This is an optimization exercise on Yosys and OpenROAD, whose aim is small area, a short achievable clock period and few clock cycles per item, not a production implementation. Only simulation tests tie the RTL to the original design; equivalence was not proved. The series may have gaps, and a smaller design here may also do less where the tests do not look.

--- design/flow/design.v ---
module mux_2to1 
#(parameter WIDTH = 32) (
   input logic  [WIDTH-1:0] i_data1, i_data2, 
	input logic 			    sel,
	output logic [WIDTH-1:0] o_data_mux
);
assign o_data_mux = sel ? i_data2 : i_data1;
endmodule 
module mux2to1
#(parameter WIDTH = 24) (
   input logic  [WIDTH-1:0] i_data1, i_data2, 
	input logic 			    sel,
	output logic [WIDTH-1:0] o_data_mux
);
assign o_data_mux = sel ? i_data2 : i_data1;
endmodule 
module mux3to1
#(parameter WIDTH = 24) (
    input  logic [WIDTH-1:0] i_data1, i_data2, i_data3,
    input  logic [1:0]       sel,
    output logic [WIDTH-1:0] o_data_mux
);
always_comb begin
    case (sel)
        2'b00: o_data_mux = i_data1;
        2'b01: o_data_mux = i_data2;
        2'b10: o_data_mux = i_data3;
        default: o_data_mux = i_data1;  
    endcase
end
endmodule
module alu (
	input logic [31:0] i_operand_a,
	input logic [31:0] i_operand_b,
	input logic [3:0] i_alu_op,
	output logic [31:0] o_alu_data
);
    logic [31:0] subtemp;
    logic less;
    assign subtemp = i_operand_a + ~i_operand_b + 1;  
   assign less = ((i_operand_a[31] == 1) && (i_operand_b[31] == 0)) ? 0 : ((i_operand_a[31] == 0) && (i_operand_b[31] == 1)) ? 1 : ((subtemp[31] == 1) ? 1 : 0);   
	always_comb begin
		case(i_alu_op)
			4'b0000: o_alu_data = i_operand_a + i_operand_b; 
			4'b0001: o_alu_data = i_operand_a + ~i_operand_b+1; 
			4'b0010: if(i_operand_a[31]==1 && i_operand_b[31]==0) 
					o_alu_data = 1;
				else begin
					if((i_operand_a[31]==1 && i_operand_b[31]==1)||(i_operand_a[31]==0 && i_operand_b[31]==0)) 
						begin
				    		if(subtemp[31]) 
								o_alu_data = 1;
							else 
								o_alu_data = 0;
						end
					else 
						o_alu_data = 0;
				end
			4'b0011:  
			if(less) begin
					o_alu_data = 32'b0000_0000_0000_0000_0000_0000_0000_0001;
			end else begin
					o_alu_data = 32'b0000_0000_0000_0000_0000_0000_0000_0000;
            end
			4'b0100: o_alu_data = i_operand_a^i_operand_b;	 
			4'b0101:  o_alu_data = i_operand_a|i_operand_b;	 
			4'b0110: o_alu_data = i_operand_a&i_operand_b;	 
			4'b0111: begin  
			case (i_operand_b)
			32'b00000 : o_alu_data = {i_operand_a[31:0]};
			32'b00001 : o_alu_data = {i_operand_a[30:0],1'b0};
			32'b00010 : o_alu_data = {i_operand_a[29:0],2'b0};
			32'b00011 : o_alu_data = {i_operand_a[28:0],3'b0};
			32'b00100 : o_alu_data = {i_operand_a[27:0],4'b0};
			32'b00101 : o_alu_data = {i_operand_a[26:0],5'b0};
			32'b00110 : o_alu_data = {i_operand_a[25:0],6'b0};
			32'b00111 : o_alu_data = {i_operand_a[24:0],7'b0};
			32'b01000 : o_alu_data = {i_operand_a[23:0],8'b0};
			32'b01001 : o_alu_data = {i_operand_a[22:0],9'b0};
			32'b01010 : o_alu_data = {i_operand_a[21:0],10'b0};
			32'b01011 : o_alu_data = {i_operand_a[20:0],11'b0};
			32'b01100 : o_alu_data = {i_operand_a[19:0],12'b0};
			32'b01101 : o_alu_data = {i_operand_a[18:0],13'b0};
			32'b01110 : o_alu_data = {i_operand_a[17:0],14'b0};
			32'b01111 : o_alu_data = {i_operand_a[16:0],15'b0};
			32'b10000 : o_alu_data = {i_operand_a[15:0],16'b0};
			32'b10001 : o_alu_data = {i_operand_a[14:0],17'b0};
			32'b10010 : o_alu_data = {i_operand_a[13:0],18'b0};
			32'b10011 : o_alu_data = {i_operand_a[12:0],19'b0};
			32'b10100 : o_alu_data = {i_operand_a[11:0],20'b0};
			32'b10101 : o_alu_data = {i_operand_a[10:0],21'b0};
			32'b10110 : o_alu_data = {i_operand_a[9:0],22'b0};
			32'b10111 : o_alu_data = {i_operand_a[8:0],23'b0};
			32'b11000 : o_alu_data = {i_operand_a[7:0],24'b0};
			32'b11001 : o_alu_data = {i_operand_a[6:0],25'b0};
			32'b11010 : o_alu_data = {i_operand_a[5:0],26'b0};
			32'b11011 : o_alu_data = {i_operand_a[4:0],27'b0};
			32'b11100 : o_alu_data = {i_operand_a[3:0],28'b0};
			32'b11101 : o_alu_data = {i_operand_a[2:0],29'b0};
			32'b11110 : o_alu_data = {i_operand_a[1:0],30'b0};
			32'b11111 : o_alu_data = {i_operand_a[0:0],31'b0};
			default: o_alu_data = 32'b0;
	endcase
	end
			4'b1000: begin 			 
			case (i_operand_b)
			32'b00000 : o_alu_data = {i_operand_a[31:0]};
			32'b00001 : o_alu_data = {1'b0, i_operand_a[31:1]};
			32'b00010 : o_alu_data = {2'b0, i_operand_a[31:2]};
			32'b00011 : o_alu_data = {3'b0, i_operand_a[31:3]};
			32'b00100 : o_alu_data = {4'b0, i_operand_a[31:4]};
			32'b00101 : o_alu_data = {5'b0, i_operand_a[31:5]};
			32'b00110 : o_alu_data = {6'b0, i_operand_a[31:6]};
			32'b00111 : o_alu_data = {7'b0, i_operand_a[31:7]};
			32'b01000 : o_alu_data = {8'b0, i_operand_a[31:8]};
			32'b01001 : o_alu_data = {9'b0, i_operand_a[31:9]};
			32'b01010 : o_alu_data = {10'b0, i_operand_a[31:10]};
			32'b01011 : o_alu_data = {11'b0, i_operand_a[31:11]};
			32'b01100 : o_alu_data = {12'b0, i_operand_a[31:12]};
			32'b01101 : o_alu_data = {13'b0, i_operand_a[31:13]};
			32'b01110 : o_alu_data = {14'b0, i_operand_a[31:14]};
			32'b01111 : o_alu_data = {15'b0, i_operand_a[31:15]};
			32'b10000 : o_alu_data = {16'b0, i_operand_a[31:16]};
			32'b10001 : o_alu_data = {17'b0, i_operand_a[31:17]};
			32'b10010 : o_alu_data = {18'b0, i_operand_a[31:18]};
			32'b10011 : o_alu_data = {19'b0, i_operand_a[31:19]};
			32'b10100 : o_alu_data = {20'b0, i_operand_a[31:20]};
			32'b10101 : o_alu_data = {21'b0, i_operand_a[31:21]};
			32'b10110 : o_alu_data = {22'b0, i_operand_a[31:22]};
			32'b10111 : o_alu_data = {23'b0, i_operand_a[31:23]};
			32'b11000 : o_alu_data = {24'b0, i_operand_a[31:24]};
			32'b11001 : o_alu_data = {25'b0, i_operand_a[31:25]};
			32'b11010 : o_alu_data = {26'b0, i_operand_a[31:26]};
			32'b11011 : o_alu_data = {27'b0, i_operand_a[31:27]};
			32'b11100 : o_alu_data = {28'b0, i_operand_a[31:28]};
			32'b11101 : o_alu_data = {29'b0, i_operand_a[31:29]};
			32'b11110 : o_alu_data = {30'b0, i_operand_a[31:30]};
			32'b11111 : o_alu_data = {31'b0, i_operand_a[31:31]};
			default: o_alu_data = 32'b0;
	endcase
	end
			4'b1001: if (i_operand_a[31] == 0 )	 
			begin
			case (i_operand_b)
			32'b00000 : o_alu_data = {i_operand_a[31:0]};
			32'b00001 : o_alu_data = {1'b0, i_operand_a[31:1]};
			32'b00010 : o_alu_data = {2'b0, i_operand_a[31:2]};
			32'b00011 : o_alu_data = {3'b0, i_operand_a[31:3]};
			32'b00100 : o_alu_data = {4'b0, i_operand_a[31:4]};
			32'b00101 : o_alu_data = {5'b0, i_operand_a[31:5]};
			32'b00110 : o_alu_data = {6'b0, i_operand_a[31:6]};
			32'b00111 : o_alu_data = {7'b0, i_operand_a[31:7]};
			32'b01000 : o_alu_data = {8'b0, i_operand_a[31:8]};
			32'b01001 : o_alu_data = {9'b0, i_operand_a[31:9]};
			32'b01010 : o_alu_data = {10'b0, i_operand_a[31:10]};
			32'b01011 : o_alu_data = {11'b0, i_operand_a[31:11]};
			32'b01100 : o_alu_data = {12'b0, i_operand_a[31:12]};
			32'b01101 : o_alu_data = {13'b0, i_operand_a[31:13]};
			32'b01110 : o_alu_data = {14'b0, i_operand_a[31:14]};
			32'b01111 : o_alu_data = {15'b0, i_operand_a[31:15]};
			32'b10000 : o_alu_data = {16'b0, i_operand_a[31:16]};
			32'b10001 : o_alu_data = {17'b0, i_operand_a[31:17]};
			32'b10010 : o_alu_data = {18'b0, i_operand_a[31:18]};
			32'b10011 : o_alu_data = {19'b0, i_operand_a[31:19]};
			32'b10100 : o_alu_data = {20'b0, i_operand_a[31:20]};
			32'b10101 : o_alu_data = {21'b0, i_operand_a[31:21]};
			32'b10110 : o_alu_data = {22'b0, i_operand_a[31:22]};
			32'b10111 : o_alu_data = {23'b0, i_operand_a[31:23]};
			32'b11000 : o_alu_data = {24'b0, i_operand_a[31:24]};
			32'b11001 : o_alu_data = {25'b0, i_operand_a[31:25]};
			32'b11010 : o_alu_data = {26'b0, i_operand_a[31:26]};
			32'b11011 : o_alu_data = {27'b0, i_operand_a[31:27]};
			32'b11100 : o_alu_data = {28'b0, i_operand_a[31:28]};
			32'b11101 : o_alu_data = {29'b0, i_operand_a[31:29]};
			32'b11110 : o_alu_data = {30'b0, i_operand_a[31:30]};
			32'b11111 : o_alu_data = {31'b0, i_operand_a[31:31]};
			default: o_alu_data = 32'b0;
	endcase
	end else begin
			case (i_operand_b)
			32'b00000 : o_alu_data = {i_operand_a[31:0]};
			32'b00001 : o_alu_data = {1'b1, i_operand_a[31:1]};
			32'b00010 : o_alu_data = {2'b11, i_operand_a[31:2]};
			32'b00011 : o_alu_data = {3'b111, i_operand_a[31:3]};
			32'b00100 : o_alu_data = {4'b1111, i_operand_a[31:4]};
			32'b00101 : o_alu_data = {5'b11111, i_operand_a[31:5]};
			32'b00110 : o_alu_data = {6'b111111, i_operand_a[31:6]};
			32'b00111 : o_alu_data = {7'b1111111, i_operand_a[31:7]};
			32'b01000 : o_alu_data = {8'b11111111, i_operand_a[31:8]};
			32'b01001 : o_alu_data = {9'b111111111, i_operand_a[31:9]};
			32'b01010 : o_alu_data = {10'b1111111111, i_operand_a[31:10]};
			32'b01011 : o_alu_data = {11'b11111111111, i_operand_a[31:11]};
			32'b01100 : o_alu_data = {12'b111111111111, i_operand_a[31:12]};
			32'b01101 : o_alu_data = {13'b1111111111111, i_operand_a[31:13]};
			32'b01110 : o_alu_data = {14'b11111111111111, i_operand_a[31:14]};
			32'b01111 : o_alu_data = {15'b111111111111111, i_operand_a[31:15]};
			32'b10000 : o_alu_data = {16'b1111111111111111, i_operand_a[31:16]};
			32'b10001 : o_alu_data = {17'b11111111111111111, i_operand_a[31:17]};
			32'b10010 : o_alu_data = {18'b111111111111111111, i_operand_a[31:18]};
			32'b10011 : o_alu_data = {19'b1111111111111111111, i_operand_a[31:19]};
			32'b10100 : o_alu_data = {20'b11111111111111111111, i_operand_a[31:20]};
			32'b10101 : o_alu_data = {21'b111111111111111111111, i_operand_a[31:21]};
			32'b10110 : o_alu_data = {22'b1111111111111111111111, i_operand_a[31:22]};
			32'b10111 : o_alu_data = {23'b11111111111111111111111, i_operand_a[31:23]};
			32'b11000 : o_alu_data = {24'b111111111111111111111111, i_operand_a[31:24]};
			32'b11001 : o_alu_data = {25'b1111111111111111111111111, i_operand_a[31:25]};
			32'b11010 : o_alu_data = {26'b11111111111111111111111111, i_operand_a[31:26]};
			32'b11011 : o_alu_data = {27'b111111111111111111111111111, i_operand_a[31:27]};
			32'b11100 : o_alu_data = {28'b1111111111111111111111111111, i_operand_a[31:28]};
			32'b11101 : o_alu_data = {29'b11111111111111111111111111111, i_operand_a[31:29]};
			32'b11110 : o_alu_data = {30'b111111111111111111111111111111, i_operand_a[31:30]};
			32'b11111 : o_alu_data = {31'b1111111111111111111111111111111, i_operand_a[31:31]};
			default: o_alu_data = 32'b0;
	endcase
	end
         4'b1110: o_alu_data = i_operand_a + i_operand_b; 
			4'b1111: o_alu_data = i_operand_b;																																 
			default: o_alu_data = 32'b0;
		endcase
	end
endmodule : alu
module combArbiter
#(parameter N = 32)
(  
    input logic [N - 1 : 0] x,
    output logic [N - 1 : 0] out
);
logic [N - 1 : 0] notFoundYet;
genvar i;
assign notFoundYet[0] = 1'b1;
generate
for(i = 1; i < N; i++)
begin: arbiterFor
    assign notFoundYet[i] = (~x[i - 1]) & notFoundYet[i - 1];
end
endgenerate
assign out = x & notFoundYet;
endmodule
module encoder
#(parameter N = 32)
(
    input logic [N - 1 : 0] x,
    output logic [$clog2(N) - 1 : 0] out
);
always_comb
begin
    out = {$clog2(N){1'b0}};
    for (int unsigned i = 0; i < N; i++)
    begin
        if (x[i])
            out |= $clog2(N)'(i);  
    end
end
endmodule
module zeroMSBCounter
#(parameter N = 32)
(  
    input logic [N - 1 : 0] x,
    output logic [$clog2(N) - 1 : 0] out
);
logic [N - 1 : 0] xi;
logic [N - 1 : 0] caOut;
genvar i;
generate
for(i = 0; i < N; i++)
begin: invertbits
   assign xi[i] = x[N - 1 - i];
end
endgenerate
combArbiter #(N) ca(.x(xi), .out(caOut));
encoder #(N) enc(.x(caOut), .out(out));
endmodule
module fpu_add
#(parameter BITS = 32, parameter MANTISSA_BITS = 23, parameter EXPONENT_BITS = 8)  
(
 input logic sub,
 input logic [BITS - 1 : 0] x,
 input logic [BITS - 1 : 0] y,
 output logic [BITS - 1 : 0] out
 );
localparam exponentBias = (1 << (EXPONENT_BITS - 1)) - 1;
localparam maxExponent = (1 << (EXPONENT_BITS - 1)) - 1;
localparam minExponent = 1 - maxExponent;
localparam minBiasedExponent = minExponent + exponentBias;
localparam maxBiasedExponent = maxExponent + exponentBias;
localparam infExponent = maxExponent + 1;
localparam infBiasedExponent = maxExponent + 1 + exponentBias;
localparam zeroOrDenormBiasedExponent = minExponent - 1 + exponentBias;
localparam nanMantissa = 1 << (MANTISSA_BITS - 1);  
logic [MANTISSA_BITS - 1 : 0] xM;
logic [MANTISSA_BITS + 1 - 1 : 0] xMantissa;  
logic [MANTISSA_BITS + 4 - 1 : 0] xAlignedMantissa;  
logic [MANTISSA_BITS - 1 : 0] yM;
logic [MANTISSA_BITS + 1 - 1 : 0] yMantissa;  
logic [MANTISSA_BITS + 4 - 1 : 0] yAlignedMantissa;  
logic [MANTISSA_BITS + 1 - 1 : 0] normalizedMantissa;  
logic [MANTISSA_BITS + 1 - 1 : 0] zMantissa;  
logic [MANTISSA_BITS + 5 - 1 : 0] sum;        
logic [MANTISSA_BITS + 5 - 1 : 0] xPlusY;     
logic [MANTISSA_BITS + 5 - 1 : 0] xMinusY;    
logic [MANTISSA_BITS + 5 - 1 : 0] yMinusX;    
logic [EXPONENT_BITS - 1 : 0] xE; 
logic [EXPONENT_BITS - 1 : 0] xExponent; 
logic [EXPONENT_BITS - 1 : 0] xAlignedExponent; 
logic [EXPONENT_BITS - 1 : 0] yE; 
logic [EXPONENT_BITS - 1 : 0] yExponent; 
logic [EXPONENT_BITS - 1 : 0] yAlignedExponent; 
logic [EXPONENT_BITS - 1 : 0] tentativeExponent; 
logic [EXPONENT_BITS - 1 : 0] zExponent; 
logic [$clog2(MANTISSA_BITS + 4) - 1 : 0] normalizeShiftAmountSum;
logic [$clog2(MANTISSA_BITS + 4) - 1 : 0] shiftAmount;
logic xS;
logic xSign;
logic yS;
logic ySign;
logic xHiddenBit;
logic yHiddenBit;
logic zSign;
logic sumSign;
logic overflow;
logic guardBit;
logic roundBit;
logic stickyBit;
logic roundFlag;
assign xM = x[MANTISSA_BITS - 1 : 0];
assign yM = y[MANTISSA_BITS - 1 : 0];
assign xE = x[BITS - 2 : BITS - 1 - EXPONENT_BITS];
assign yE = y[BITS - 2 : BITS - 1 - EXPONENT_BITS];
assign xS = x[BITS - 1];
assign yS = y[BITS - 1] ^ sub;  
assign out[BITS - 1] = zSign;
assign out[BITS - 2 : BITS - 1 - EXPONENT_BITS] = zExponent;
assign out[BITS - 1 - EXPONENT_BITS - 1 : 0] = zMantissa[MANTISSA_BITS + 1 - 2 : 0];
assign xPlusY = xAlignedMantissa + yAlignedMantissa;
assign xMinusY = xAlignedMantissa - yAlignedMantissa;
assign yMinusX = yAlignedMantissa - xAlignedMantissa;
always_comb
begin: denormOrRegular
	xMantissa[MANTISSA_BITS - 1 : 0] = {xM};
	yMantissa[MANTISSA_BITS - 1 : 0] = {yM};
	xSign = xS;
	ySign = yS;
	if (xE == zeroOrDenormBiasedExponent)  
	begin: xDenorm
		xExponent = minBiasedExponent;
		xMantissa[MANTISSA_BITS] = 1'b0;					
	end
	else  
	begin: xRegular
		xExponent = xE;
		xMantissa[MANTISSA_BITS] = 1'b1;					
	end
	if (yE == zeroOrDenormBiasedExponent)  
	begin: yDenorm
		yExponent = minBiasedExponent;
		yMantissa[MANTISSA_BITS] = 1'b0;					
	end
	else  
	begin: yRegular
		yExponent = yE;
		yMantissa[MANTISSA_BITS] = 1'b1;					
	end
end
always_comb
begin: align
	if(xExponent > yExponent)
	begin: xExpGreater
		if((xExponent - yExponent) >= (MANTISSA_BITS + 4))
		begin: shiftAllOutYMantissa
			yAlignedMantissa[MANTISSA_BITS + 4 - 1 : 1] = 0;
			yAlignedMantissa[0] = (yMantissa != 0);
		end
		else
		begin: shiftYMantissa
			yAlignedMantissa[0] = (xExponent - yExponent) > 2 ?  (yMantissa  & ((1 << (xExponent - yExponent - 2)) - 1)) != 0 : 1'b0; 
			yAlignedMantissa[MANTISSA_BITS + 4 - 1 : 1] = {yMantissa, 2'b00} >> (xExponent - yExponent); 
		end
		yAlignedExponent = xExponent;
        	xAlignedMantissa = {xMantissa, 3'b0};
        	xAlignedExponent = xExponent;
	end        	
	else if(yExponent > xExponent)
	begin: yExpGreater
		if(yExponent - xExponent > (MANTISSA_BITS + 4))
		begin: shiftAllOutXMantissa
			xAlignedMantissa[MANTISSA_BITS + 4 - 1 : 1] = 0;
			xAlignedMantissa[0] = (xMantissa != 0);
		end
		else
		begin: shiftXMantissa
			xAlignedMantissa[0] = (yExponent - xExponent) > 2 ? (xMantissa & ((1 << (yExponent - xExponent - 2)) - 1)) != 0 : 1'b0; 
			xAlignedMantissa[MANTISSA_BITS + 4 - 1 : 1] = {xMantissa, 2'b00} >> (yExponent - xExponent); 
		end
		xAlignedExponent = yExponent;
        	yAlignedMantissa = {yMantissa, 3'b0};
		yAlignedExponent = yExponent;
	end
	else
	begin: sameExp
		xAlignedMantissa = {xMantissa, 3'b0};
		xAlignedExponent = xExponent;
		yAlignedMantissa = {yMantissa, 3'b0};
		yAlignedExponent = yExponent;
	end
end  	
always_comb
begin: sumAndSign
	if(xSign == ySign)
	begin: sameSign
		sum = xPlusY;
		sumSign =  xSign;
	end
	else
	begin: differentSign
		if(xAlignedMantissa >= yAlignedMantissa)
		begin: xMantissaLarger
			sum = xMinusY;
			sumSign = xSign;
		end
		else
		begin: yMantissaLarger
			sum = yMinusX;
			sumSign = ySign;
		end
	end
end
assign overflow = (xSign == ySign) & sum[MANTISSA_BITS + 5 - 1];
zeroMSBCounter #(.N(MANTISSA_BITS + 4)) msbZerosSum(sum[MANTISSA_BITS + 4 - 1 : 0], normalizeShiftAmountSum);
assign shiftAmount = (normalizeShiftAmountSum < xAlignedExponent) ? normalizeShiftAmountSum : xAlignedExponent - 1;
assign guardBit = overflow ? sum[3] : (shiftAmount != 0) ? ((shiftAmount > 1) ? 1'b0 : sum[1]) : sum[2];
assign roundBit = overflow ? sum[2] : (shiftAmount != 0) ? 1'b0 : sum[1];
assign stickyBit = overflow ? sum[1] | sum[0] : sum[0];
assign roundFlag = guardBit && (normalizedMantissa[0] | roundBit | stickyBit);
assign normalizedMantissa = overflow ? sum[MANTISSA_BITS + 5 - 1 : 4] : (sum[MANTISSA_BITS + 4 - 1 : 1] << shiftAmount) >> 2;
assign tentativeExponent = overflow ? xAlignedExponent + 1 : xAlignedExponent - shiftAmount;
always_comb
begin: handleCases
	if (((xE == infBiasedExponent) && (xM != 0)) ||  ((yE == infBiasedExponent) && (yM != 0)))
	begin: NaN
		zSign = 1'b0; 
		zExponent = infBiasedExponent;	
		zMantissa = {1'b0, nanMantissa};
	end
	else if (xE == infBiasedExponent)  
	begin: xInf
		if ((yE == infBiasedExponent) && (xS != yS))  
		begin: oppositeInf
			zSign = 1'b1; 
			zExponent = infBiasedExponent;	
			zMantissa = {1'b0, nanMantissa};
		end
		else
		begin: xInfRes
			zSign = xS;
			zExponent = infBiasedExponent;
			zMantissa = 0;
		end
	end
	else if (yE == infBiasedExponent)  
	begin: yInf
		zSign = yS;
		zExponent = infBiasedExponent;
		zMantissa = 0;
	end
	else if ((xE == zeroOrDenormBiasedExponent) && (xM == 0) && (yE == zeroOrDenormBiasedExponent) && (yM == 0))  
	begin: xZero_yZero 
		zSign = xS & yS;
		zExponent = zeroOrDenormBiasedExponent;
		zMantissa = 0;
	end
	else if ((xE == zeroOrDenormBiasedExponent) && (xM == 0))  
	begin: xZero
		zSign = yS;
		zExponent = yE;
		zMantissa = {1'b0, yM};	
	end 
	else if ((yE == zeroOrDenormBiasedExponent) && (yM == 0))  
	begin: yZero
		zSign = xS;
		zExponent = xE;
		zMantissa = {1'b0, xM};
	end 
	else  
	begin: denormOrRegularAdd
		if(roundFlag == 1'b1)
		begin: doRounding
			zMantissa = (tentativeExponent != infBiasedExponent) ? normalizedMantissa + 1 : {(MANTISSA_BITS + 1){1'b0}};
			if(normalizedMantissa == {(MANTISSA_BITS + 1){1'b1}})  
			begin: roundingCarry
				if(!(tentativeExponent == maxBiasedExponent || tentativeExponent == infBiasedExponent))  
				begin: roundingExpPlus1
					zExponent = tentativeExponent + 1;
				end
				else
				begin: roundingInf
					zExponent = infBiasedExponent;
				end
			end
			else
			begin: roundingNoCarry
				if((tentativeExponent == minBiasedExponent) && (normalizedMantissa[MANTISSA_BITS + 1 - 1] == 1'b0))  
				begin: roundingDenorm
					zExponent = zeroOrDenormBiasedExponent;
				end
				else
				begin: roundingNumber
					zExponent = tentativeExponent;
				end
			end
		end
		else
		begin: noRounding
			zMantissa = (tentativeExponent != infBiasedExponent) ? normalizedMantissa : {(MANTISSA_BITS + 1){1'b0}};
			if((tentativeExponent == minBiasedExponent) && (normalizedMantissa[MANTISSA_BITS + 1 - 1] == 1'b0))  
			begin: noRoundingDenorm
				zExponent = zeroOrDenormBiasedExponent;	
			end
			else
			begin: noRoundingNumber
				zExponent = tentativeExponent;
			end
		end
		if((tentativeExponent == minBiasedExponent) && (normalizedMantissa == {(MANTISSA_BITS + 1){1'b0}}))  
		begin: zeroSignCorrection
			zSign = 1'b0;
		end
		else
		begin:  nonZeroSign
			zSign = sumSign;
		end
	end
end
endmodule
module fpu_mul
#(parameter BITS = 32, parameter MANTISSA_BITS = 23, parameter EXPONENT_BITS = 8)  
(
 input logic [BITS - 1 : 0] x,
 input logic [BITS - 1 : 0] y,
 output logic [BITS - 1 : 0] out
);
localparam exponentBias = (1 << (EXPONENT_BITS - 1)) - 1;
localparam maxExponent = (1 << (EXPONENT_BITS - 1)) - 1;
localparam minExponent = 1 - maxExponent;
localparam minBiasedExponent = minExponent + exponentBias;
localparam maxBiasedExponent = maxExponent + exponentBias;
localparam infExponent = maxExponent + 1;
localparam infBiasedExponent = maxExponent + 1 + exponentBias;
localparam zeroOrDenormBiasedExponent = minExponent - 1 + exponentBias;
localparam nanMantissa = 1 << (MANTISSA_BITS - 1);  
logic [MANTISSA_BITS - 1 : 0] xM;
logic [MANTISSA_BITS + 1 - 1 : 0] xMantissa;  
logic [MANTISSA_BITS - 1 : 0] yM;
logic [MANTISSA_BITS + 1 - 1 : 0] yMantissa;  
logic [MANTISSA_BITS + 1 - 1 : 0] normalizedMantissa;  
logic [MANTISSA_BITS + 1 - 1 : 0] normalizedMantissa2;  
logic [MANTISSA_BITS + 1 - 1 : 0] zMantissa;  
logic [2 * (MANTISSA_BITS + 1) - 1 : 0] prod;  
logic [EXPONENT_BITS - 1 : 0] xE; 
logic [EXPONENT_BITS - 1 : 0] xExponent; 
logic [EXPONENT_BITS - 1 : 0] yE; 
logic [EXPONENT_BITS - 1 : 0] yExponent; 
logic [EXPONENT_BITS + 1 : 0] tentativeExponent;  
logic [EXPONENT_BITS + 1 : 0] tentativeExponent2;  
logic [EXPONENT_BITS - 1 : 0] zExponent; 
logic [$clog2((MANTISSA_BITS + 1) * 2) - 1 : 0] normalizeShiftAmount;
logic [EXPONENT_BITS + 1 : 0] rightShiftAmount;
logic xS;
logic yS;
logic zSign;
logic guardBit;
logic roundBit;
logic stickyBit;
logic guardBit2;
logic roundBit2;
logic stickyBit2;
logic roundFlag;
logic shiftUnderflowFlag;
assign xM = x[MANTISSA_BITS - 1 : 0];
assign yM = y[MANTISSA_BITS - 1 : 0];
assign xE = x[BITS - 2 : BITS - 1 - EXPONENT_BITS];
assign yE = y[BITS - 2 : BITS - 1 - EXPONENT_BITS];
assign xS = x[BITS - 1];
assign yS = y[BITS - 1];
assign out[BITS - 1] = zSign;
assign out[BITS - 2 : BITS - 1 - EXPONENT_BITS] = zExponent;
assign out[BITS - 1 - EXPONENT_BITS - 1 : 0] = zMantissa[MANTISSA_BITS + 1 - 2 : 0];
assign prod = xMantissa * yMantissa;
always_comb
begin: denormOrRegular
	xMantissa[MANTISSA_BITS - 1 : 0] = {xM};
	yMantissa[MANTISSA_BITS - 1 : 0] = {yM};
	if (xE == zeroOrDenormBiasedExponent)  
	begin: xDenorm
		xExponent = minBiasedExponent;
		xMantissa[MANTISSA_BITS] = 1'b0;					
	end
	else  
	begin: xRegular
		xExponent = xE;
		xMantissa[MANTISSA_BITS] = 1'b1;					
	end
	if (yE == zeroOrDenormBiasedExponent)  
	begin: yDenorm
		yExponent = minBiasedExponent;
		yMantissa[MANTISSA_BITS] = 1'b0;					
	end
	else  
	begin: yRegular
		yExponent = yE;
		yMantissa[MANTISSA_BITS] = 1'b1;					
	end
end
zeroMSBCounter #(.N(((MANTISSA_BITS + 1) * 2))) msbZerosSum(prod[(MANTISSA_BITS + 1) * 2 - 1 : 0], normalizeShiftAmount);
assign guardBit = (normalizeShiftAmount <= MANTISSA_BITS) ? prod[MANTISSA_BITS - normalizeShiftAmount] : 1'b0;
assign roundBit = (normalizeShiftAmount <= MANTISSA_BITS - 1) ? prod[MANTISSA_BITS - 1 - normalizeShiftAmount] : 1'b0;
assign stickyBit = prod[MANTISSA_BITS - 2 : 0] != 0;
assign normalizedMantissa = (prod[((MANTISSA_BITS + 1) * 2) - 1 : 0] << normalizeShiftAmount) >> (MANTISSA_BITS + 1);
assign tentativeExponent = {2'b00, xExponent} + {2'b00, yExponent} - exponentBias + 1 - normalizeShiftAmount;
assign shiftUnderflowFlag = $signed(tentativeExponent) < $signed(minBiasedExponent); 
assign rightShiftAmount = minBiasedExponent - tentativeExponent;
assign tentativeExponent2 = shiftUnderflowFlag ? tentativeExponent + rightShiftAmount : tentativeExponent;
assign guardBit2 = (shiftUnderflowFlag) ? (normalizedMantissa >> (rightShiftAmount - 1)) & 1 : guardBit;
assign roundBit2 = (shiftUnderflowFlag) ? rightShiftAmount > 1 ? (normalizedMantissa >> rightShiftAmount - 2) & 1 : guardBit : roundBit;
assign stickyBit2 = stickyBit | (shiftUnderflowFlag ? ((rightShiftAmount > 2) ? (normalizedMantissa >> rightShiftAmount - 3) & 1 : ((rightShiftAmount > 1) ? guardBit : roundBit)) : 0);
assign normalizedMantissa2 = shiftUnderflowFlag ? normalizedMantissa >> rightShiftAmount : normalizedMantissa;
assign roundFlag = guardBit2 && (normalizedMantissa2[0] | roundBit2 | stickyBit2);
always_comb
begin: handleCases
	if (((xE == infBiasedExponent) && (xM != 0)) ||  ((yE == infBiasedExponent) && (yM != 0)))
	begin: NaN
		zSign = 1'b0; 
		zExponent = infBiasedExponent;
		zMantissa = {1'b0, nanMantissa};
	end
	else if (xE == infBiasedExponent)  
	begin: xInf
		if ((yE == zeroOrDenormBiasedExponent) && (yM == 0))  
		begin: infTimesZero
			zSign = 1'b0; 
			zExponent = infBiasedExponent;	
			zMantissa = {1'b0, nanMantissa};
		end
		else
		begin: xInfRes
			zSign = xS ^ yS;
			zExponent = infBiasedExponent;
			zMantissa = 0;
		end
	end
	else if (yE == infBiasedExponent)  
	begin: yInf
		if ((xE == zeroOrDenormBiasedExponent) && (xM == 0))  
		begin: ZeroTimesInf
			zSign = 1'b0;
			zExponent = infBiasedExponent;
			zMantissa = {1'b0, nanMantissa};
		end
		else
		begin: yInfRes
			zSign = xS ^ yS; 
			zExponent = infBiasedExponent;	
			zMantissa = 0;
		end
	end
	else if (((xE == zeroOrDenormBiasedExponent) && (xM == 0)) || ((yE == zeroOrDenormBiasedExponent) && (yM == 0)))  
	begin: xZeroOryZero 
		zSign = xS ^ yS;
		zExponent = zeroOrDenormBiasedExponent;
		zMantissa = 0;
	end
	else  
	begin: denormOrRegularAdd
		if(roundFlag == 1'b1)
		begin: doRounding
			zMantissa = (tentativeExponent2 < infBiasedExponent) ? normalizedMantissa2 + 1 : {(MANTISSA_BITS + 1){1'b0}};
			if(normalizedMantissa2 == {(MANTISSA_BITS + 1){1'b1}})  
			begin: roundingCarry
				if(!(tentativeExponent2 == maxBiasedExponent || tentativeExponent2 == infBiasedExponent))  
				begin: roundingExpPlus1
					zExponent = tentativeExponent2[EXPONENT_BITS - 1 : 0] + 1;
				end
				else
				begin: roundingInf
					zExponent = infBiasedExponent;
				end
			end
			else
			begin: roundingNoCarry
				if((tentativeExponent2 == minBiasedExponent) && (normalizedMantissa2[MANTISSA_BITS + 1 - 1] == 1'b0))  
				begin: roundingDenorm
					zExponent = zeroOrDenormBiasedExponent;
				end
				else
				begin: roundingNumber
					zExponent = (tentativeExponent2 < infBiasedExponent) ? tentativeExponent2[EXPONENT_BITS - 1 : 0] : infBiasedExponent;
				end
			end
		end
		else
		begin: noRounding
			zMantissa = (tentativeExponent2 < infBiasedExponent) ? normalizedMantissa2 : {(MANTISSA_BITS + 1){1'b0}};
			if((tentativeExponent2 == minBiasedExponent) && (normalizedMantissa2[MANTISSA_BITS + 1 - 1] == 1'b0))  
			begin: noRoundingDenorm
				zExponent = zeroOrDenormBiasedExponent;	
			end
			else
			begin: noRoundingNumber
				zExponent = (tentativeExponent2 < infBiasedExponent) ? tentativeExponent2[EXPONENT_BITS - 1 : 0] : infBiasedExponent;
			end
		end
		zSign = xS ^ yS;
	end
end
endmodule
module ROM (
    input logic [8:0] address,
    output logic [23:0] data_const
);
    logic [23:0] mem [0:511];
    initial begin
        $readmemb("511val.mem", mem);
    end
    always_comb begin
        data_const = mem[address];
    end
endmodule
module modifier (
    input logic [17:0] data_2m,
    output logic [23:0] data_modified
);
logic [8:0] M1;
logic [8:0] M2;
assign M1 = data_2m[17:9];
assign M2 = ~data_2m[8:0];
assign data_modified[23:0] = {1'b1, M1, M2, 5'b00000};
endmodule
module multiplier (
	input logic [23:0] A,B,
	output logic [23:0] result_mult
);
logic [47:0] temp_mult;
assign temp_mult = A * B;
assign result_mult = temp_mult[46:23];
endmodule
module register(
    input logic i_ld, i_clk,
    input logic  [23:0] i_data,
    output logic [23:0] o_data
);
always_ff @(posedge i_clk) begin
    if (i_ld) begin
        o_data <= i_data;
    end
end
endmodule
module adder #(
    parameter WIDTH = 24
)(
    input  logic [WIDTH-1:0] A,
    input  logic [WIDTH-1:0] B,
    input  logic             sel,
    output logic [WIDTH-1:0] Sum
);
    always_comb begin
        if (sel == 0)
            Sum = A + B;    
        else
            Sum = A - B;    
    end
endmodule
module DU_reciprocal(
    input logic [23:0] i_X,
    input logic [1:0]  i_sel_MUX31,
    input logic        i_sel_MUX2,
    input logic        i_sel_MUX3,
    input logic        i_sel_MUX4,
    input logic        i_ld_R1,
    input logic        i_ld_R2,
    input logic        i_ld_R3,
    input logic        i_ld_R4,
    input logic        i_sel_adder,
    input logic        i_clk,
    output logic [23:0] D_R3,
    output logic [23:0] D_R1,
    output logic [23:0] D_R2,
    output logic [23:0] A_mult,
    output logic [23:0] B_mult,
    output logic [8:0]  address,
    output logic [23:0] C,
    output logic [17:0] data_2m,
    output logic [23:0] data_modified,
    output logic [23:0] data_mult,
    output logic [23:0] o_1_X
);
assign address = i_X[22:14];
assign data_2m = i_X[22:5];
logic [23:0] Q_R1;
logic [23:0] Q_R2;
logic [23:0] Q_R4; 
ROM rom_inst (
    .address(address),
    .data_const(C)
);
mux3to1 mux_inst (
    .i_data1(C),
    .i_data2(i_X),
    .i_data3(o_1_X),
    .sel(i_sel_MUX31),
    .o_data_mux(A_mult)
);
modifier modifier_inst (
    .data_2m(data_2m),
    .data_modified(data_modified)
);
mux2to1 MUX2 (
    .i_data1(data_modified),
    .i_data2(Q_R4),
    .sel(i_sel_MUX2),
    .o_data_mux(B_mult)
);
multiplier mult_inst (
    .A(A_mult),
    .B(B_mult),
    .result_mult(data_mult)
);
mux2to1 MUX3 (
    .i_data1(data_mult),
    .i_data2(o_1_X),
    .sel(i_sel_MUX3),
    .o_data_mux(D_R1)
);
mux2to1 MUX4 (
    .i_data1(24'hFFFFFF),  
    .i_data2(24'b0),       
    .sel(i_sel_MUX4),
    .o_data_mux(D_R2)
);
register R1 (
    .i_data(D_R1),
    .i_ld(i_ld_R1),
    .i_clk(i_clk),
    .o_data(Q_R1)
);
register R2 (
    .i_data(D_R2),
    .i_ld(i_ld_R2),
    .i_clk(i_clk),
    .o_data(Q_R2)
);
adder adder_inst (
    .A(Q_R2),
    .B(Q_R1),
    .sel(i_sel_adder),
    .Sum(D_R3)
);
register R3 (
    .i_data(D_R3),
    .i_ld(i_ld_R3),
    .i_clk(i_clk),
    .o_data(o_1_X)
);
register R4 (
    .i_data(D_R3),
    .i_ld(i_ld_R4),
    .i_clk(i_clk),
    .o_data(Q_R4)
);
endmodule
module CU_reciprocal(
    input logic i_clk,
    input logic i_rst_n,
    input logic i_start,
    output logic [1:0]  o_sel_MUX31,
    output logic        o_sel_MUX2,
    output logic        o_sel_MUX3,
    output logic        o_sel_MUX4,
    output logic        o_ld_R1,
    output logic        o_ld_R2,
    output logic        o_ld_R3,
    output logic        o_ld_R4,
    output logic        o_sel_adder,
    output logic [4:0]  T,
    output logic        o_done
);
typedef enum logic [4:0] {
    T0, T1, T2, T3, T4, T5, T6, T7,
    T8, T9, T10, T11, T12, T13, T14, T15, T16, T17, T18, T19,
    T20, T21, T22, T23, T24, T25, T26, T27
} state_t;
state_t state, next_state;
assign T = state;
always_ff @(posedge i_clk or negedge i_rst_n) begin
	if (!i_rst_n)
		state <= T0;
	else begin
		case (state)
			T0: if (i_start) 
                state <= T1;
			default: state <= next_state;  
		endcase
	end
end
always_comb begin
    o_sel_MUX31 = 2'b00;
    o_sel_MUX2 = 1'b0;
    o_sel_MUX3 = 1'b0;
    o_sel_MUX4 = 1'b0;
    o_ld_R1 = 1'b0;
    o_ld_R2 = 1'b0;
    o_ld_R3 = 1'b0;
    o_ld_R4 = 1'b0;
    o_sel_adder = 1'b0;
    o_done = 1'b0;
    next_state = state;  
    case (state)
        T0: begin
            next_state = T1;
        end
        T1: begin
            o_sel_MUX31 = 2'b00;  
            o_sel_MUX2 = 1'b0;  
            o_sel_MUX3 = 1'b0;  
            o_sel_MUX4 = 1'b1;  
            o_sel_adder = 1'b1;  
            o_ld_R1 = 1'b1;  
            o_ld_R2 = 1'b1;  
            next_state = T2;
        end
        T2: begin
            o_ld_R1 = 1'b0; 
            o_ld_R2 = 1'b0; 
            o_ld_R3 = 1'b1;  
            o_ld_R4 = 1'b1;  
            next_state = T3;
        end
        T3: begin
            o_sel_MUX31 = 2'b01;  
            o_sel_MUX2 = 1'b1;  
            o_sel_MUX3 = 1'b0;  
            o_sel_MUX4 = 1'b1;  
            o_sel_adder = 1'b1;  
            o_ld_R1 = 1'b1;  
            o_ld_R2 = 1'b0;  
            next_state = T4;
        end
        T4: begin
            o_ld_R3 = 1'b1;  
            o_ld_R4 = 1'b0;  
            next_state = T5;
        end
        T5: begin
            o_sel_MUX3 = 1'b1;  
            o_sel_MUX4 = 1'b0;  
            o_sel_adder = 1'b1;  
            o_ld_R1 = 1'b1;  
            o_ld_R2 = 1'b1;  
            next_state = T6;
        end
        T6: begin
            o_sel_adder = 1'b1;  
            o_ld_R3 = 1'b1;  
            o_ld_R4 = 1'b0;  
            next_state = T7;
        end
        T7: begin
            o_sel_MUX31 = 2'b10;  
            o_sel_MUX2 = 1'b1;  
            o_sel_MUX3 = 1'b0;  
            o_sel_MUX4 = 1'b1;  
            o_sel_adder = 1'b0;  
            o_ld_R1 = 1'b1;  
            o_ld_R2 = 1'b1;  
            next_state = T8;
        end
        T8: begin
            o_ld_R3 = 1'b1;  
            o_ld_R4 = 1'b1;  
            next_state = T9;
        end
        T9: begin
            o_sel_MUX31 = 2'b01;  
            o_sel_MUX2 = 1'b1;  
            o_sel_MUX3 = 1'b0;  
            o_sel_MUX4 = 1'b1;  
            o_sel_adder = 1'b0;  
            o_ld_R1 = 1'b1;  
            o_ld_R2 = 1'b1;  
            next_state = T10;
        end
        T10: begin
            o_ld_R3 = 1'b1;  
            o_ld_R4 = 1'b0;  
            next_state = T11;
        end
        T11: begin
            o_sel_MUX3 = 1'b1;  
            o_sel_MUX4 = 1'b0;  
            o_sel_adder = 1'b1;  
            o_ld_R1 = 1'b1;  
            o_ld_R2 = 1'b1;  
            next_state = T12;
        end
        T12: begin
            o_sel_adder = 1'b1;  
            o_ld_R3 = 1'b1;  
            o_ld_R4 = 1'b0;  
            next_state = T13;
        end
        T13: begin
            o_sel_MUX31 = 2'b10;  
            o_sel_MUX2 = 1'b1;  
            o_sel_MUX3 = 1'b0;  
            o_sel_MUX4 = 1'b1;  
            o_sel_adder = 1'b0;  
            o_ld_R1 = 1'b1;  
            o_ld_R2 = 1'b1;  
            next_state = T14;
        end
        T14: begin
            o_ld_R3 = 1'b1;  
            o_ld_R4 = 1'b1;  
            next_state = T15;
        end
        T15: begin
            o_sel_MUX31 = 2'b01;  
            o_sel_MUX2 = 1'b1;  
            o_sel_MUX3 = 1'b0;  
            o_sel_MUX4 = 1'b1;  
            o_sel_adder = 1'b0;  
            o_ld_R1 = 1'b1;  
            o_ld_R2 = 1'b1;  
            next_state = T16;
        end
        T16: begin
            o_ld_R3 = 1'b1;  
            o_ld_R4 = 1'b0;  
            next_state = T17;
        end
        T17: begin
            o_sel_MUX3 = 1'b1;  
            o_sel_MUX4 = 1'b0;  
            o_sel_adder = 1'b1;  
            o_ld_R1 = 1'b1;  
            o_ld_R2 = 1'b1;  
            next_state = T18;
        end
        T18: begin
            o_sel_adder = 1'b1;  
            o_ld_R3 = 1'b1;  
            o_ld_R4 = 1'b0;  
            next_state = T19;
        end
        T19: begin
            o_sel_adder = 1'b1;  
            o_ld_R3 = 1'b1;  
            o_ld_R4 = 1'b0;  
            next_state = T20;
        end
        T20: begin
            o_sel_MUX31 = 2'b10;  
            o_sel_MUX2 = 1'b1;  
            o_sel_MUX3 = 1'b0;  
            o_sel_MUX4 = 1'b1;  
            o_sel_adder = 1'b0;  
            o_ld_R1 = 1'b1;  
            o_ld_R2 = 1'b1;  
            next_state = T21;
        end
        T21: begin
            o_ld_R3 = 1'b1;  
            o_ld_R4 = 1'b1;  
            o_done = 1'b1;
            next_state = T0;
        end
        default: next_state = T0;  
    endcase
end
endmodule
module DUCU_reciprocal(
    input  logic       i_clk,
    input  logic       i_rst_n,
    input  logic       i_start,
    input  logic [23:0] i_X,
    output logic [23:0] o_1_X, D_R3,
    output logic [23:0] D_R1,
    output logic [23:0] D_R2,
    output logic [23:0] A_mult,
    output logic [23:0] B_mult,
    output logic [8:0]  address,
    output logic [23:0] C,
    output logic [17:0] data_2m,
    output logic [23:0] data_modified,
    output logic [23:0] data_mult,
    output logic [4:0]  T,
    output logic        o_done
);
logic [1:0]  sel_MUX31;
logic        sel_MUX2;
logic        sel_MUX3;
logic        sel_MUX4;
logic        ld_R1;
logic        ld_R2;
logic        ld_R3;
logic        ld_R4;
logic        sel_adder;
logic [23:0] Q_R1;
logic [23:0] Q_R2;
logic [23:0] Q_R4;
DU_reciprocal u_DU_reciprocal (
    .i_X(i_X),
    .i_sel_MUX31(sel_MUX31),
    .i_sel_MUX2(sel_MUX2),
    .i_sel_MUX3(sel_MUX3),
    .i_sel_MUX4(sel_MUX4),
    .i_ld_R1(ld_R1),
    .i_ld_R2(ld_R2),
    .i_ld_R3(ld_R3),
    .i_ld_R4(ld_R4),
    .i_sel_adder(sel_adder),
    .i_clk(i_clk),
    .D_R1(D_R1),
    .D_R2(D_R2),
    .address(address),
    .C(C),
    .A_mult(A_mult),
    .B_mult(B_mult),
    .data_2m(data_2m),
    .data_modified(data_modified),
    .data_mult(data_mult),
    .D_R3(D_R3),
    .o_1_X(o_1_X)
);
CU_reciprocal u_CU_reciprocal (
    .i_clk(i_clk),
    .i_rst_n(i_rst_n),
    .i_start(i_start),
    .o_sel_MUX31(sel_MUX31),
    .o_sel_MUX2(sel_MUX2),
    .o_sel_MUX3(sel_MUX3),
    .o_sel_MUX4(sel_MUX4),
    .o_ld_R1(ld_R1),
    .o_ld_R2(ld_R2),
    .o_ld_R3(ld_R3),
    .o_ld_R4(ld_R4),
    .o_sel_adder(sel_adder),
    .T(T),
    .o_done(o_done)
);
endmodule
module inversion (
    input logic [7:0] i_raw_exponent,
    output logic [8:0] o_inv_exponent
);
    always_comb begin
        o_inv_exponent = ~i_raw_exponent + 1;
    end
endmodule
module LZD (
    input  [23:0] in,
    output reg [4:0] lz
);
    integer i;
    reg found;
    always @(*) begin
        lz = 0;
        found = 0;
        for (i = 23; i >= 0; i = i - 1) begin
            if (!found && in[i]) begin
                lz = 23 - i;
                found = 1;
            end
        end
    end
endmodule
module exponent_update (
    input logic [8:0] i_inv_exponent,
    input logic [1:0] i_offset,
    output logic [7:0] o_exponent
);
logic [8:0] exponent;
assign o_exponent = exponent[7:0];  
always_comb begin
    case (i_offset)
        2'b00: exponent = i_inv_exponent + 9'b011111110;  
        2'b01: exponent = i_inv_exponent + 9'b111111111 + 9'b011111110;  
        default:     
            exponent = i_inv_exponent + 9'b011111110;
    endcase
end
endmodule
module shift_bit (
    input  logic [23:0] i_data,
    input  logic [1:0] i_shift_amount,
    output logic [22:0] o_data
);
    logic [23:0] data;
    assign o_data = data[22:0];  
    always_comb begin
        data = i_data << i_shift_amount;
    end
endmodule
module top_reciprocal (
    input logic i_clk,
    input logic i_rst_n,
    input logic [31:0] i_rs2_f,
    input logic i_start,
    output logic [31:0] o_rs2_f_reciprocal,
    output logic o_done
);
assign o_rs2_f_reciprocal[31] =  i_rs2_f[31];  
logic [7:0] Ex;
assign Ex = i_rs2_f[30:23];  
logic [23:0] Fr;
assign Fr = {1'b1,i_rs2_f[22:0]};  
logic [8:0] inv_exponent;
    logic [23:0] o_1_X, D_R3;
    logic [23:0] D_R1;
    logic [23:0] D_R2;
    logic [23:0] A_mult;
    logic [23:0] B_mult;
    logic [8:0]  address;
    logic [23:0] C;
    logic [17:0] data_2m;
    logic [23:0] data_modified;
    logic [23:0] data_mult;
    logic [4:0]  T;
logic [4:0] lz;
inversion invert_exp (
    .i_raw_exponent(Ex),
    .o_inv_exponent(inv_exponent)
);
DUCU_reciprocal u_DUCU_reciprocal (
    .i_clk         (i_clk),
    .i_rst_n       (i_rst_n),
    .i_start       (i_start),
    .i_X           (Fr),
    .o_1_X         (o_1_X),
    .D_R3          (D_R3),
    .D_R1          (D_R1),
    .D_R2          (D_R2),
    .A_mult        (A_mult),
    .B_mult        (B_mult),
    .address       (address),
    .C             (C),
    .data_2m       (data_2m),
    .data_modified (data_modified),
    .data_mult     (data_mult),
    .T             (T),
    .o_done        (o_done)
);
LZD u_LZD (
    .in           (D_R3),
    .lz           (lz)
);
exponent_update u_exponent_update (
    .i_inv_exponent(inv_exponent),
    .i_offset(lz[1:0]),
    .o_exponent(o_rs2_f_reciprocal[30:23])
);
shift_bit u_shift_bit (
    .i_data(D_R3),
    .i_shift_amount(lz[1:0]),
    .o_data(o_rs2_f_reciprocal[22:0])
);
endmodule
module fclass (
    input  logic [31:0] i_rs1_f,    
    output logic [9:0]  o_rd      
);
    logic sign;
    logic [7:0] exponent;
    logic [22:0] mantissa;
    logic is_zero;
    logic is_subnormal;
    logic is_infinity;
    logic is_nan;
    logic is_snan;
    logic is_qnan;
    assign sign     = i_rs1_f[31];
    assign exponent = i_rs1_f[30:23];
    assign mantissa = i_rs1_f[22:0];
    assign is_zero      = (exponent == 8'b0) && (mantissa == 23'b0);
    assign is_subnormal = (exponent == 8'b0) && (mantissa != 23'b0);
    assign is_infinity  = (exponent == 8'hFF) && (mantissa == 23'b0);
    assign is_nan       = (exponent == 8'hFF) && (mantissa != 23'b0);
    assign is_snan      = is_nan && (mantissa[22] == 1'b0);
    assign is_qnan      = is_nan && (mantissa[22] == 1'b1);
    always_comb begin
        o_rd = 10'b0;
        if (is_infinity && sign)             o_rd[0] = 1'b1;   
        else if (~sign && is_infinity)       o_rd[7] = 1'b1;   
        else if (is_zero && sign)            o_rd[3] = 1'b1;   
        else if (is_zero && ~sign)           o_rd[4] = 1'b1;   
        else if (is_subnormal && sign)       o_rd[2] = 1'b1;   
        else if (is_subnormal && ~sign)      o_rd[5] = 1'b1;   
        else if (~sign && ~is_nan && ~is_infinity && ~is_zero && ~is_subnormal) o_rd[6] = 1'b1;   
        else if (sign && ~is_nan && ~is_infinity && ~is_zero && ~is_subnormal)  o_rd[1] = 1'b1;   
        else if (is_snan)                    o_rd[8] = 1'b1;   
        else if (is_qnan)                    o_rd[9] = 1'b1;   
    end
endmodule
module comparator_1bit (
    input  logic a_1,      
    input  logic b_1,      
    output logic greater_1,  
    output logic equal_1,    
    output logic less_1      
);
    always_comb begin
        greater_1 = 0;
        equal_1 = 0;
        less_1 = 0;
        if (a_1 == b_1) begin
            equal_1 = 1;
        end else if (a_1 > b_1) begin
            greater_1 = 1;
        end else begin
            less_1 = 1;
        end
    end
endmodule
module comparator_8bit (
    input  logic [7:0] a_8,      
    input  logic [7:0] b_8,      
    output logic       greater_8,  
    output logic       equal_8,    
    output logic       less_8      
);
    logic found;
    always_comb begin
        greater_8 = 0;
        equal_8 = 1;
        less_8 = 0;
        found = 0;
        for (int i=7; i>=0; i--) begin
            if (!found && (a_8[i] != b_8[i])) begin
                equal_8 = 0;
                if (a_8[i] == 1 && b_8[i] == 0) begin
                    greater_8 = 1;
                    less_8 = 0;
                end else begin
                    greater_8 = 0;
                    less_8 = 1;
                end
                found = 1;
            end
        end
    end
endmodule
module comparator_23bit (
    input  logic [22:0] a_23,    
    input  logic [22:0] b_23,    
    output logic        greater_23,   
    output logic        equal_23,   
    output logic        less_23    
);
    logic [22:0] diff;
    logic found;
    always_comb begin
        greater_23 = 0;
        equal_23 = 1;
        less_23 = 0;
        found = 0;
        for (int i=22; i>=0; i--) begin
            if (!found && (a_23[i] != b_23[i])) begin
                equal_23 = 0;
                if (a_23[i] == 1 && b_23[i] == 0) begin
                    greater_23 = 1;
                    less_23 = 0;
                end else begin
                    greater_23 = 0;
                    less_23 = 1;
                end
                found = 1;
            end
        end
    end
endmodule
module comp_block (
  input logic [31:0]  i_rs1_f, 
  input logic [31:0]  i_rs2_f,
  output logic        greater_than,            
  output logic        equal,
  output logic        less_than
);
  logic [0:0] Sa, Sb;  
  logic [7:0] Ea, Eb;  
  logic [22:0] Ma, Mb;  
  assign Sa = i_rs1_f[31];
  assign Sb = i_rs2_f[31];
  assign Ea = i_rs1_f[30:23];
  assign Eb = i_rs2_f[30:23];
  assign Ma = i_rs1_f[22:0];
  assign Mb = i_rs2_f[22:0];
  logic Sa_gt, Sa_eq, Sa_lt;
  logic [1:0] Ea_comp, Ma_comp;  
  logic Ea_gt, Ea_eq, Ea_lt;
  logic Ma_gt, Ma_eq, Ma_lt;
  comparator_1bit sign_comp (
    .a_1(Sa),
    .b_1(Sb),
    .greater_1(Sa_gt),
    .equal_1(Sa_eq),
    .less_1(Sa_lt)
  );
  comparator_8bit exponent_comp (
    .a_8(Ea),
    .b_8(Eb),
    .greater_8(Ea_gt),
    .equal_8(Ea_eq),
    .less_8(Ea_lt)
  );
  comparator_23bit mantissa_comp (
    .a_23(Ma),
    .b_23(Mb),
    .greater_23(Ma_gt),
    .equal_23(Ma_eq),
    .less_23(Ma_lt)
  );
  assign greater_than = (Sa_lt) |
                        (Sa_eq & Ea_gt) |
                        (Sa_eq & Ea_eq & Ma_gt);
  assign equal = (Sa_eq & Ea_eq & Ma_eq);
  assign less_than = (Sa_gt) |
                      (Sa_eq & Ea_lt) |
                      (Sa_eq & Ea_eq & Ma_lt);
endmodule
module NaN_detect (
    input  logic [31:0] i_rs1_f,
    input  logic [31:0] i_rs2_f,
    output logic        o_nan
);
    assign o_nan = ((i_rs1_f[30:23] == 8'hFF) && (i_rs1_f[22:0] != 0)) ||
                   ((i_rs2_f[30:23] == 8'hFF) && (i_rs2_f[22:0] != 0));
endmodule
module flag_selector (
    input  logic greater_than,
    input  logic less_than,
    input  logic equal,
    input  logic NaN,
    input  logic [31:0] i_rs1_f,
    input  logic [31:0] i_rs2_f,
    input  logic flt,
    input  logic feq,
    input  logic fle,
    input  logic fmin,
    input  logic fmax,
    output logic [31:0] o_comp_result
);
    always_comb begin
        o_comp_result = 32'd0;
        if (fmin) begin
            if (less_than || equal) begin
                o_comp_result = i_rs1_f;  
            end else begin
                o_comp_result = i_rs2_f;
            end
        end else if (fmax) begin
            if (greater_than || equal) begin
                o_comp_result = i_rs1_f;  
            end else begin
                o_comp_result = i_rs2_f;
            end
        end else begin
            if (NaN) begin
                o_comp_result = 32'd0;
            end else begin
                if (flt) begin
                    o_comp_result = less_than ? 32'd1 : 32'd0;
                end else if (feq) begin
                    o_comp_result = equal ? 32'd1 : 32'd0;
                end else if (fle) begin
                    o_comp_result = (less_than || equal) ? 32'd1 : 32'd0;
                end else begin
                    o_comp_result = 32'd0;
                end
            end
        end
    end
endmodule
module fpu_comp (
    input  logic [31:0] i_rs1_f,  
    input  logic [31:0] i_rs2_f,  
    input  logic        flt,       
    input  logic        feq,       
    input  logic        fle,       
    input  logic        fmin,      
    input  logic        fmax,      
    output logic [31:0] o_comp_result  
);
logic o_nan;  
logic greater_than;  
logic equal;  
logic less_than;  
comp_block comp_block_inst (
    .i_rs1_f(i_rs1_f),
    .i_rs2_f(i_rs2_f),
    .greater_than(greater_than),  
    .equal(equal),          
    .less_than(less_than)       
);
NaN_detect nan_detect_inst (
    .i_rs1_f(i_rs1_f),
    .i_rs2_f(i_rs2_f),
    .o_nan(o_nan)  
);
flag_selector flag_selector_inst (
    .greater_than(greater_than),
    .less_than(less_than),
    .equal(equal),
    .NaN(o_nan),
    .i_rs1_f(i_rs1_f),
    .i_rs2_f(i_rs2_f),
    .flt(flt),
    .feq(feq),
    .fle(fle),
    .fmin(fmin),
    .fmax(fmax),
    .o_comp_result(o_comp_result)
);
endmodule
module fpu_sign_inject (
    input logic [31:0] i_operand_a,
    input logic [31:0] i_operand_b,
    input logic [4:0]  i_alu_op,
    output logic [31:0] o_sign_inject
);
always_comb begin 
    case (i_alu_op) 
        5'b10001: o_sign_inject = {i_operand_b[31], i_operand_a[30:0]};  
        5'b10010: o_sign_inject = {~i_operand_b[31], i_operand_a[30:0]};  
        5'b10011: o_sign_inject = {i_operand_a[31] ^ i_operand_b[31], i_operand_a[30:0]};  
        default:   o_sign_inject = 32'b0;
    endcase
end
endmodule
module fpu_convert (
    input  logic [31:0] i_operand_a,       
    input  logic [31:0] i_rs1_f,           
    input  logic [4:0]  i_alu_op,          
    output logic [31:0] o_data_convert     
);
    localparam OP_FCVT_S_W  = 5'b11001;  
    localparam OP_FCVT_S_WU = 5'b11010;  
    localparam OP_FCVT_W_S  = 5'b10110;  
    localparam OP_FCVT_WU_S = 5'b10111;  
    logic        int_sign;
    logic [31:0] int_abs_val;
    logic [7:0]  float_exponent_unbiased;
    logic [22:0] float_mantissa;
    logic        is_zero_int;
    logic [63:0] shifted_int;
    integer      leading_zeros;  
    logic        float_sign;
    logic [7:0]  float_exponent_biased;
    logic [22:0] float_mantissa_in;
    logic [23:0] float_significand_int;
    logic signed [8:0] float_exponent_actual;    
    logic signed [8:0] shift_amount_flt_int;     
    logic [63:0] shifted_significand;
    logic [31:0] int_result;
    logic        is_zero_float;
    logic        is_denormal_float;
    logic        is_normal_float;
    logic        is_nan_float;
    logic        is_inf_float;
    assign float_sign              = i_rs1_f[31];
    assign float_exponent_biased   = i_rs1_f[30:23];
    assign float_mantissa_in       = i_rs1_f[22:0];
    assign float_exponent_actual   = signed'({1'b0, float_exponent_biased}) - 9'd127;
    assign is_zero_float       = (float_exponent_biased == 8'b0) && (float_mantissa_in == 23'b0);
    assign is_denormal_float   = (float_exponent_biased == 8'b0) && (float_mantissa_in != 23'b0);
    assign is_normal_float     = (float_exponent_biased != 8'b0) && (float_exponent_biased != 8'hFF);
    assign is_inf_float        = (float_exponent_biased == 8'hFF) && (float_mantissa_in == 23'b0);
    assign is_nan_float        = (float_exponent_biased == 8'hFF) && (float_mantissa_in != 23'b0);
    assign float_significand_int = is_normal_float ? {1'b1, float_mantissa_in} : {1'b0, float_mantissa_in};
    assign int_sign    = (i_alu_op == OP_FCVT_S_W) ? i_operand_a[31] : 1'b0;
    assign int_abs_val = (i_alu_op == OP_FCVT_S_W && i_operand_a[31]) ? -i_operand_a : i_operand_a;
    assign is_zero_int = (int_abs_val == 32'b0);
    always_comb begin
        leading_zeros = 32;
        if (!is_zero_int) begin
            for (int i = 0; i <= 31; i = i + 1) begin
                if (int_abs_val[i]) begin
                    leading_zeros = 31 - i;
                end
            end
        end
    end
    assign float_exponent_unbiased = (is_zero_int) ? 8'b0 : 8'( (31 - leading_zeros) + 127 );
    assign shifted_int             = int_abs_val << unsigned'(leading_zeros);
    assign float_mantissa          = (is_zero_int) ? 23'b0 : shifted_int[30:8];
    assign shift_amount_flt_int = float_exponent_actual - 9'd23;
    always_comb begin
        logic overflow_signed;
        logic overflow_unsigned;
        logic [63:0] temp_sig_comb;
        int_result = 32'b0;
        shifted_significand = 64'b0;
        overflow_signed = 1'b0;
        overflow_unsigned = 1'b0;
        temp_sig_comb = 64'b0;
        if (is_nan_float) begin
            if (i_alu_op == OP_FCVT_W_S) int_result = 32'h7FFFFFFF;
            else int_result = 32'hFFFFFFFF;
        end else if (is_inf_float) begin
            if (i_alu_op == OP_FCVT_W_S) int_result = float_sign ? 32'h80000000 : 32'h7FFFFFFF;
            else int_result = float_sign ? 32'h00000000 : 32'hFFFFFFFF;
        end else if (is_zero_float || is_denormal_float || float_exponent_actual < 0) begin
            int_result = 32'b0;
        end else if (float_exponent_actual > 31) begin
            if (i_alu_op == OP_FCVT_W_S) int_result = float_sign ? 32'h80000000 : 32'h7FFFFFFF;
            else int_result = float_sign ? 32'h00000000 : 32'hFFFFFFFF;
        end else begin
            temp_sig_comb = {40'b0, float_significand_int};
            if (shift_amount_flt_int >= 0) begin
                shifted_significand = temp_sig_comb << unsigned'(shift_amount_flt_int);
            end else begin
                shifted_significand = temp_sig_comb >> unsigned'(-shift_amount_flt_int);
            end
            int_result = shifted_significand[31:0];
            overflow_signed   = (float_sign == 0 && shifted_significand[63:31] != 0) ||
                                (float_sign == 1 && shifted_significand > {32'b0, 32'h80000000});
            overflow_unsigned = (shifted_significand[63:32] != 0);
            if (i_alu_op == OP_FCVT_W_S) begin  
                if (overflow_signed) begin
                    int_result = float_sign ? 32'h80000000 : 32'h7FFFFFFF;
                end else if (float_sign) begin
                    int_result = -int_result;
                end
            end else begin  
                if (float_sign) begin
                    int_result = 32'b0;
                end else if (overflow_unsigned) begin
                    int_result = 32'hFFFFFFFF;
                end
            end
        end
    end
    always_comb begin
        case (i_alu_op)
            OP_FCVT_S_W, OP_FCVT_S_WU: begin
                if (is_zero_int) begin
                    o_data_convert = 32'b0;
                end else begin
                    o_data_convert = {int_sign, float_exponent_unbiased, float_mantissa};
                end
            end
            OP_FCVT_W_S, OP_FCVT_WU_S: begin
                o_data_convert = int_result;
            end
            default: begin
                o_data_convert = 32'b0;
            end
        endcase
    end
endmodule
module final_select_fpu (
    input logic [31:0]  fpu_add_result, fpu_mul_result, 
    input logic [31:0]  fpu_sign_inject_result, fpu_class_result,
    input logic [31:0]  fpu_convert_result,fpu_comp_result,
    input logic [4:0] op_sel_F,
    output logic [31:0] result_fpu
);
always_comb begin
    case (op_sel_F)
			5'b01010: result_fpu = fpu_add_result;  
			5'b01011: result_fpu = fpu_add_result;  
			5'b01100: result_fpu = fpu_mul_result;  
			5'b01101: result_fpu = fpu_mul_result;  
			5'b10001: result_fpu = fpu_sign_inject_result;  
			5'b10010: result_fpu = fpu_sign_inject_result;  
			5'b10011: result_fpu = fpu_sign_inject_result;  
			5'b10110: result_fpu = fpu_convert_result;  
			5'b10111: result_fpu = fpu_convert_result;  
			5'b11001: result_fpu = fpu_convert_result;  
			5'b11010: result_fpu = fpu_convert_result;  
			5'b11000: result_fpu = fpu_class_result;  
			5'b10100: result_fpu = fpu_comp_result;  
			5'b10101: result_fpu = fpu_comp_result;  
			5'b11011: result_fpu = fpu_comp_result;  
			5'b11100: result_fpu = fpu_comp_result;  
			5'b11101: result_fpu = fpu_comp_result;  
			5'b11110: result_fpu = fpu_add_result;  
			5'b11111: result_fpu = fpu_add_result;  
    default: result_fpu = 32'b0;
    endcase
end
endmodule
module fpu_top (
	input logic i_clk,
	input logic i_rst_n,	
   input logic [31:0] i_rs1_f,
	input logic [31:0] i_rs2_f,
	input logic [31:0] i_rs3_f,
	input logic [31:0] instr_ex,
	input logic [4:0]  i_alu_op,
	input logic [31:0] i_operand_a,
	output logic o_done,
	output logic [31:0] o_fpu_data
);
logic [31:0] neg_rs1_f;
assign neg_rs1_f = {~i_rs1_f[31], i_rs1_f[30:0]};
logic [3:0]  op_sel_F;  
logic		 	sub_sign;  
logic 		start;  
logic 		min;  
logic 		max;  
logic 		flt;  
logic 		fle;  
logic 		feq;  
logic 		muxa;  
logic 		muxb;  
logic 		muxc;  
logic [31:0] fpu_add_result;  
logic [31:0] fpu_mul_result;  
logic [31:0] fpu_div_result;  
logic [31:0] fpu_sign_inject_result;  
logic [31:0] fpu_convert_result;  
logic [31:0] fpu_class_result;  
logic [31:0] fpu_reciprocal_result;  
logic [31:0] fpu_comp_result;  
logic [31:0] data_mul_rs2;  
logic [31:0] data_mul_rs1;  
logic [31:0] data_add_rs1;  
logic [31:0] data_add_rs2;  
always_comb begin
	sub_sign = 1'b0;
	start    = 1'b0;
	min 		= 1'b0;
	max      = 1'b0;
	fle 		= 1'b0;
	flt    	= 1'b0; 
	feq    	= 1'b0;
	muxa 		= 1'b0;
	muxb 		= 1'b0;
	muxc 		= 1'b0;	
	case (instr_ex[6:2])
		5'b10010: muxa = 1'b1;  
		5'b10011: muxa = 1'b1;  
	endcase
	case (i_alu_op) 			
		5'b01010:	op_sel_F = 4'b0000;  
		5'b01011:	op_sel_F = 4'b0001;  
		5'b01100:	op_sel_F = 4'b0010;  
		5'b01101:	op_sel_F = 4'b0011;  
		5'b10001:	op_sel_F = 4'b0100;  
		5'b10010:	op_sel_F = 4'b0100;  
		5'b10011:	op_sel_F = 4'b0100;  
		5'b10110:	op_sel_F = 4'b0101;  
		5'b10111:	op_sel_F = 4'b0101;  
		5'b11001:	op_sel_F = 4'b0101;  
		5'b11010:	op_sel_F = 4'b0101;  
		5'b11000:	op_sel_F = 4'b0110;  
		5'b10100:	op_sel_F = 4'b0111;  
		5'b10101:	op_sel_F = 4'b1000;  
		5'b11011:	op_sel_F = 4'b1001;  
		5'b11100:	op_sel_F = 4'b1010;  
		5'b11101:	op_sel_F = 4'b1011;  
		5'b11110:	op_sel_F = 4'b1100;  
		5'b11111:	op_sel_F = 4'b1101;  
		default:    op_sel_F = 4'b0000;
	endcase
	case (op_sel_F)
		 4'b0000: sub_sign = 1'b0;
		 4'b0001: sub_sign = 1'b1;
		 4'b0011: start = 1'b1;		 
		 4'b0111: min    = 1'b1;
		 4'b1000: max    = 1'b1;
		 4'b1001: fle    = 1'b1;
		 4'b1010: flt    = 1'b1;
		 4'b1011: feq    = 1'b1;
		 4'b1100: begin
			 muxb   		= 1'b1;
			 muxc 		= 1'b1;			 
		 end
		 4'b1101: begin
			 muxb    	= 1'b1;
			 muxc 		= 1'b1;
			 sub_sign 	= 1'b1;
		 end		 
	endcase   
end
mux_2to1 mux1 (
		.i_data1	(i_rs2_f), 
		.i_data2	(fpu_reciprocal_result), 
		.sel		(start & o_done),
		.o_data_mux	(data_mul_rs2)
);
mux_2to1 mux2 (
		.i_data1	(i_rs1_f), 
		.i_data2	(neg_rs1_f), 
		.sel		(muxa),
		.o_data_mux	(data_mul_rs1)
);
mux_2to1 mux3 (
		.i_data1	(i_rs1_f), 
		.i_data2	(fpu_mul_result), 
		.sel		(muxb),
		.o_data_mux	(data_add_rs1)
);
mux_2to1 mux4 (
		.i_data1	(i_rs2_f), 
		.i_data2	(i_rs3_f), 
		.sel		(muxc),
		.o_data_mux	(data_add_rs2)
);
fpu_add fpu_add_block (
	.sub 	(sub_sign),
	.x		(data_add_rs1),
	.y		(data_add_rs2),
	.out	(fpu_add_result)
);
fpu_mul fpu_mul_block (
	.x		(data_mul_rs1),
	.y		(data_mul_rs2),
	.out	(fpu_mul_result)
);
top_reciprocal reciprocal_block(
	.i_clk				(i_clk),
	.i_rst_n			(i_rst_n),
	.i_rs2_f			(i_rs2_f),
	.i_start			(start),
	.o_rs2_f_reciprocal	(fpu_reciprocal_result),
	.o_done				(o_done)
);
assign fpu_class_result[31:10] = 22'b0;
fclass fclass_block(
.i_rs1_f		(i_rs1_f),    
.o_rd			(fpu_class_result[9:0])      
);
fpu_comp fpu_comp_block(
	.i_rs1_f			(i_rs1_f),  
	.i_rs2_f			(i_rs2_f),  
	.flt				(flt),       
	.feq				(feq),       
	.fle				(fle),       
	.fmin				(min),      
	.fmax				(max),      
	.o_comp_result	(fpu_comp_result)  
);
fpu_sign_inject fpu_sign_inject_block (
	.i_operand_a	(i_rs1_f),
	.i_operand_b	(i_rs2_f),
	.i_alu_op		(i_alu_op),
	.o_sign_inject	(fpu_sign_inject_result)
);
fpu_convert fpu_convert_block(
	.i_operand_a	(i_operand_a),     
	.i_rs1_f		(i_rs1_f),         
	.i_alu_op		(i_alu_op),        
	.o_data_convert	(fpu_convert_result)     
);
final_select_fpu	final_select_mux (
	.fpu_add_result			(fpu_add_result),
	.fpu_mul_result			(fpu_mul_result),
	.fpu_sign_inject_result (fpu_sign_inject_result),
	.fpu_comp_result			(fpu_comp_result),
	.fpu_convert_result		(fpu_convert_result),
	.fpu_class_result		(fpu_class_result),
	.op_sel_F				(i_alu_op),
	.result_fpu				(o_fpu_data)
);
endmodule
module final_select_ALPU (
    input logic [31:0] i_alu_data, 
    input logic [31:0] i_fpu_data, 
    input logic [4:0]  i_alu_op,
    output logic [31:0] o_result
);
always_comb begin
    case (i_alu_op)
		5'b01010:	o_result = i_fpu_data;
		5'b01011:	o_result = i_fpu_data;
		5'b01100:	o_result = i_fpu_data;
		5'b01101:	o_result = i_fpu_data;
		5'b10001: 	o_result = i_fpu_data;
		5'b10010: 	o_result = i_fpu_data;
		5'b10011: 	o_result = i_fpu_data;
		5'b10110: 	o_result = i_fpu_data;
		5'b10111: 	o_result = i_fpu_data;
		5'b11001: 	o_result = i_fpu_data;
		5'b11010: 	o_result = i_fpu_data;
		5'b11000: 	o_result = i_fpu_data;  
		5'b10100: 	o_result = i_fpu_data;
		5'b10101: 	o_result = i_fpu_data;
		5'b11011: 	o_result = i_fpu_data;
		5'b11100: 	o_result = i_fpu_data;
		5'b11101: 	o_result = i_fpu_data;
		5'b11110: 	o_result = i_fpu_data;
		5'b11111: 	o_result = i_fpu_data;		
    default: o_result = i_alu_data;
    endcase
end
endmodule
module alu_fpu (
	input logic i_clk,
	input logic i_rst_n,
	input logic [31:0] i_operand_a,
	input logic [31:0] i_operand_b,
	input logic [31:0] i_rs1_f,
	input logic [31:0] i_rs2_f,
	input logic [31:0] i_rs3_f,
	input logic [31:0] instr_ex,	
	input logic [4:0] i_alu_op,
	output logic o_done,
	output logic [31:0] o_alu_fpu_data
);
logic [31:0] alu_data;  
logic [31:0] fpu_data;  
alu alu_block (
	.i_operand_a		(i_operand_a),
	.i_operand_b		(i_operand_b),
	.i_alu_op			(i_alu_op[3:0]),
	.o_alu_data			(alu_data)
);
fpu_top fpu_block (
	.i_clk			(i_clk),
	.i_rst_n		(i_rst_n),
	.i_operand_a	(i_operand_a),
	.i_rs1_f		(i_rs1_f),
	.i_rs2_f		(i_rs2_f),	
	.i_rs3_f		(i_rs3_f),
	.instr_ex	(instr_ex),	
	.i_alu_op		(i_alu_op),
	.o_done			(o_done),	
	.o_fpu_data		(fpu_data)
);
final_select_ALPU	final_select_block (
	.i_alu_data		(alu_data), 
	.i_fpu_data		(fpu_data), 
	.i_alu_op		(i_alu_op),
	.o_result		(o_alu_fpu_data)
);
endmodule
--- design/flow/511val.mem ---
100000000010000000000110
011111111010000000110110
011111110010000100100100
011111101010001011010001
011111100010010100111001
011111011010100001011011
011111010010110000110111
011111001011000011001010
011111000011011000010100
011110111011110000010010
011110110100001011000011
011110101100101000100111
011110100101001000111100
011110011101101011111111
011110010110010001110001
011110001110111010001111
011110000111100101011001
011110000000010011001101
011101111001000011101010
011101110001110110101110
011101101010101100011001
011101100011100100101000
011101011100011111011011
011101010101011100110001
011101001110011100101001
011101000111011111000000
011101000000100011110110
011100111001101011001010
011100110010110100111011
011100101100000001000111
011100100101001111101110
011100011110100000101110
011100010111110100000101
011100010001001001110100
011100001010100001111001
011100000011111100010010
011011111101011000111111
011011110110110111111110
011011110000011001001111
011011101001111100110001
011011100011100010100010
011011011101001010100001
011011010110110100101101
011011010000100001000110
011011001010001111101010
011011000100000000011001
011010111101110011010001
011010110111101000010001
011010110001011111011000
011010101011011000100110
011010100101010011111010
011010011111010001010010
011010011001010000101101
011010010011010010001011
011010001101010101101011
011010000111011011001011
011010000001100010101100
011001111011101100001011
011001110101110111101001
011001110000000101000011
011001101010010100011011
011001100100100101101101
011001011110111000111010
011001011001001110000001
011001010011100101000001
011001001101111101111001
011001001000011000101000
011001000010110101001110
011000111101010011101001
011000110111110011111001
011000110010010101111101
011000101100111001110100
011000100111011111011101
011000100010000110111000
011000011100110000000100
011000010111011011000001
011000010010000111101100
011000001100110110000110
011000000111100110001110
011000000010011000000011
010111111101001011100100
010111111000000000110001
010111110010110111101000
010111101101110000001010
010111101000101010010110
010111100011100110001010
010111011110100011100110
010111011001100010101001
010111010100100011010011
010111001111100101100011
010111001010101001011001
010111000101101110110011
010111000000110101110001
010110111011111110010010
010110110111001000010110
010110110010010011111100
010110101101100001000011
010110101000101111101011
010110100011111111110011
010110011111010001011010
010110011010100100100001
010110010101111001000101
010110010001001111000111
010110001100100110100111
010110000111111111100010
010110000011011001111001
010101111110110101101100
010101111010010010111001
010101110101110001100000
010101110001010001100001
010101101100110010111010
010101101000010101101100
010101100011111001110101
010101011111011111010110
010101011011000110001101
010101010110101110011010
010101010010010111111101
010101001110000010110100
010101001001101111000001
010101000101011100100001
010101000001001011010100
010100111100111011011010
010100111000101100110011
010100110100011111011101
010100110000010011011001
010100101100001000100101
010100100111111111000010
010100100011110110101110
010100011111101111101010
010100011011101001110100
010100010111100101001101
010100010011100001110011
010100001111011111100111
010100001011011110101000
010100000111011110110101
010100000011100000001101
010011111111100010110010
010011111011100110100001
010011110111101011011011
010011110011110001011110
010011101111111000101100
010011101100000001000010
010011101000001010100001
010011100100010101001000
010011100000100000110111
010011011100101101101110
010011011000111011101011
010011010101001010101111
010011010001011010111001
010011001101101100001001
010011001001111110011110
010011000110010001110111
010011000010100110010101
010010111110111011110111
010010111011010010011101
010010110111101010000101
010010110100000010110001
010010110000011100011111
010010101100110111001110
010010101001010011000000
010010100101101111110010
010010100010001101100110
010010011110101100011010
010010011011001100001101
010010010111101101000001
010010010100001110110100
010010010000110001100101
010010001101010101010101
010010001001111010000100
010010000110011111110000
010010000011000110011001
010001111111101110000000
010001111100010110100011
010001111001000000000011
010001110101101010011111
010001110010010101110110
010001101111000010001001
010001101011101111010111
010001101000011101011111
010001100101001100100010
010001100001111100011110
010001011110101101010100
010001011011011111000100
010001011000010001101100
010001010101000101001101
010001010001111001100111
010001001110101110111000
010001001011100101000001
010001001000011100000010
010001000101010011111001
010001000010001100100111
010000111111000110001100
010000111100000000100110
010000111000111011110111
010000110101110111111101
010000110010110100111000
010000101111110010101000
010000101100110001001100
010000101001110000100101
010000100110110000110010
010000100011110001110011
010000100000110011100111
010000011101110110001110
010000011010111001101000
010000010111111101110100
010000010101000010110011
010000010010001000100100
010000001111001111000110
010000001100010110011010
010000001001011110011111
010000000110100111010101
010000000011110000111100
010000000000111011010011
001111111110000110011010
001111111011010010010000
001111111000011110110111
001111110101101100001101
001111110010111010010001
001111110000001001000101
001111101101011000100111
001111101010101000110111
001111100111111001110110
001111100101001011100010
001111100010011101111011
001111011111110001000010
001111011101000100110110
001111011010011001010111
001111010111101110100100
001111010101000100011110
001111010010011011000011
001111001111110010010101
001111001101001010010010
001111001010100010111010
001111000111111100001110
001111000101010110001100
001111000010110000110101
001111000000001100001001
001110111101101000000110
001110111011000100101110
001110111000100001111111
001110110101111111111010
001110110011011110011110
001110110000111101101100
001110101110011101100010
001110101011111110000001
001110101001011111001000
001110100111000000111000
001110100100100011001111
001110100010000110001111
001110011111101001110110
001110011101001110000100
001110011010110010111010
001110011000011000010110
001110010101111110011010
001110010011100101000100
001110010001001100010100
001110001110110100001010
001110001100011100100111
001110001010000101101001
001110000111101111010001
001110000101011001011110
001110000011000100010000
001110000000101111101000
001101111110011011100100
001101111100001000000101
001101111001110101001010
001101110111100010110011
001101110101010001000001
001101110010111111110010
001101110000101111000111
001101101110011111000000
001101101100001111011100
001101101010000000011011
001101100111110001111101
001101100101100100000010
001101100011010110101001
001101100001001001110011
001101011110111101100000
001101011100110001101110
001101011010100110011110
001101011000011011110000
001101010110010001100011
001101010100000111111000
001101010001111110101110
001101001111110110000110
001101001101101101111110
001101001011100110010111
001101001001011111010000
001101000111011000101010
001101000101010010100100
001101000011001100111110
001101000001000111111000
001100111111000011010010
001100111100111111001100
001100111010111011100101
001100111000111000011101
001100110110110101110100
001100110100110011101011
001100110010110010000000
001100110000110000110100
001100101110110000000111
001100101100101111110111
001100101010110000000111
001100101000110000110100
001100100110110001111111
001100100100110011101000
001100100010110101101110
001100100000111000010011
001100011110111011010100
001100011100111110110011
001100011011000010101110
001100011001000111000111
001100010111001011111101
001100010101010001001111
001100010011010110111101
001100010001011101001000
001100001111100011110000
001100001101101010110011
001100001011110010010010
001100001001111010001110
001100001000000010100101
001100000110001011010111
001100000100010100100101
001100000010011110001110
001100000000101000010010
001011111110110010110010
001011111100111101101100
001011111011001001000001
001011111001010100110001
001011110111100000111011
001011110101101101100000
001011110011111010011111
001011110010000111111000
001011110000010101101011
001011101110100011111001
001011101100110010011111
001011101011000001100000
001011101001010000111010
001011100111100000101110
001011100101110000111010
001011100100000001100000
001011100010010010100000
001011100000100011111000
001011011110110101101000
001011011101000111110010
001011011011011010010100
001011011001101101001111
001011011000000000100010
001011010110010100001101
001011010100101000010001
001011010010111100101100
001011010001010001100000
001011001111100110101011
001011001101111100001110
001011001100010010001000
001011001010101000011010
001011001000111111000100
001011000111010110000100
001011000101101101011100
001011000100000101001011
001011000010011101010001
001011000000110101101110
001010111111001110100001
001010111101100111101011
001010111100000001001100
001010111010011011000011
001010111000110101010000
001010110111001111110100
001010110101101010101110
001010110100000101111101
001010110010100001100011
001010110000111101011110
001010101111011001110000
001010101101110110010111
001010101100010011010011
001010101010110000100101
001010101001001110001100
001010100111101100001000
001010100110001010011010
001010100100101001000001
001010100011000111111100
001010100001100111001101
001010100000000110110010
001010011110100110101100
001010011101000110111010
001010011011100111011101
001010011010001000010100
001010011000101001100000
001010010111001011000000
001010010101101100110100
001010010100001110111100
001010010010110001011000
001010010001010100001000
001010001111110111001100
001010001110011010100011
001010001100111110001110
001010001011100010001101
001010001010000110011111
001010001000101011000100
001010000111001111111100
001010000101110101001000
001010000100011010100111
001010000011000000011001
001010000001100110011101
001010000000001100110101
001001111110110011011111
001001111101011010011100
001001111100000001101100
001001111010101001001110
001001111001010001000011
001001110111111001001010
001001110110100001100011
001001110101001010001110
001001110011110011001100
001001110010011100011011
001001110001000101111101
001001101111101111110000
001001101110011001110110
001001101101000100001100
001001101011101110110101
001001101010011001101111
001001101001000100111011
001001100111110000011000
001001100110011100000111
001001100101001000000110
001001100011110100010111
001001100010100000111010
001001100001001101101101
001001011111111010110001
001001011110101000000110
001001011101010101101100
001001011100000011100011
001001011010110001101010
001001011001100000000010
001001011000001110101011
001001010110111101100100
001001010101101100101101
001001010100011100000111
001001010011001011110001
001001010001111011101100
001001010000101011110110
001001001111011100010001
001001001110001100111100
001001001100111101110110
001001001011101111000001
001001001010100000011011
001001001001010010000101
001001001000000011111111
001001000110110110001000
001001000101101000100001
001001000100011011001001
001001000011001110000001
001001000010000001001000
001001000000110100011110
001000111111101000000100
001000111110011011111001
001000111101001111111101
001000111100000100010000
001000111010111000110010
001000111001101101100010
001000111000100010100010
001000110111010111110001
001000110110001101001110
001000110101000010111010
001000110011111000110100
001000110010101110111101
001000110001100101010101
001000110000011011111011
001000101111010010101111
001000101110001001110010
001000101101000001000011
001000101011111000100010
001000101010110000010000
001000101001101000001011
001000101000100000010101
001000100111011000101100
001000100110010001010001
001000100101001010000101
001000100100000011000110
001000100010111100010100
001000100001110101110001
001000100000101111011011
001000011111101001010011
001000011110100011011000
001000011101011101101010
001000011100011000001011
001000011011010010111000
001000011010001101110011
001000011001001000111011
001000011000000100010000
001000010110111111110010
001000010101111011100010
001000010100110111011111
001000010011110011101000
001000010010101111111111
001000010001101100100010
001000010000101001010010
001000001111100110001111
001000001110100011011001
001000001101100000101111
001000001100011110010011
001000001011011100000010
001000001010011001111111
001000001001011000000111
001000001000010110011100
001000000111010100111110
001000000110010011101100
001000000101010010100110
001000000100010001101101
001000000011010000111111
001000000010010000011110
001000000001010000001001


--- design/flow/run.sh ---
#!/bin/bash
# synth_recipe.tcl (not shown) runs the flow's synth.tcl, then flattens the netlist and writes it again
# the make line also repeats each setting of config.mk as NAME=value (left out here)
make -C /OpenROAD-flow-scripts/flow DESIGN_CONFIG=/design/flow/config.mk WORK_HOME=/design/flow/orfs CLKGATE_MAP_FILE= SYNTH_SCRIPT=/design/flow/synth_recipe.tcl finish
--- design/flow/config.mk ---
export PLATFORM = sky130hd
export DESIGN_NAME = alu_fpu
export DESIGN_NICKNAME = alu_fpu
export VERILOG_FILES = /design/flow/design.v
export SDC_FILE = /design/flow/constraint.sdc
export NUM_CORES = 8
export LEC_CHECK = 0
export CAP_MARGIN = 20
export CORE_MARGIN = 2
export CORE_UTILIZATION = 40
export SETUP_SLACK_MARGIN = 2
export SLEW_MARGIN = 20
export SYNTH_MEMORY_MAX_BITS = 16384
--- design/flow/constraint.sdc ---
create_clock -name core_clock -period 60.0 [get_ports {i_clk}]
set_input_delay 12.0000 -clock core_clock [delete_from_list [all_inputs] [get_ports {i_clk}]]
set_output_delay 12.0000 -clock core_clock [all_outputs]
set_load 0.01 [all_outputs]
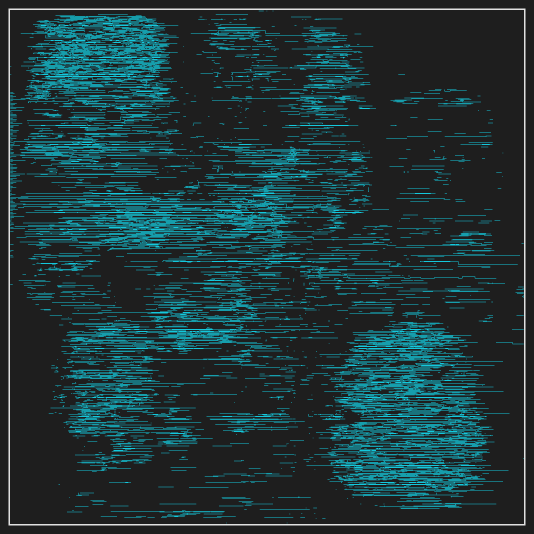
Run 1: metal 3
Scale: 1 px per um.
2,470 nets have wire on it. The layer carries 74.1 mm of wire. The layer holds 13% of the routed length.
via count: 125,000
met3 Use GR: 11.9%

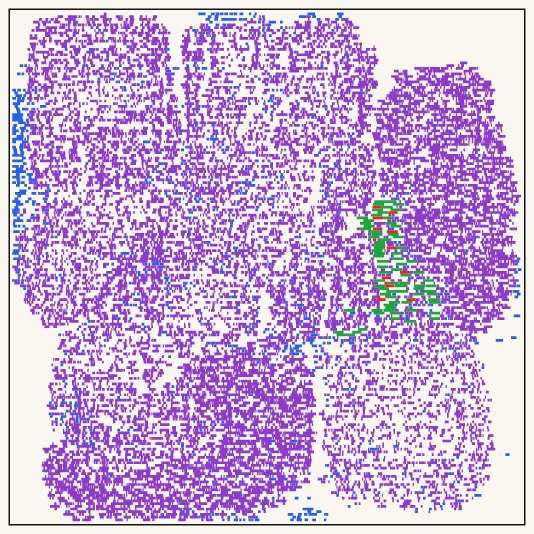
Run 1: cells coloured by class
Scale: 1 px per um.
Purple marks remaining logic cells, cells 13,817, share of their area 91%. Red marks clock drivers and dummy loads, cells 15, share of their area 0.29%. Blue marks remaining buffers and delay cells, cells 855, share of their area 6.5%. Green marks sequential cells, cells 78, share of their area 2.1%.
row cnt: 187
fin area: 112,000 um2
Core Region: 259,000 um2
sequential share of cell area: 2.06%
Util after Layout: 43.4%

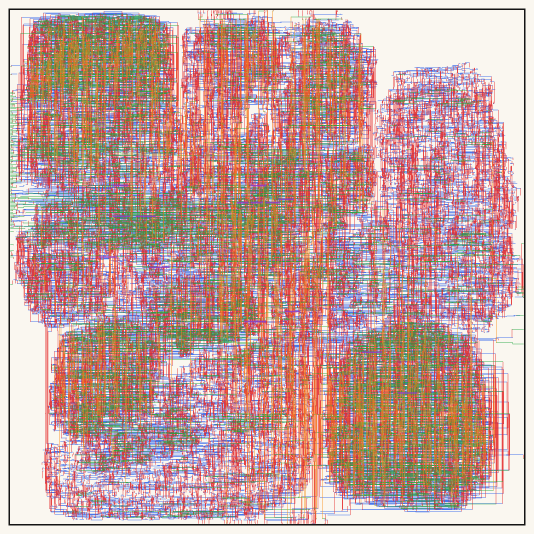
Run 1: routed metal, one colour a layer
Scale: 1 px per um.
Purple marks M5, wire length 213 um. Orange marks M4, wire length 45.4 mm. Red marks M2, wire length 225 mm. Green marks M3, wire length 74.1 mm. Blue marks M1, wire length 216 mm.
DR WL/cell: 30.8 um
GRT Overall Usage: 40.8%
final WL: 561 mm

## run 1: layout by cell type, fill, tap and decap left out, types with 200 or more instances in the layout
cell / Yosys / layout
buf_4: 7 / 633
a22oi_1: 277 / 276
ha_1: 711 / 693
fa_1: 977 / 976
inv_1: 1420 / 1411
xnor2_1: 222 / 207
nand3_1: 395 / 394
nand2_1: 2126 / 2119
mux2i_1: 227 / 216
a31oi_1: 208 / 200
a21oi_1: 1004 / 975
a221oi_1: 207 / 203
and2_1: 371 / 371
o21ai_0: 759 / 734
nor3_1: 402 / 385
nor2_1: 1222 / 1191
nand4_1: 227 / 227
## run 1: logic make-up after synthesis
family          count (synthesis)  synth area share [%]
simple gates                 5569                  25.0
buf+inv                      2624                  9.61
compound gates               4502                  29.9
mux                           308                  3.29
xor+xnor                      305                  2.57
flops                          78                  2.23
fa+ha+maj                    1689                  27.4
## run 1: layer usage
layer | wire length [um] | track usage (%)
met1 | 216000 | 53.5
met2 | 225000 | 58.4
met3 | 74100 | 11.9
met4 | 45400 | 25.4
met5 | 213 | 0
==> results_dict.tcl, run 1 <==
set metrics [dict create \
    synth-async-reset-ratio_pct 6.41 \
    fin_cells 18200 \
    reg2reg_depth 62 \
    chipHeight_um 514 \
    top_area_cell_class "multi-input combinational cells" \
    synth_top_area_cell "fa_1" \
    cts_resized 23 \
    cts_made_buffers 9 \
    maxCapViolations 0 \
    grt_pass1_wl_mm 814 \
    clk-insertion-delay-late_ps 340 \
    drtIter0Drc 21500 \
    drive_gt1_share_pct 8.49 \
    worstSetupStartpointType "input port" \
    drc 0 \
    ys_top_cells_by_count "nand2_1, inv_1, nor2_1" \
    max_freq_ghz 0.0175 \
    viasPerCell 6.88 \
    yosysMostFrequentCell "nand2_1" \
    period_needed_ps 57000 \
    required_ps 48000 \
    cts_setup_buffers 1 \
    layout_setup_ws_ps 3000 \
    dp_hpwl_mm 421 \
    path_class "input port to output pin" \
    synth-main-ff-cell "edfxtp_1" \
    crit_path_start "i_rs2_f[23]" \
    clk_pin_slew_ps 50 \
    cts.sinks 78 \
    io_pins 232 \
    cpPeakStageDelay_ps 650 \
    whs_path_depth 1 \
    ys_warn_count 24 \
    outcome "no timing/DRC/antenna violations" \
    r2r_setup_slack_ps 46280 \
    initial_utilization_pct 40.2 \
    arrival_ps 45000 \
    holdBufCountCts 0 \
    portBuffers 203 \
    ant_nets 0 \
    syn_area_per_cell_um2 6.90 \
    regArea_um2 2320 \
    die_w_um 514 \
    buf_share_pct 6.24 \
    syn_area_um2 104000 \
    grt_pass1_vias 117000 \
    worst_pin_slew_ps 1210 \
    synth.distinct_cells 135 \
    cpMaxStageDelayCell "a222oi_1" \
    drtPass1Iterations 15 \
    dpl_cell_area_um2 111000 \
    seq_cell_count 78 \
    antenna_found_initial 37 \
    slew_viol_final 0 \
]
Testbench counts for the RTL of run 1, summed over its fixed seeds: cycles 44,055, ops 24,000.
==> run 2: a larger rewrite; changed files in full <==
==> design/flow/design.v <==
module alu_fpu (
  input  logic        i_clk,
  input  logic        i_rst_n,
  input  logic [31:0] i_operand_a,
  input  logic [31:0] i_operand_b,
  input  logic [31:0] i_rs1_f,
  input  logic [31:0] i_rs2_f,
  input  logic [31:0] i_rs3_f,
  input  logic [31:0] instr_ex,
  input  logic [4:0]  i_alu_op,
  output logic        o_done,
  output logic [31:0] o_alu_fpu_data
);
  localparam logic [4:0] OP_FADD = 5'b01010, OP_FSUB = 5'b01011, OP_FMUL = 5'b01100,
                         OP_FDIV = 5'b01101, OP_FMADD = 5'b11110, OP_FMSUB = 5'b11111;
  logic [4:0] op;
  assign op = i_alu_op;
  logic is_div, is_fma, negate;
  assign is_div = (op == OP_FDIV);
  assign is_fma = (op == OP_FMADD) | (op == OP_FMSUB);
  assign negate = (instr_ex[6:3] == 4'b1001);    
  logic [2:0]  cnt;
  logic [23:0] R, T;
  logic        div_step, div_last;
  assign div_step = is_div & (cnt != 3'd6);
  assign div_last = (cnt == 3'd6);
  assign o_done   = div_last;
  always_ff @(posedge i_clk or negedge i_rst_n) begin
    if (!i_rst_n) cnt <= 3'd0;
    else          cnt <= div_step ? cnt + 3'd1 : 3'd0;
  end
  logic [23:0] rom [0:511];
  initial $readmemb("511val.mem", rom);
  logic [23:0] C;
  assign C = rom[i_rs2_f[22:14]];
  logic [23:0] modv, Xd;
  assign modv = {1'b1, i_rs2_f[22:14], ~i_rs2_f[13:5], 5'b00000};
  assign Xd   = {1'b1, i_rs2_f[22:0]};
  logic [7:0]  rexp;
  logic [22:0] rman;
  assign rexp = R[22] ? (8'd253 - i_rs2_f[30:23]) : (8'd254 - i_rs2_f[30:23]);
  assign rman = R[22] ? {R[21:0], 1'b0} : {R[20:0], 2'b00};
  logic [31:0] mx, my;
  assign mx = {i_rs1_f[31] ^ negate, i_rs1_f[30:0]};
  assign my = (is_div & div_last) ? {i_rs2_f[31], rexp, rman} : i_rs2_f;
  logic [23:0] ma, mb;
  logic [47:0] prod;
  always_comb begin
    if (div_step) begin
      ma = (cnt == 3'd0) ? C : (cnt[0] ? Xd : T);
      mb = (cnt == 3'd0) ? modv : R;
    end else begin
      ma = {|mx[30:23], mx[22:0]};
      mb = {|my[30:23], my[22:0]};
    end
  end
  assign prod = ma * mb;
  logic [1:0]  d3;
  logic [25:0] r3;
  assign d3 = ~prod[24:23];
  assign r3 = {2'b00, R} * d3;
  always_ff @(posedge i_clk) begin
    if (div_step) begin
      case (cnt)
        3'd0, 3'd2, 3'd4: R <= prod[46:23];
        3'd5:             R <= R + {22'b0, r3[24:23]};
        default:          T <= ~prod[46:23];
      endcase
    end
  end
  logic [31:0] mul_res;
  fp_mul_post u_mulp (.x(mx), .y(my), .prod(prod), .out(mul_res));
  logic [31:0] add_x, add_y, add_res;
  logic        add_sub;
  assign add_x   = is_fma ? mul_res : i_rs1_f;
  assign add_y   = is_fma ? i_rs3_f : i_rs2_f;
  assign add_sub = (op == OP_FSUB) | (op == OP_FMSUB);
  fp_add u_add (.x(add_x), .y(add_y), .sub(add_sub), .out(add_res));
  logic [31:0] misc_res;
  fp_misc u_misc (.op(op), .a(i_operand_a), .f1(i_rs1_f), .f2(i_rs2_f), .out(misc_res));
  logic [31:0] alu_res;
  int_alu u_alu (.op(op[3:0]), .a(i_operand_a), .b(i_operand_b), .out(alu_res));
  always_comb begin
    case (op)
      OP_FADD, OP_FSUB, OP_FMADD, OP_FMSUB: o_alu_fpu_data = add_res;
      OP_FMUL, OP_FDIV:                     o_alu_fpu_data = mul_res;
      5'b10001, 5'b10010, 5'b10011, 5'b10110, 5'b10111, 5'b11001, 5'b11010,
      5'b11000, 5'b10100, 5'b10101, 5'b11011, 5'b11100, 5'b11101:
                                            o_alu_fpu_data = misc_res;
      default:                              o_alu_fpu_data = alu_res;
    endcase
  end
endmodule
module lzc #(parameter N = 32, parameter W = 5) (
  input  logic [N-1:0] x,
  output logic [W-1:0] n
);
  always_comb begin
    n = '0;
    for (int i = 0; i < N; i++)
      if (x[i]) n = W'(N - 1 - i);
  end
endmodule
module fp_mul_post (
  input  logic [31:0] x,
  input  logic [31:0] y,
  input  logic [47:0] prod,
  output logic [31:0] out
);
  logic       xS, yS, xZ, yZ, xN, yN;
  logic [7:0] xE, yE, xExp, yExp;
  assign xS = x[31]; assign yS = y[31];
  assign xE = x[30:23]; assign yE = y[30:23];
  assign xExp = (xE == 8'd0) ? 8'd1 : xE;
  assign yExp = (yE == 8'd0) ? 8'd1 : yE;
  assign xZ = (x[30:0] == 31'd0);
  assign yZ = (y[30:0] == 31'd0);
  assign xN = (xE == 8'hFF) & (x[22:0] != 23'd0);
  assign yN = (yE == 8'hFF) & (y[22:0] != 23'd0);
  logic [5:0] nsa;
  lzc #(48, 6) u_lzc (.x(prod), .n(nsa));
  logic signed [9:0] E, Em1;
  logic              uf;
  assign E   = $signed({2'b00, xExp}) + $signed({2'b00, yExp}) - 10'sd126;
  assign Em1 = E - 10'sd1;
  assign uf  = Em1 < $signed({4'b0000, nsa});
  logic [47:0] Q;
  logic [9:0]  te;
  always_comb begin
    if (!uf) begin
      Q  = prod << nsa;
      te = E - $signed({4'b0000, nsa});
    end else begin
      Q  = Em1[9] ? (prod >> (-Em1)) : (prod << Em1);
      te = 10'd1;
    end
  end
  logic [23:0] nm;
  logic        rf, sticky;
  assign nm     = Q[47:24];
  assign sticky = (prod[21:0] != 22'd0) | Q[21];
  assign rf     = Q[23] & (nm[0] | Q[22] | sticky);
  logic [23:0] zM;
  logic [7:0]  zE;
  logic        big;
  assign big = (te >= 10'd255);
  always_comb begin
    zM = big ? 24'd0 : nm + {23'd0, rf};
    if (rf & (nm == 24'hFFFFFF))
      zE = (te == 10'd254 || te == 10'd255) ? 8'hFF : te[7:0] + 8'd1;
    else
      zE = (te == 10'd1 && !nm[23]) ? 8'd0 : (big ? 8'hFF : te[7:0]);
  end
  always_comb begin
    if (xN | yN)            out = 32'h7FC00000;
    else if (xE == 8'hFF)   out = yZ ? 32'h7FC00000 : {xS ^ yS, 8'hFF, 23'd0};
    else if (yE == 8'hFF)   out = xZ ? 32'h7FC00000 : {xS ^ yS, 8'hFF, 23'd0};
    else if (xZ | yZ)       out = {xS ^ yS, 31'd0};
    else                    out = {xS ^ yS, zE, zM[22:0]};
  end
endmodule
module fp_add (
  input  logic [31:0] x,
  input  logic [31:0] y,
  input  logic        sub,
  output logic [31:0] out
);
  logic        xS, yS, xH, yH, xZ, yZ, xN, yN;
  logic [7:0]  xE, yE, xExp, yExp;
  logic [23:0] xMant, yMant;
  assign xS = x[31]; assign yS = y[31] ^ sub;
  assign xE = x[30:23]; assign yE = y[30:23];
  assign xH = |xE; assign yH = |yE;
  assign xExp = xH ? xE : 8'd1;
  assign yExp = yH ? yE : 8'd1;
  assign xMant = {xH, x[22:0]};
  assign yMant = {yH, y[22:0]};
  assign xZ = (x[30:0] == 31'd0);
  assign yZ = (y[30:0] == 31'd0);
  assign xN = (xE == 8'hFF) & (x[22:0] != 23'd0);
  assign yN = (yE == 8'hFF) & (y[22:0] != 23'd0);
  logic [8:0] dxy;
  logic       ygt, swap;
  assign dxy  = {1'b0, xExp} - {1'b0, yExp};
  assign ygt  = dxy[8];
  assign swap = ygt | ((dxy == 9'd0) & (yMant > xMant));
  logic [7:0]  d, bigExp;
  logic [4:0]  dc;
  logic [23:0] bigMant, smallMant;
  logic        sumSign, effsub;
  assign d = ygt ? (8'd0 - dxy[7:0]) : dxy[7:0];
  assign dc = (d > 8'd26) ? 5'd26 : d[4:0];
  assign bigExp = ygt ? yExp : xExp;
  assign bigMant = swap ? yMant : xMant;
  assign smallMant = swap ? xMant : yMant;
  assign sumSign = swap ? yS : xS;
  assign effsub = xS ^ yS;
  logic [49:0] W;
  logic [26:0] smallA, bigA;
  assign W = {smallMant, 2'b00, 24'd0} >> dc;
  assign smallA = {W[49:24], |W[23:0]};
  assign bigA = {bigMant, 3'b000};
  logic [27:0] sum;
  assign sum = effsub ? ({1'b0, bigA} - {1'b0, smallA}) : ({1'b0, bigA} + {1'b0, smallA});
  logic       ovf;
  logic [4:0] lz, sa;
  assign ovf = sum[27];
  lzc #(27, 5) u_lzc (.x(sum[26:0]), .n(lz));
  assign sa = ({3'b000, lz} < bigExp) ? lz : 5'(bigExp - 8'd1);
  logic [25:0] shl;
  logic [23:0] nm;
  logic        g, r, s, rf;
  logic [7:0]  te;
  assign shl = sum[26:1] << sa;
  assign nm = ovf ? sum[27:4] : shl[25:2];
  assign g  = ovf ? sum[3] : (sa != 5'd0) ? ((sa > 5'd1) ? 1'b0 : sum[1]) : sum[2];
  assign r  = ovf ? sum[2] : (sa != 5'd0) ? 1'b0 : sum[1];
  assign s  = ovf ? (sum[1] | sum[0]) : sum[0];
  assign rf = g & (nm[0] | r | s);
  assign te = ovf ? bigExp + 8'd1 : bigExp - {3'b000, sa};
  logic [23:0] zM;
  logic [7:0]  zE;
  logic        zS;
  always_comb begin
    zM = (te == 8'hFF) ? 24'd0 : nm + {23'd0, rf};
    if (rf & (nm == 24'hFFFFFF))
      zE = (te >= 8'd254) ? 8'hFF : te + 8'd1;
    else
      zE = (te == 8'd1 && !nm[23]) ? 8'd0 : te;
    zS = (te == 8'd1 && nm == 24'd0) ? 1'b0 : sumSign;
  end
  always_comb begin
    if (xN | yN)             out = 32'h7FC00000;
    else if (xE == 8'hFF)    out = ((yE == 8'hFF) && (xS != yS)) ? 32'hFFC00000 : {xS, 8'hFF, 23'd0};
    else if (yE == 8'hFF)    out = {yS, 8'hFF, 23'd0};
    else if (xZ & yZ)        out = {xS & yS, 31'd0};
    else if (xZ)             out = {yS, y[30:0]};
    else if (yZ)             out = {xS, x[30:0]};
    else                     out = {zS, zE, zM[22:0]};
  end
endmodule
module fp_misc (
  input  logic [4:0]  op,
  input  logic [31:0] a,
  input  logic [31:0] f1,
  input  logic [31:0] f2,
  output logic [31:0] out
);
  logic       s1, s2;
  logic [7:0] e1;
  logic [22:0] m1;
  assign s1 = f1[31]; assign s2 = f2[31];
  assign e1 = f1[30:23]; assign m1 = f1[22:0];
  logic z1, sub1, inf1, nan1;
  logic [9:0] cls;
  assign z1   = (e1 == 8'd0) & (m1 == 23'd0);
  assign sub1 = (e1 == 8'd0) & (m1 != 23'd0);
  assign inf1 = (e1 == 8'hFF) & (m1 == 23'd0);
  assign nan1 = (e1 == 8'hFF) & (m1 != 23'd0);
  assign cls = {nan1 & m1[22], nan1 & ~m1[22], ~s1 & inf1, ~s1 & ~inf1 & ~nan1 & ~z1 & ~sub1,
                ~s1 & sub1, ~s1 & z1, s1 & z1, s1 & sub1, s1 & ~inf1 & ~nan1 & ~z1 & ~sub1, s1 & inf1};
  logic eq, mgt, mlt, gt, lt, nan2;
  assign eq  = (f1 == f2);
  assign mgt = f1[30:0] > f2[30:0];
  assign mlt = f1[30:0] < f2[30:0];
  assign gt  = (~s1 & s2) | ((s1 == s2) & mgt);
  assign lt  = (s1 & ~s2) | ((s1 == s2) & mlt);
  assign nan2 = nan1 | ((f2[30:23] == 8'hFF) & (f2[22:0] != 23'd0));
  logic        isgn;
  logic [31:0] iabs, ishl;
  logic [4:0]  ilz;
  logic [7:0]  iexp;
  assign isgn = (op == 5'b11001) & a[31];
  assign iabs = isgn ? (32'd0 - a) : a;
  lzc #(32, 5) u_ilz (.x(iabs), .n(ilz));
  assign ishl = iabs << ilz;
  assign iexp = 8'd158 - {3'b000, ilz};
  logic [31:0] fsh, f2i_w, f2i_wu;
  logic [4:0]  famt;
  assign famt = 5'(8'd158 - e1);              
  assign fsh = {1'b1, m1, 8'd0} >> famt;
  always_comb begin
    if (nan1)                 f2i_w = 32'h7FFFFFFF;
    else if (e1 >= 8'd158)    f2i_w = s1 ? 32'h80000000 : 32'h7FFFFFFF;
    else if (e1 < 8'd127)     f2i_w = 32'd0;
    else                      f2i_w = s1 ? (32'd0 - fsh) : fsh;
    if (nan1)                 f2i_wu = 32'hFFFFFFFF;
    else if (e1 >= 8'd159)    f2i_wu = s1 ? 32'd0 : 32'hFFFFFFFF;
    else if (e1 < 8'd127)     f2i_wu = 32'd0;
    else                      f2i_wu = s1 ? 32'd0 : fsh;
  end
  always_comb begin
    case (op)
      5'b10001: out = {s2, f1[30:0]};
      5'b10010: out = {~s2, f1[30:0]};
      5'b10011: out = {s1 ^ s2, f1[30:0]};
      5'b10110: out = f2i_w;
      5'b10111: out = f2i_wu;
      5'b11001, 5'b11010: out = (iabs == 32'd0) ? 32'd0 : {isgn, iexp, ishl[30:8]};
      5'b11000: out = {22'd0, cls};
      5'b10100: out = lt ? f1 : f2;
      5'b10101: out = gt ? f1 : f2;
      5'b11011: out = {31'd0, ~nan2 & (lt | eq)};
      5'b11100: out = {31'd0, ~nan2 & lt};
      5'b11101: out = {31'd0, ~nan2 & eq};
      default:  out = 32'd0;
    endcase
  end
endmodule
module int_alu (
  input  logic [3:0]  op,
  input  logic [31:0] a,
  input  logic [31:0] b,
  output logic [31:0] out
);
  logic        sub, big;
  logic [31:0] sum, shr, shl;
  logic [4:0]  sh;
  assign sub = (op == 4'd1) | (op == 4'd2) | (op == 4'd3);
  assign sum = a + (b ^ {32{sub}}) + {31'd0, sub};
  assign big = |b[31:5];
  assign sh  = b[4:0];
  assign shl = a << sh;
  assign shr = 32'($signed({(op == 4'd9) & a[31], a}) >>> sh);
  always_comb begin
    case (op)
      4'd0, 4'd1, 4'd14: out = sum;
      4'd2:  out = {31'd0, (a[31] != b[31]) ? a[31] : sum[31]};
      4'd3:  out = {31'd0, (a[31] != b[31]) ? b[31] : sum[31]};
      4'd4:  out = a ^ b;
      4'd5:  out = a | b;
      4'd6:  out = a & b;
      4'd7:  out = big ? 32'd0 : shl;
      4'd8, 4'd9: out = big ? 32'd0 : shr;
      4'd15: out = b;
      default: out = 32'd0;
    endcase
  end
endmodule
==> design/flow/config.mk <==
export PLATFORM = sky130hd
export DESIGN_NAME = alu_fpu
export DESIGN_NICKNAME = alu_fpu
export VERILOG_FILES = /design/flow/design.v
export SDC_FILE = /design/flow/constraint.sdc
export NUM_CORES = 8
export LEC_CHECK = 0
export ABC_AREA = 1
export CAP_MARGIN = 20
export CORE_MARGIN = 2
export CORE_UTILIZATION = 40
export SETUP_SLACK_MARGIN = 2
export SLEW_MARGIN = 20
export SYNTH_MEMORY_MAX_BITS = 16384
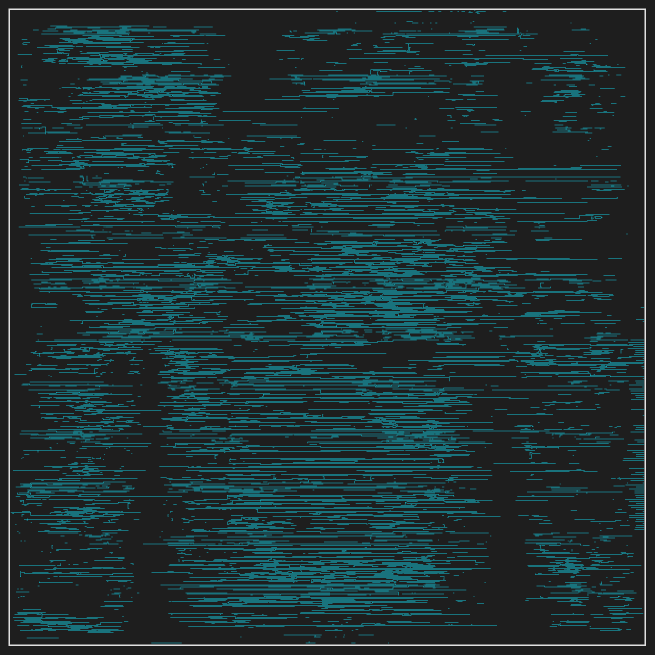
Run 2: metal 3
Scale: 1.5 px per um.
The longest straight run is 200 um. The layer holds 13% of the routed length. The layer carries 56.7 mm of wire. 1,991 nets have wire on it. The wires run mostly horizontal.
via count: 91,800
met3 Use GR: 13.9%

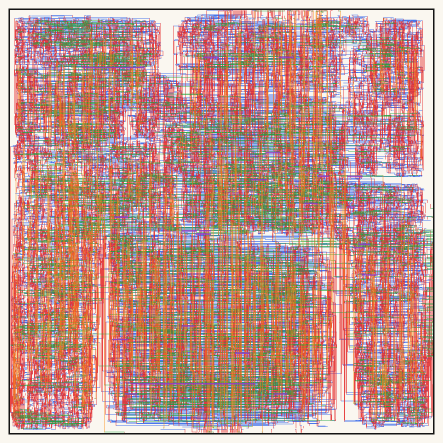
Run 2: routed metal, one colour a layer
Scale: 1 px per um.
Blue marks M1, wire length 164 mm. Green marks M3, wire length 56.7 mm. Purple marks M5, wire length 421 um. Red marks M2, wire length 179 mm. Orange marks M4, wire length 44.4 mm.
DR WL/cell: 31.0 um
GRT Overall Usage: 47.7%
final WL: 445 mm

==> run 2 against run 1 <==
  * Sequential share of layout area shrank 0.087 points
  * Maximum frequency increased by 0.30%
  * Largest cell class unchanged
  * Worst setup slack gained 170 ps
  * Clock-buffer cell count is 5 lower
==> results_dict.tcl, run 2 <==
set metrics [dict create \
    maxCapViolations 0 \
    worstSetupStartpointType "input port" \
    die_w_um 423 \
    ant_nets 0 \
    clk_pin_slew_ps 70 \
    antenna_found_initial 60 \
    final_common_cell "nand2_1" \
    synth-main-ff-cell "edfxtp_1" \
    cts_made_buffers 5 \
    slew_viol_final 0 \
    worst_pin_slew_ps 1320 \
    syn_area_um2 70200 \
    busiest_layer "met2" \
    initial_utilization_pct 40.3 \
    use_met1_pct 58.9 \
    cpMaxStageDelayCell "o21ai_1" \
    reg2reg_depth 68 \
    drive_gt1_share_pct 10.8 \
    clk-insertion-delay-late_ps 300 \
    viasPerCell 6.40 \
    cts.sinks 51 \
    top_area_cell_class "multi-input combinational cells" \
    synth.distinct_cells 116 \
    synth-async-reset-ratio_pct 5.88 \
    buf_share_pct 8.07 \
    grt_pass1_wl_mm 623 \
    final_cell_mix "nand2_1, inv_1, o21ai_0, nor2_1, nand3_1" \
    crit_path_start "i_rs2_f[14]" \
    holdBufCountCts 0 \
    cts_setup_buffers 0 \
    outcome "no timing/DRC/antenna violations" \
    syn_nets 13000 \
    yosysMostFrequentCell "nand2_1" \
    grt_pass1_vias 86100 \
    arrival_ps 44830 \
    whs_path_depth 2 \
    period_needed_ps 56830 \
    r2r_setup_slack_ps 43470 \
    cpPeakStageDelay_ps 730 \
    drc 0 \
    io_pins 232 \
    synth_top_area_cell "nand2_1" \
    syn_area_per_cell_um2 5.93 \
    dp_hpwl_mm 351 \
    path_class "input port to output pin" \
    max_freq_ghz 0.0176 \
]
Testbench counts for the RTL of run 2, summed over its fixed seeds: cycles 29,730, ops 24,000.
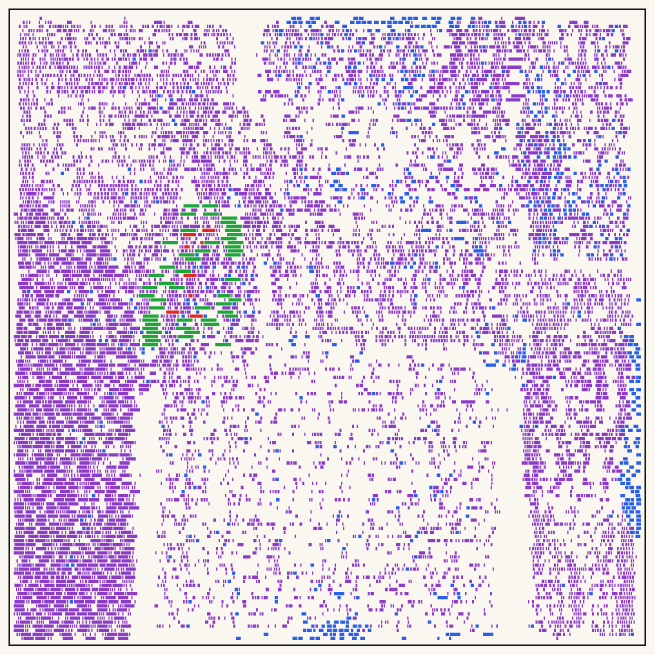
Run 2: cells coloured by class
Scale: 1.5 px per um.
row cnt: 153
fin area: 76,800 um2
Core Region: 174,000 um2
sequential share of cell area: 1.97%
Util after Layout: 44.1%

run 2: kinds of logic (layout without fill, tap and decap cells):
kind of cell | count (synthesis) | in the layout | synth area share [%]
AO/OA/AOI/OAI | 2631 | 2631 | 22.2
flip-flops | 51 | 51 | 2.16
XOR/XNOR | 200 | 200 | 2.81
AND/OR/NAND/NOR | 5699 | 5699 | 36.0
multiplexers | 53 | 53 | 0.755
adder cells (fa/ha/maj) | 988 | 988 | 22.8
other | 0 | 43 | 0
buffers and inverters | 2232 | 2360 | 13.3
run 2: layer usage:
metal	part of all wire [%]	vias to the layer above
met1	37	43400
met4	10	44
met3	13	1771
li1	-	39500
met5	0.095	-
met2	40	7057
run 2: stage by stage:
step,instances,setup WS (ps),instance area [um2],utilization [%]
after floorplan,11900,11120,70200,-
after global placement,14300,4470,76500,43.9
after detailed placement,14300,4200,76500,43.9
after CTS,14300,4060,76600,44.0
after global routing,14300,2010,76800,44.1
final,14400,3170,76800,44.1
Run 2, layout detail:
Window x 297 to 337, y 297 to 337 um. Cells in grey, sequential cells in the stronger grey; small squares are vias.
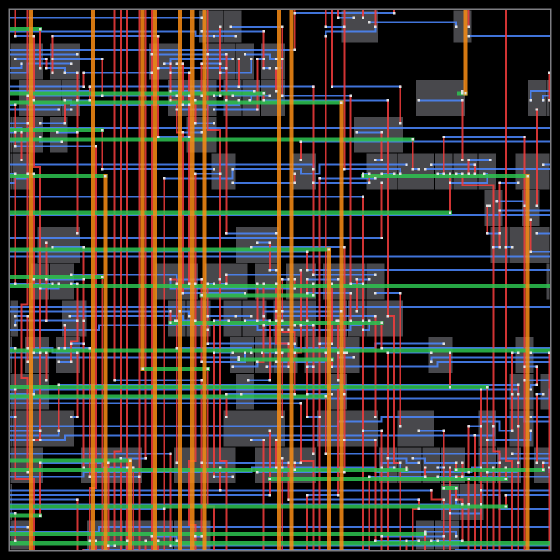

## Run 3: large edit since run 2, in outline
design/flow/design.v: 339 -> 2312 lines; modules unchanged: 1
  mul24: new, 1952 lines
  alu_fpu: edited, 93 -> 90 lines
  fp_mul_post: edited, 58 -> 59 lines
  fp_add: edited, 80 -> 80 lines
  int_misc: new, 121 lines
  removed: fp_misc, int_alu
==> module fp_mul_post as of run 3 <==
module fp_mul_post (
  input  logic [31:0] x,
  input  logic [31:0] y,
  input  logic [47:0] prod,
  output logic [31:0] out
);
  logic       xS, yS, xZ, yZ, xN, yN;
  logic [7:0] xE, yE, xExp, yExp;
  assign xS = x[31]; assign yS = y[31];
  assign xE = x[30:23]; assign yE = y[30:23];
  assign xExp = (xE == 8'd0) ? 8'd1 : xE;
  assign yExp = (yE == 8'd0) ? 8'd1 : yE;
  assign xZ = (x[30:0] == 31'd0);
  assign yZ = (y[30:0] == 31'd0);
  assign xN = (xE == 8'hFF) & (x[22:0] != 23'd0);
  assign yN = (yE == 8'hFF) & (y[22:0] != 23'd0);
  logic [5:0] nsa;
  lzc #(48, 6) u_lzc (.x(prod), .n(nsa));
  logic signed [9:0] E, Em1;
  logic              uf;
  assign E   = $signed({2'b00, xExp}) + $signed({2'b00, yExp}) - 10'sd126;
  assign Em1 = E - 10'sd1;
  assign uf  = Em1 < $signed({4'b0000, nsa});
  logic signed [9:0] s;
  logic [9:0]  t;
  logic [6:0]  tc;
  logic [73:0] pad;
  logic [26:0] Qw;
  logic [9:0]  te;
  assign s   = uf ? Em1 : $signed({4'b0000, nsa});
  assign t   = 10'd47 - s;
  assign tc  = (t > 10'd73) ? 7'd74 : t[6:0];
  assign pad = {prod, 26'd0};
  assign Qw  = 27'(pad >> tc);
  assign te  = uf ? 10'd1 : E - $signed({4'b0000, nsa});
  logic [23:0] nm;
  logic        rf, sticky;
  assign nm     = Qw[26:3];
  assign sticky = (prod[21:0] != 22'd0) | Qw[0];
  assign rf     = Qw[2] & (nm[0] | Qw[1] | sticky);
  logic [23:0] zM;
  logic [7:0]  zE;
  logic        big;
  assign big = (te >= 10'd255);
  always_comb begin
    zM = big ? 24'd0 : nm + {23'd0, rf};
    if (rf & (nm == 24'hFFFFFF))
      zE = (te == 10'd254 || te == 10'd255) ? 8'hFF : te[7:0] + 8'd1;
    else
      zE = (te == 10'd1 && !nm[23]) ? 8'd0 : (big ? 8'hFF : te[7:0]);
  end
  always_comb begin
    if (xN | yN)            out = 32'h7FC00000;
    else if (xE == 8'hFF)   out = yZ ? 32'h7FC00000 : {xS ^ yS, 8'hFF, 23'd0};
    else if (yE == 8'hFF)   out = xZ ? 32'h7FC00000 : {xS ^ yS, 8'hFF, 23'd0};
    else if (xZ | yZ)       out = {xS ^ yS, 31'd0};
    else                    out = {xS ^ yS, zE, zM[22:0]};
  end
endmodule
==> module fp_add as of run 3 <==
module fp_add (
  input  logic [31:0] x,
  input  logic [31:0] y,
  input  logic        sub,
  output logic [31:0] out
);
  logic        xS, yS, xH, yH, xZ, yZ, xN, yN;
  logic [7:0]  xE, yE, xExp, yExp;
  logic [23:0] xMant, yMant;
  assign xS = x[31]; assign yS = y[31] ^ sub;
  assign xE = x[30:23]; assign yE = y[30:23];
  assign xH = |xE; assign yH = |yE;
  assign xExp = xH ? xE : 8'd1;
  assign yExp = yH ? yE : 8'd1;
  assign xMant = {xH, x[22:0]};
  assign yMant = {yH, y[22:0]};
  assign xZ = (x[30:0] == 31'd0);
  assign yZ = (y[30:0] == 31'd0);
  assign xN = (xE == 8'hFF) & (x[22:0] != 23'd0);
  assign yN = (yE == 8'hFF) & (y[22:0] != 23'd0);
  logic [8:0] dxy;
  logic       ygt, swap;
  assign dxy  = {1'b0, xExp} - {1'b0, yExp};
  assign ygt  = dxy[8];
  assign swap = ygt | ((dxy == 9'd0) & (yMant > xMant));
  logic [7:0]  d, bigExp;
  logic [4:0]  dc;
  logic [23:0] bigMant, smallMant;
  logic        sumSign, effsub;
  assign d = ygt ? (8'd0 - dxy[7:0]) : dxy[7:0];
  assign dc = (d > 8'd26) ? 5'd26 : d[4:0];
  assign bigExp = ygt ? yExp : xExp;
  assign bigMant = swap ? yMant : xMant;
  assign smallMant = swap ? xMant : yMant;
  assign sumSign = swap ? yS : xS;
  assign effsub = xS ^ yS;
  logic [49:0] W;
  logic [26:0] smallA, bigA;
  assign W = {smallMant, 2'b00, 24'd0} >> dc;
  assign smallA = {W[49:24], |W[23:0]};
  assign bigA = {bigMant, 3'b000};
  logic [27:0] sum;
  assign sum = {1'b0, bigA} + ({1'b0, smallA} ^ {28{effsub}}) + {27'd0, effsub};
  logic       ovf;
  logic [4:0] lz, sa;
  assign ovf = sum[27];
  lzc #(27, 5) u_lzc (.x(sum[26:0]), .n(lz));
  assign sa = ({3'b000, lz} < bigExp) ? lz : 5'(bigExp - 8'd1);
  logic [25:0] shl;
  logic [23:0] nm;
  logic        g, r, s, rf;
  logic [7:0]  te;
  assign shl = sum[26:1] << sa;
  assign nm = ovf ? sum[27:4] : shl[25:2];
  assign g  = ovf ? sum[3] : (sa != 5'd0) ? ((sa > 5'd1) ? 1'b0 : sum[1]) : sum[2];
  assign r  = ovf ? sum[2] : (sa != 5'd0) ? 1'b0 : sum[1];
  assign s  = ovf ? (sum[1] | sum[0]) : sum[0];
  assign rf = g & (nm[0] | r | s);
  assign te = ovf ? bigExp + 8'd1 : bigExp - {3'b000, sa};
  logic [23:0] zM;
  logic [7:0]  zE;
  logic        zS;
  always_comb begin
    zM = (te == 8'hFF) ? 24'd0 : nm + {23'd0, rf};
    if (rf & (nm == 24'hFFFFFF))
      zE = (te >= 8'd254) ? 8'hFF : te + 8'd1;
    else
      zE = (te == 8'd1 && !nm[23]) ? 8'd0 : te;
    zS = (te == 8'd1 && nm == 24'd0) ? 1'b0 : sumSign;
  end
  always_comb begin
    if (xN | yN)             out = 32'h7FC00000;
    else if (xE == 8'hFF)    out = ((yE == 8'hFF) && (xS != yS)) ? 32'hFFC00000 : {xS, 8'hFF, 23'd0};
    else if (yE == 8'hFF)    out = {yS, 8'hFF, 23'd0};
    else if (xZ & yZ)        out = {xS & yS, 31'd0};
    else if (xZ)             out = {yS, y[30:0]};
    else if (yZ)             out = {xS, x[30:0]};
    else                     out = {zS, zE, zM[22:0]};
  end
endmodule
==> module alu_fpu as of run 3 <==
module alu_fpu (
  input  logic        i_clk,
  input  logic        i_rst_n,
  input  logic [31:0] i_operand_a,
  input  logic [31:0] i_operand_b,
  input  logic [31:0] i_rs1_f,
  input  logic [31:0] i_rs2_f,
  input  logic [31:0] i_rs3_f,
  input  logic [31:0] instr_ex,
  input  logic [4:0]  i_alu_op,
  output logic        o_done,
  output logic [31:0] o_alu_fpu_data
);
  localparam logic [4:0] OP_FADD = 5'b01010, OP_FSUB = 5'b01011, OP_FMUL = 5'b01100,
                         OP_FDIV = 5'b01101, OP_FMADD = 5'b11110, OP_FMSUB = 5'b11111;
  logic [4:0] op;
  assign op = i_alu_op;
  logic is_div, is_fma, negate;
  assign is_div = (op == OP_FDIV);
  assign is_fma = (op == OP_FMADD) | (op == OP_FMSUB);
  assign negate = (instr_ex[6:3] == 4'b1001);    
  logic [2:0]  cnt;
  logic [8:0]  A;
  logic [23:0] R, T;
  logic        div_step, div_last;
  assign div_step = (cnt != 3'd0) & (cnt != 3'd7);
  assign div_last = (cnt == 3'd7);
  assign o_done   = div_last;
  always_ff @(posedge i_clk or negedge i_rst_n) begin
    if (!i_rst_n) cnt <= 3'd0;
    else          cnt <= (is_div & ~div_last) ? cnt + 3'd1 : 3'd0;
  end
  logic [23:0] rom [0:511];
  initial $readmemb("511val.mem", rom);
  logic [23:0] C;
  assign C = rom[A];
  logic [23:0] modv, Xd;
  assign modv = {1'b1, i_rs2_f[22:14], ~i_rs2_f[13:5], 5'b00000};
  assign Xd   = {1'b1, i_rs2_f[22:0]};
  logic [7:0]  rexp;
  logic [22:0] rman;
  assign rexp = R[22] ? (8'd253 - i_rs2_f[30:23]) : (8'd254 - i_rs2_f[30:23]);
  assign rman = R[22] ? {R[21:0], 1'b0} : {R[20:0], 2'b00};
  logic [31:0] mx, my;
  assign mx = {i_rs1_f[31] ^ negate, i_rs1_f[30:0]};
  assign my = div_last ? {i_rs2_f[31], rexp, rman} : i_rs2_f;
  logic [23:0] ma, mb;
  logic [47:0] prod;
  always_comb begin
    if (div_step) begin
      ma = (cnt == 3'd1) ? C : (cnt[0] ? T : Xd);
      mb = (cnt == 3'd1) ? modv : R;
    end else begin
      ma = {|mx[30:23], mx[22:0]};
      mb = {|my[30:23], my[22:0]};
    end
  end
  mul24 u_mul (.a(ma), .b(mb), .p(prod));
  logic [1:0]  d3;
  logic [25:0] r3;
  assign d3 = ~prod[24:23];
  assign r3 = {2'b00, R} * d3;
  always_ff @(posedge i_clk) begin
    if (cnt == 3'd0) A <= i_rs2_f[22:14];
    if (div_step) begin
      case (cnt)
        3'd1, 3'd3, 3'd5: R <= prod[46:23];
        3'd6:             R <= R + {22'b0, r3[24:23]};
        default:          T <= ~prod[46:23];
      endcase
    end
  end
  logic [31:0] mul_res;
  fp_mul_post u_mulp (.x(mx), .y(my), .prod(prod), .out(mul_res));
  logic [31:0] add_x, add_y, add_res;
  logic        add_sub;
  assign add_x   = is_fma ? mul_res : i_rs1_f;
  assign add_y   = is_fma ? i_rs3_f : i_rs2_f;
  assign add_sub = (op == OP_FSUB) | (op == OP_FMSUB);
  fp_add u_add (.x(add_x), .y(add_y), .sub(add_sub), .out(add_res));
  logic [31:0] misc_res;
  int_misc u_misc (.op(op), .a(i_operand_a), .b(i_operand_b), .f1(i_rs1_f), .f2(i_rs2_f), .out(misc_res));
  always_comb begin
    case (op)
      OP_FADD, OP_FSUB, OP_FMADD, OP_FMSUB: o_alu_fpu_data = add_res;
      OP_FMUL, OP_FDIV:                     o_alu_fpu_data = mul_res;
      default:                              o_alu_fpu_data = misc_res;
    endcase
  end
endmodule
==> module int_misc as of run 3 <==
module int_misc (
  input  logic [4:0]  op,
  input  logic [31:0] a,
  input  logic [31:0] b,
  input  logic [31:0] f1,
  input  logic [31:0] f2,
  output logic [31:0] out
);
  logic        s1, s2;
  logic [7:0]  e1;
  logic [22:0] m1;
  assign s1 = f1[31];
  assign s2 = f2[31];
  assign e1 = f1[30:23];
  assign m1 = f1[22:0];
  logic op_sll, op_sra, op_f2i, op_i2f;
  assign op_sll = (op == 5'b00111);
  assign op_sra = (op == 5'b01001);
  assign op_f2i = (op == 5'b10110) | (op == 5'b10111);
  assign op_i2f = (op == 5'b11001) | (op == 5'b11010);
  logic        sub;
  logic [31:0] bx, sum;
  logic [32:0] cy;
  assign sub = (op == 5'b00001) | (op == 5'b00010) | (op == 5'b00011);
  assign bx  = b ^ {32{sub}};
  assign cy[0] = sub;
  for (genvar i = 0; i < 32; i++) begin : g_add
    assign sum[i]  = a[i] ^ bx[i] ^ cy[i];
    assign cy[i+1] = (a[i] & bx[i]) | (a[i] & cy[i]) | (bx[i] & cy[i]);
  end
  logic        isgn;
  logic [31:0] iabs;
  logic [32:0] ic;
  logic [4:0]  ilz;
  assign isgn  = (op == 5'b11001) & a[31];
  assign ic[0] = isgn;
  for (genvar i = 0; i < 32; i++) begin : g_abs
    assign iabs[i]  = (a[i] ^ isgn) ^ ic[i];
    assign ic[i+1]  = (a[i] ^ isgn) & ic[i];
  end
  lzc #(32, 5) u_ilz (.x(iabs), .n(ilz));
  logic [31:0] shin, shv, shout, sho;
  logic [4:0]  amt;
  logic        fill, rev;
  assign rev  = op_sll | op_i2f;
  always_comb begin
    if (op_f2i)      begin shin = {1'b1, m1, 8'd0}; amt = 5'(8'd158 - e1); end
    else if (op_i2f) begin shin = iabs;             amt = ilz;             end
    else             begin shin = a;                amt = b[4:0];          end
  end
  assign fill = op_sra & a[31];
  for (genvar i = 0; i < 32; i++) begin : g_rev
    assign shv[i] = rev ? shin[31-i] : shin[i];
    assign sho[i] = rev ? shout[31-i] : shout[i];
  end
  assign shout = 32'($signed({fill, shv}) >>> amt);
  logic [31:0] fneg, f2i_w, f2i_wu;
  logic [32:0] fc;
  assign fc[0] = 1'b1;
  for (genvar i = 0; i < 32; i++) begin : g_neg
    assign fneg[i]  = ~sho[i] ^ fc[i];
    assign fc[i+1]  = ~sho[i] & fc[i];
  end
  logic nan1, nan2;
  assign nan1 = (e1 == 8'hFF) & (m1 != 23'd0);
  assign nan2 = (f2[30:23] == 8'hFF) & (f2[22:0] != 23'd0);
  always_comb begin
    if (nan1)                 f2i_w = 32'h7FFFFFFF;
    else if (e1 >= 8'd158)    f2i_w = s1 ? 32'h80000000 : 32'h7FFFFFFF;
    else if (e1 < 8'd127)     f2i_w = 32'd0;
    else                      f2i_w = s1 ? fneg : sho;
    if (nan1)                 f2i_wu = 32'hFFFFFFFF;
    else if (e1 >= 8'd159)    f2i_wu = s1 ? 32'd0 : 32'hFFFFFFFF;
    else if (e1 < 8'd127)     f2i_wu = 32'd0;
    else                      f2i_wu = s1 ? 32'd0 : sho;
  end
  logic z1, sub1, inf1, nrm1;
  logic [9:0] cls;
  assign z1   = (e1 == 8'd0) & (m1 == 23'd0);
  assign sub1 = (e1 == 8'd0) & (m1 != 23'd0);
  assign inf1 = (e1 == 8'hFF) & (m1 == 23'd0);
  assign nrm1 = (e1 != 8'd0) & (e1 != 8'hFF);
  assign cls = {nan1 & m1[22], nan1 & ~m1[22], ~s1 & inf1, ~s1 & nrm1, ~s1 & sub1, ~s1 & z1,
                s1 & z1, s1 & sub1, s1 & nrm1, s1 & inf1};
  logic        meq, mlt, eq, gt, lt;
  logic [31:0] mc;
  assign mc[0] = 1'b0;
  for (genvar i = 0; i < 31; i++) begin : g_cmp
    assign mc[i+1] = (~f1[i] & f2[i]) | (~(f1[i] ^ f2[i]) & mc[i]);
  end
  assign mlt = mc[31];
  assign meq = (f1[30:0] == f2[30:0]);
  assign eq  = meq & (s1 == s2);
  assign lt  = (s1 & ~s2) | ((s1 == s2) & mlt);
  assign gt  = (~s1 & s2) | ((s1 == s2) & ~mlt & ~meq);
  always_comb begin
    case (op)
      5'b00000, 5'b00001, 5'b01110, 5'b10000: out = sum;
      5'b00010: out = {31'd0, (a[31] != b[31]) ? a[31] : sum[31]};
      5'b00011: out = {31'd0, (a[31] != b[31]) ? b[31] : sum[31]};
      5'b00100: out = a ^ b;
      5'b00101: out = a | b;
      5'b00110: out = a & b;
      5'b00111, 5'b01000, 5'b01001: out = (|b[31:5]) ? 32'd0 : sho;
      5'b01111: out = b;
      5'b10001: out = {s2, f1[30:0]};
      5'b10010: out = {~s2, f1[30:0]};
      5'b10011: out = {s1 ^ s2, f1[30:0]};
      5'b10110: out = f2i_w;
      5'b10111: out = f2i_wu;
      5'b11001, 5'b11010: out = (iabs == 32'd0) ? 32'd0 : {isgn, 8'd158 - {3'b000, ilz}, sho[30:8]};
      5'b11000: out = {22'd0, cls};
      5'b10100: out = lt ? f1 : f2;
      5'b10101: out = gt ? f1 : f2;
      5'b11011: out = {31'd0, ~(nan1 | nan2) & (lt | eq)};
      5'b11100: out = {31'd0, ~(nan1 | nan2) & lt};
      5'b11101: out = {31'd0, ~(nan1 | nan2) & eq};
      default:  out = 32'd0;
    endcase
  end
endmodule
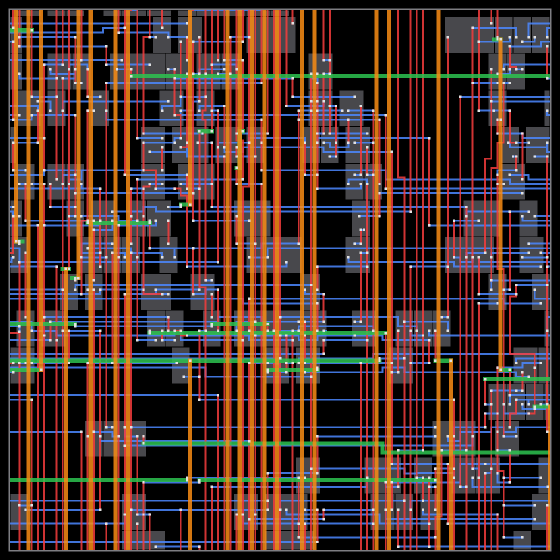
Run 3: layout detail
Window x 276 to 316, y 276 to 316 um. Cells in grey, sequential cells in the stronger grey; small squares are vias.
Blue marks M1. Green marks M3. Red marks M2. Orange marks M4.
111 logic cells have their middle in the window. Sequential cells in the window: 0. Most frequent: nand2_1 (41), a21oi_1 (13).

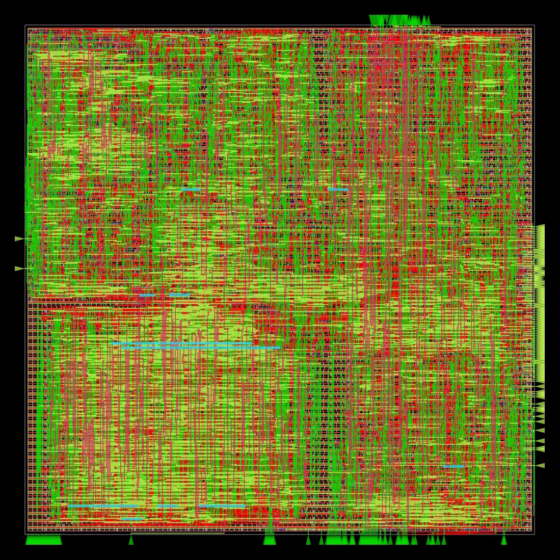
Run 3: wires after detailed routing
met2 wire length: 149 mm
GRT Overall Usage: 44.5%
via count: 77,700
final WL: 362 mm

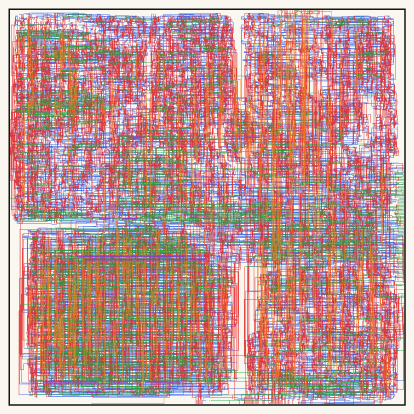
Run 3: routed metal, one colour a layer
Scale: 1 px per um.
Red marks M2, wire length 149 mm. Orange marks M4, wire length 25.9 mm. Purple marks M5, wire length 405 um. Green marks M3, wire length 46.0 mm. Blue marks M1, wire length 141 mm.
DR WL/cell: 29.9 um

==> run 3 against run 2 <==
  * Cell count decreased by 16%
  * Highest routed layer unchanged
  * Still clean on timing, DRC and antenna
  * Worst setup slack improved by 690 ps
  * Critical path type unchanged
  * Register-to-register slack improved by 2300 ps
  * Clock skew decreased by 2.0 ps
==> results_dict.tcl, run 3 <==
set metrics [dict create \
    drive_gt1_share_pct 8.39 \
    initial_utilization_pct 40.2 \
    synth_top_area_cell "nand2_1" \
    use_met1_pct 57.0 \
    final_common_cell "nand2_1" \
    met3_usage_pct 13.6 \
    drtPass1Iterations 8 \
    areaGrowthSynthToFinish_pct 7.22 \
    fin_util_pct 43.1 \
    final.setup.tns_ps 0 \
    cpMaxStageDelayCell "clkdlybuf4s50_1" \
    crit_path_start "i_rs2_f[24]" \
    dpl_worst_slack_ps 3520 \
    layout_setup_ws_ps 3860 \
    core-area_um2 152000 \
    final_cell_mix "nand2_1, inv_1, nand3_1, nor2_1, o21ai_0" \
    synth.distinct_cells 109 \
    period_needed_ps 56140 \
    r2r-start "cnt[0]" \
    cts_made_buffers 9 \
    syn_area_per_cell_um2 6.02 \
    met1_length_mm 141 \
    cts.sinks 84 \
    dr_wl_met3_mm 46.0 \
    cpPeakStageDelay_ps 820 \
    viasPerCell 6.42 \
    drc 0 \
    ant_nets 0 \
    worstSetupStartpointType "input port" \
    dpl_cell_area_um2 64800 \
    portBuffers 203 \
    dpl.cell_count 12100 \
    clk-insertion-delay-late_ps 370 \
    gp_congestion 1.12 \
    ys_top_cells_by_count "nand2_1, inv_1, nand3_1" \
    outcome "no timing/DRC/antenna violations" \
    rows 143 \
    synth-async-reset-ratio_pct 3.57 \
    yosysMostFrequentCell "nand2_1" \
    io_pins 232 \
    dp_hpwl_mm 278 \
    worst_pin_slew_ps 1230 \
    path_class "input port to output pin" \
    busiest_layer "met2" \
    die_w_um 394 \
    synth.top_cell.area_share_pct 12.6 \
    design_area_um2 65300 \
    syn_area_um2 60900 \
    antenna_found_initial 32 \
    slew_viol_final 0 \
    max_freq_ghz 0.0178 \
    synth-main-ff-cell "edfxtp_1" \
    arrival_ps 44140 \
    grt_pass1_vias 72500 \
    syn_nets 11000 \
    maxCapViolations 0 \
    fin_cells 12100 \
    grt_pass1_wl_mm 514 \
    top_layer "met5" \
    ys_warn_count 7 \
    clk_pin_slew_ps 70 \
]
Testbench counts for the RTL of run 3, summed over its fixed seeds: cycles 30,685, ops 24,000.
run 3: logic make-up (layout without fill, tap and decap cells):
family,after synthesis,in the layout,share of synthesized area (%)
buf+inv,1934,1878,13.6
fa+ha+maj,715,715,18.1
simple gates,4387,4390,32.2
xor+xnor,505,505,7.45
flops,84,84,3.72
mux,10,10,0.164
compound gates,2474,2474,24.7
other cells,0,22,0
run 3: worst paths after layout:
kind                                endpoint  slack [ps]  cells past startpoint
max                        o_alu_fpu_data[9]        3860                    154
min                                   cnt[0]         640                      1
max reg2reg                            R[23]       45740                     54
min reg2reg                           cnt[0]         640                      1
max in group asynchronous             cnt[0]       47760                      1
min in group asynchronous             cnt[1]       11940                      1
run 3: layout make-up:
type	instances	area, um2
Inverter	1371	5190
Timing Repair Buffer	491	4260
Clock buffer	9	225
Sequential cell	84	2270
Multi-Input combinational cell	8094	50700
Fill cell	16700	86300
Antenna cell	22	55.1
Tap cell	2030	2540
Clock inverter	7	67.6
run 3: repair_timing:
item / in CTS / in global routing
buffers inserted: 0 / 4
resized for setup: 0 / 12
hold buffers: 0 / 0
setup endpoints to repair: 0 / 32
==> run 4: too many edits to list; what changed since run 3 <==
design/flow/design.v: 2312 -> 5599 lines; modules unchanged: 1
  seed_rom: new, 2619 lines
  mul24: edited, 1952 -> 2537 lines
  alu_fpu: edited, 90 -> 97 lines
  lzc32t: new, 28 lines
  fp_mul_post: edited, 59 -> 81 lines
  fp_add: edited, 80 -> 87 lines
  int_misc: edited, 121 -> 140 lines
==> module lzc32t as of run 4 <==
module lzc32t (
  input  logic [31:0] x,
  output logic [4:0]  n,
  output logic        v
);
  logic [15:0] v1; logic [15:0]      p1;
  logic [7:0]  v2; logic [7:0][1:0] p2;
  logic [3:0]  v3; logic [3:0][2:0] p3;
  logic [1:0]  v4; logic [1:0][3:0] p4;
  for (genvar i = 0; i < 16; i++) begin : l1
    assign v1[i] = x[2*i+1] | x[2*i];
    assign p1[i] = ~x[2*i+1];
  end
  for (genvar i = 0; i < 8; i++) begin : l2
    assign v2[i] = v1[2*i+1] | v1[2*i];
    assign p2[i] = v1[2*i+1] ? {1'b0, p1[2*i+1]} : {1'b1, p1[2*i]};
  end
  for (genvar i = 0; i < 4; i++) begin : l3
    assign v3[i] = v2[2*i+1] | v2[2*i];
    assign p3[i] = v2[2*i+1] ? {1'b0, p2[2*i+1]} : {1'b1, p2[2*i]};
  end
  for (genvar i = 0; i < 2; i++) begin : l4
    assign v4[i] = v3[2*i+1] | v3[2*i];
    assign p4[i] = v3[2*i+1] ? {1'b0, p3[2*i+1]} : {1'b1, p3[2*i]};
  end
  assign v = v4[1] | v4[0];
  assign n = v4[1] ? {1'b0, p4[1]} : (v4[0] ? {1'b1, p4[0]} : 5'd0);
endmodule
==> module fp_add as of run 4 <==
module fp_add (
  input  logic [31:0] x,
  input  logic [31:0] y,
  input  logic        sub,
  output logic [31:0] out
);
  logic        xS, yS, xH, yH, xZ, yZ, xN, yN;
  logic [7:0]  xE, yE, xExp, yExp;
  logic [23:0] xMant, yMant;
  assign xS = x[31]; assign yS = y[31] ^ sub;
  assign xE = x[30:23]; assign yE = y[30:23];
  assign xH = |xE; assign yH = |yE;
  assign xExp = xH ? xE : 8'd1;
  assign yExp = yH ? yE : 8'd1;
  assign xMant = {xH, x[22:0]};
  assign yMant = {yH, y[22:0]};
  assign xZ = (x[30:0] == 31'd0);
  assign yZ = (y[30:0] == 31'd0);
  assign xN = (xE == 8'hFF) & (x[22:0] != 23'd0);
  assign yN = (yE == 8'hFF) & (y[22:0] != 23'd0);
  logic [8:0] dxy;
  logic       ygt, swap;
  assign dxy  = {1'b0, xExp} - {1'b0, yExp};
  assign ygt  = dxy[8];
  assign swap = ygt | ((dxy == 9'd0) & (yMant > xMant));
  logic [7:0]  d, bigExp;
  logic [4:0]  dc;
  logic [23:0] bigMant, smallMant;
  logic        sumSign, effsub;
  assign d = ygt ? (8'd0 - dxy[7:0]) : dxy[7:0];
  assign dc = (d > 8'd26) ? 5'd26 : d[4:0];
  assign bigExp = ygt ? yExp : xExp;
  assign bigMant = swap ? yMant : xMant;
  assign smallMant = swap ? xMant : yMant;
  assign sumSign = swap ? yS : xS;
  assign effsub = xS ^ yS;
  logic [49:0] W;
  logic [26:0] smallA, bigA;
  assign W = {smallMant, 2'b00, 24'd0} >> dc;
  assign smallA = {W[49:24], |W[23:0]};
  assign bigA = {bigMant, 3'b000};
  logic [27:0] sum;
  assign sum = {1'b0, bigA} + ({1'b0, smallA} ^ {28{effsub}}) + {27'd0, effsub};
  logic        ovf, sumz, lzv;
  logic [4:0]  lz, sa;
  logic [26:0] cap;
  assign ovf  = sum[27];
  assign sumz = effsub & (dxy == 9'd0) & (xMant == yMant);
  always_comb begin
    cap = '0;
    for (int k = 1; k <= 27; k++)
      if (bigExp == 8'(k)) cap[27-k] = 1'b1;
  end
  lzc32t u_lzc (.x({sum[26:0] | cap, 5'd0}), .n(lz), .v(lzv));
  assign sa = sumz ? 5'd0 : lz;
  logic [25:0] shl;
  logic [23:0] nm;
  logic        g, r, s, rf;
  logic [7:0]  te;
  assign shl = sum[26:1] << sa;
  assign nm = ovf ? sum[27:4] : shl[25:2];
  assign g  = ovf ? sum[3] : (sa != 5'd0) ? ((sa > 5'd1) ? 1'b0 : sum[1]) : sum[2];
  assign r  = ovf ? sum[2] : (sa != 5'd0) ? 1'b0 : sum[1];
  assign s  = ovf ? (sum[1] | sum[0]) : sum[0];
  assign rf = g & (nm[0] | r | s);
  assign te = ovf ? bigExp + 8'd1 : bigExp - {3'b000, sa};
  logic [23:0] zM;
  logic [7:0]  zE;
  logic        zS;
  always_comb begin
    zM = (te == 8'hFF) ? 24'd0 : nm + {23'd0, rf};
    if (rf & (nm == 24'hFFFFFF))
      zE = (te >= 8'd254) ? 8'hFF : te + 8'd1;
    else
      zE = (te == 8'd1 && !nm[23]) ? 8'd0 : te;
    zS = (te == 8'd1 && nm == 24'd0) ? 1'b0 : sumSign;
  end
  always_comb begin
    if (xN | yN)             out = 32'h7FC00000;
    else if (xE == 8'hFF)    out = ((yE == 8'hFF) && (xS != yS)) ? 32'hFFC00000 : {xS, 8'hFF, 23'd0};
    else if (yE == 8'hFF)    out = {yS, 8'hFF, 23'd0};
    else if (xZ & yZ)        out = {xS & yS, 31'd0};
    else if (xZ)             out = {yS, y[30:0]};
    else if (yZ)             out = {xS, x[30:0]};
    else                     out = {zS, zE, zM[22:0]};
  end
endmodule
==> module alu_fpu as of run 4 <==
module alu_fpu (
  input  logic        i_clk,
  input  logic        i_rst_n,
  input  logic [31:0] i_operand_a,
  input  logic [31:0] i_operand_b,
  input  logic [31:0] i_rs1_f,
  input  logic [31:0] i_rs2_f,
  input  logic [31:0] i_rs3_f,
  input  logic [31:0] instr_ex,
  input  logic [4:0]  i_alu_op,
  output logic        o_done,
  output logic [31:0] o_alu_fpu_data
);
  localparam logic [4:0] OP_FADD = 5'b01010, OP_FSUB = 5'b01011, OP_FMUL = 5'b01100,
                         OP_FDIV = 5'b01101, OP_FMADD = 5'b11110, OP_FMSUB = 5'b11111;
  logic [4:0] op;
  assign op = i_alu_op;
  logic is_div, is_fma, negate;
  assign is_div = (op == OP_FDIV);
  assign is_fma = (op == OP_FMADD) | (op == OP_FMSUB);
  assign negate = (instr_ex[6:3] == 4'b1001);    
  logic [2:0]  cnt;
  logic [8:0]  A;
  logic [23:0] R;
  logic [14:0] Tl;
  logic [23:0] T;
  logic        div_step, div_last;
  assign div_step = (cnt != 3'd0) & (cnt != 3'd7);
  assign div_last = (cnt == 3'd7);
  assign o_done   = div_last;
  always_ff @(posedge i_clk or negedge i_rst_n) begin
    if (!i_rst_n) cnt <= 3'd0;
    else          cnt <= (is_div & ~div_last) ? cnt + 3'd1 : 3'd0;
  end
  logic [23:0] C;
  seed_rom u_rom (
    .x0(A[8]), .x1(A[7]), .x2(A[6]), .x3(A[5]), .x4(A[4]), .x5(A[3]), .x6(A[2]), .x7(A[1]), .x8(A[0]),
    .z00(C[23]), .z01(C[22]), .z02(C[21]), .z03(C[20]), .z04(C[19]), .z05(C[18]), .z06(C[17]), .z07(C[16]),
    .z08(C[15]), .z09(C[14]), .z10(C[13]), .z11(C[12]), .z12(C[11]), .z13(C[10]), .z14(C[9]),  .z15(C[8]),
    .z16(C[7]),  .z17(C[6]),  .z18(C[5]),  .z19(C[4]),  .z20(C[3]),  .z21(C[2]),  .z22(C[1]),  .z23(C[0]));
  logic [23:0] modv, Xd;
  assign modv = {1'b1, i_rs2_f[22:14], ~i_rs2_f[13:5], 5'b00000};
  assign Xd   = {1'b1, i_rs2_f[22:0]};
  logic [7:0]  rexp;
  logic [22:0] rman;
  assign rexp = R[22] ? (8'd253 - i_rs2_f[30:23]) : (8'd254 - i_rs2_f[30:23]);
  assign rman = R[22] ? {R[21:0], 1'b0} : {R[20:0], 2'b00};
  assign T = {(cnt == 3'd3) ? 9'h0FF : 9'h100, Tl};
  logic [31:0] mx, my;
  assign mx = {i_rs1_f[31] ^ negate, i_rs1_f[30:0]};
  assign my = div_last ? {i_rs2_f[31], rexp, rman} : i_rs2_f;
  logic yhid;
  assign yhid = div_last ? (i_rs2_f[30:23] != (R[22] ? 8'd253 : 8'd254)) : (|i_rs2_f[30:23]);
  logic [23:0] ma, mb;
  logic [47:0] prod;
  always_comb begin
    if (div_step) begin
      ma = (cnt == 3'd1) ? C : (cnt[0] ? T : Xd);
      mb = (cnt == 3'd1) ? modv : R;
    end else begin
      ma = {|mx[30:23], mx[22:0]};
      mb = {yhid, my[22:0]};
    end
  end
  mul24 u_mul (.a(ma), .b(mb), .p(prod));
  logic [1:0]  d3;
  logic [25:0] r3;
  assign d3 = ~prod[24:23];
  assign r3 = {2'b00, R} * d3;
  always_ff @(posedge i_clk) begin
    if (cnt == 3'd0) A <= i_rs2_f[22:14];
    if (div_step) begin
      case (cnt)
        3'd1, 3'd3, 3'd5: R <= prod[46:23];
        3'd6:             R <= R + {22'b0, r3[24:23]};
        default:          Tl <= ~prod[37:23];
      endcase
    end
  end
  logic [31:0] mul_res;
  fp_mul_post u_mulp (.x(mx), .y(my), .prod(prod), .out(mul_res));
  logic [31:0] add_x, add_y, add_res;
  logic        add_sub;
  assign add_x   = is_fma ? mul_res : i_rs1_f;
  assign add_y   = is_fma ? i_rs3_f : i_rs2_f;
  assign add_sub = (op == OP_FSUB) | (op == OP_FMSUB);
  fp_add u_add (.x(add_x), .y(add_y), .sub(add_sub), .out(add_res));
  logic [31:0] misc_res;
  int_misc u_misc (.op(op), .a(i_operand_a), .b(i_operand_b), .f1(i_rs1_f), .f2(i_rs2_f), .out(misc_res));
  always_comb begin
    case (op)
      OP_FADD, OP_FSUB, OP_FMADD, OP_FMSUB: o_alu_fpu_data = add_res;
      OP_FMUL, OP_FDIV:                     o_alu_fpu_data = mul_res;
      default:                              o_alu_fpu_data = misc_res;
    endcase
  end
endmodule
==> module int_misc as of run 4 <==
module int_misc (
  input  logic [4:0]  op,
  input  logic [31:0] a,
  input  logic [31:0] b,
  input  logic [31:0] f1,
  input  logic [31:0] f2,
  output logic [31:0] out
);
  logic        s1, s2;
  logic [7:0]  e1;
  logic [22:0] m1;
  assign s1 = f1[31];
  assign s2 = f2[31];
  assign e1 = f1[30:23];
  assign m1 = f1[22:0];
  logic op_sll, op_sra, op_f2i, op_i2f;
  assign op_sll = (op == 5'b00111);
  assign op_sra = (op == 5'b01001);
  assign op_f2i = (op == 5'b10110) | (op == 5'b10111);
  assign op_i2f = (op == 5'b11001) | (op == 5'b11010);
  logic        sub;
  logic [31:0] bx, sum;
  logic [32:0] cy;
  assign sub = (op == 5'b00001) | (op == 5'b00010) | (op == 5'b00011);
  assign bx  = b ^ {32{sub}};
  assign cy[0] = sub;
  for (genvar i = 0; i < 32; i++) begin : g_add
    assign sum[i]  = a[i] ^ bx[i] ^ cy[i];
    assign cy[i+1] = (a[i] & bx[i]) | (a[i] & cy[i]) | (bx[i] & cy[i]);
  end
  logic        isgn;
  logic [31:0] iabs;
  logic [32:0] ic;
  logic [4:0]  ilz;
  assign isgn  = (op == 5'b11001) & a[31];
  assign ic[0] = isgn;
  for (genvar i = 0; i < 32; i++) begin : g_abs
    assign iabs[i]  = (a[i] ^ isgn) ^ ic[i];
    assign ic[i+1]  = (a[i] ^ isgn) & ic[i];
  end
  lzc #(32, 5) u_ilz (.x(iabs), .n(ilz));
  logic [31:0] shin, shv, shout, sho;
  logic [4:0]  amt;
  logic        fill, rev;
  assign rev  = op_sll | op_i2f;
  always_comb begin
    if (op_f2i)      begin shin = {1'b1, m1, 8'd0}; amt = 5'(8'd158 - e1); end
    else if (op_i2f) begin shin = iabs;             amt = ilz;             end
    else             begin shin = a;                amt = b[4:0];          end
  end
  assign fill = op_sra & a[31];
  for (genvar i = 0; i < 32; i++) begin : g_rev
    assign shv[i] = rev ? shin[31-i] : shin[i];
    assign sho[i] = rev ? shout[31-i] : shout[i];
  end
  assign shout = 32'($signed({fill, shv}) >>> amt);
  logic [31:0] fneg, f2i_w, f2i_wu;
  logic [32:0] fc;
  assign fc[0] = 1'b1;
  for (genvar i = 0; i < 32; i++) begin : g_neg
    assign fneg[i]  = ~sho[i] ^ fc[i];
    assign fc[i+1]  = ~sho[i] & fc[i];
  end
  logic nan1, nan2;
  assign nan1 = (e1 == 8'hFF) & (m1 != 23'd0);
  assign nan2 = (f2[30:23] == 8'hFF) & (f2[22:0] != 23'd0);
  always_comb begin
    if (nan1)                 f2i_w = 32'h7FFFFFFF;
    else if (e1 >= 8'd158)    f2i_w = s1 ? 32'h80000000 : 32'h7FFFFFFF;
    else if (e1 < 8'd127)     f2i_w = 32'd0;
    else                      f2i_w = s1 ? fneg : sho;
    if (nan1)                 f2i_wu = 32'hFFFFFFFF;
    else if (e1 >= 8'd159)    f2i_wu = s1 ? 32'd0 : 32'hFFFFFFFF;
    else if (e1 < 8'd127)     f2i_wu = 32'd0;
    else                      f2i_wu = s1 ? 32'd0 : sho;
  end
  logic z1, sub1, inf1, nrm1;
  logic [9:0] cls;
  assign z1   = (e1 == 8'd0) & (m1 == 23'd0);
  assign sub1 = (e1 == 8'd0) & (m1 != 23'd0);
  assign inf1 = (e1 == 8'hFF) & (m1 == 23'd0);
  assign nrm1 = (e1 != 8'd0) & (e1 != 8'hFF);
  assign cls = {nan1 & m1[22], nan1 & ~m1[22], ~s1 & inf1, ~s1 & nrm1, ~s1 & sub1, ~s1 & z1,
                s1 & z1, s1 & sub1, s1 & nrm1, s1 & inf1};
  logic        meq, mlt, eq, gt, lt;
  logic [31:0] mc;
  assign mc[0] = 1'b0;
  for (genvar i = 0; i < 31; i++) begin : g_cmp
    assign mc[i+1] = (~f1[i] & f2[i]) | (~(f1[i] ^ f2[i]) & mc[i]);
  end
  assign mlt = mc[31];
  assign meq = (f1[30:0] == f2[30:0]);
  assign eq  = meq & (s1 == s2);
  assign lt  = (s1 & ~s2) | ((s1 == s2) & mlt);
  assign gt  = (~s1 & s2) | ((s1 == s2) & ~mlt & ~meq);
  logic big, s_sum, s_slt, s_sltu, s_log, s_sh, s_w, s_wu, s_i2f, s_cls, s_min, s_max, s_le, s_lt, s_eq, s_sgn;
  assign big    = |b[31:5];
  assign s_sum  = (op == 5'b00000) | (op == 5'b00001) | (op == 5'b01110) | (op == 5'b10000);
  assign s_slt  = (op == 5'b00010);
  assign s_sltu = (op == 5'b00011);
  assign s_log  = (op == 5'b00100) | (op == 5'b00101) | (op == 5'b00110) | (op == 5'b01111);
  assign s_sh   = ((op == 5'b00111) | (op == 5'b01000) | (op == 5'b01001)) & ~big;
  assign s_w    = (op == 5'b10110);
  assign s_wu   = (op == 5'b10111);
  assign s_i2f  = op_i2f & (iabs != 32'd0);
  assign s_cls  = (op == 5'b11000);
  assign s_min  = (op == 5'b10100);
  assign s_max  = (op == 5'b10101);
  assign s_le   = (op == 5'b11011);
  assign s_lt   = (op == 5'b11100);
  assign s_eq   = (op == 5'b11101);
  assign s_sgn  = (op == 5'b10001) | (op == 5'b10010) | (op == 5'b10011);
  logic [31:0] lg;
  assign lg = (op[1:0] == 2'b00) ? (a ^ b) : (op[1:0] == 2'b01) ? (a | b) : (op[1:0] == 2'b10) ? (a & b) : b;
  logic f_in, f_pos, f_neg, f_sat;
  logic [31:0] f_satv;
  assign f_in   = ~nan1 & (e1 >= 8'd127) & (s_w ? (e1 < 8'd158) : (e1 < 8'd159));
  assign f_pos  = (s_w | s_wu) & f_in & ~s1;
  assign f_neg  = s_w & f_in & s1;
  assign f_sat  = (s_w | s_wu) & ~f_in & (nan1 | (e1 >= 8'd127));
  assign f_satv = nan1 ? {~s_w, 31'h7FFFFFFF} : (s_w ? {s1, {31{~s1}}} : {32{~s1}});
  logic f1sel, f2sel, bit0;
  assign f1sel = s_sgn | (s_min & lt) | (s_max & gt);
  assign f2sel = (s_min & ~lt) | (s_max & ~gt);
  assign bit0  = (s_slt & ((a[31] != b[31]) ? a[31] : sum[31])) |
                 (s_sltu & ((a[31] != b[31]) ? b[31] : sum[31])) |
                 (~(nan1 | nan2) & ((s_le & (lt | eq)) | (s_lt & lt) | (s_eq & eq)));
  logic sgnbit;
  assign sgnbit = (op[1:0] == 2'b01) ? s2 : (op[1:0] == 2'b10) ? ~s2 : (s1 ^ s2);
  assign out = ({32{s_sum}} & sum)
             | ({32{s_log}} & lg)
             | ({32{s_sh | f_pos}} & sho)
             | ({32{f_neg}} & fneg)
             | ({32{f_sat}} & f_satv)
             | ({32{f1sel}} & {s_sgn ? sgnbit : s1, f1[30:0]})
             | ({32{f2sel}} & f2)
             | ({32{s_i2f}} & {isgn, 8'd158 - {3'b000, ilz}, sho[30:8]})
             | ({32{s_cls}} & {22'd0, cls})
             | {31'd0, bit0};
endmodule
==> design/flow/flow/run.sh (new file) <==
#!/bin/bash
# Layout flow: the standard ORFS flow (standard.sh, unchanged synthesis) with three
# layout options changed:
#  - repair_timing aims for 15 ns of setup slack instead of the default, so it also
#    shortens paths that already meet the clock;
#  - the resizer may swap a cell for one of another footprint (MATCH_CELL_FOOTPRINT=0);
#  - ports are buffered with sky130_fd_sc_hd__buf_2 (every port still gets a buffer).
# Each ORFS step keeps its own log under orfs/logs/; make's output goes to flow_make.log.
set -euo pipefail
bash standard.sh SETUP_SLACK_MARGIN=15 MATCH_CELL_FOOTPRINT=0 \
  "BUFFER_PORTS_ARGS=-buffer_cell sky130_fd_sc_hd__buf_2" finish > flow_make.log 2>&1
==> design/flow/standard.sh (new file) <==
#!/bin/bash
# synth_recipe.tcl (not shown) runs the flow's synth.tcl, then flattens the netlist and writes it again
# the make line also repeats each setting of config.mk as NAME=value (left out here)
make -C /OpenROAD-flow-scripts/flow DESIGN_CONFIG=/design/flow/config.mk WORK_HOME=/design/flow/orfs CLKGATE_MAP_FILE= SYNTH_SCRIPT=/design/flow/synth_recipe.tcl "${@:-finish}"
--- a/design/flow/config.mk
+++ b/design/flow/config.mk
@@ -10,5 +10,4 @@
 export CORE_MARGIN = 2
 export CORE_UTILIZATION = 40
-export SETUP_SLACK_MARGIN = 2
 export SLEW_MARGIN = 20
 export SYNTH_MEMORY_MAX_BITS = 16384
removed: design/flow/511val.mem
removed: design/flow/run.sh
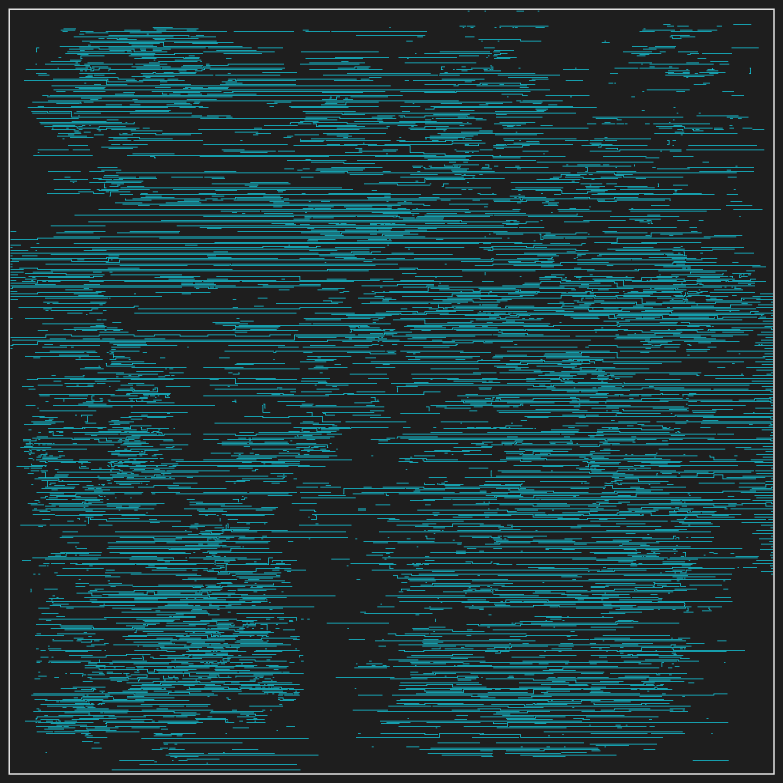
Run 4: metal 3
Scale: 2 px per um.
The layer carries 61.9 mm of wire. The wires run mostly horizontal. The layer holds 16% of the routed length. 1,918 nets have wire on it.
met3 Use GR: 20.1%
via count: 79,100
final WL: 381 mm

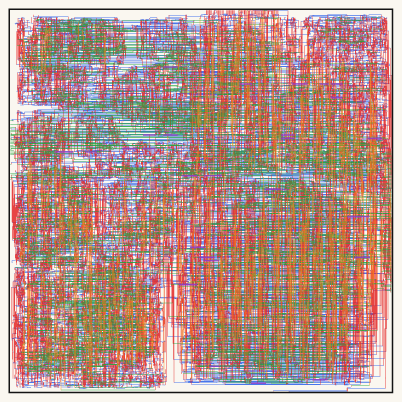
Run 4: routed metal, one colour a layer
Scale: 1 px per um.
Orange marks M4, wire length 30.3 mm. Green marks M3, wire length 61.9 mm. Purple marks M5, wire length 351 um. Blue marks M1, wire length 142 mm. Red marks M2, wire length 146 mm.
GRT Overall Usage: 49.4%
DR WL/cell: 32.0 um

==> run 4 against run 3 <==
  * Highest routed layer unchanged
  * Sequential cell count decreased by 33
  * Cell area fell by 2.6%
  * First-iteration DRC count increased by 21%
  * Still clean
==> results_dict.tcl, run 4 <==
set metrics [dict create \
    outcome "no timing/DRC/antenna violations" \
    synth_top_family_by_area "simple AND/OR/NAND/NOR gates" \
    gp_congestion 1.17 \
    grt_pass1_wl_mm 525 \
    worstSetupStartpointType "input port" \
    clk_pin_slew_ps 70 \
    holdBufCountCts 0 \
    whs_path_depth 2 \
    core-area_um2 142000 \
    top_area_cell_class "multi-input combinational cells" \
    synth-main-ff-cell "edfxtp_1" \
    slew_viol_final 0 \
    n_clock_buffer 6 \
    io_pins 232 \
    die_w_um 382 \
    ant_nets 0 \
    regArea_um2 1520 \
    path_class "input port to output pin" \
    dpl_cell_area_um2 60000 \
    synth-async-reset-ratio_pct 5.88 \
    use_met1_pct 63.3 \
    portBuffers 203 \
    final_cell_mix "nand2_1, inv_1, nand3_1, nor2_1, o21ai_0" \
    syn_area_per_cell_um2 5.75 \
    hold_end "R[16]" \
    dp_hpwl_mm 290 \
    synth.distinct_cells 74 \
    grt_pass1_vias 71100 \
    ys_top_cells_by_count "nand2_1, inv_1, nand3_1" \
    antenna_found_initial 63 \
    cts.sinks 51 \
    syn_nets 10800 \
    worst_pin_slew_ps 1400 \
    clock_area_share_pct 0.244 \
    synth.area.mux_share_pct 0.0877 \
    maxCapViolations 0 \
    buf_share_pct 6.57 \
    synth_compound_area_share_pct 22.0 \
    met1_length_mm 142 \
    clk-insertion-delay-late_ps 310 \
    viasPerCell 6.64 \
    nFillCells 15300 \
    synth_top_area_cell "nand2_1" \
    r2r_setup_slack_ps 43140 \
    drtPass1Iterations 10 \
    drc 0 \
    nNonClkBuffers 567 \
]
Testbench counts for the RTL of run 4, summed over its fixed seeds: cycles 30,685, ops 24,000.
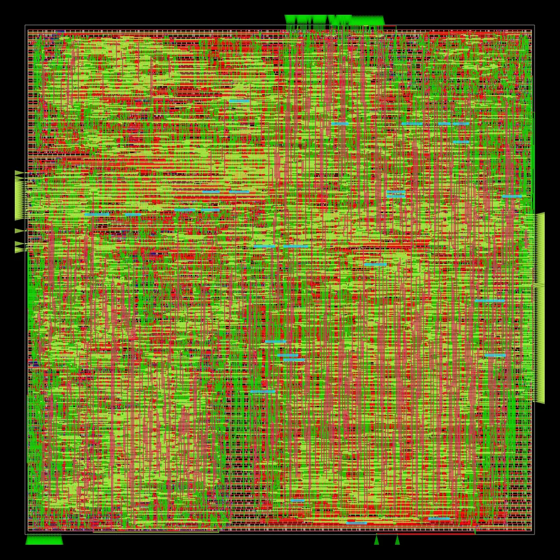
Run 4: wires after detailed routing
WL met3: 61.9 mm
Max Used Layer: met5

==> run 4: critical path, delay by kind of cell <==
kind                     cells  cell delay, ps
AO/OA/AOI/OAI               26            4270
adder cells (fa/ha/maj)     13            4850
XOR/XNOR                     3             790
buffers and inverters       16            2760
AND/OR/NAND/NOR             59            7650
==> run 4: how the worst max path moves through the flow <==
stage               cells after the start                  to  slack [ps]   startpoint
floorplan                             128   o_alu_fpu_data[7]       16710   i_rs2_f[1]
global placement                      121  o_alu_fpu_data[11]       10080   i_rs2_f[2]
detailed placement                    122  o_alu_fpu_data[11]        9850  i_rs2_f[13]
CTS                                   131  o_alu_fpu_data[31]       15010   i_rs2_f[4]
global route                          131   o_alu_fpu_data[4]       14720  i_rs2_f[24]
finish                                117   o_alu_fpu_data[4]       15480  i_rs2_f[29]
==> run 4: per-stage QoR <==
| stage | hold WS, ps | std cells |
|---|---|---|
| after global placement | 675 | 11700 |
| after global routing | 744 | 11900 |
| final | 726 | 11900 |
| after detailed placement | 700 | 11700 |
| after floorplan | 634 | 9918 |
| after CTS | 725 | 11800 |

-- static timing again, ports no longer ideal --
No port has a modelled driver above. Below, the same layouts with a new extraction and two added sets of constraints. Step 1: set_driving_cell puts a clkbuf_16 on i_clk and a buf_2 on each other input, an assumption about the parent block. Step 2 moves the port delays by t, midway between the first and last clock arrival at a register: inputs arrive t later, outputs are due t later. That takes back most of the time a late clock gives input paths. a / b / c = no drivers / after step 1 / after step 2; a / b = the first two.
| run | t (ns) | setup WS [ns] | worst setup path at the end | worst register clock-pin slew, ns |
|---|---|---|---|---|
| run 1 | 0.389 | 3.002 / 2.972 / 2.972 | input to output | 0.07 / 0.07 |
| run 2 | 0.371 | 3.173 / 3.153 / 3.153 | input to output | 0.08 / 0.08 |
| run 3 | 0.439 | 3.864 / 3.833 / 3.833 | input to output | 0.08 / 0.08 |
| run 4 | 0.360 | 15.481 / 15.322 / 15.322 | input to output | 0.08 / 0.08 |
After both steps setup and hold are still met in every run listed. The setup slack of run 4, which loses most, moves by -0.159 ns with the drivers and by -0.159 ns with both steps.
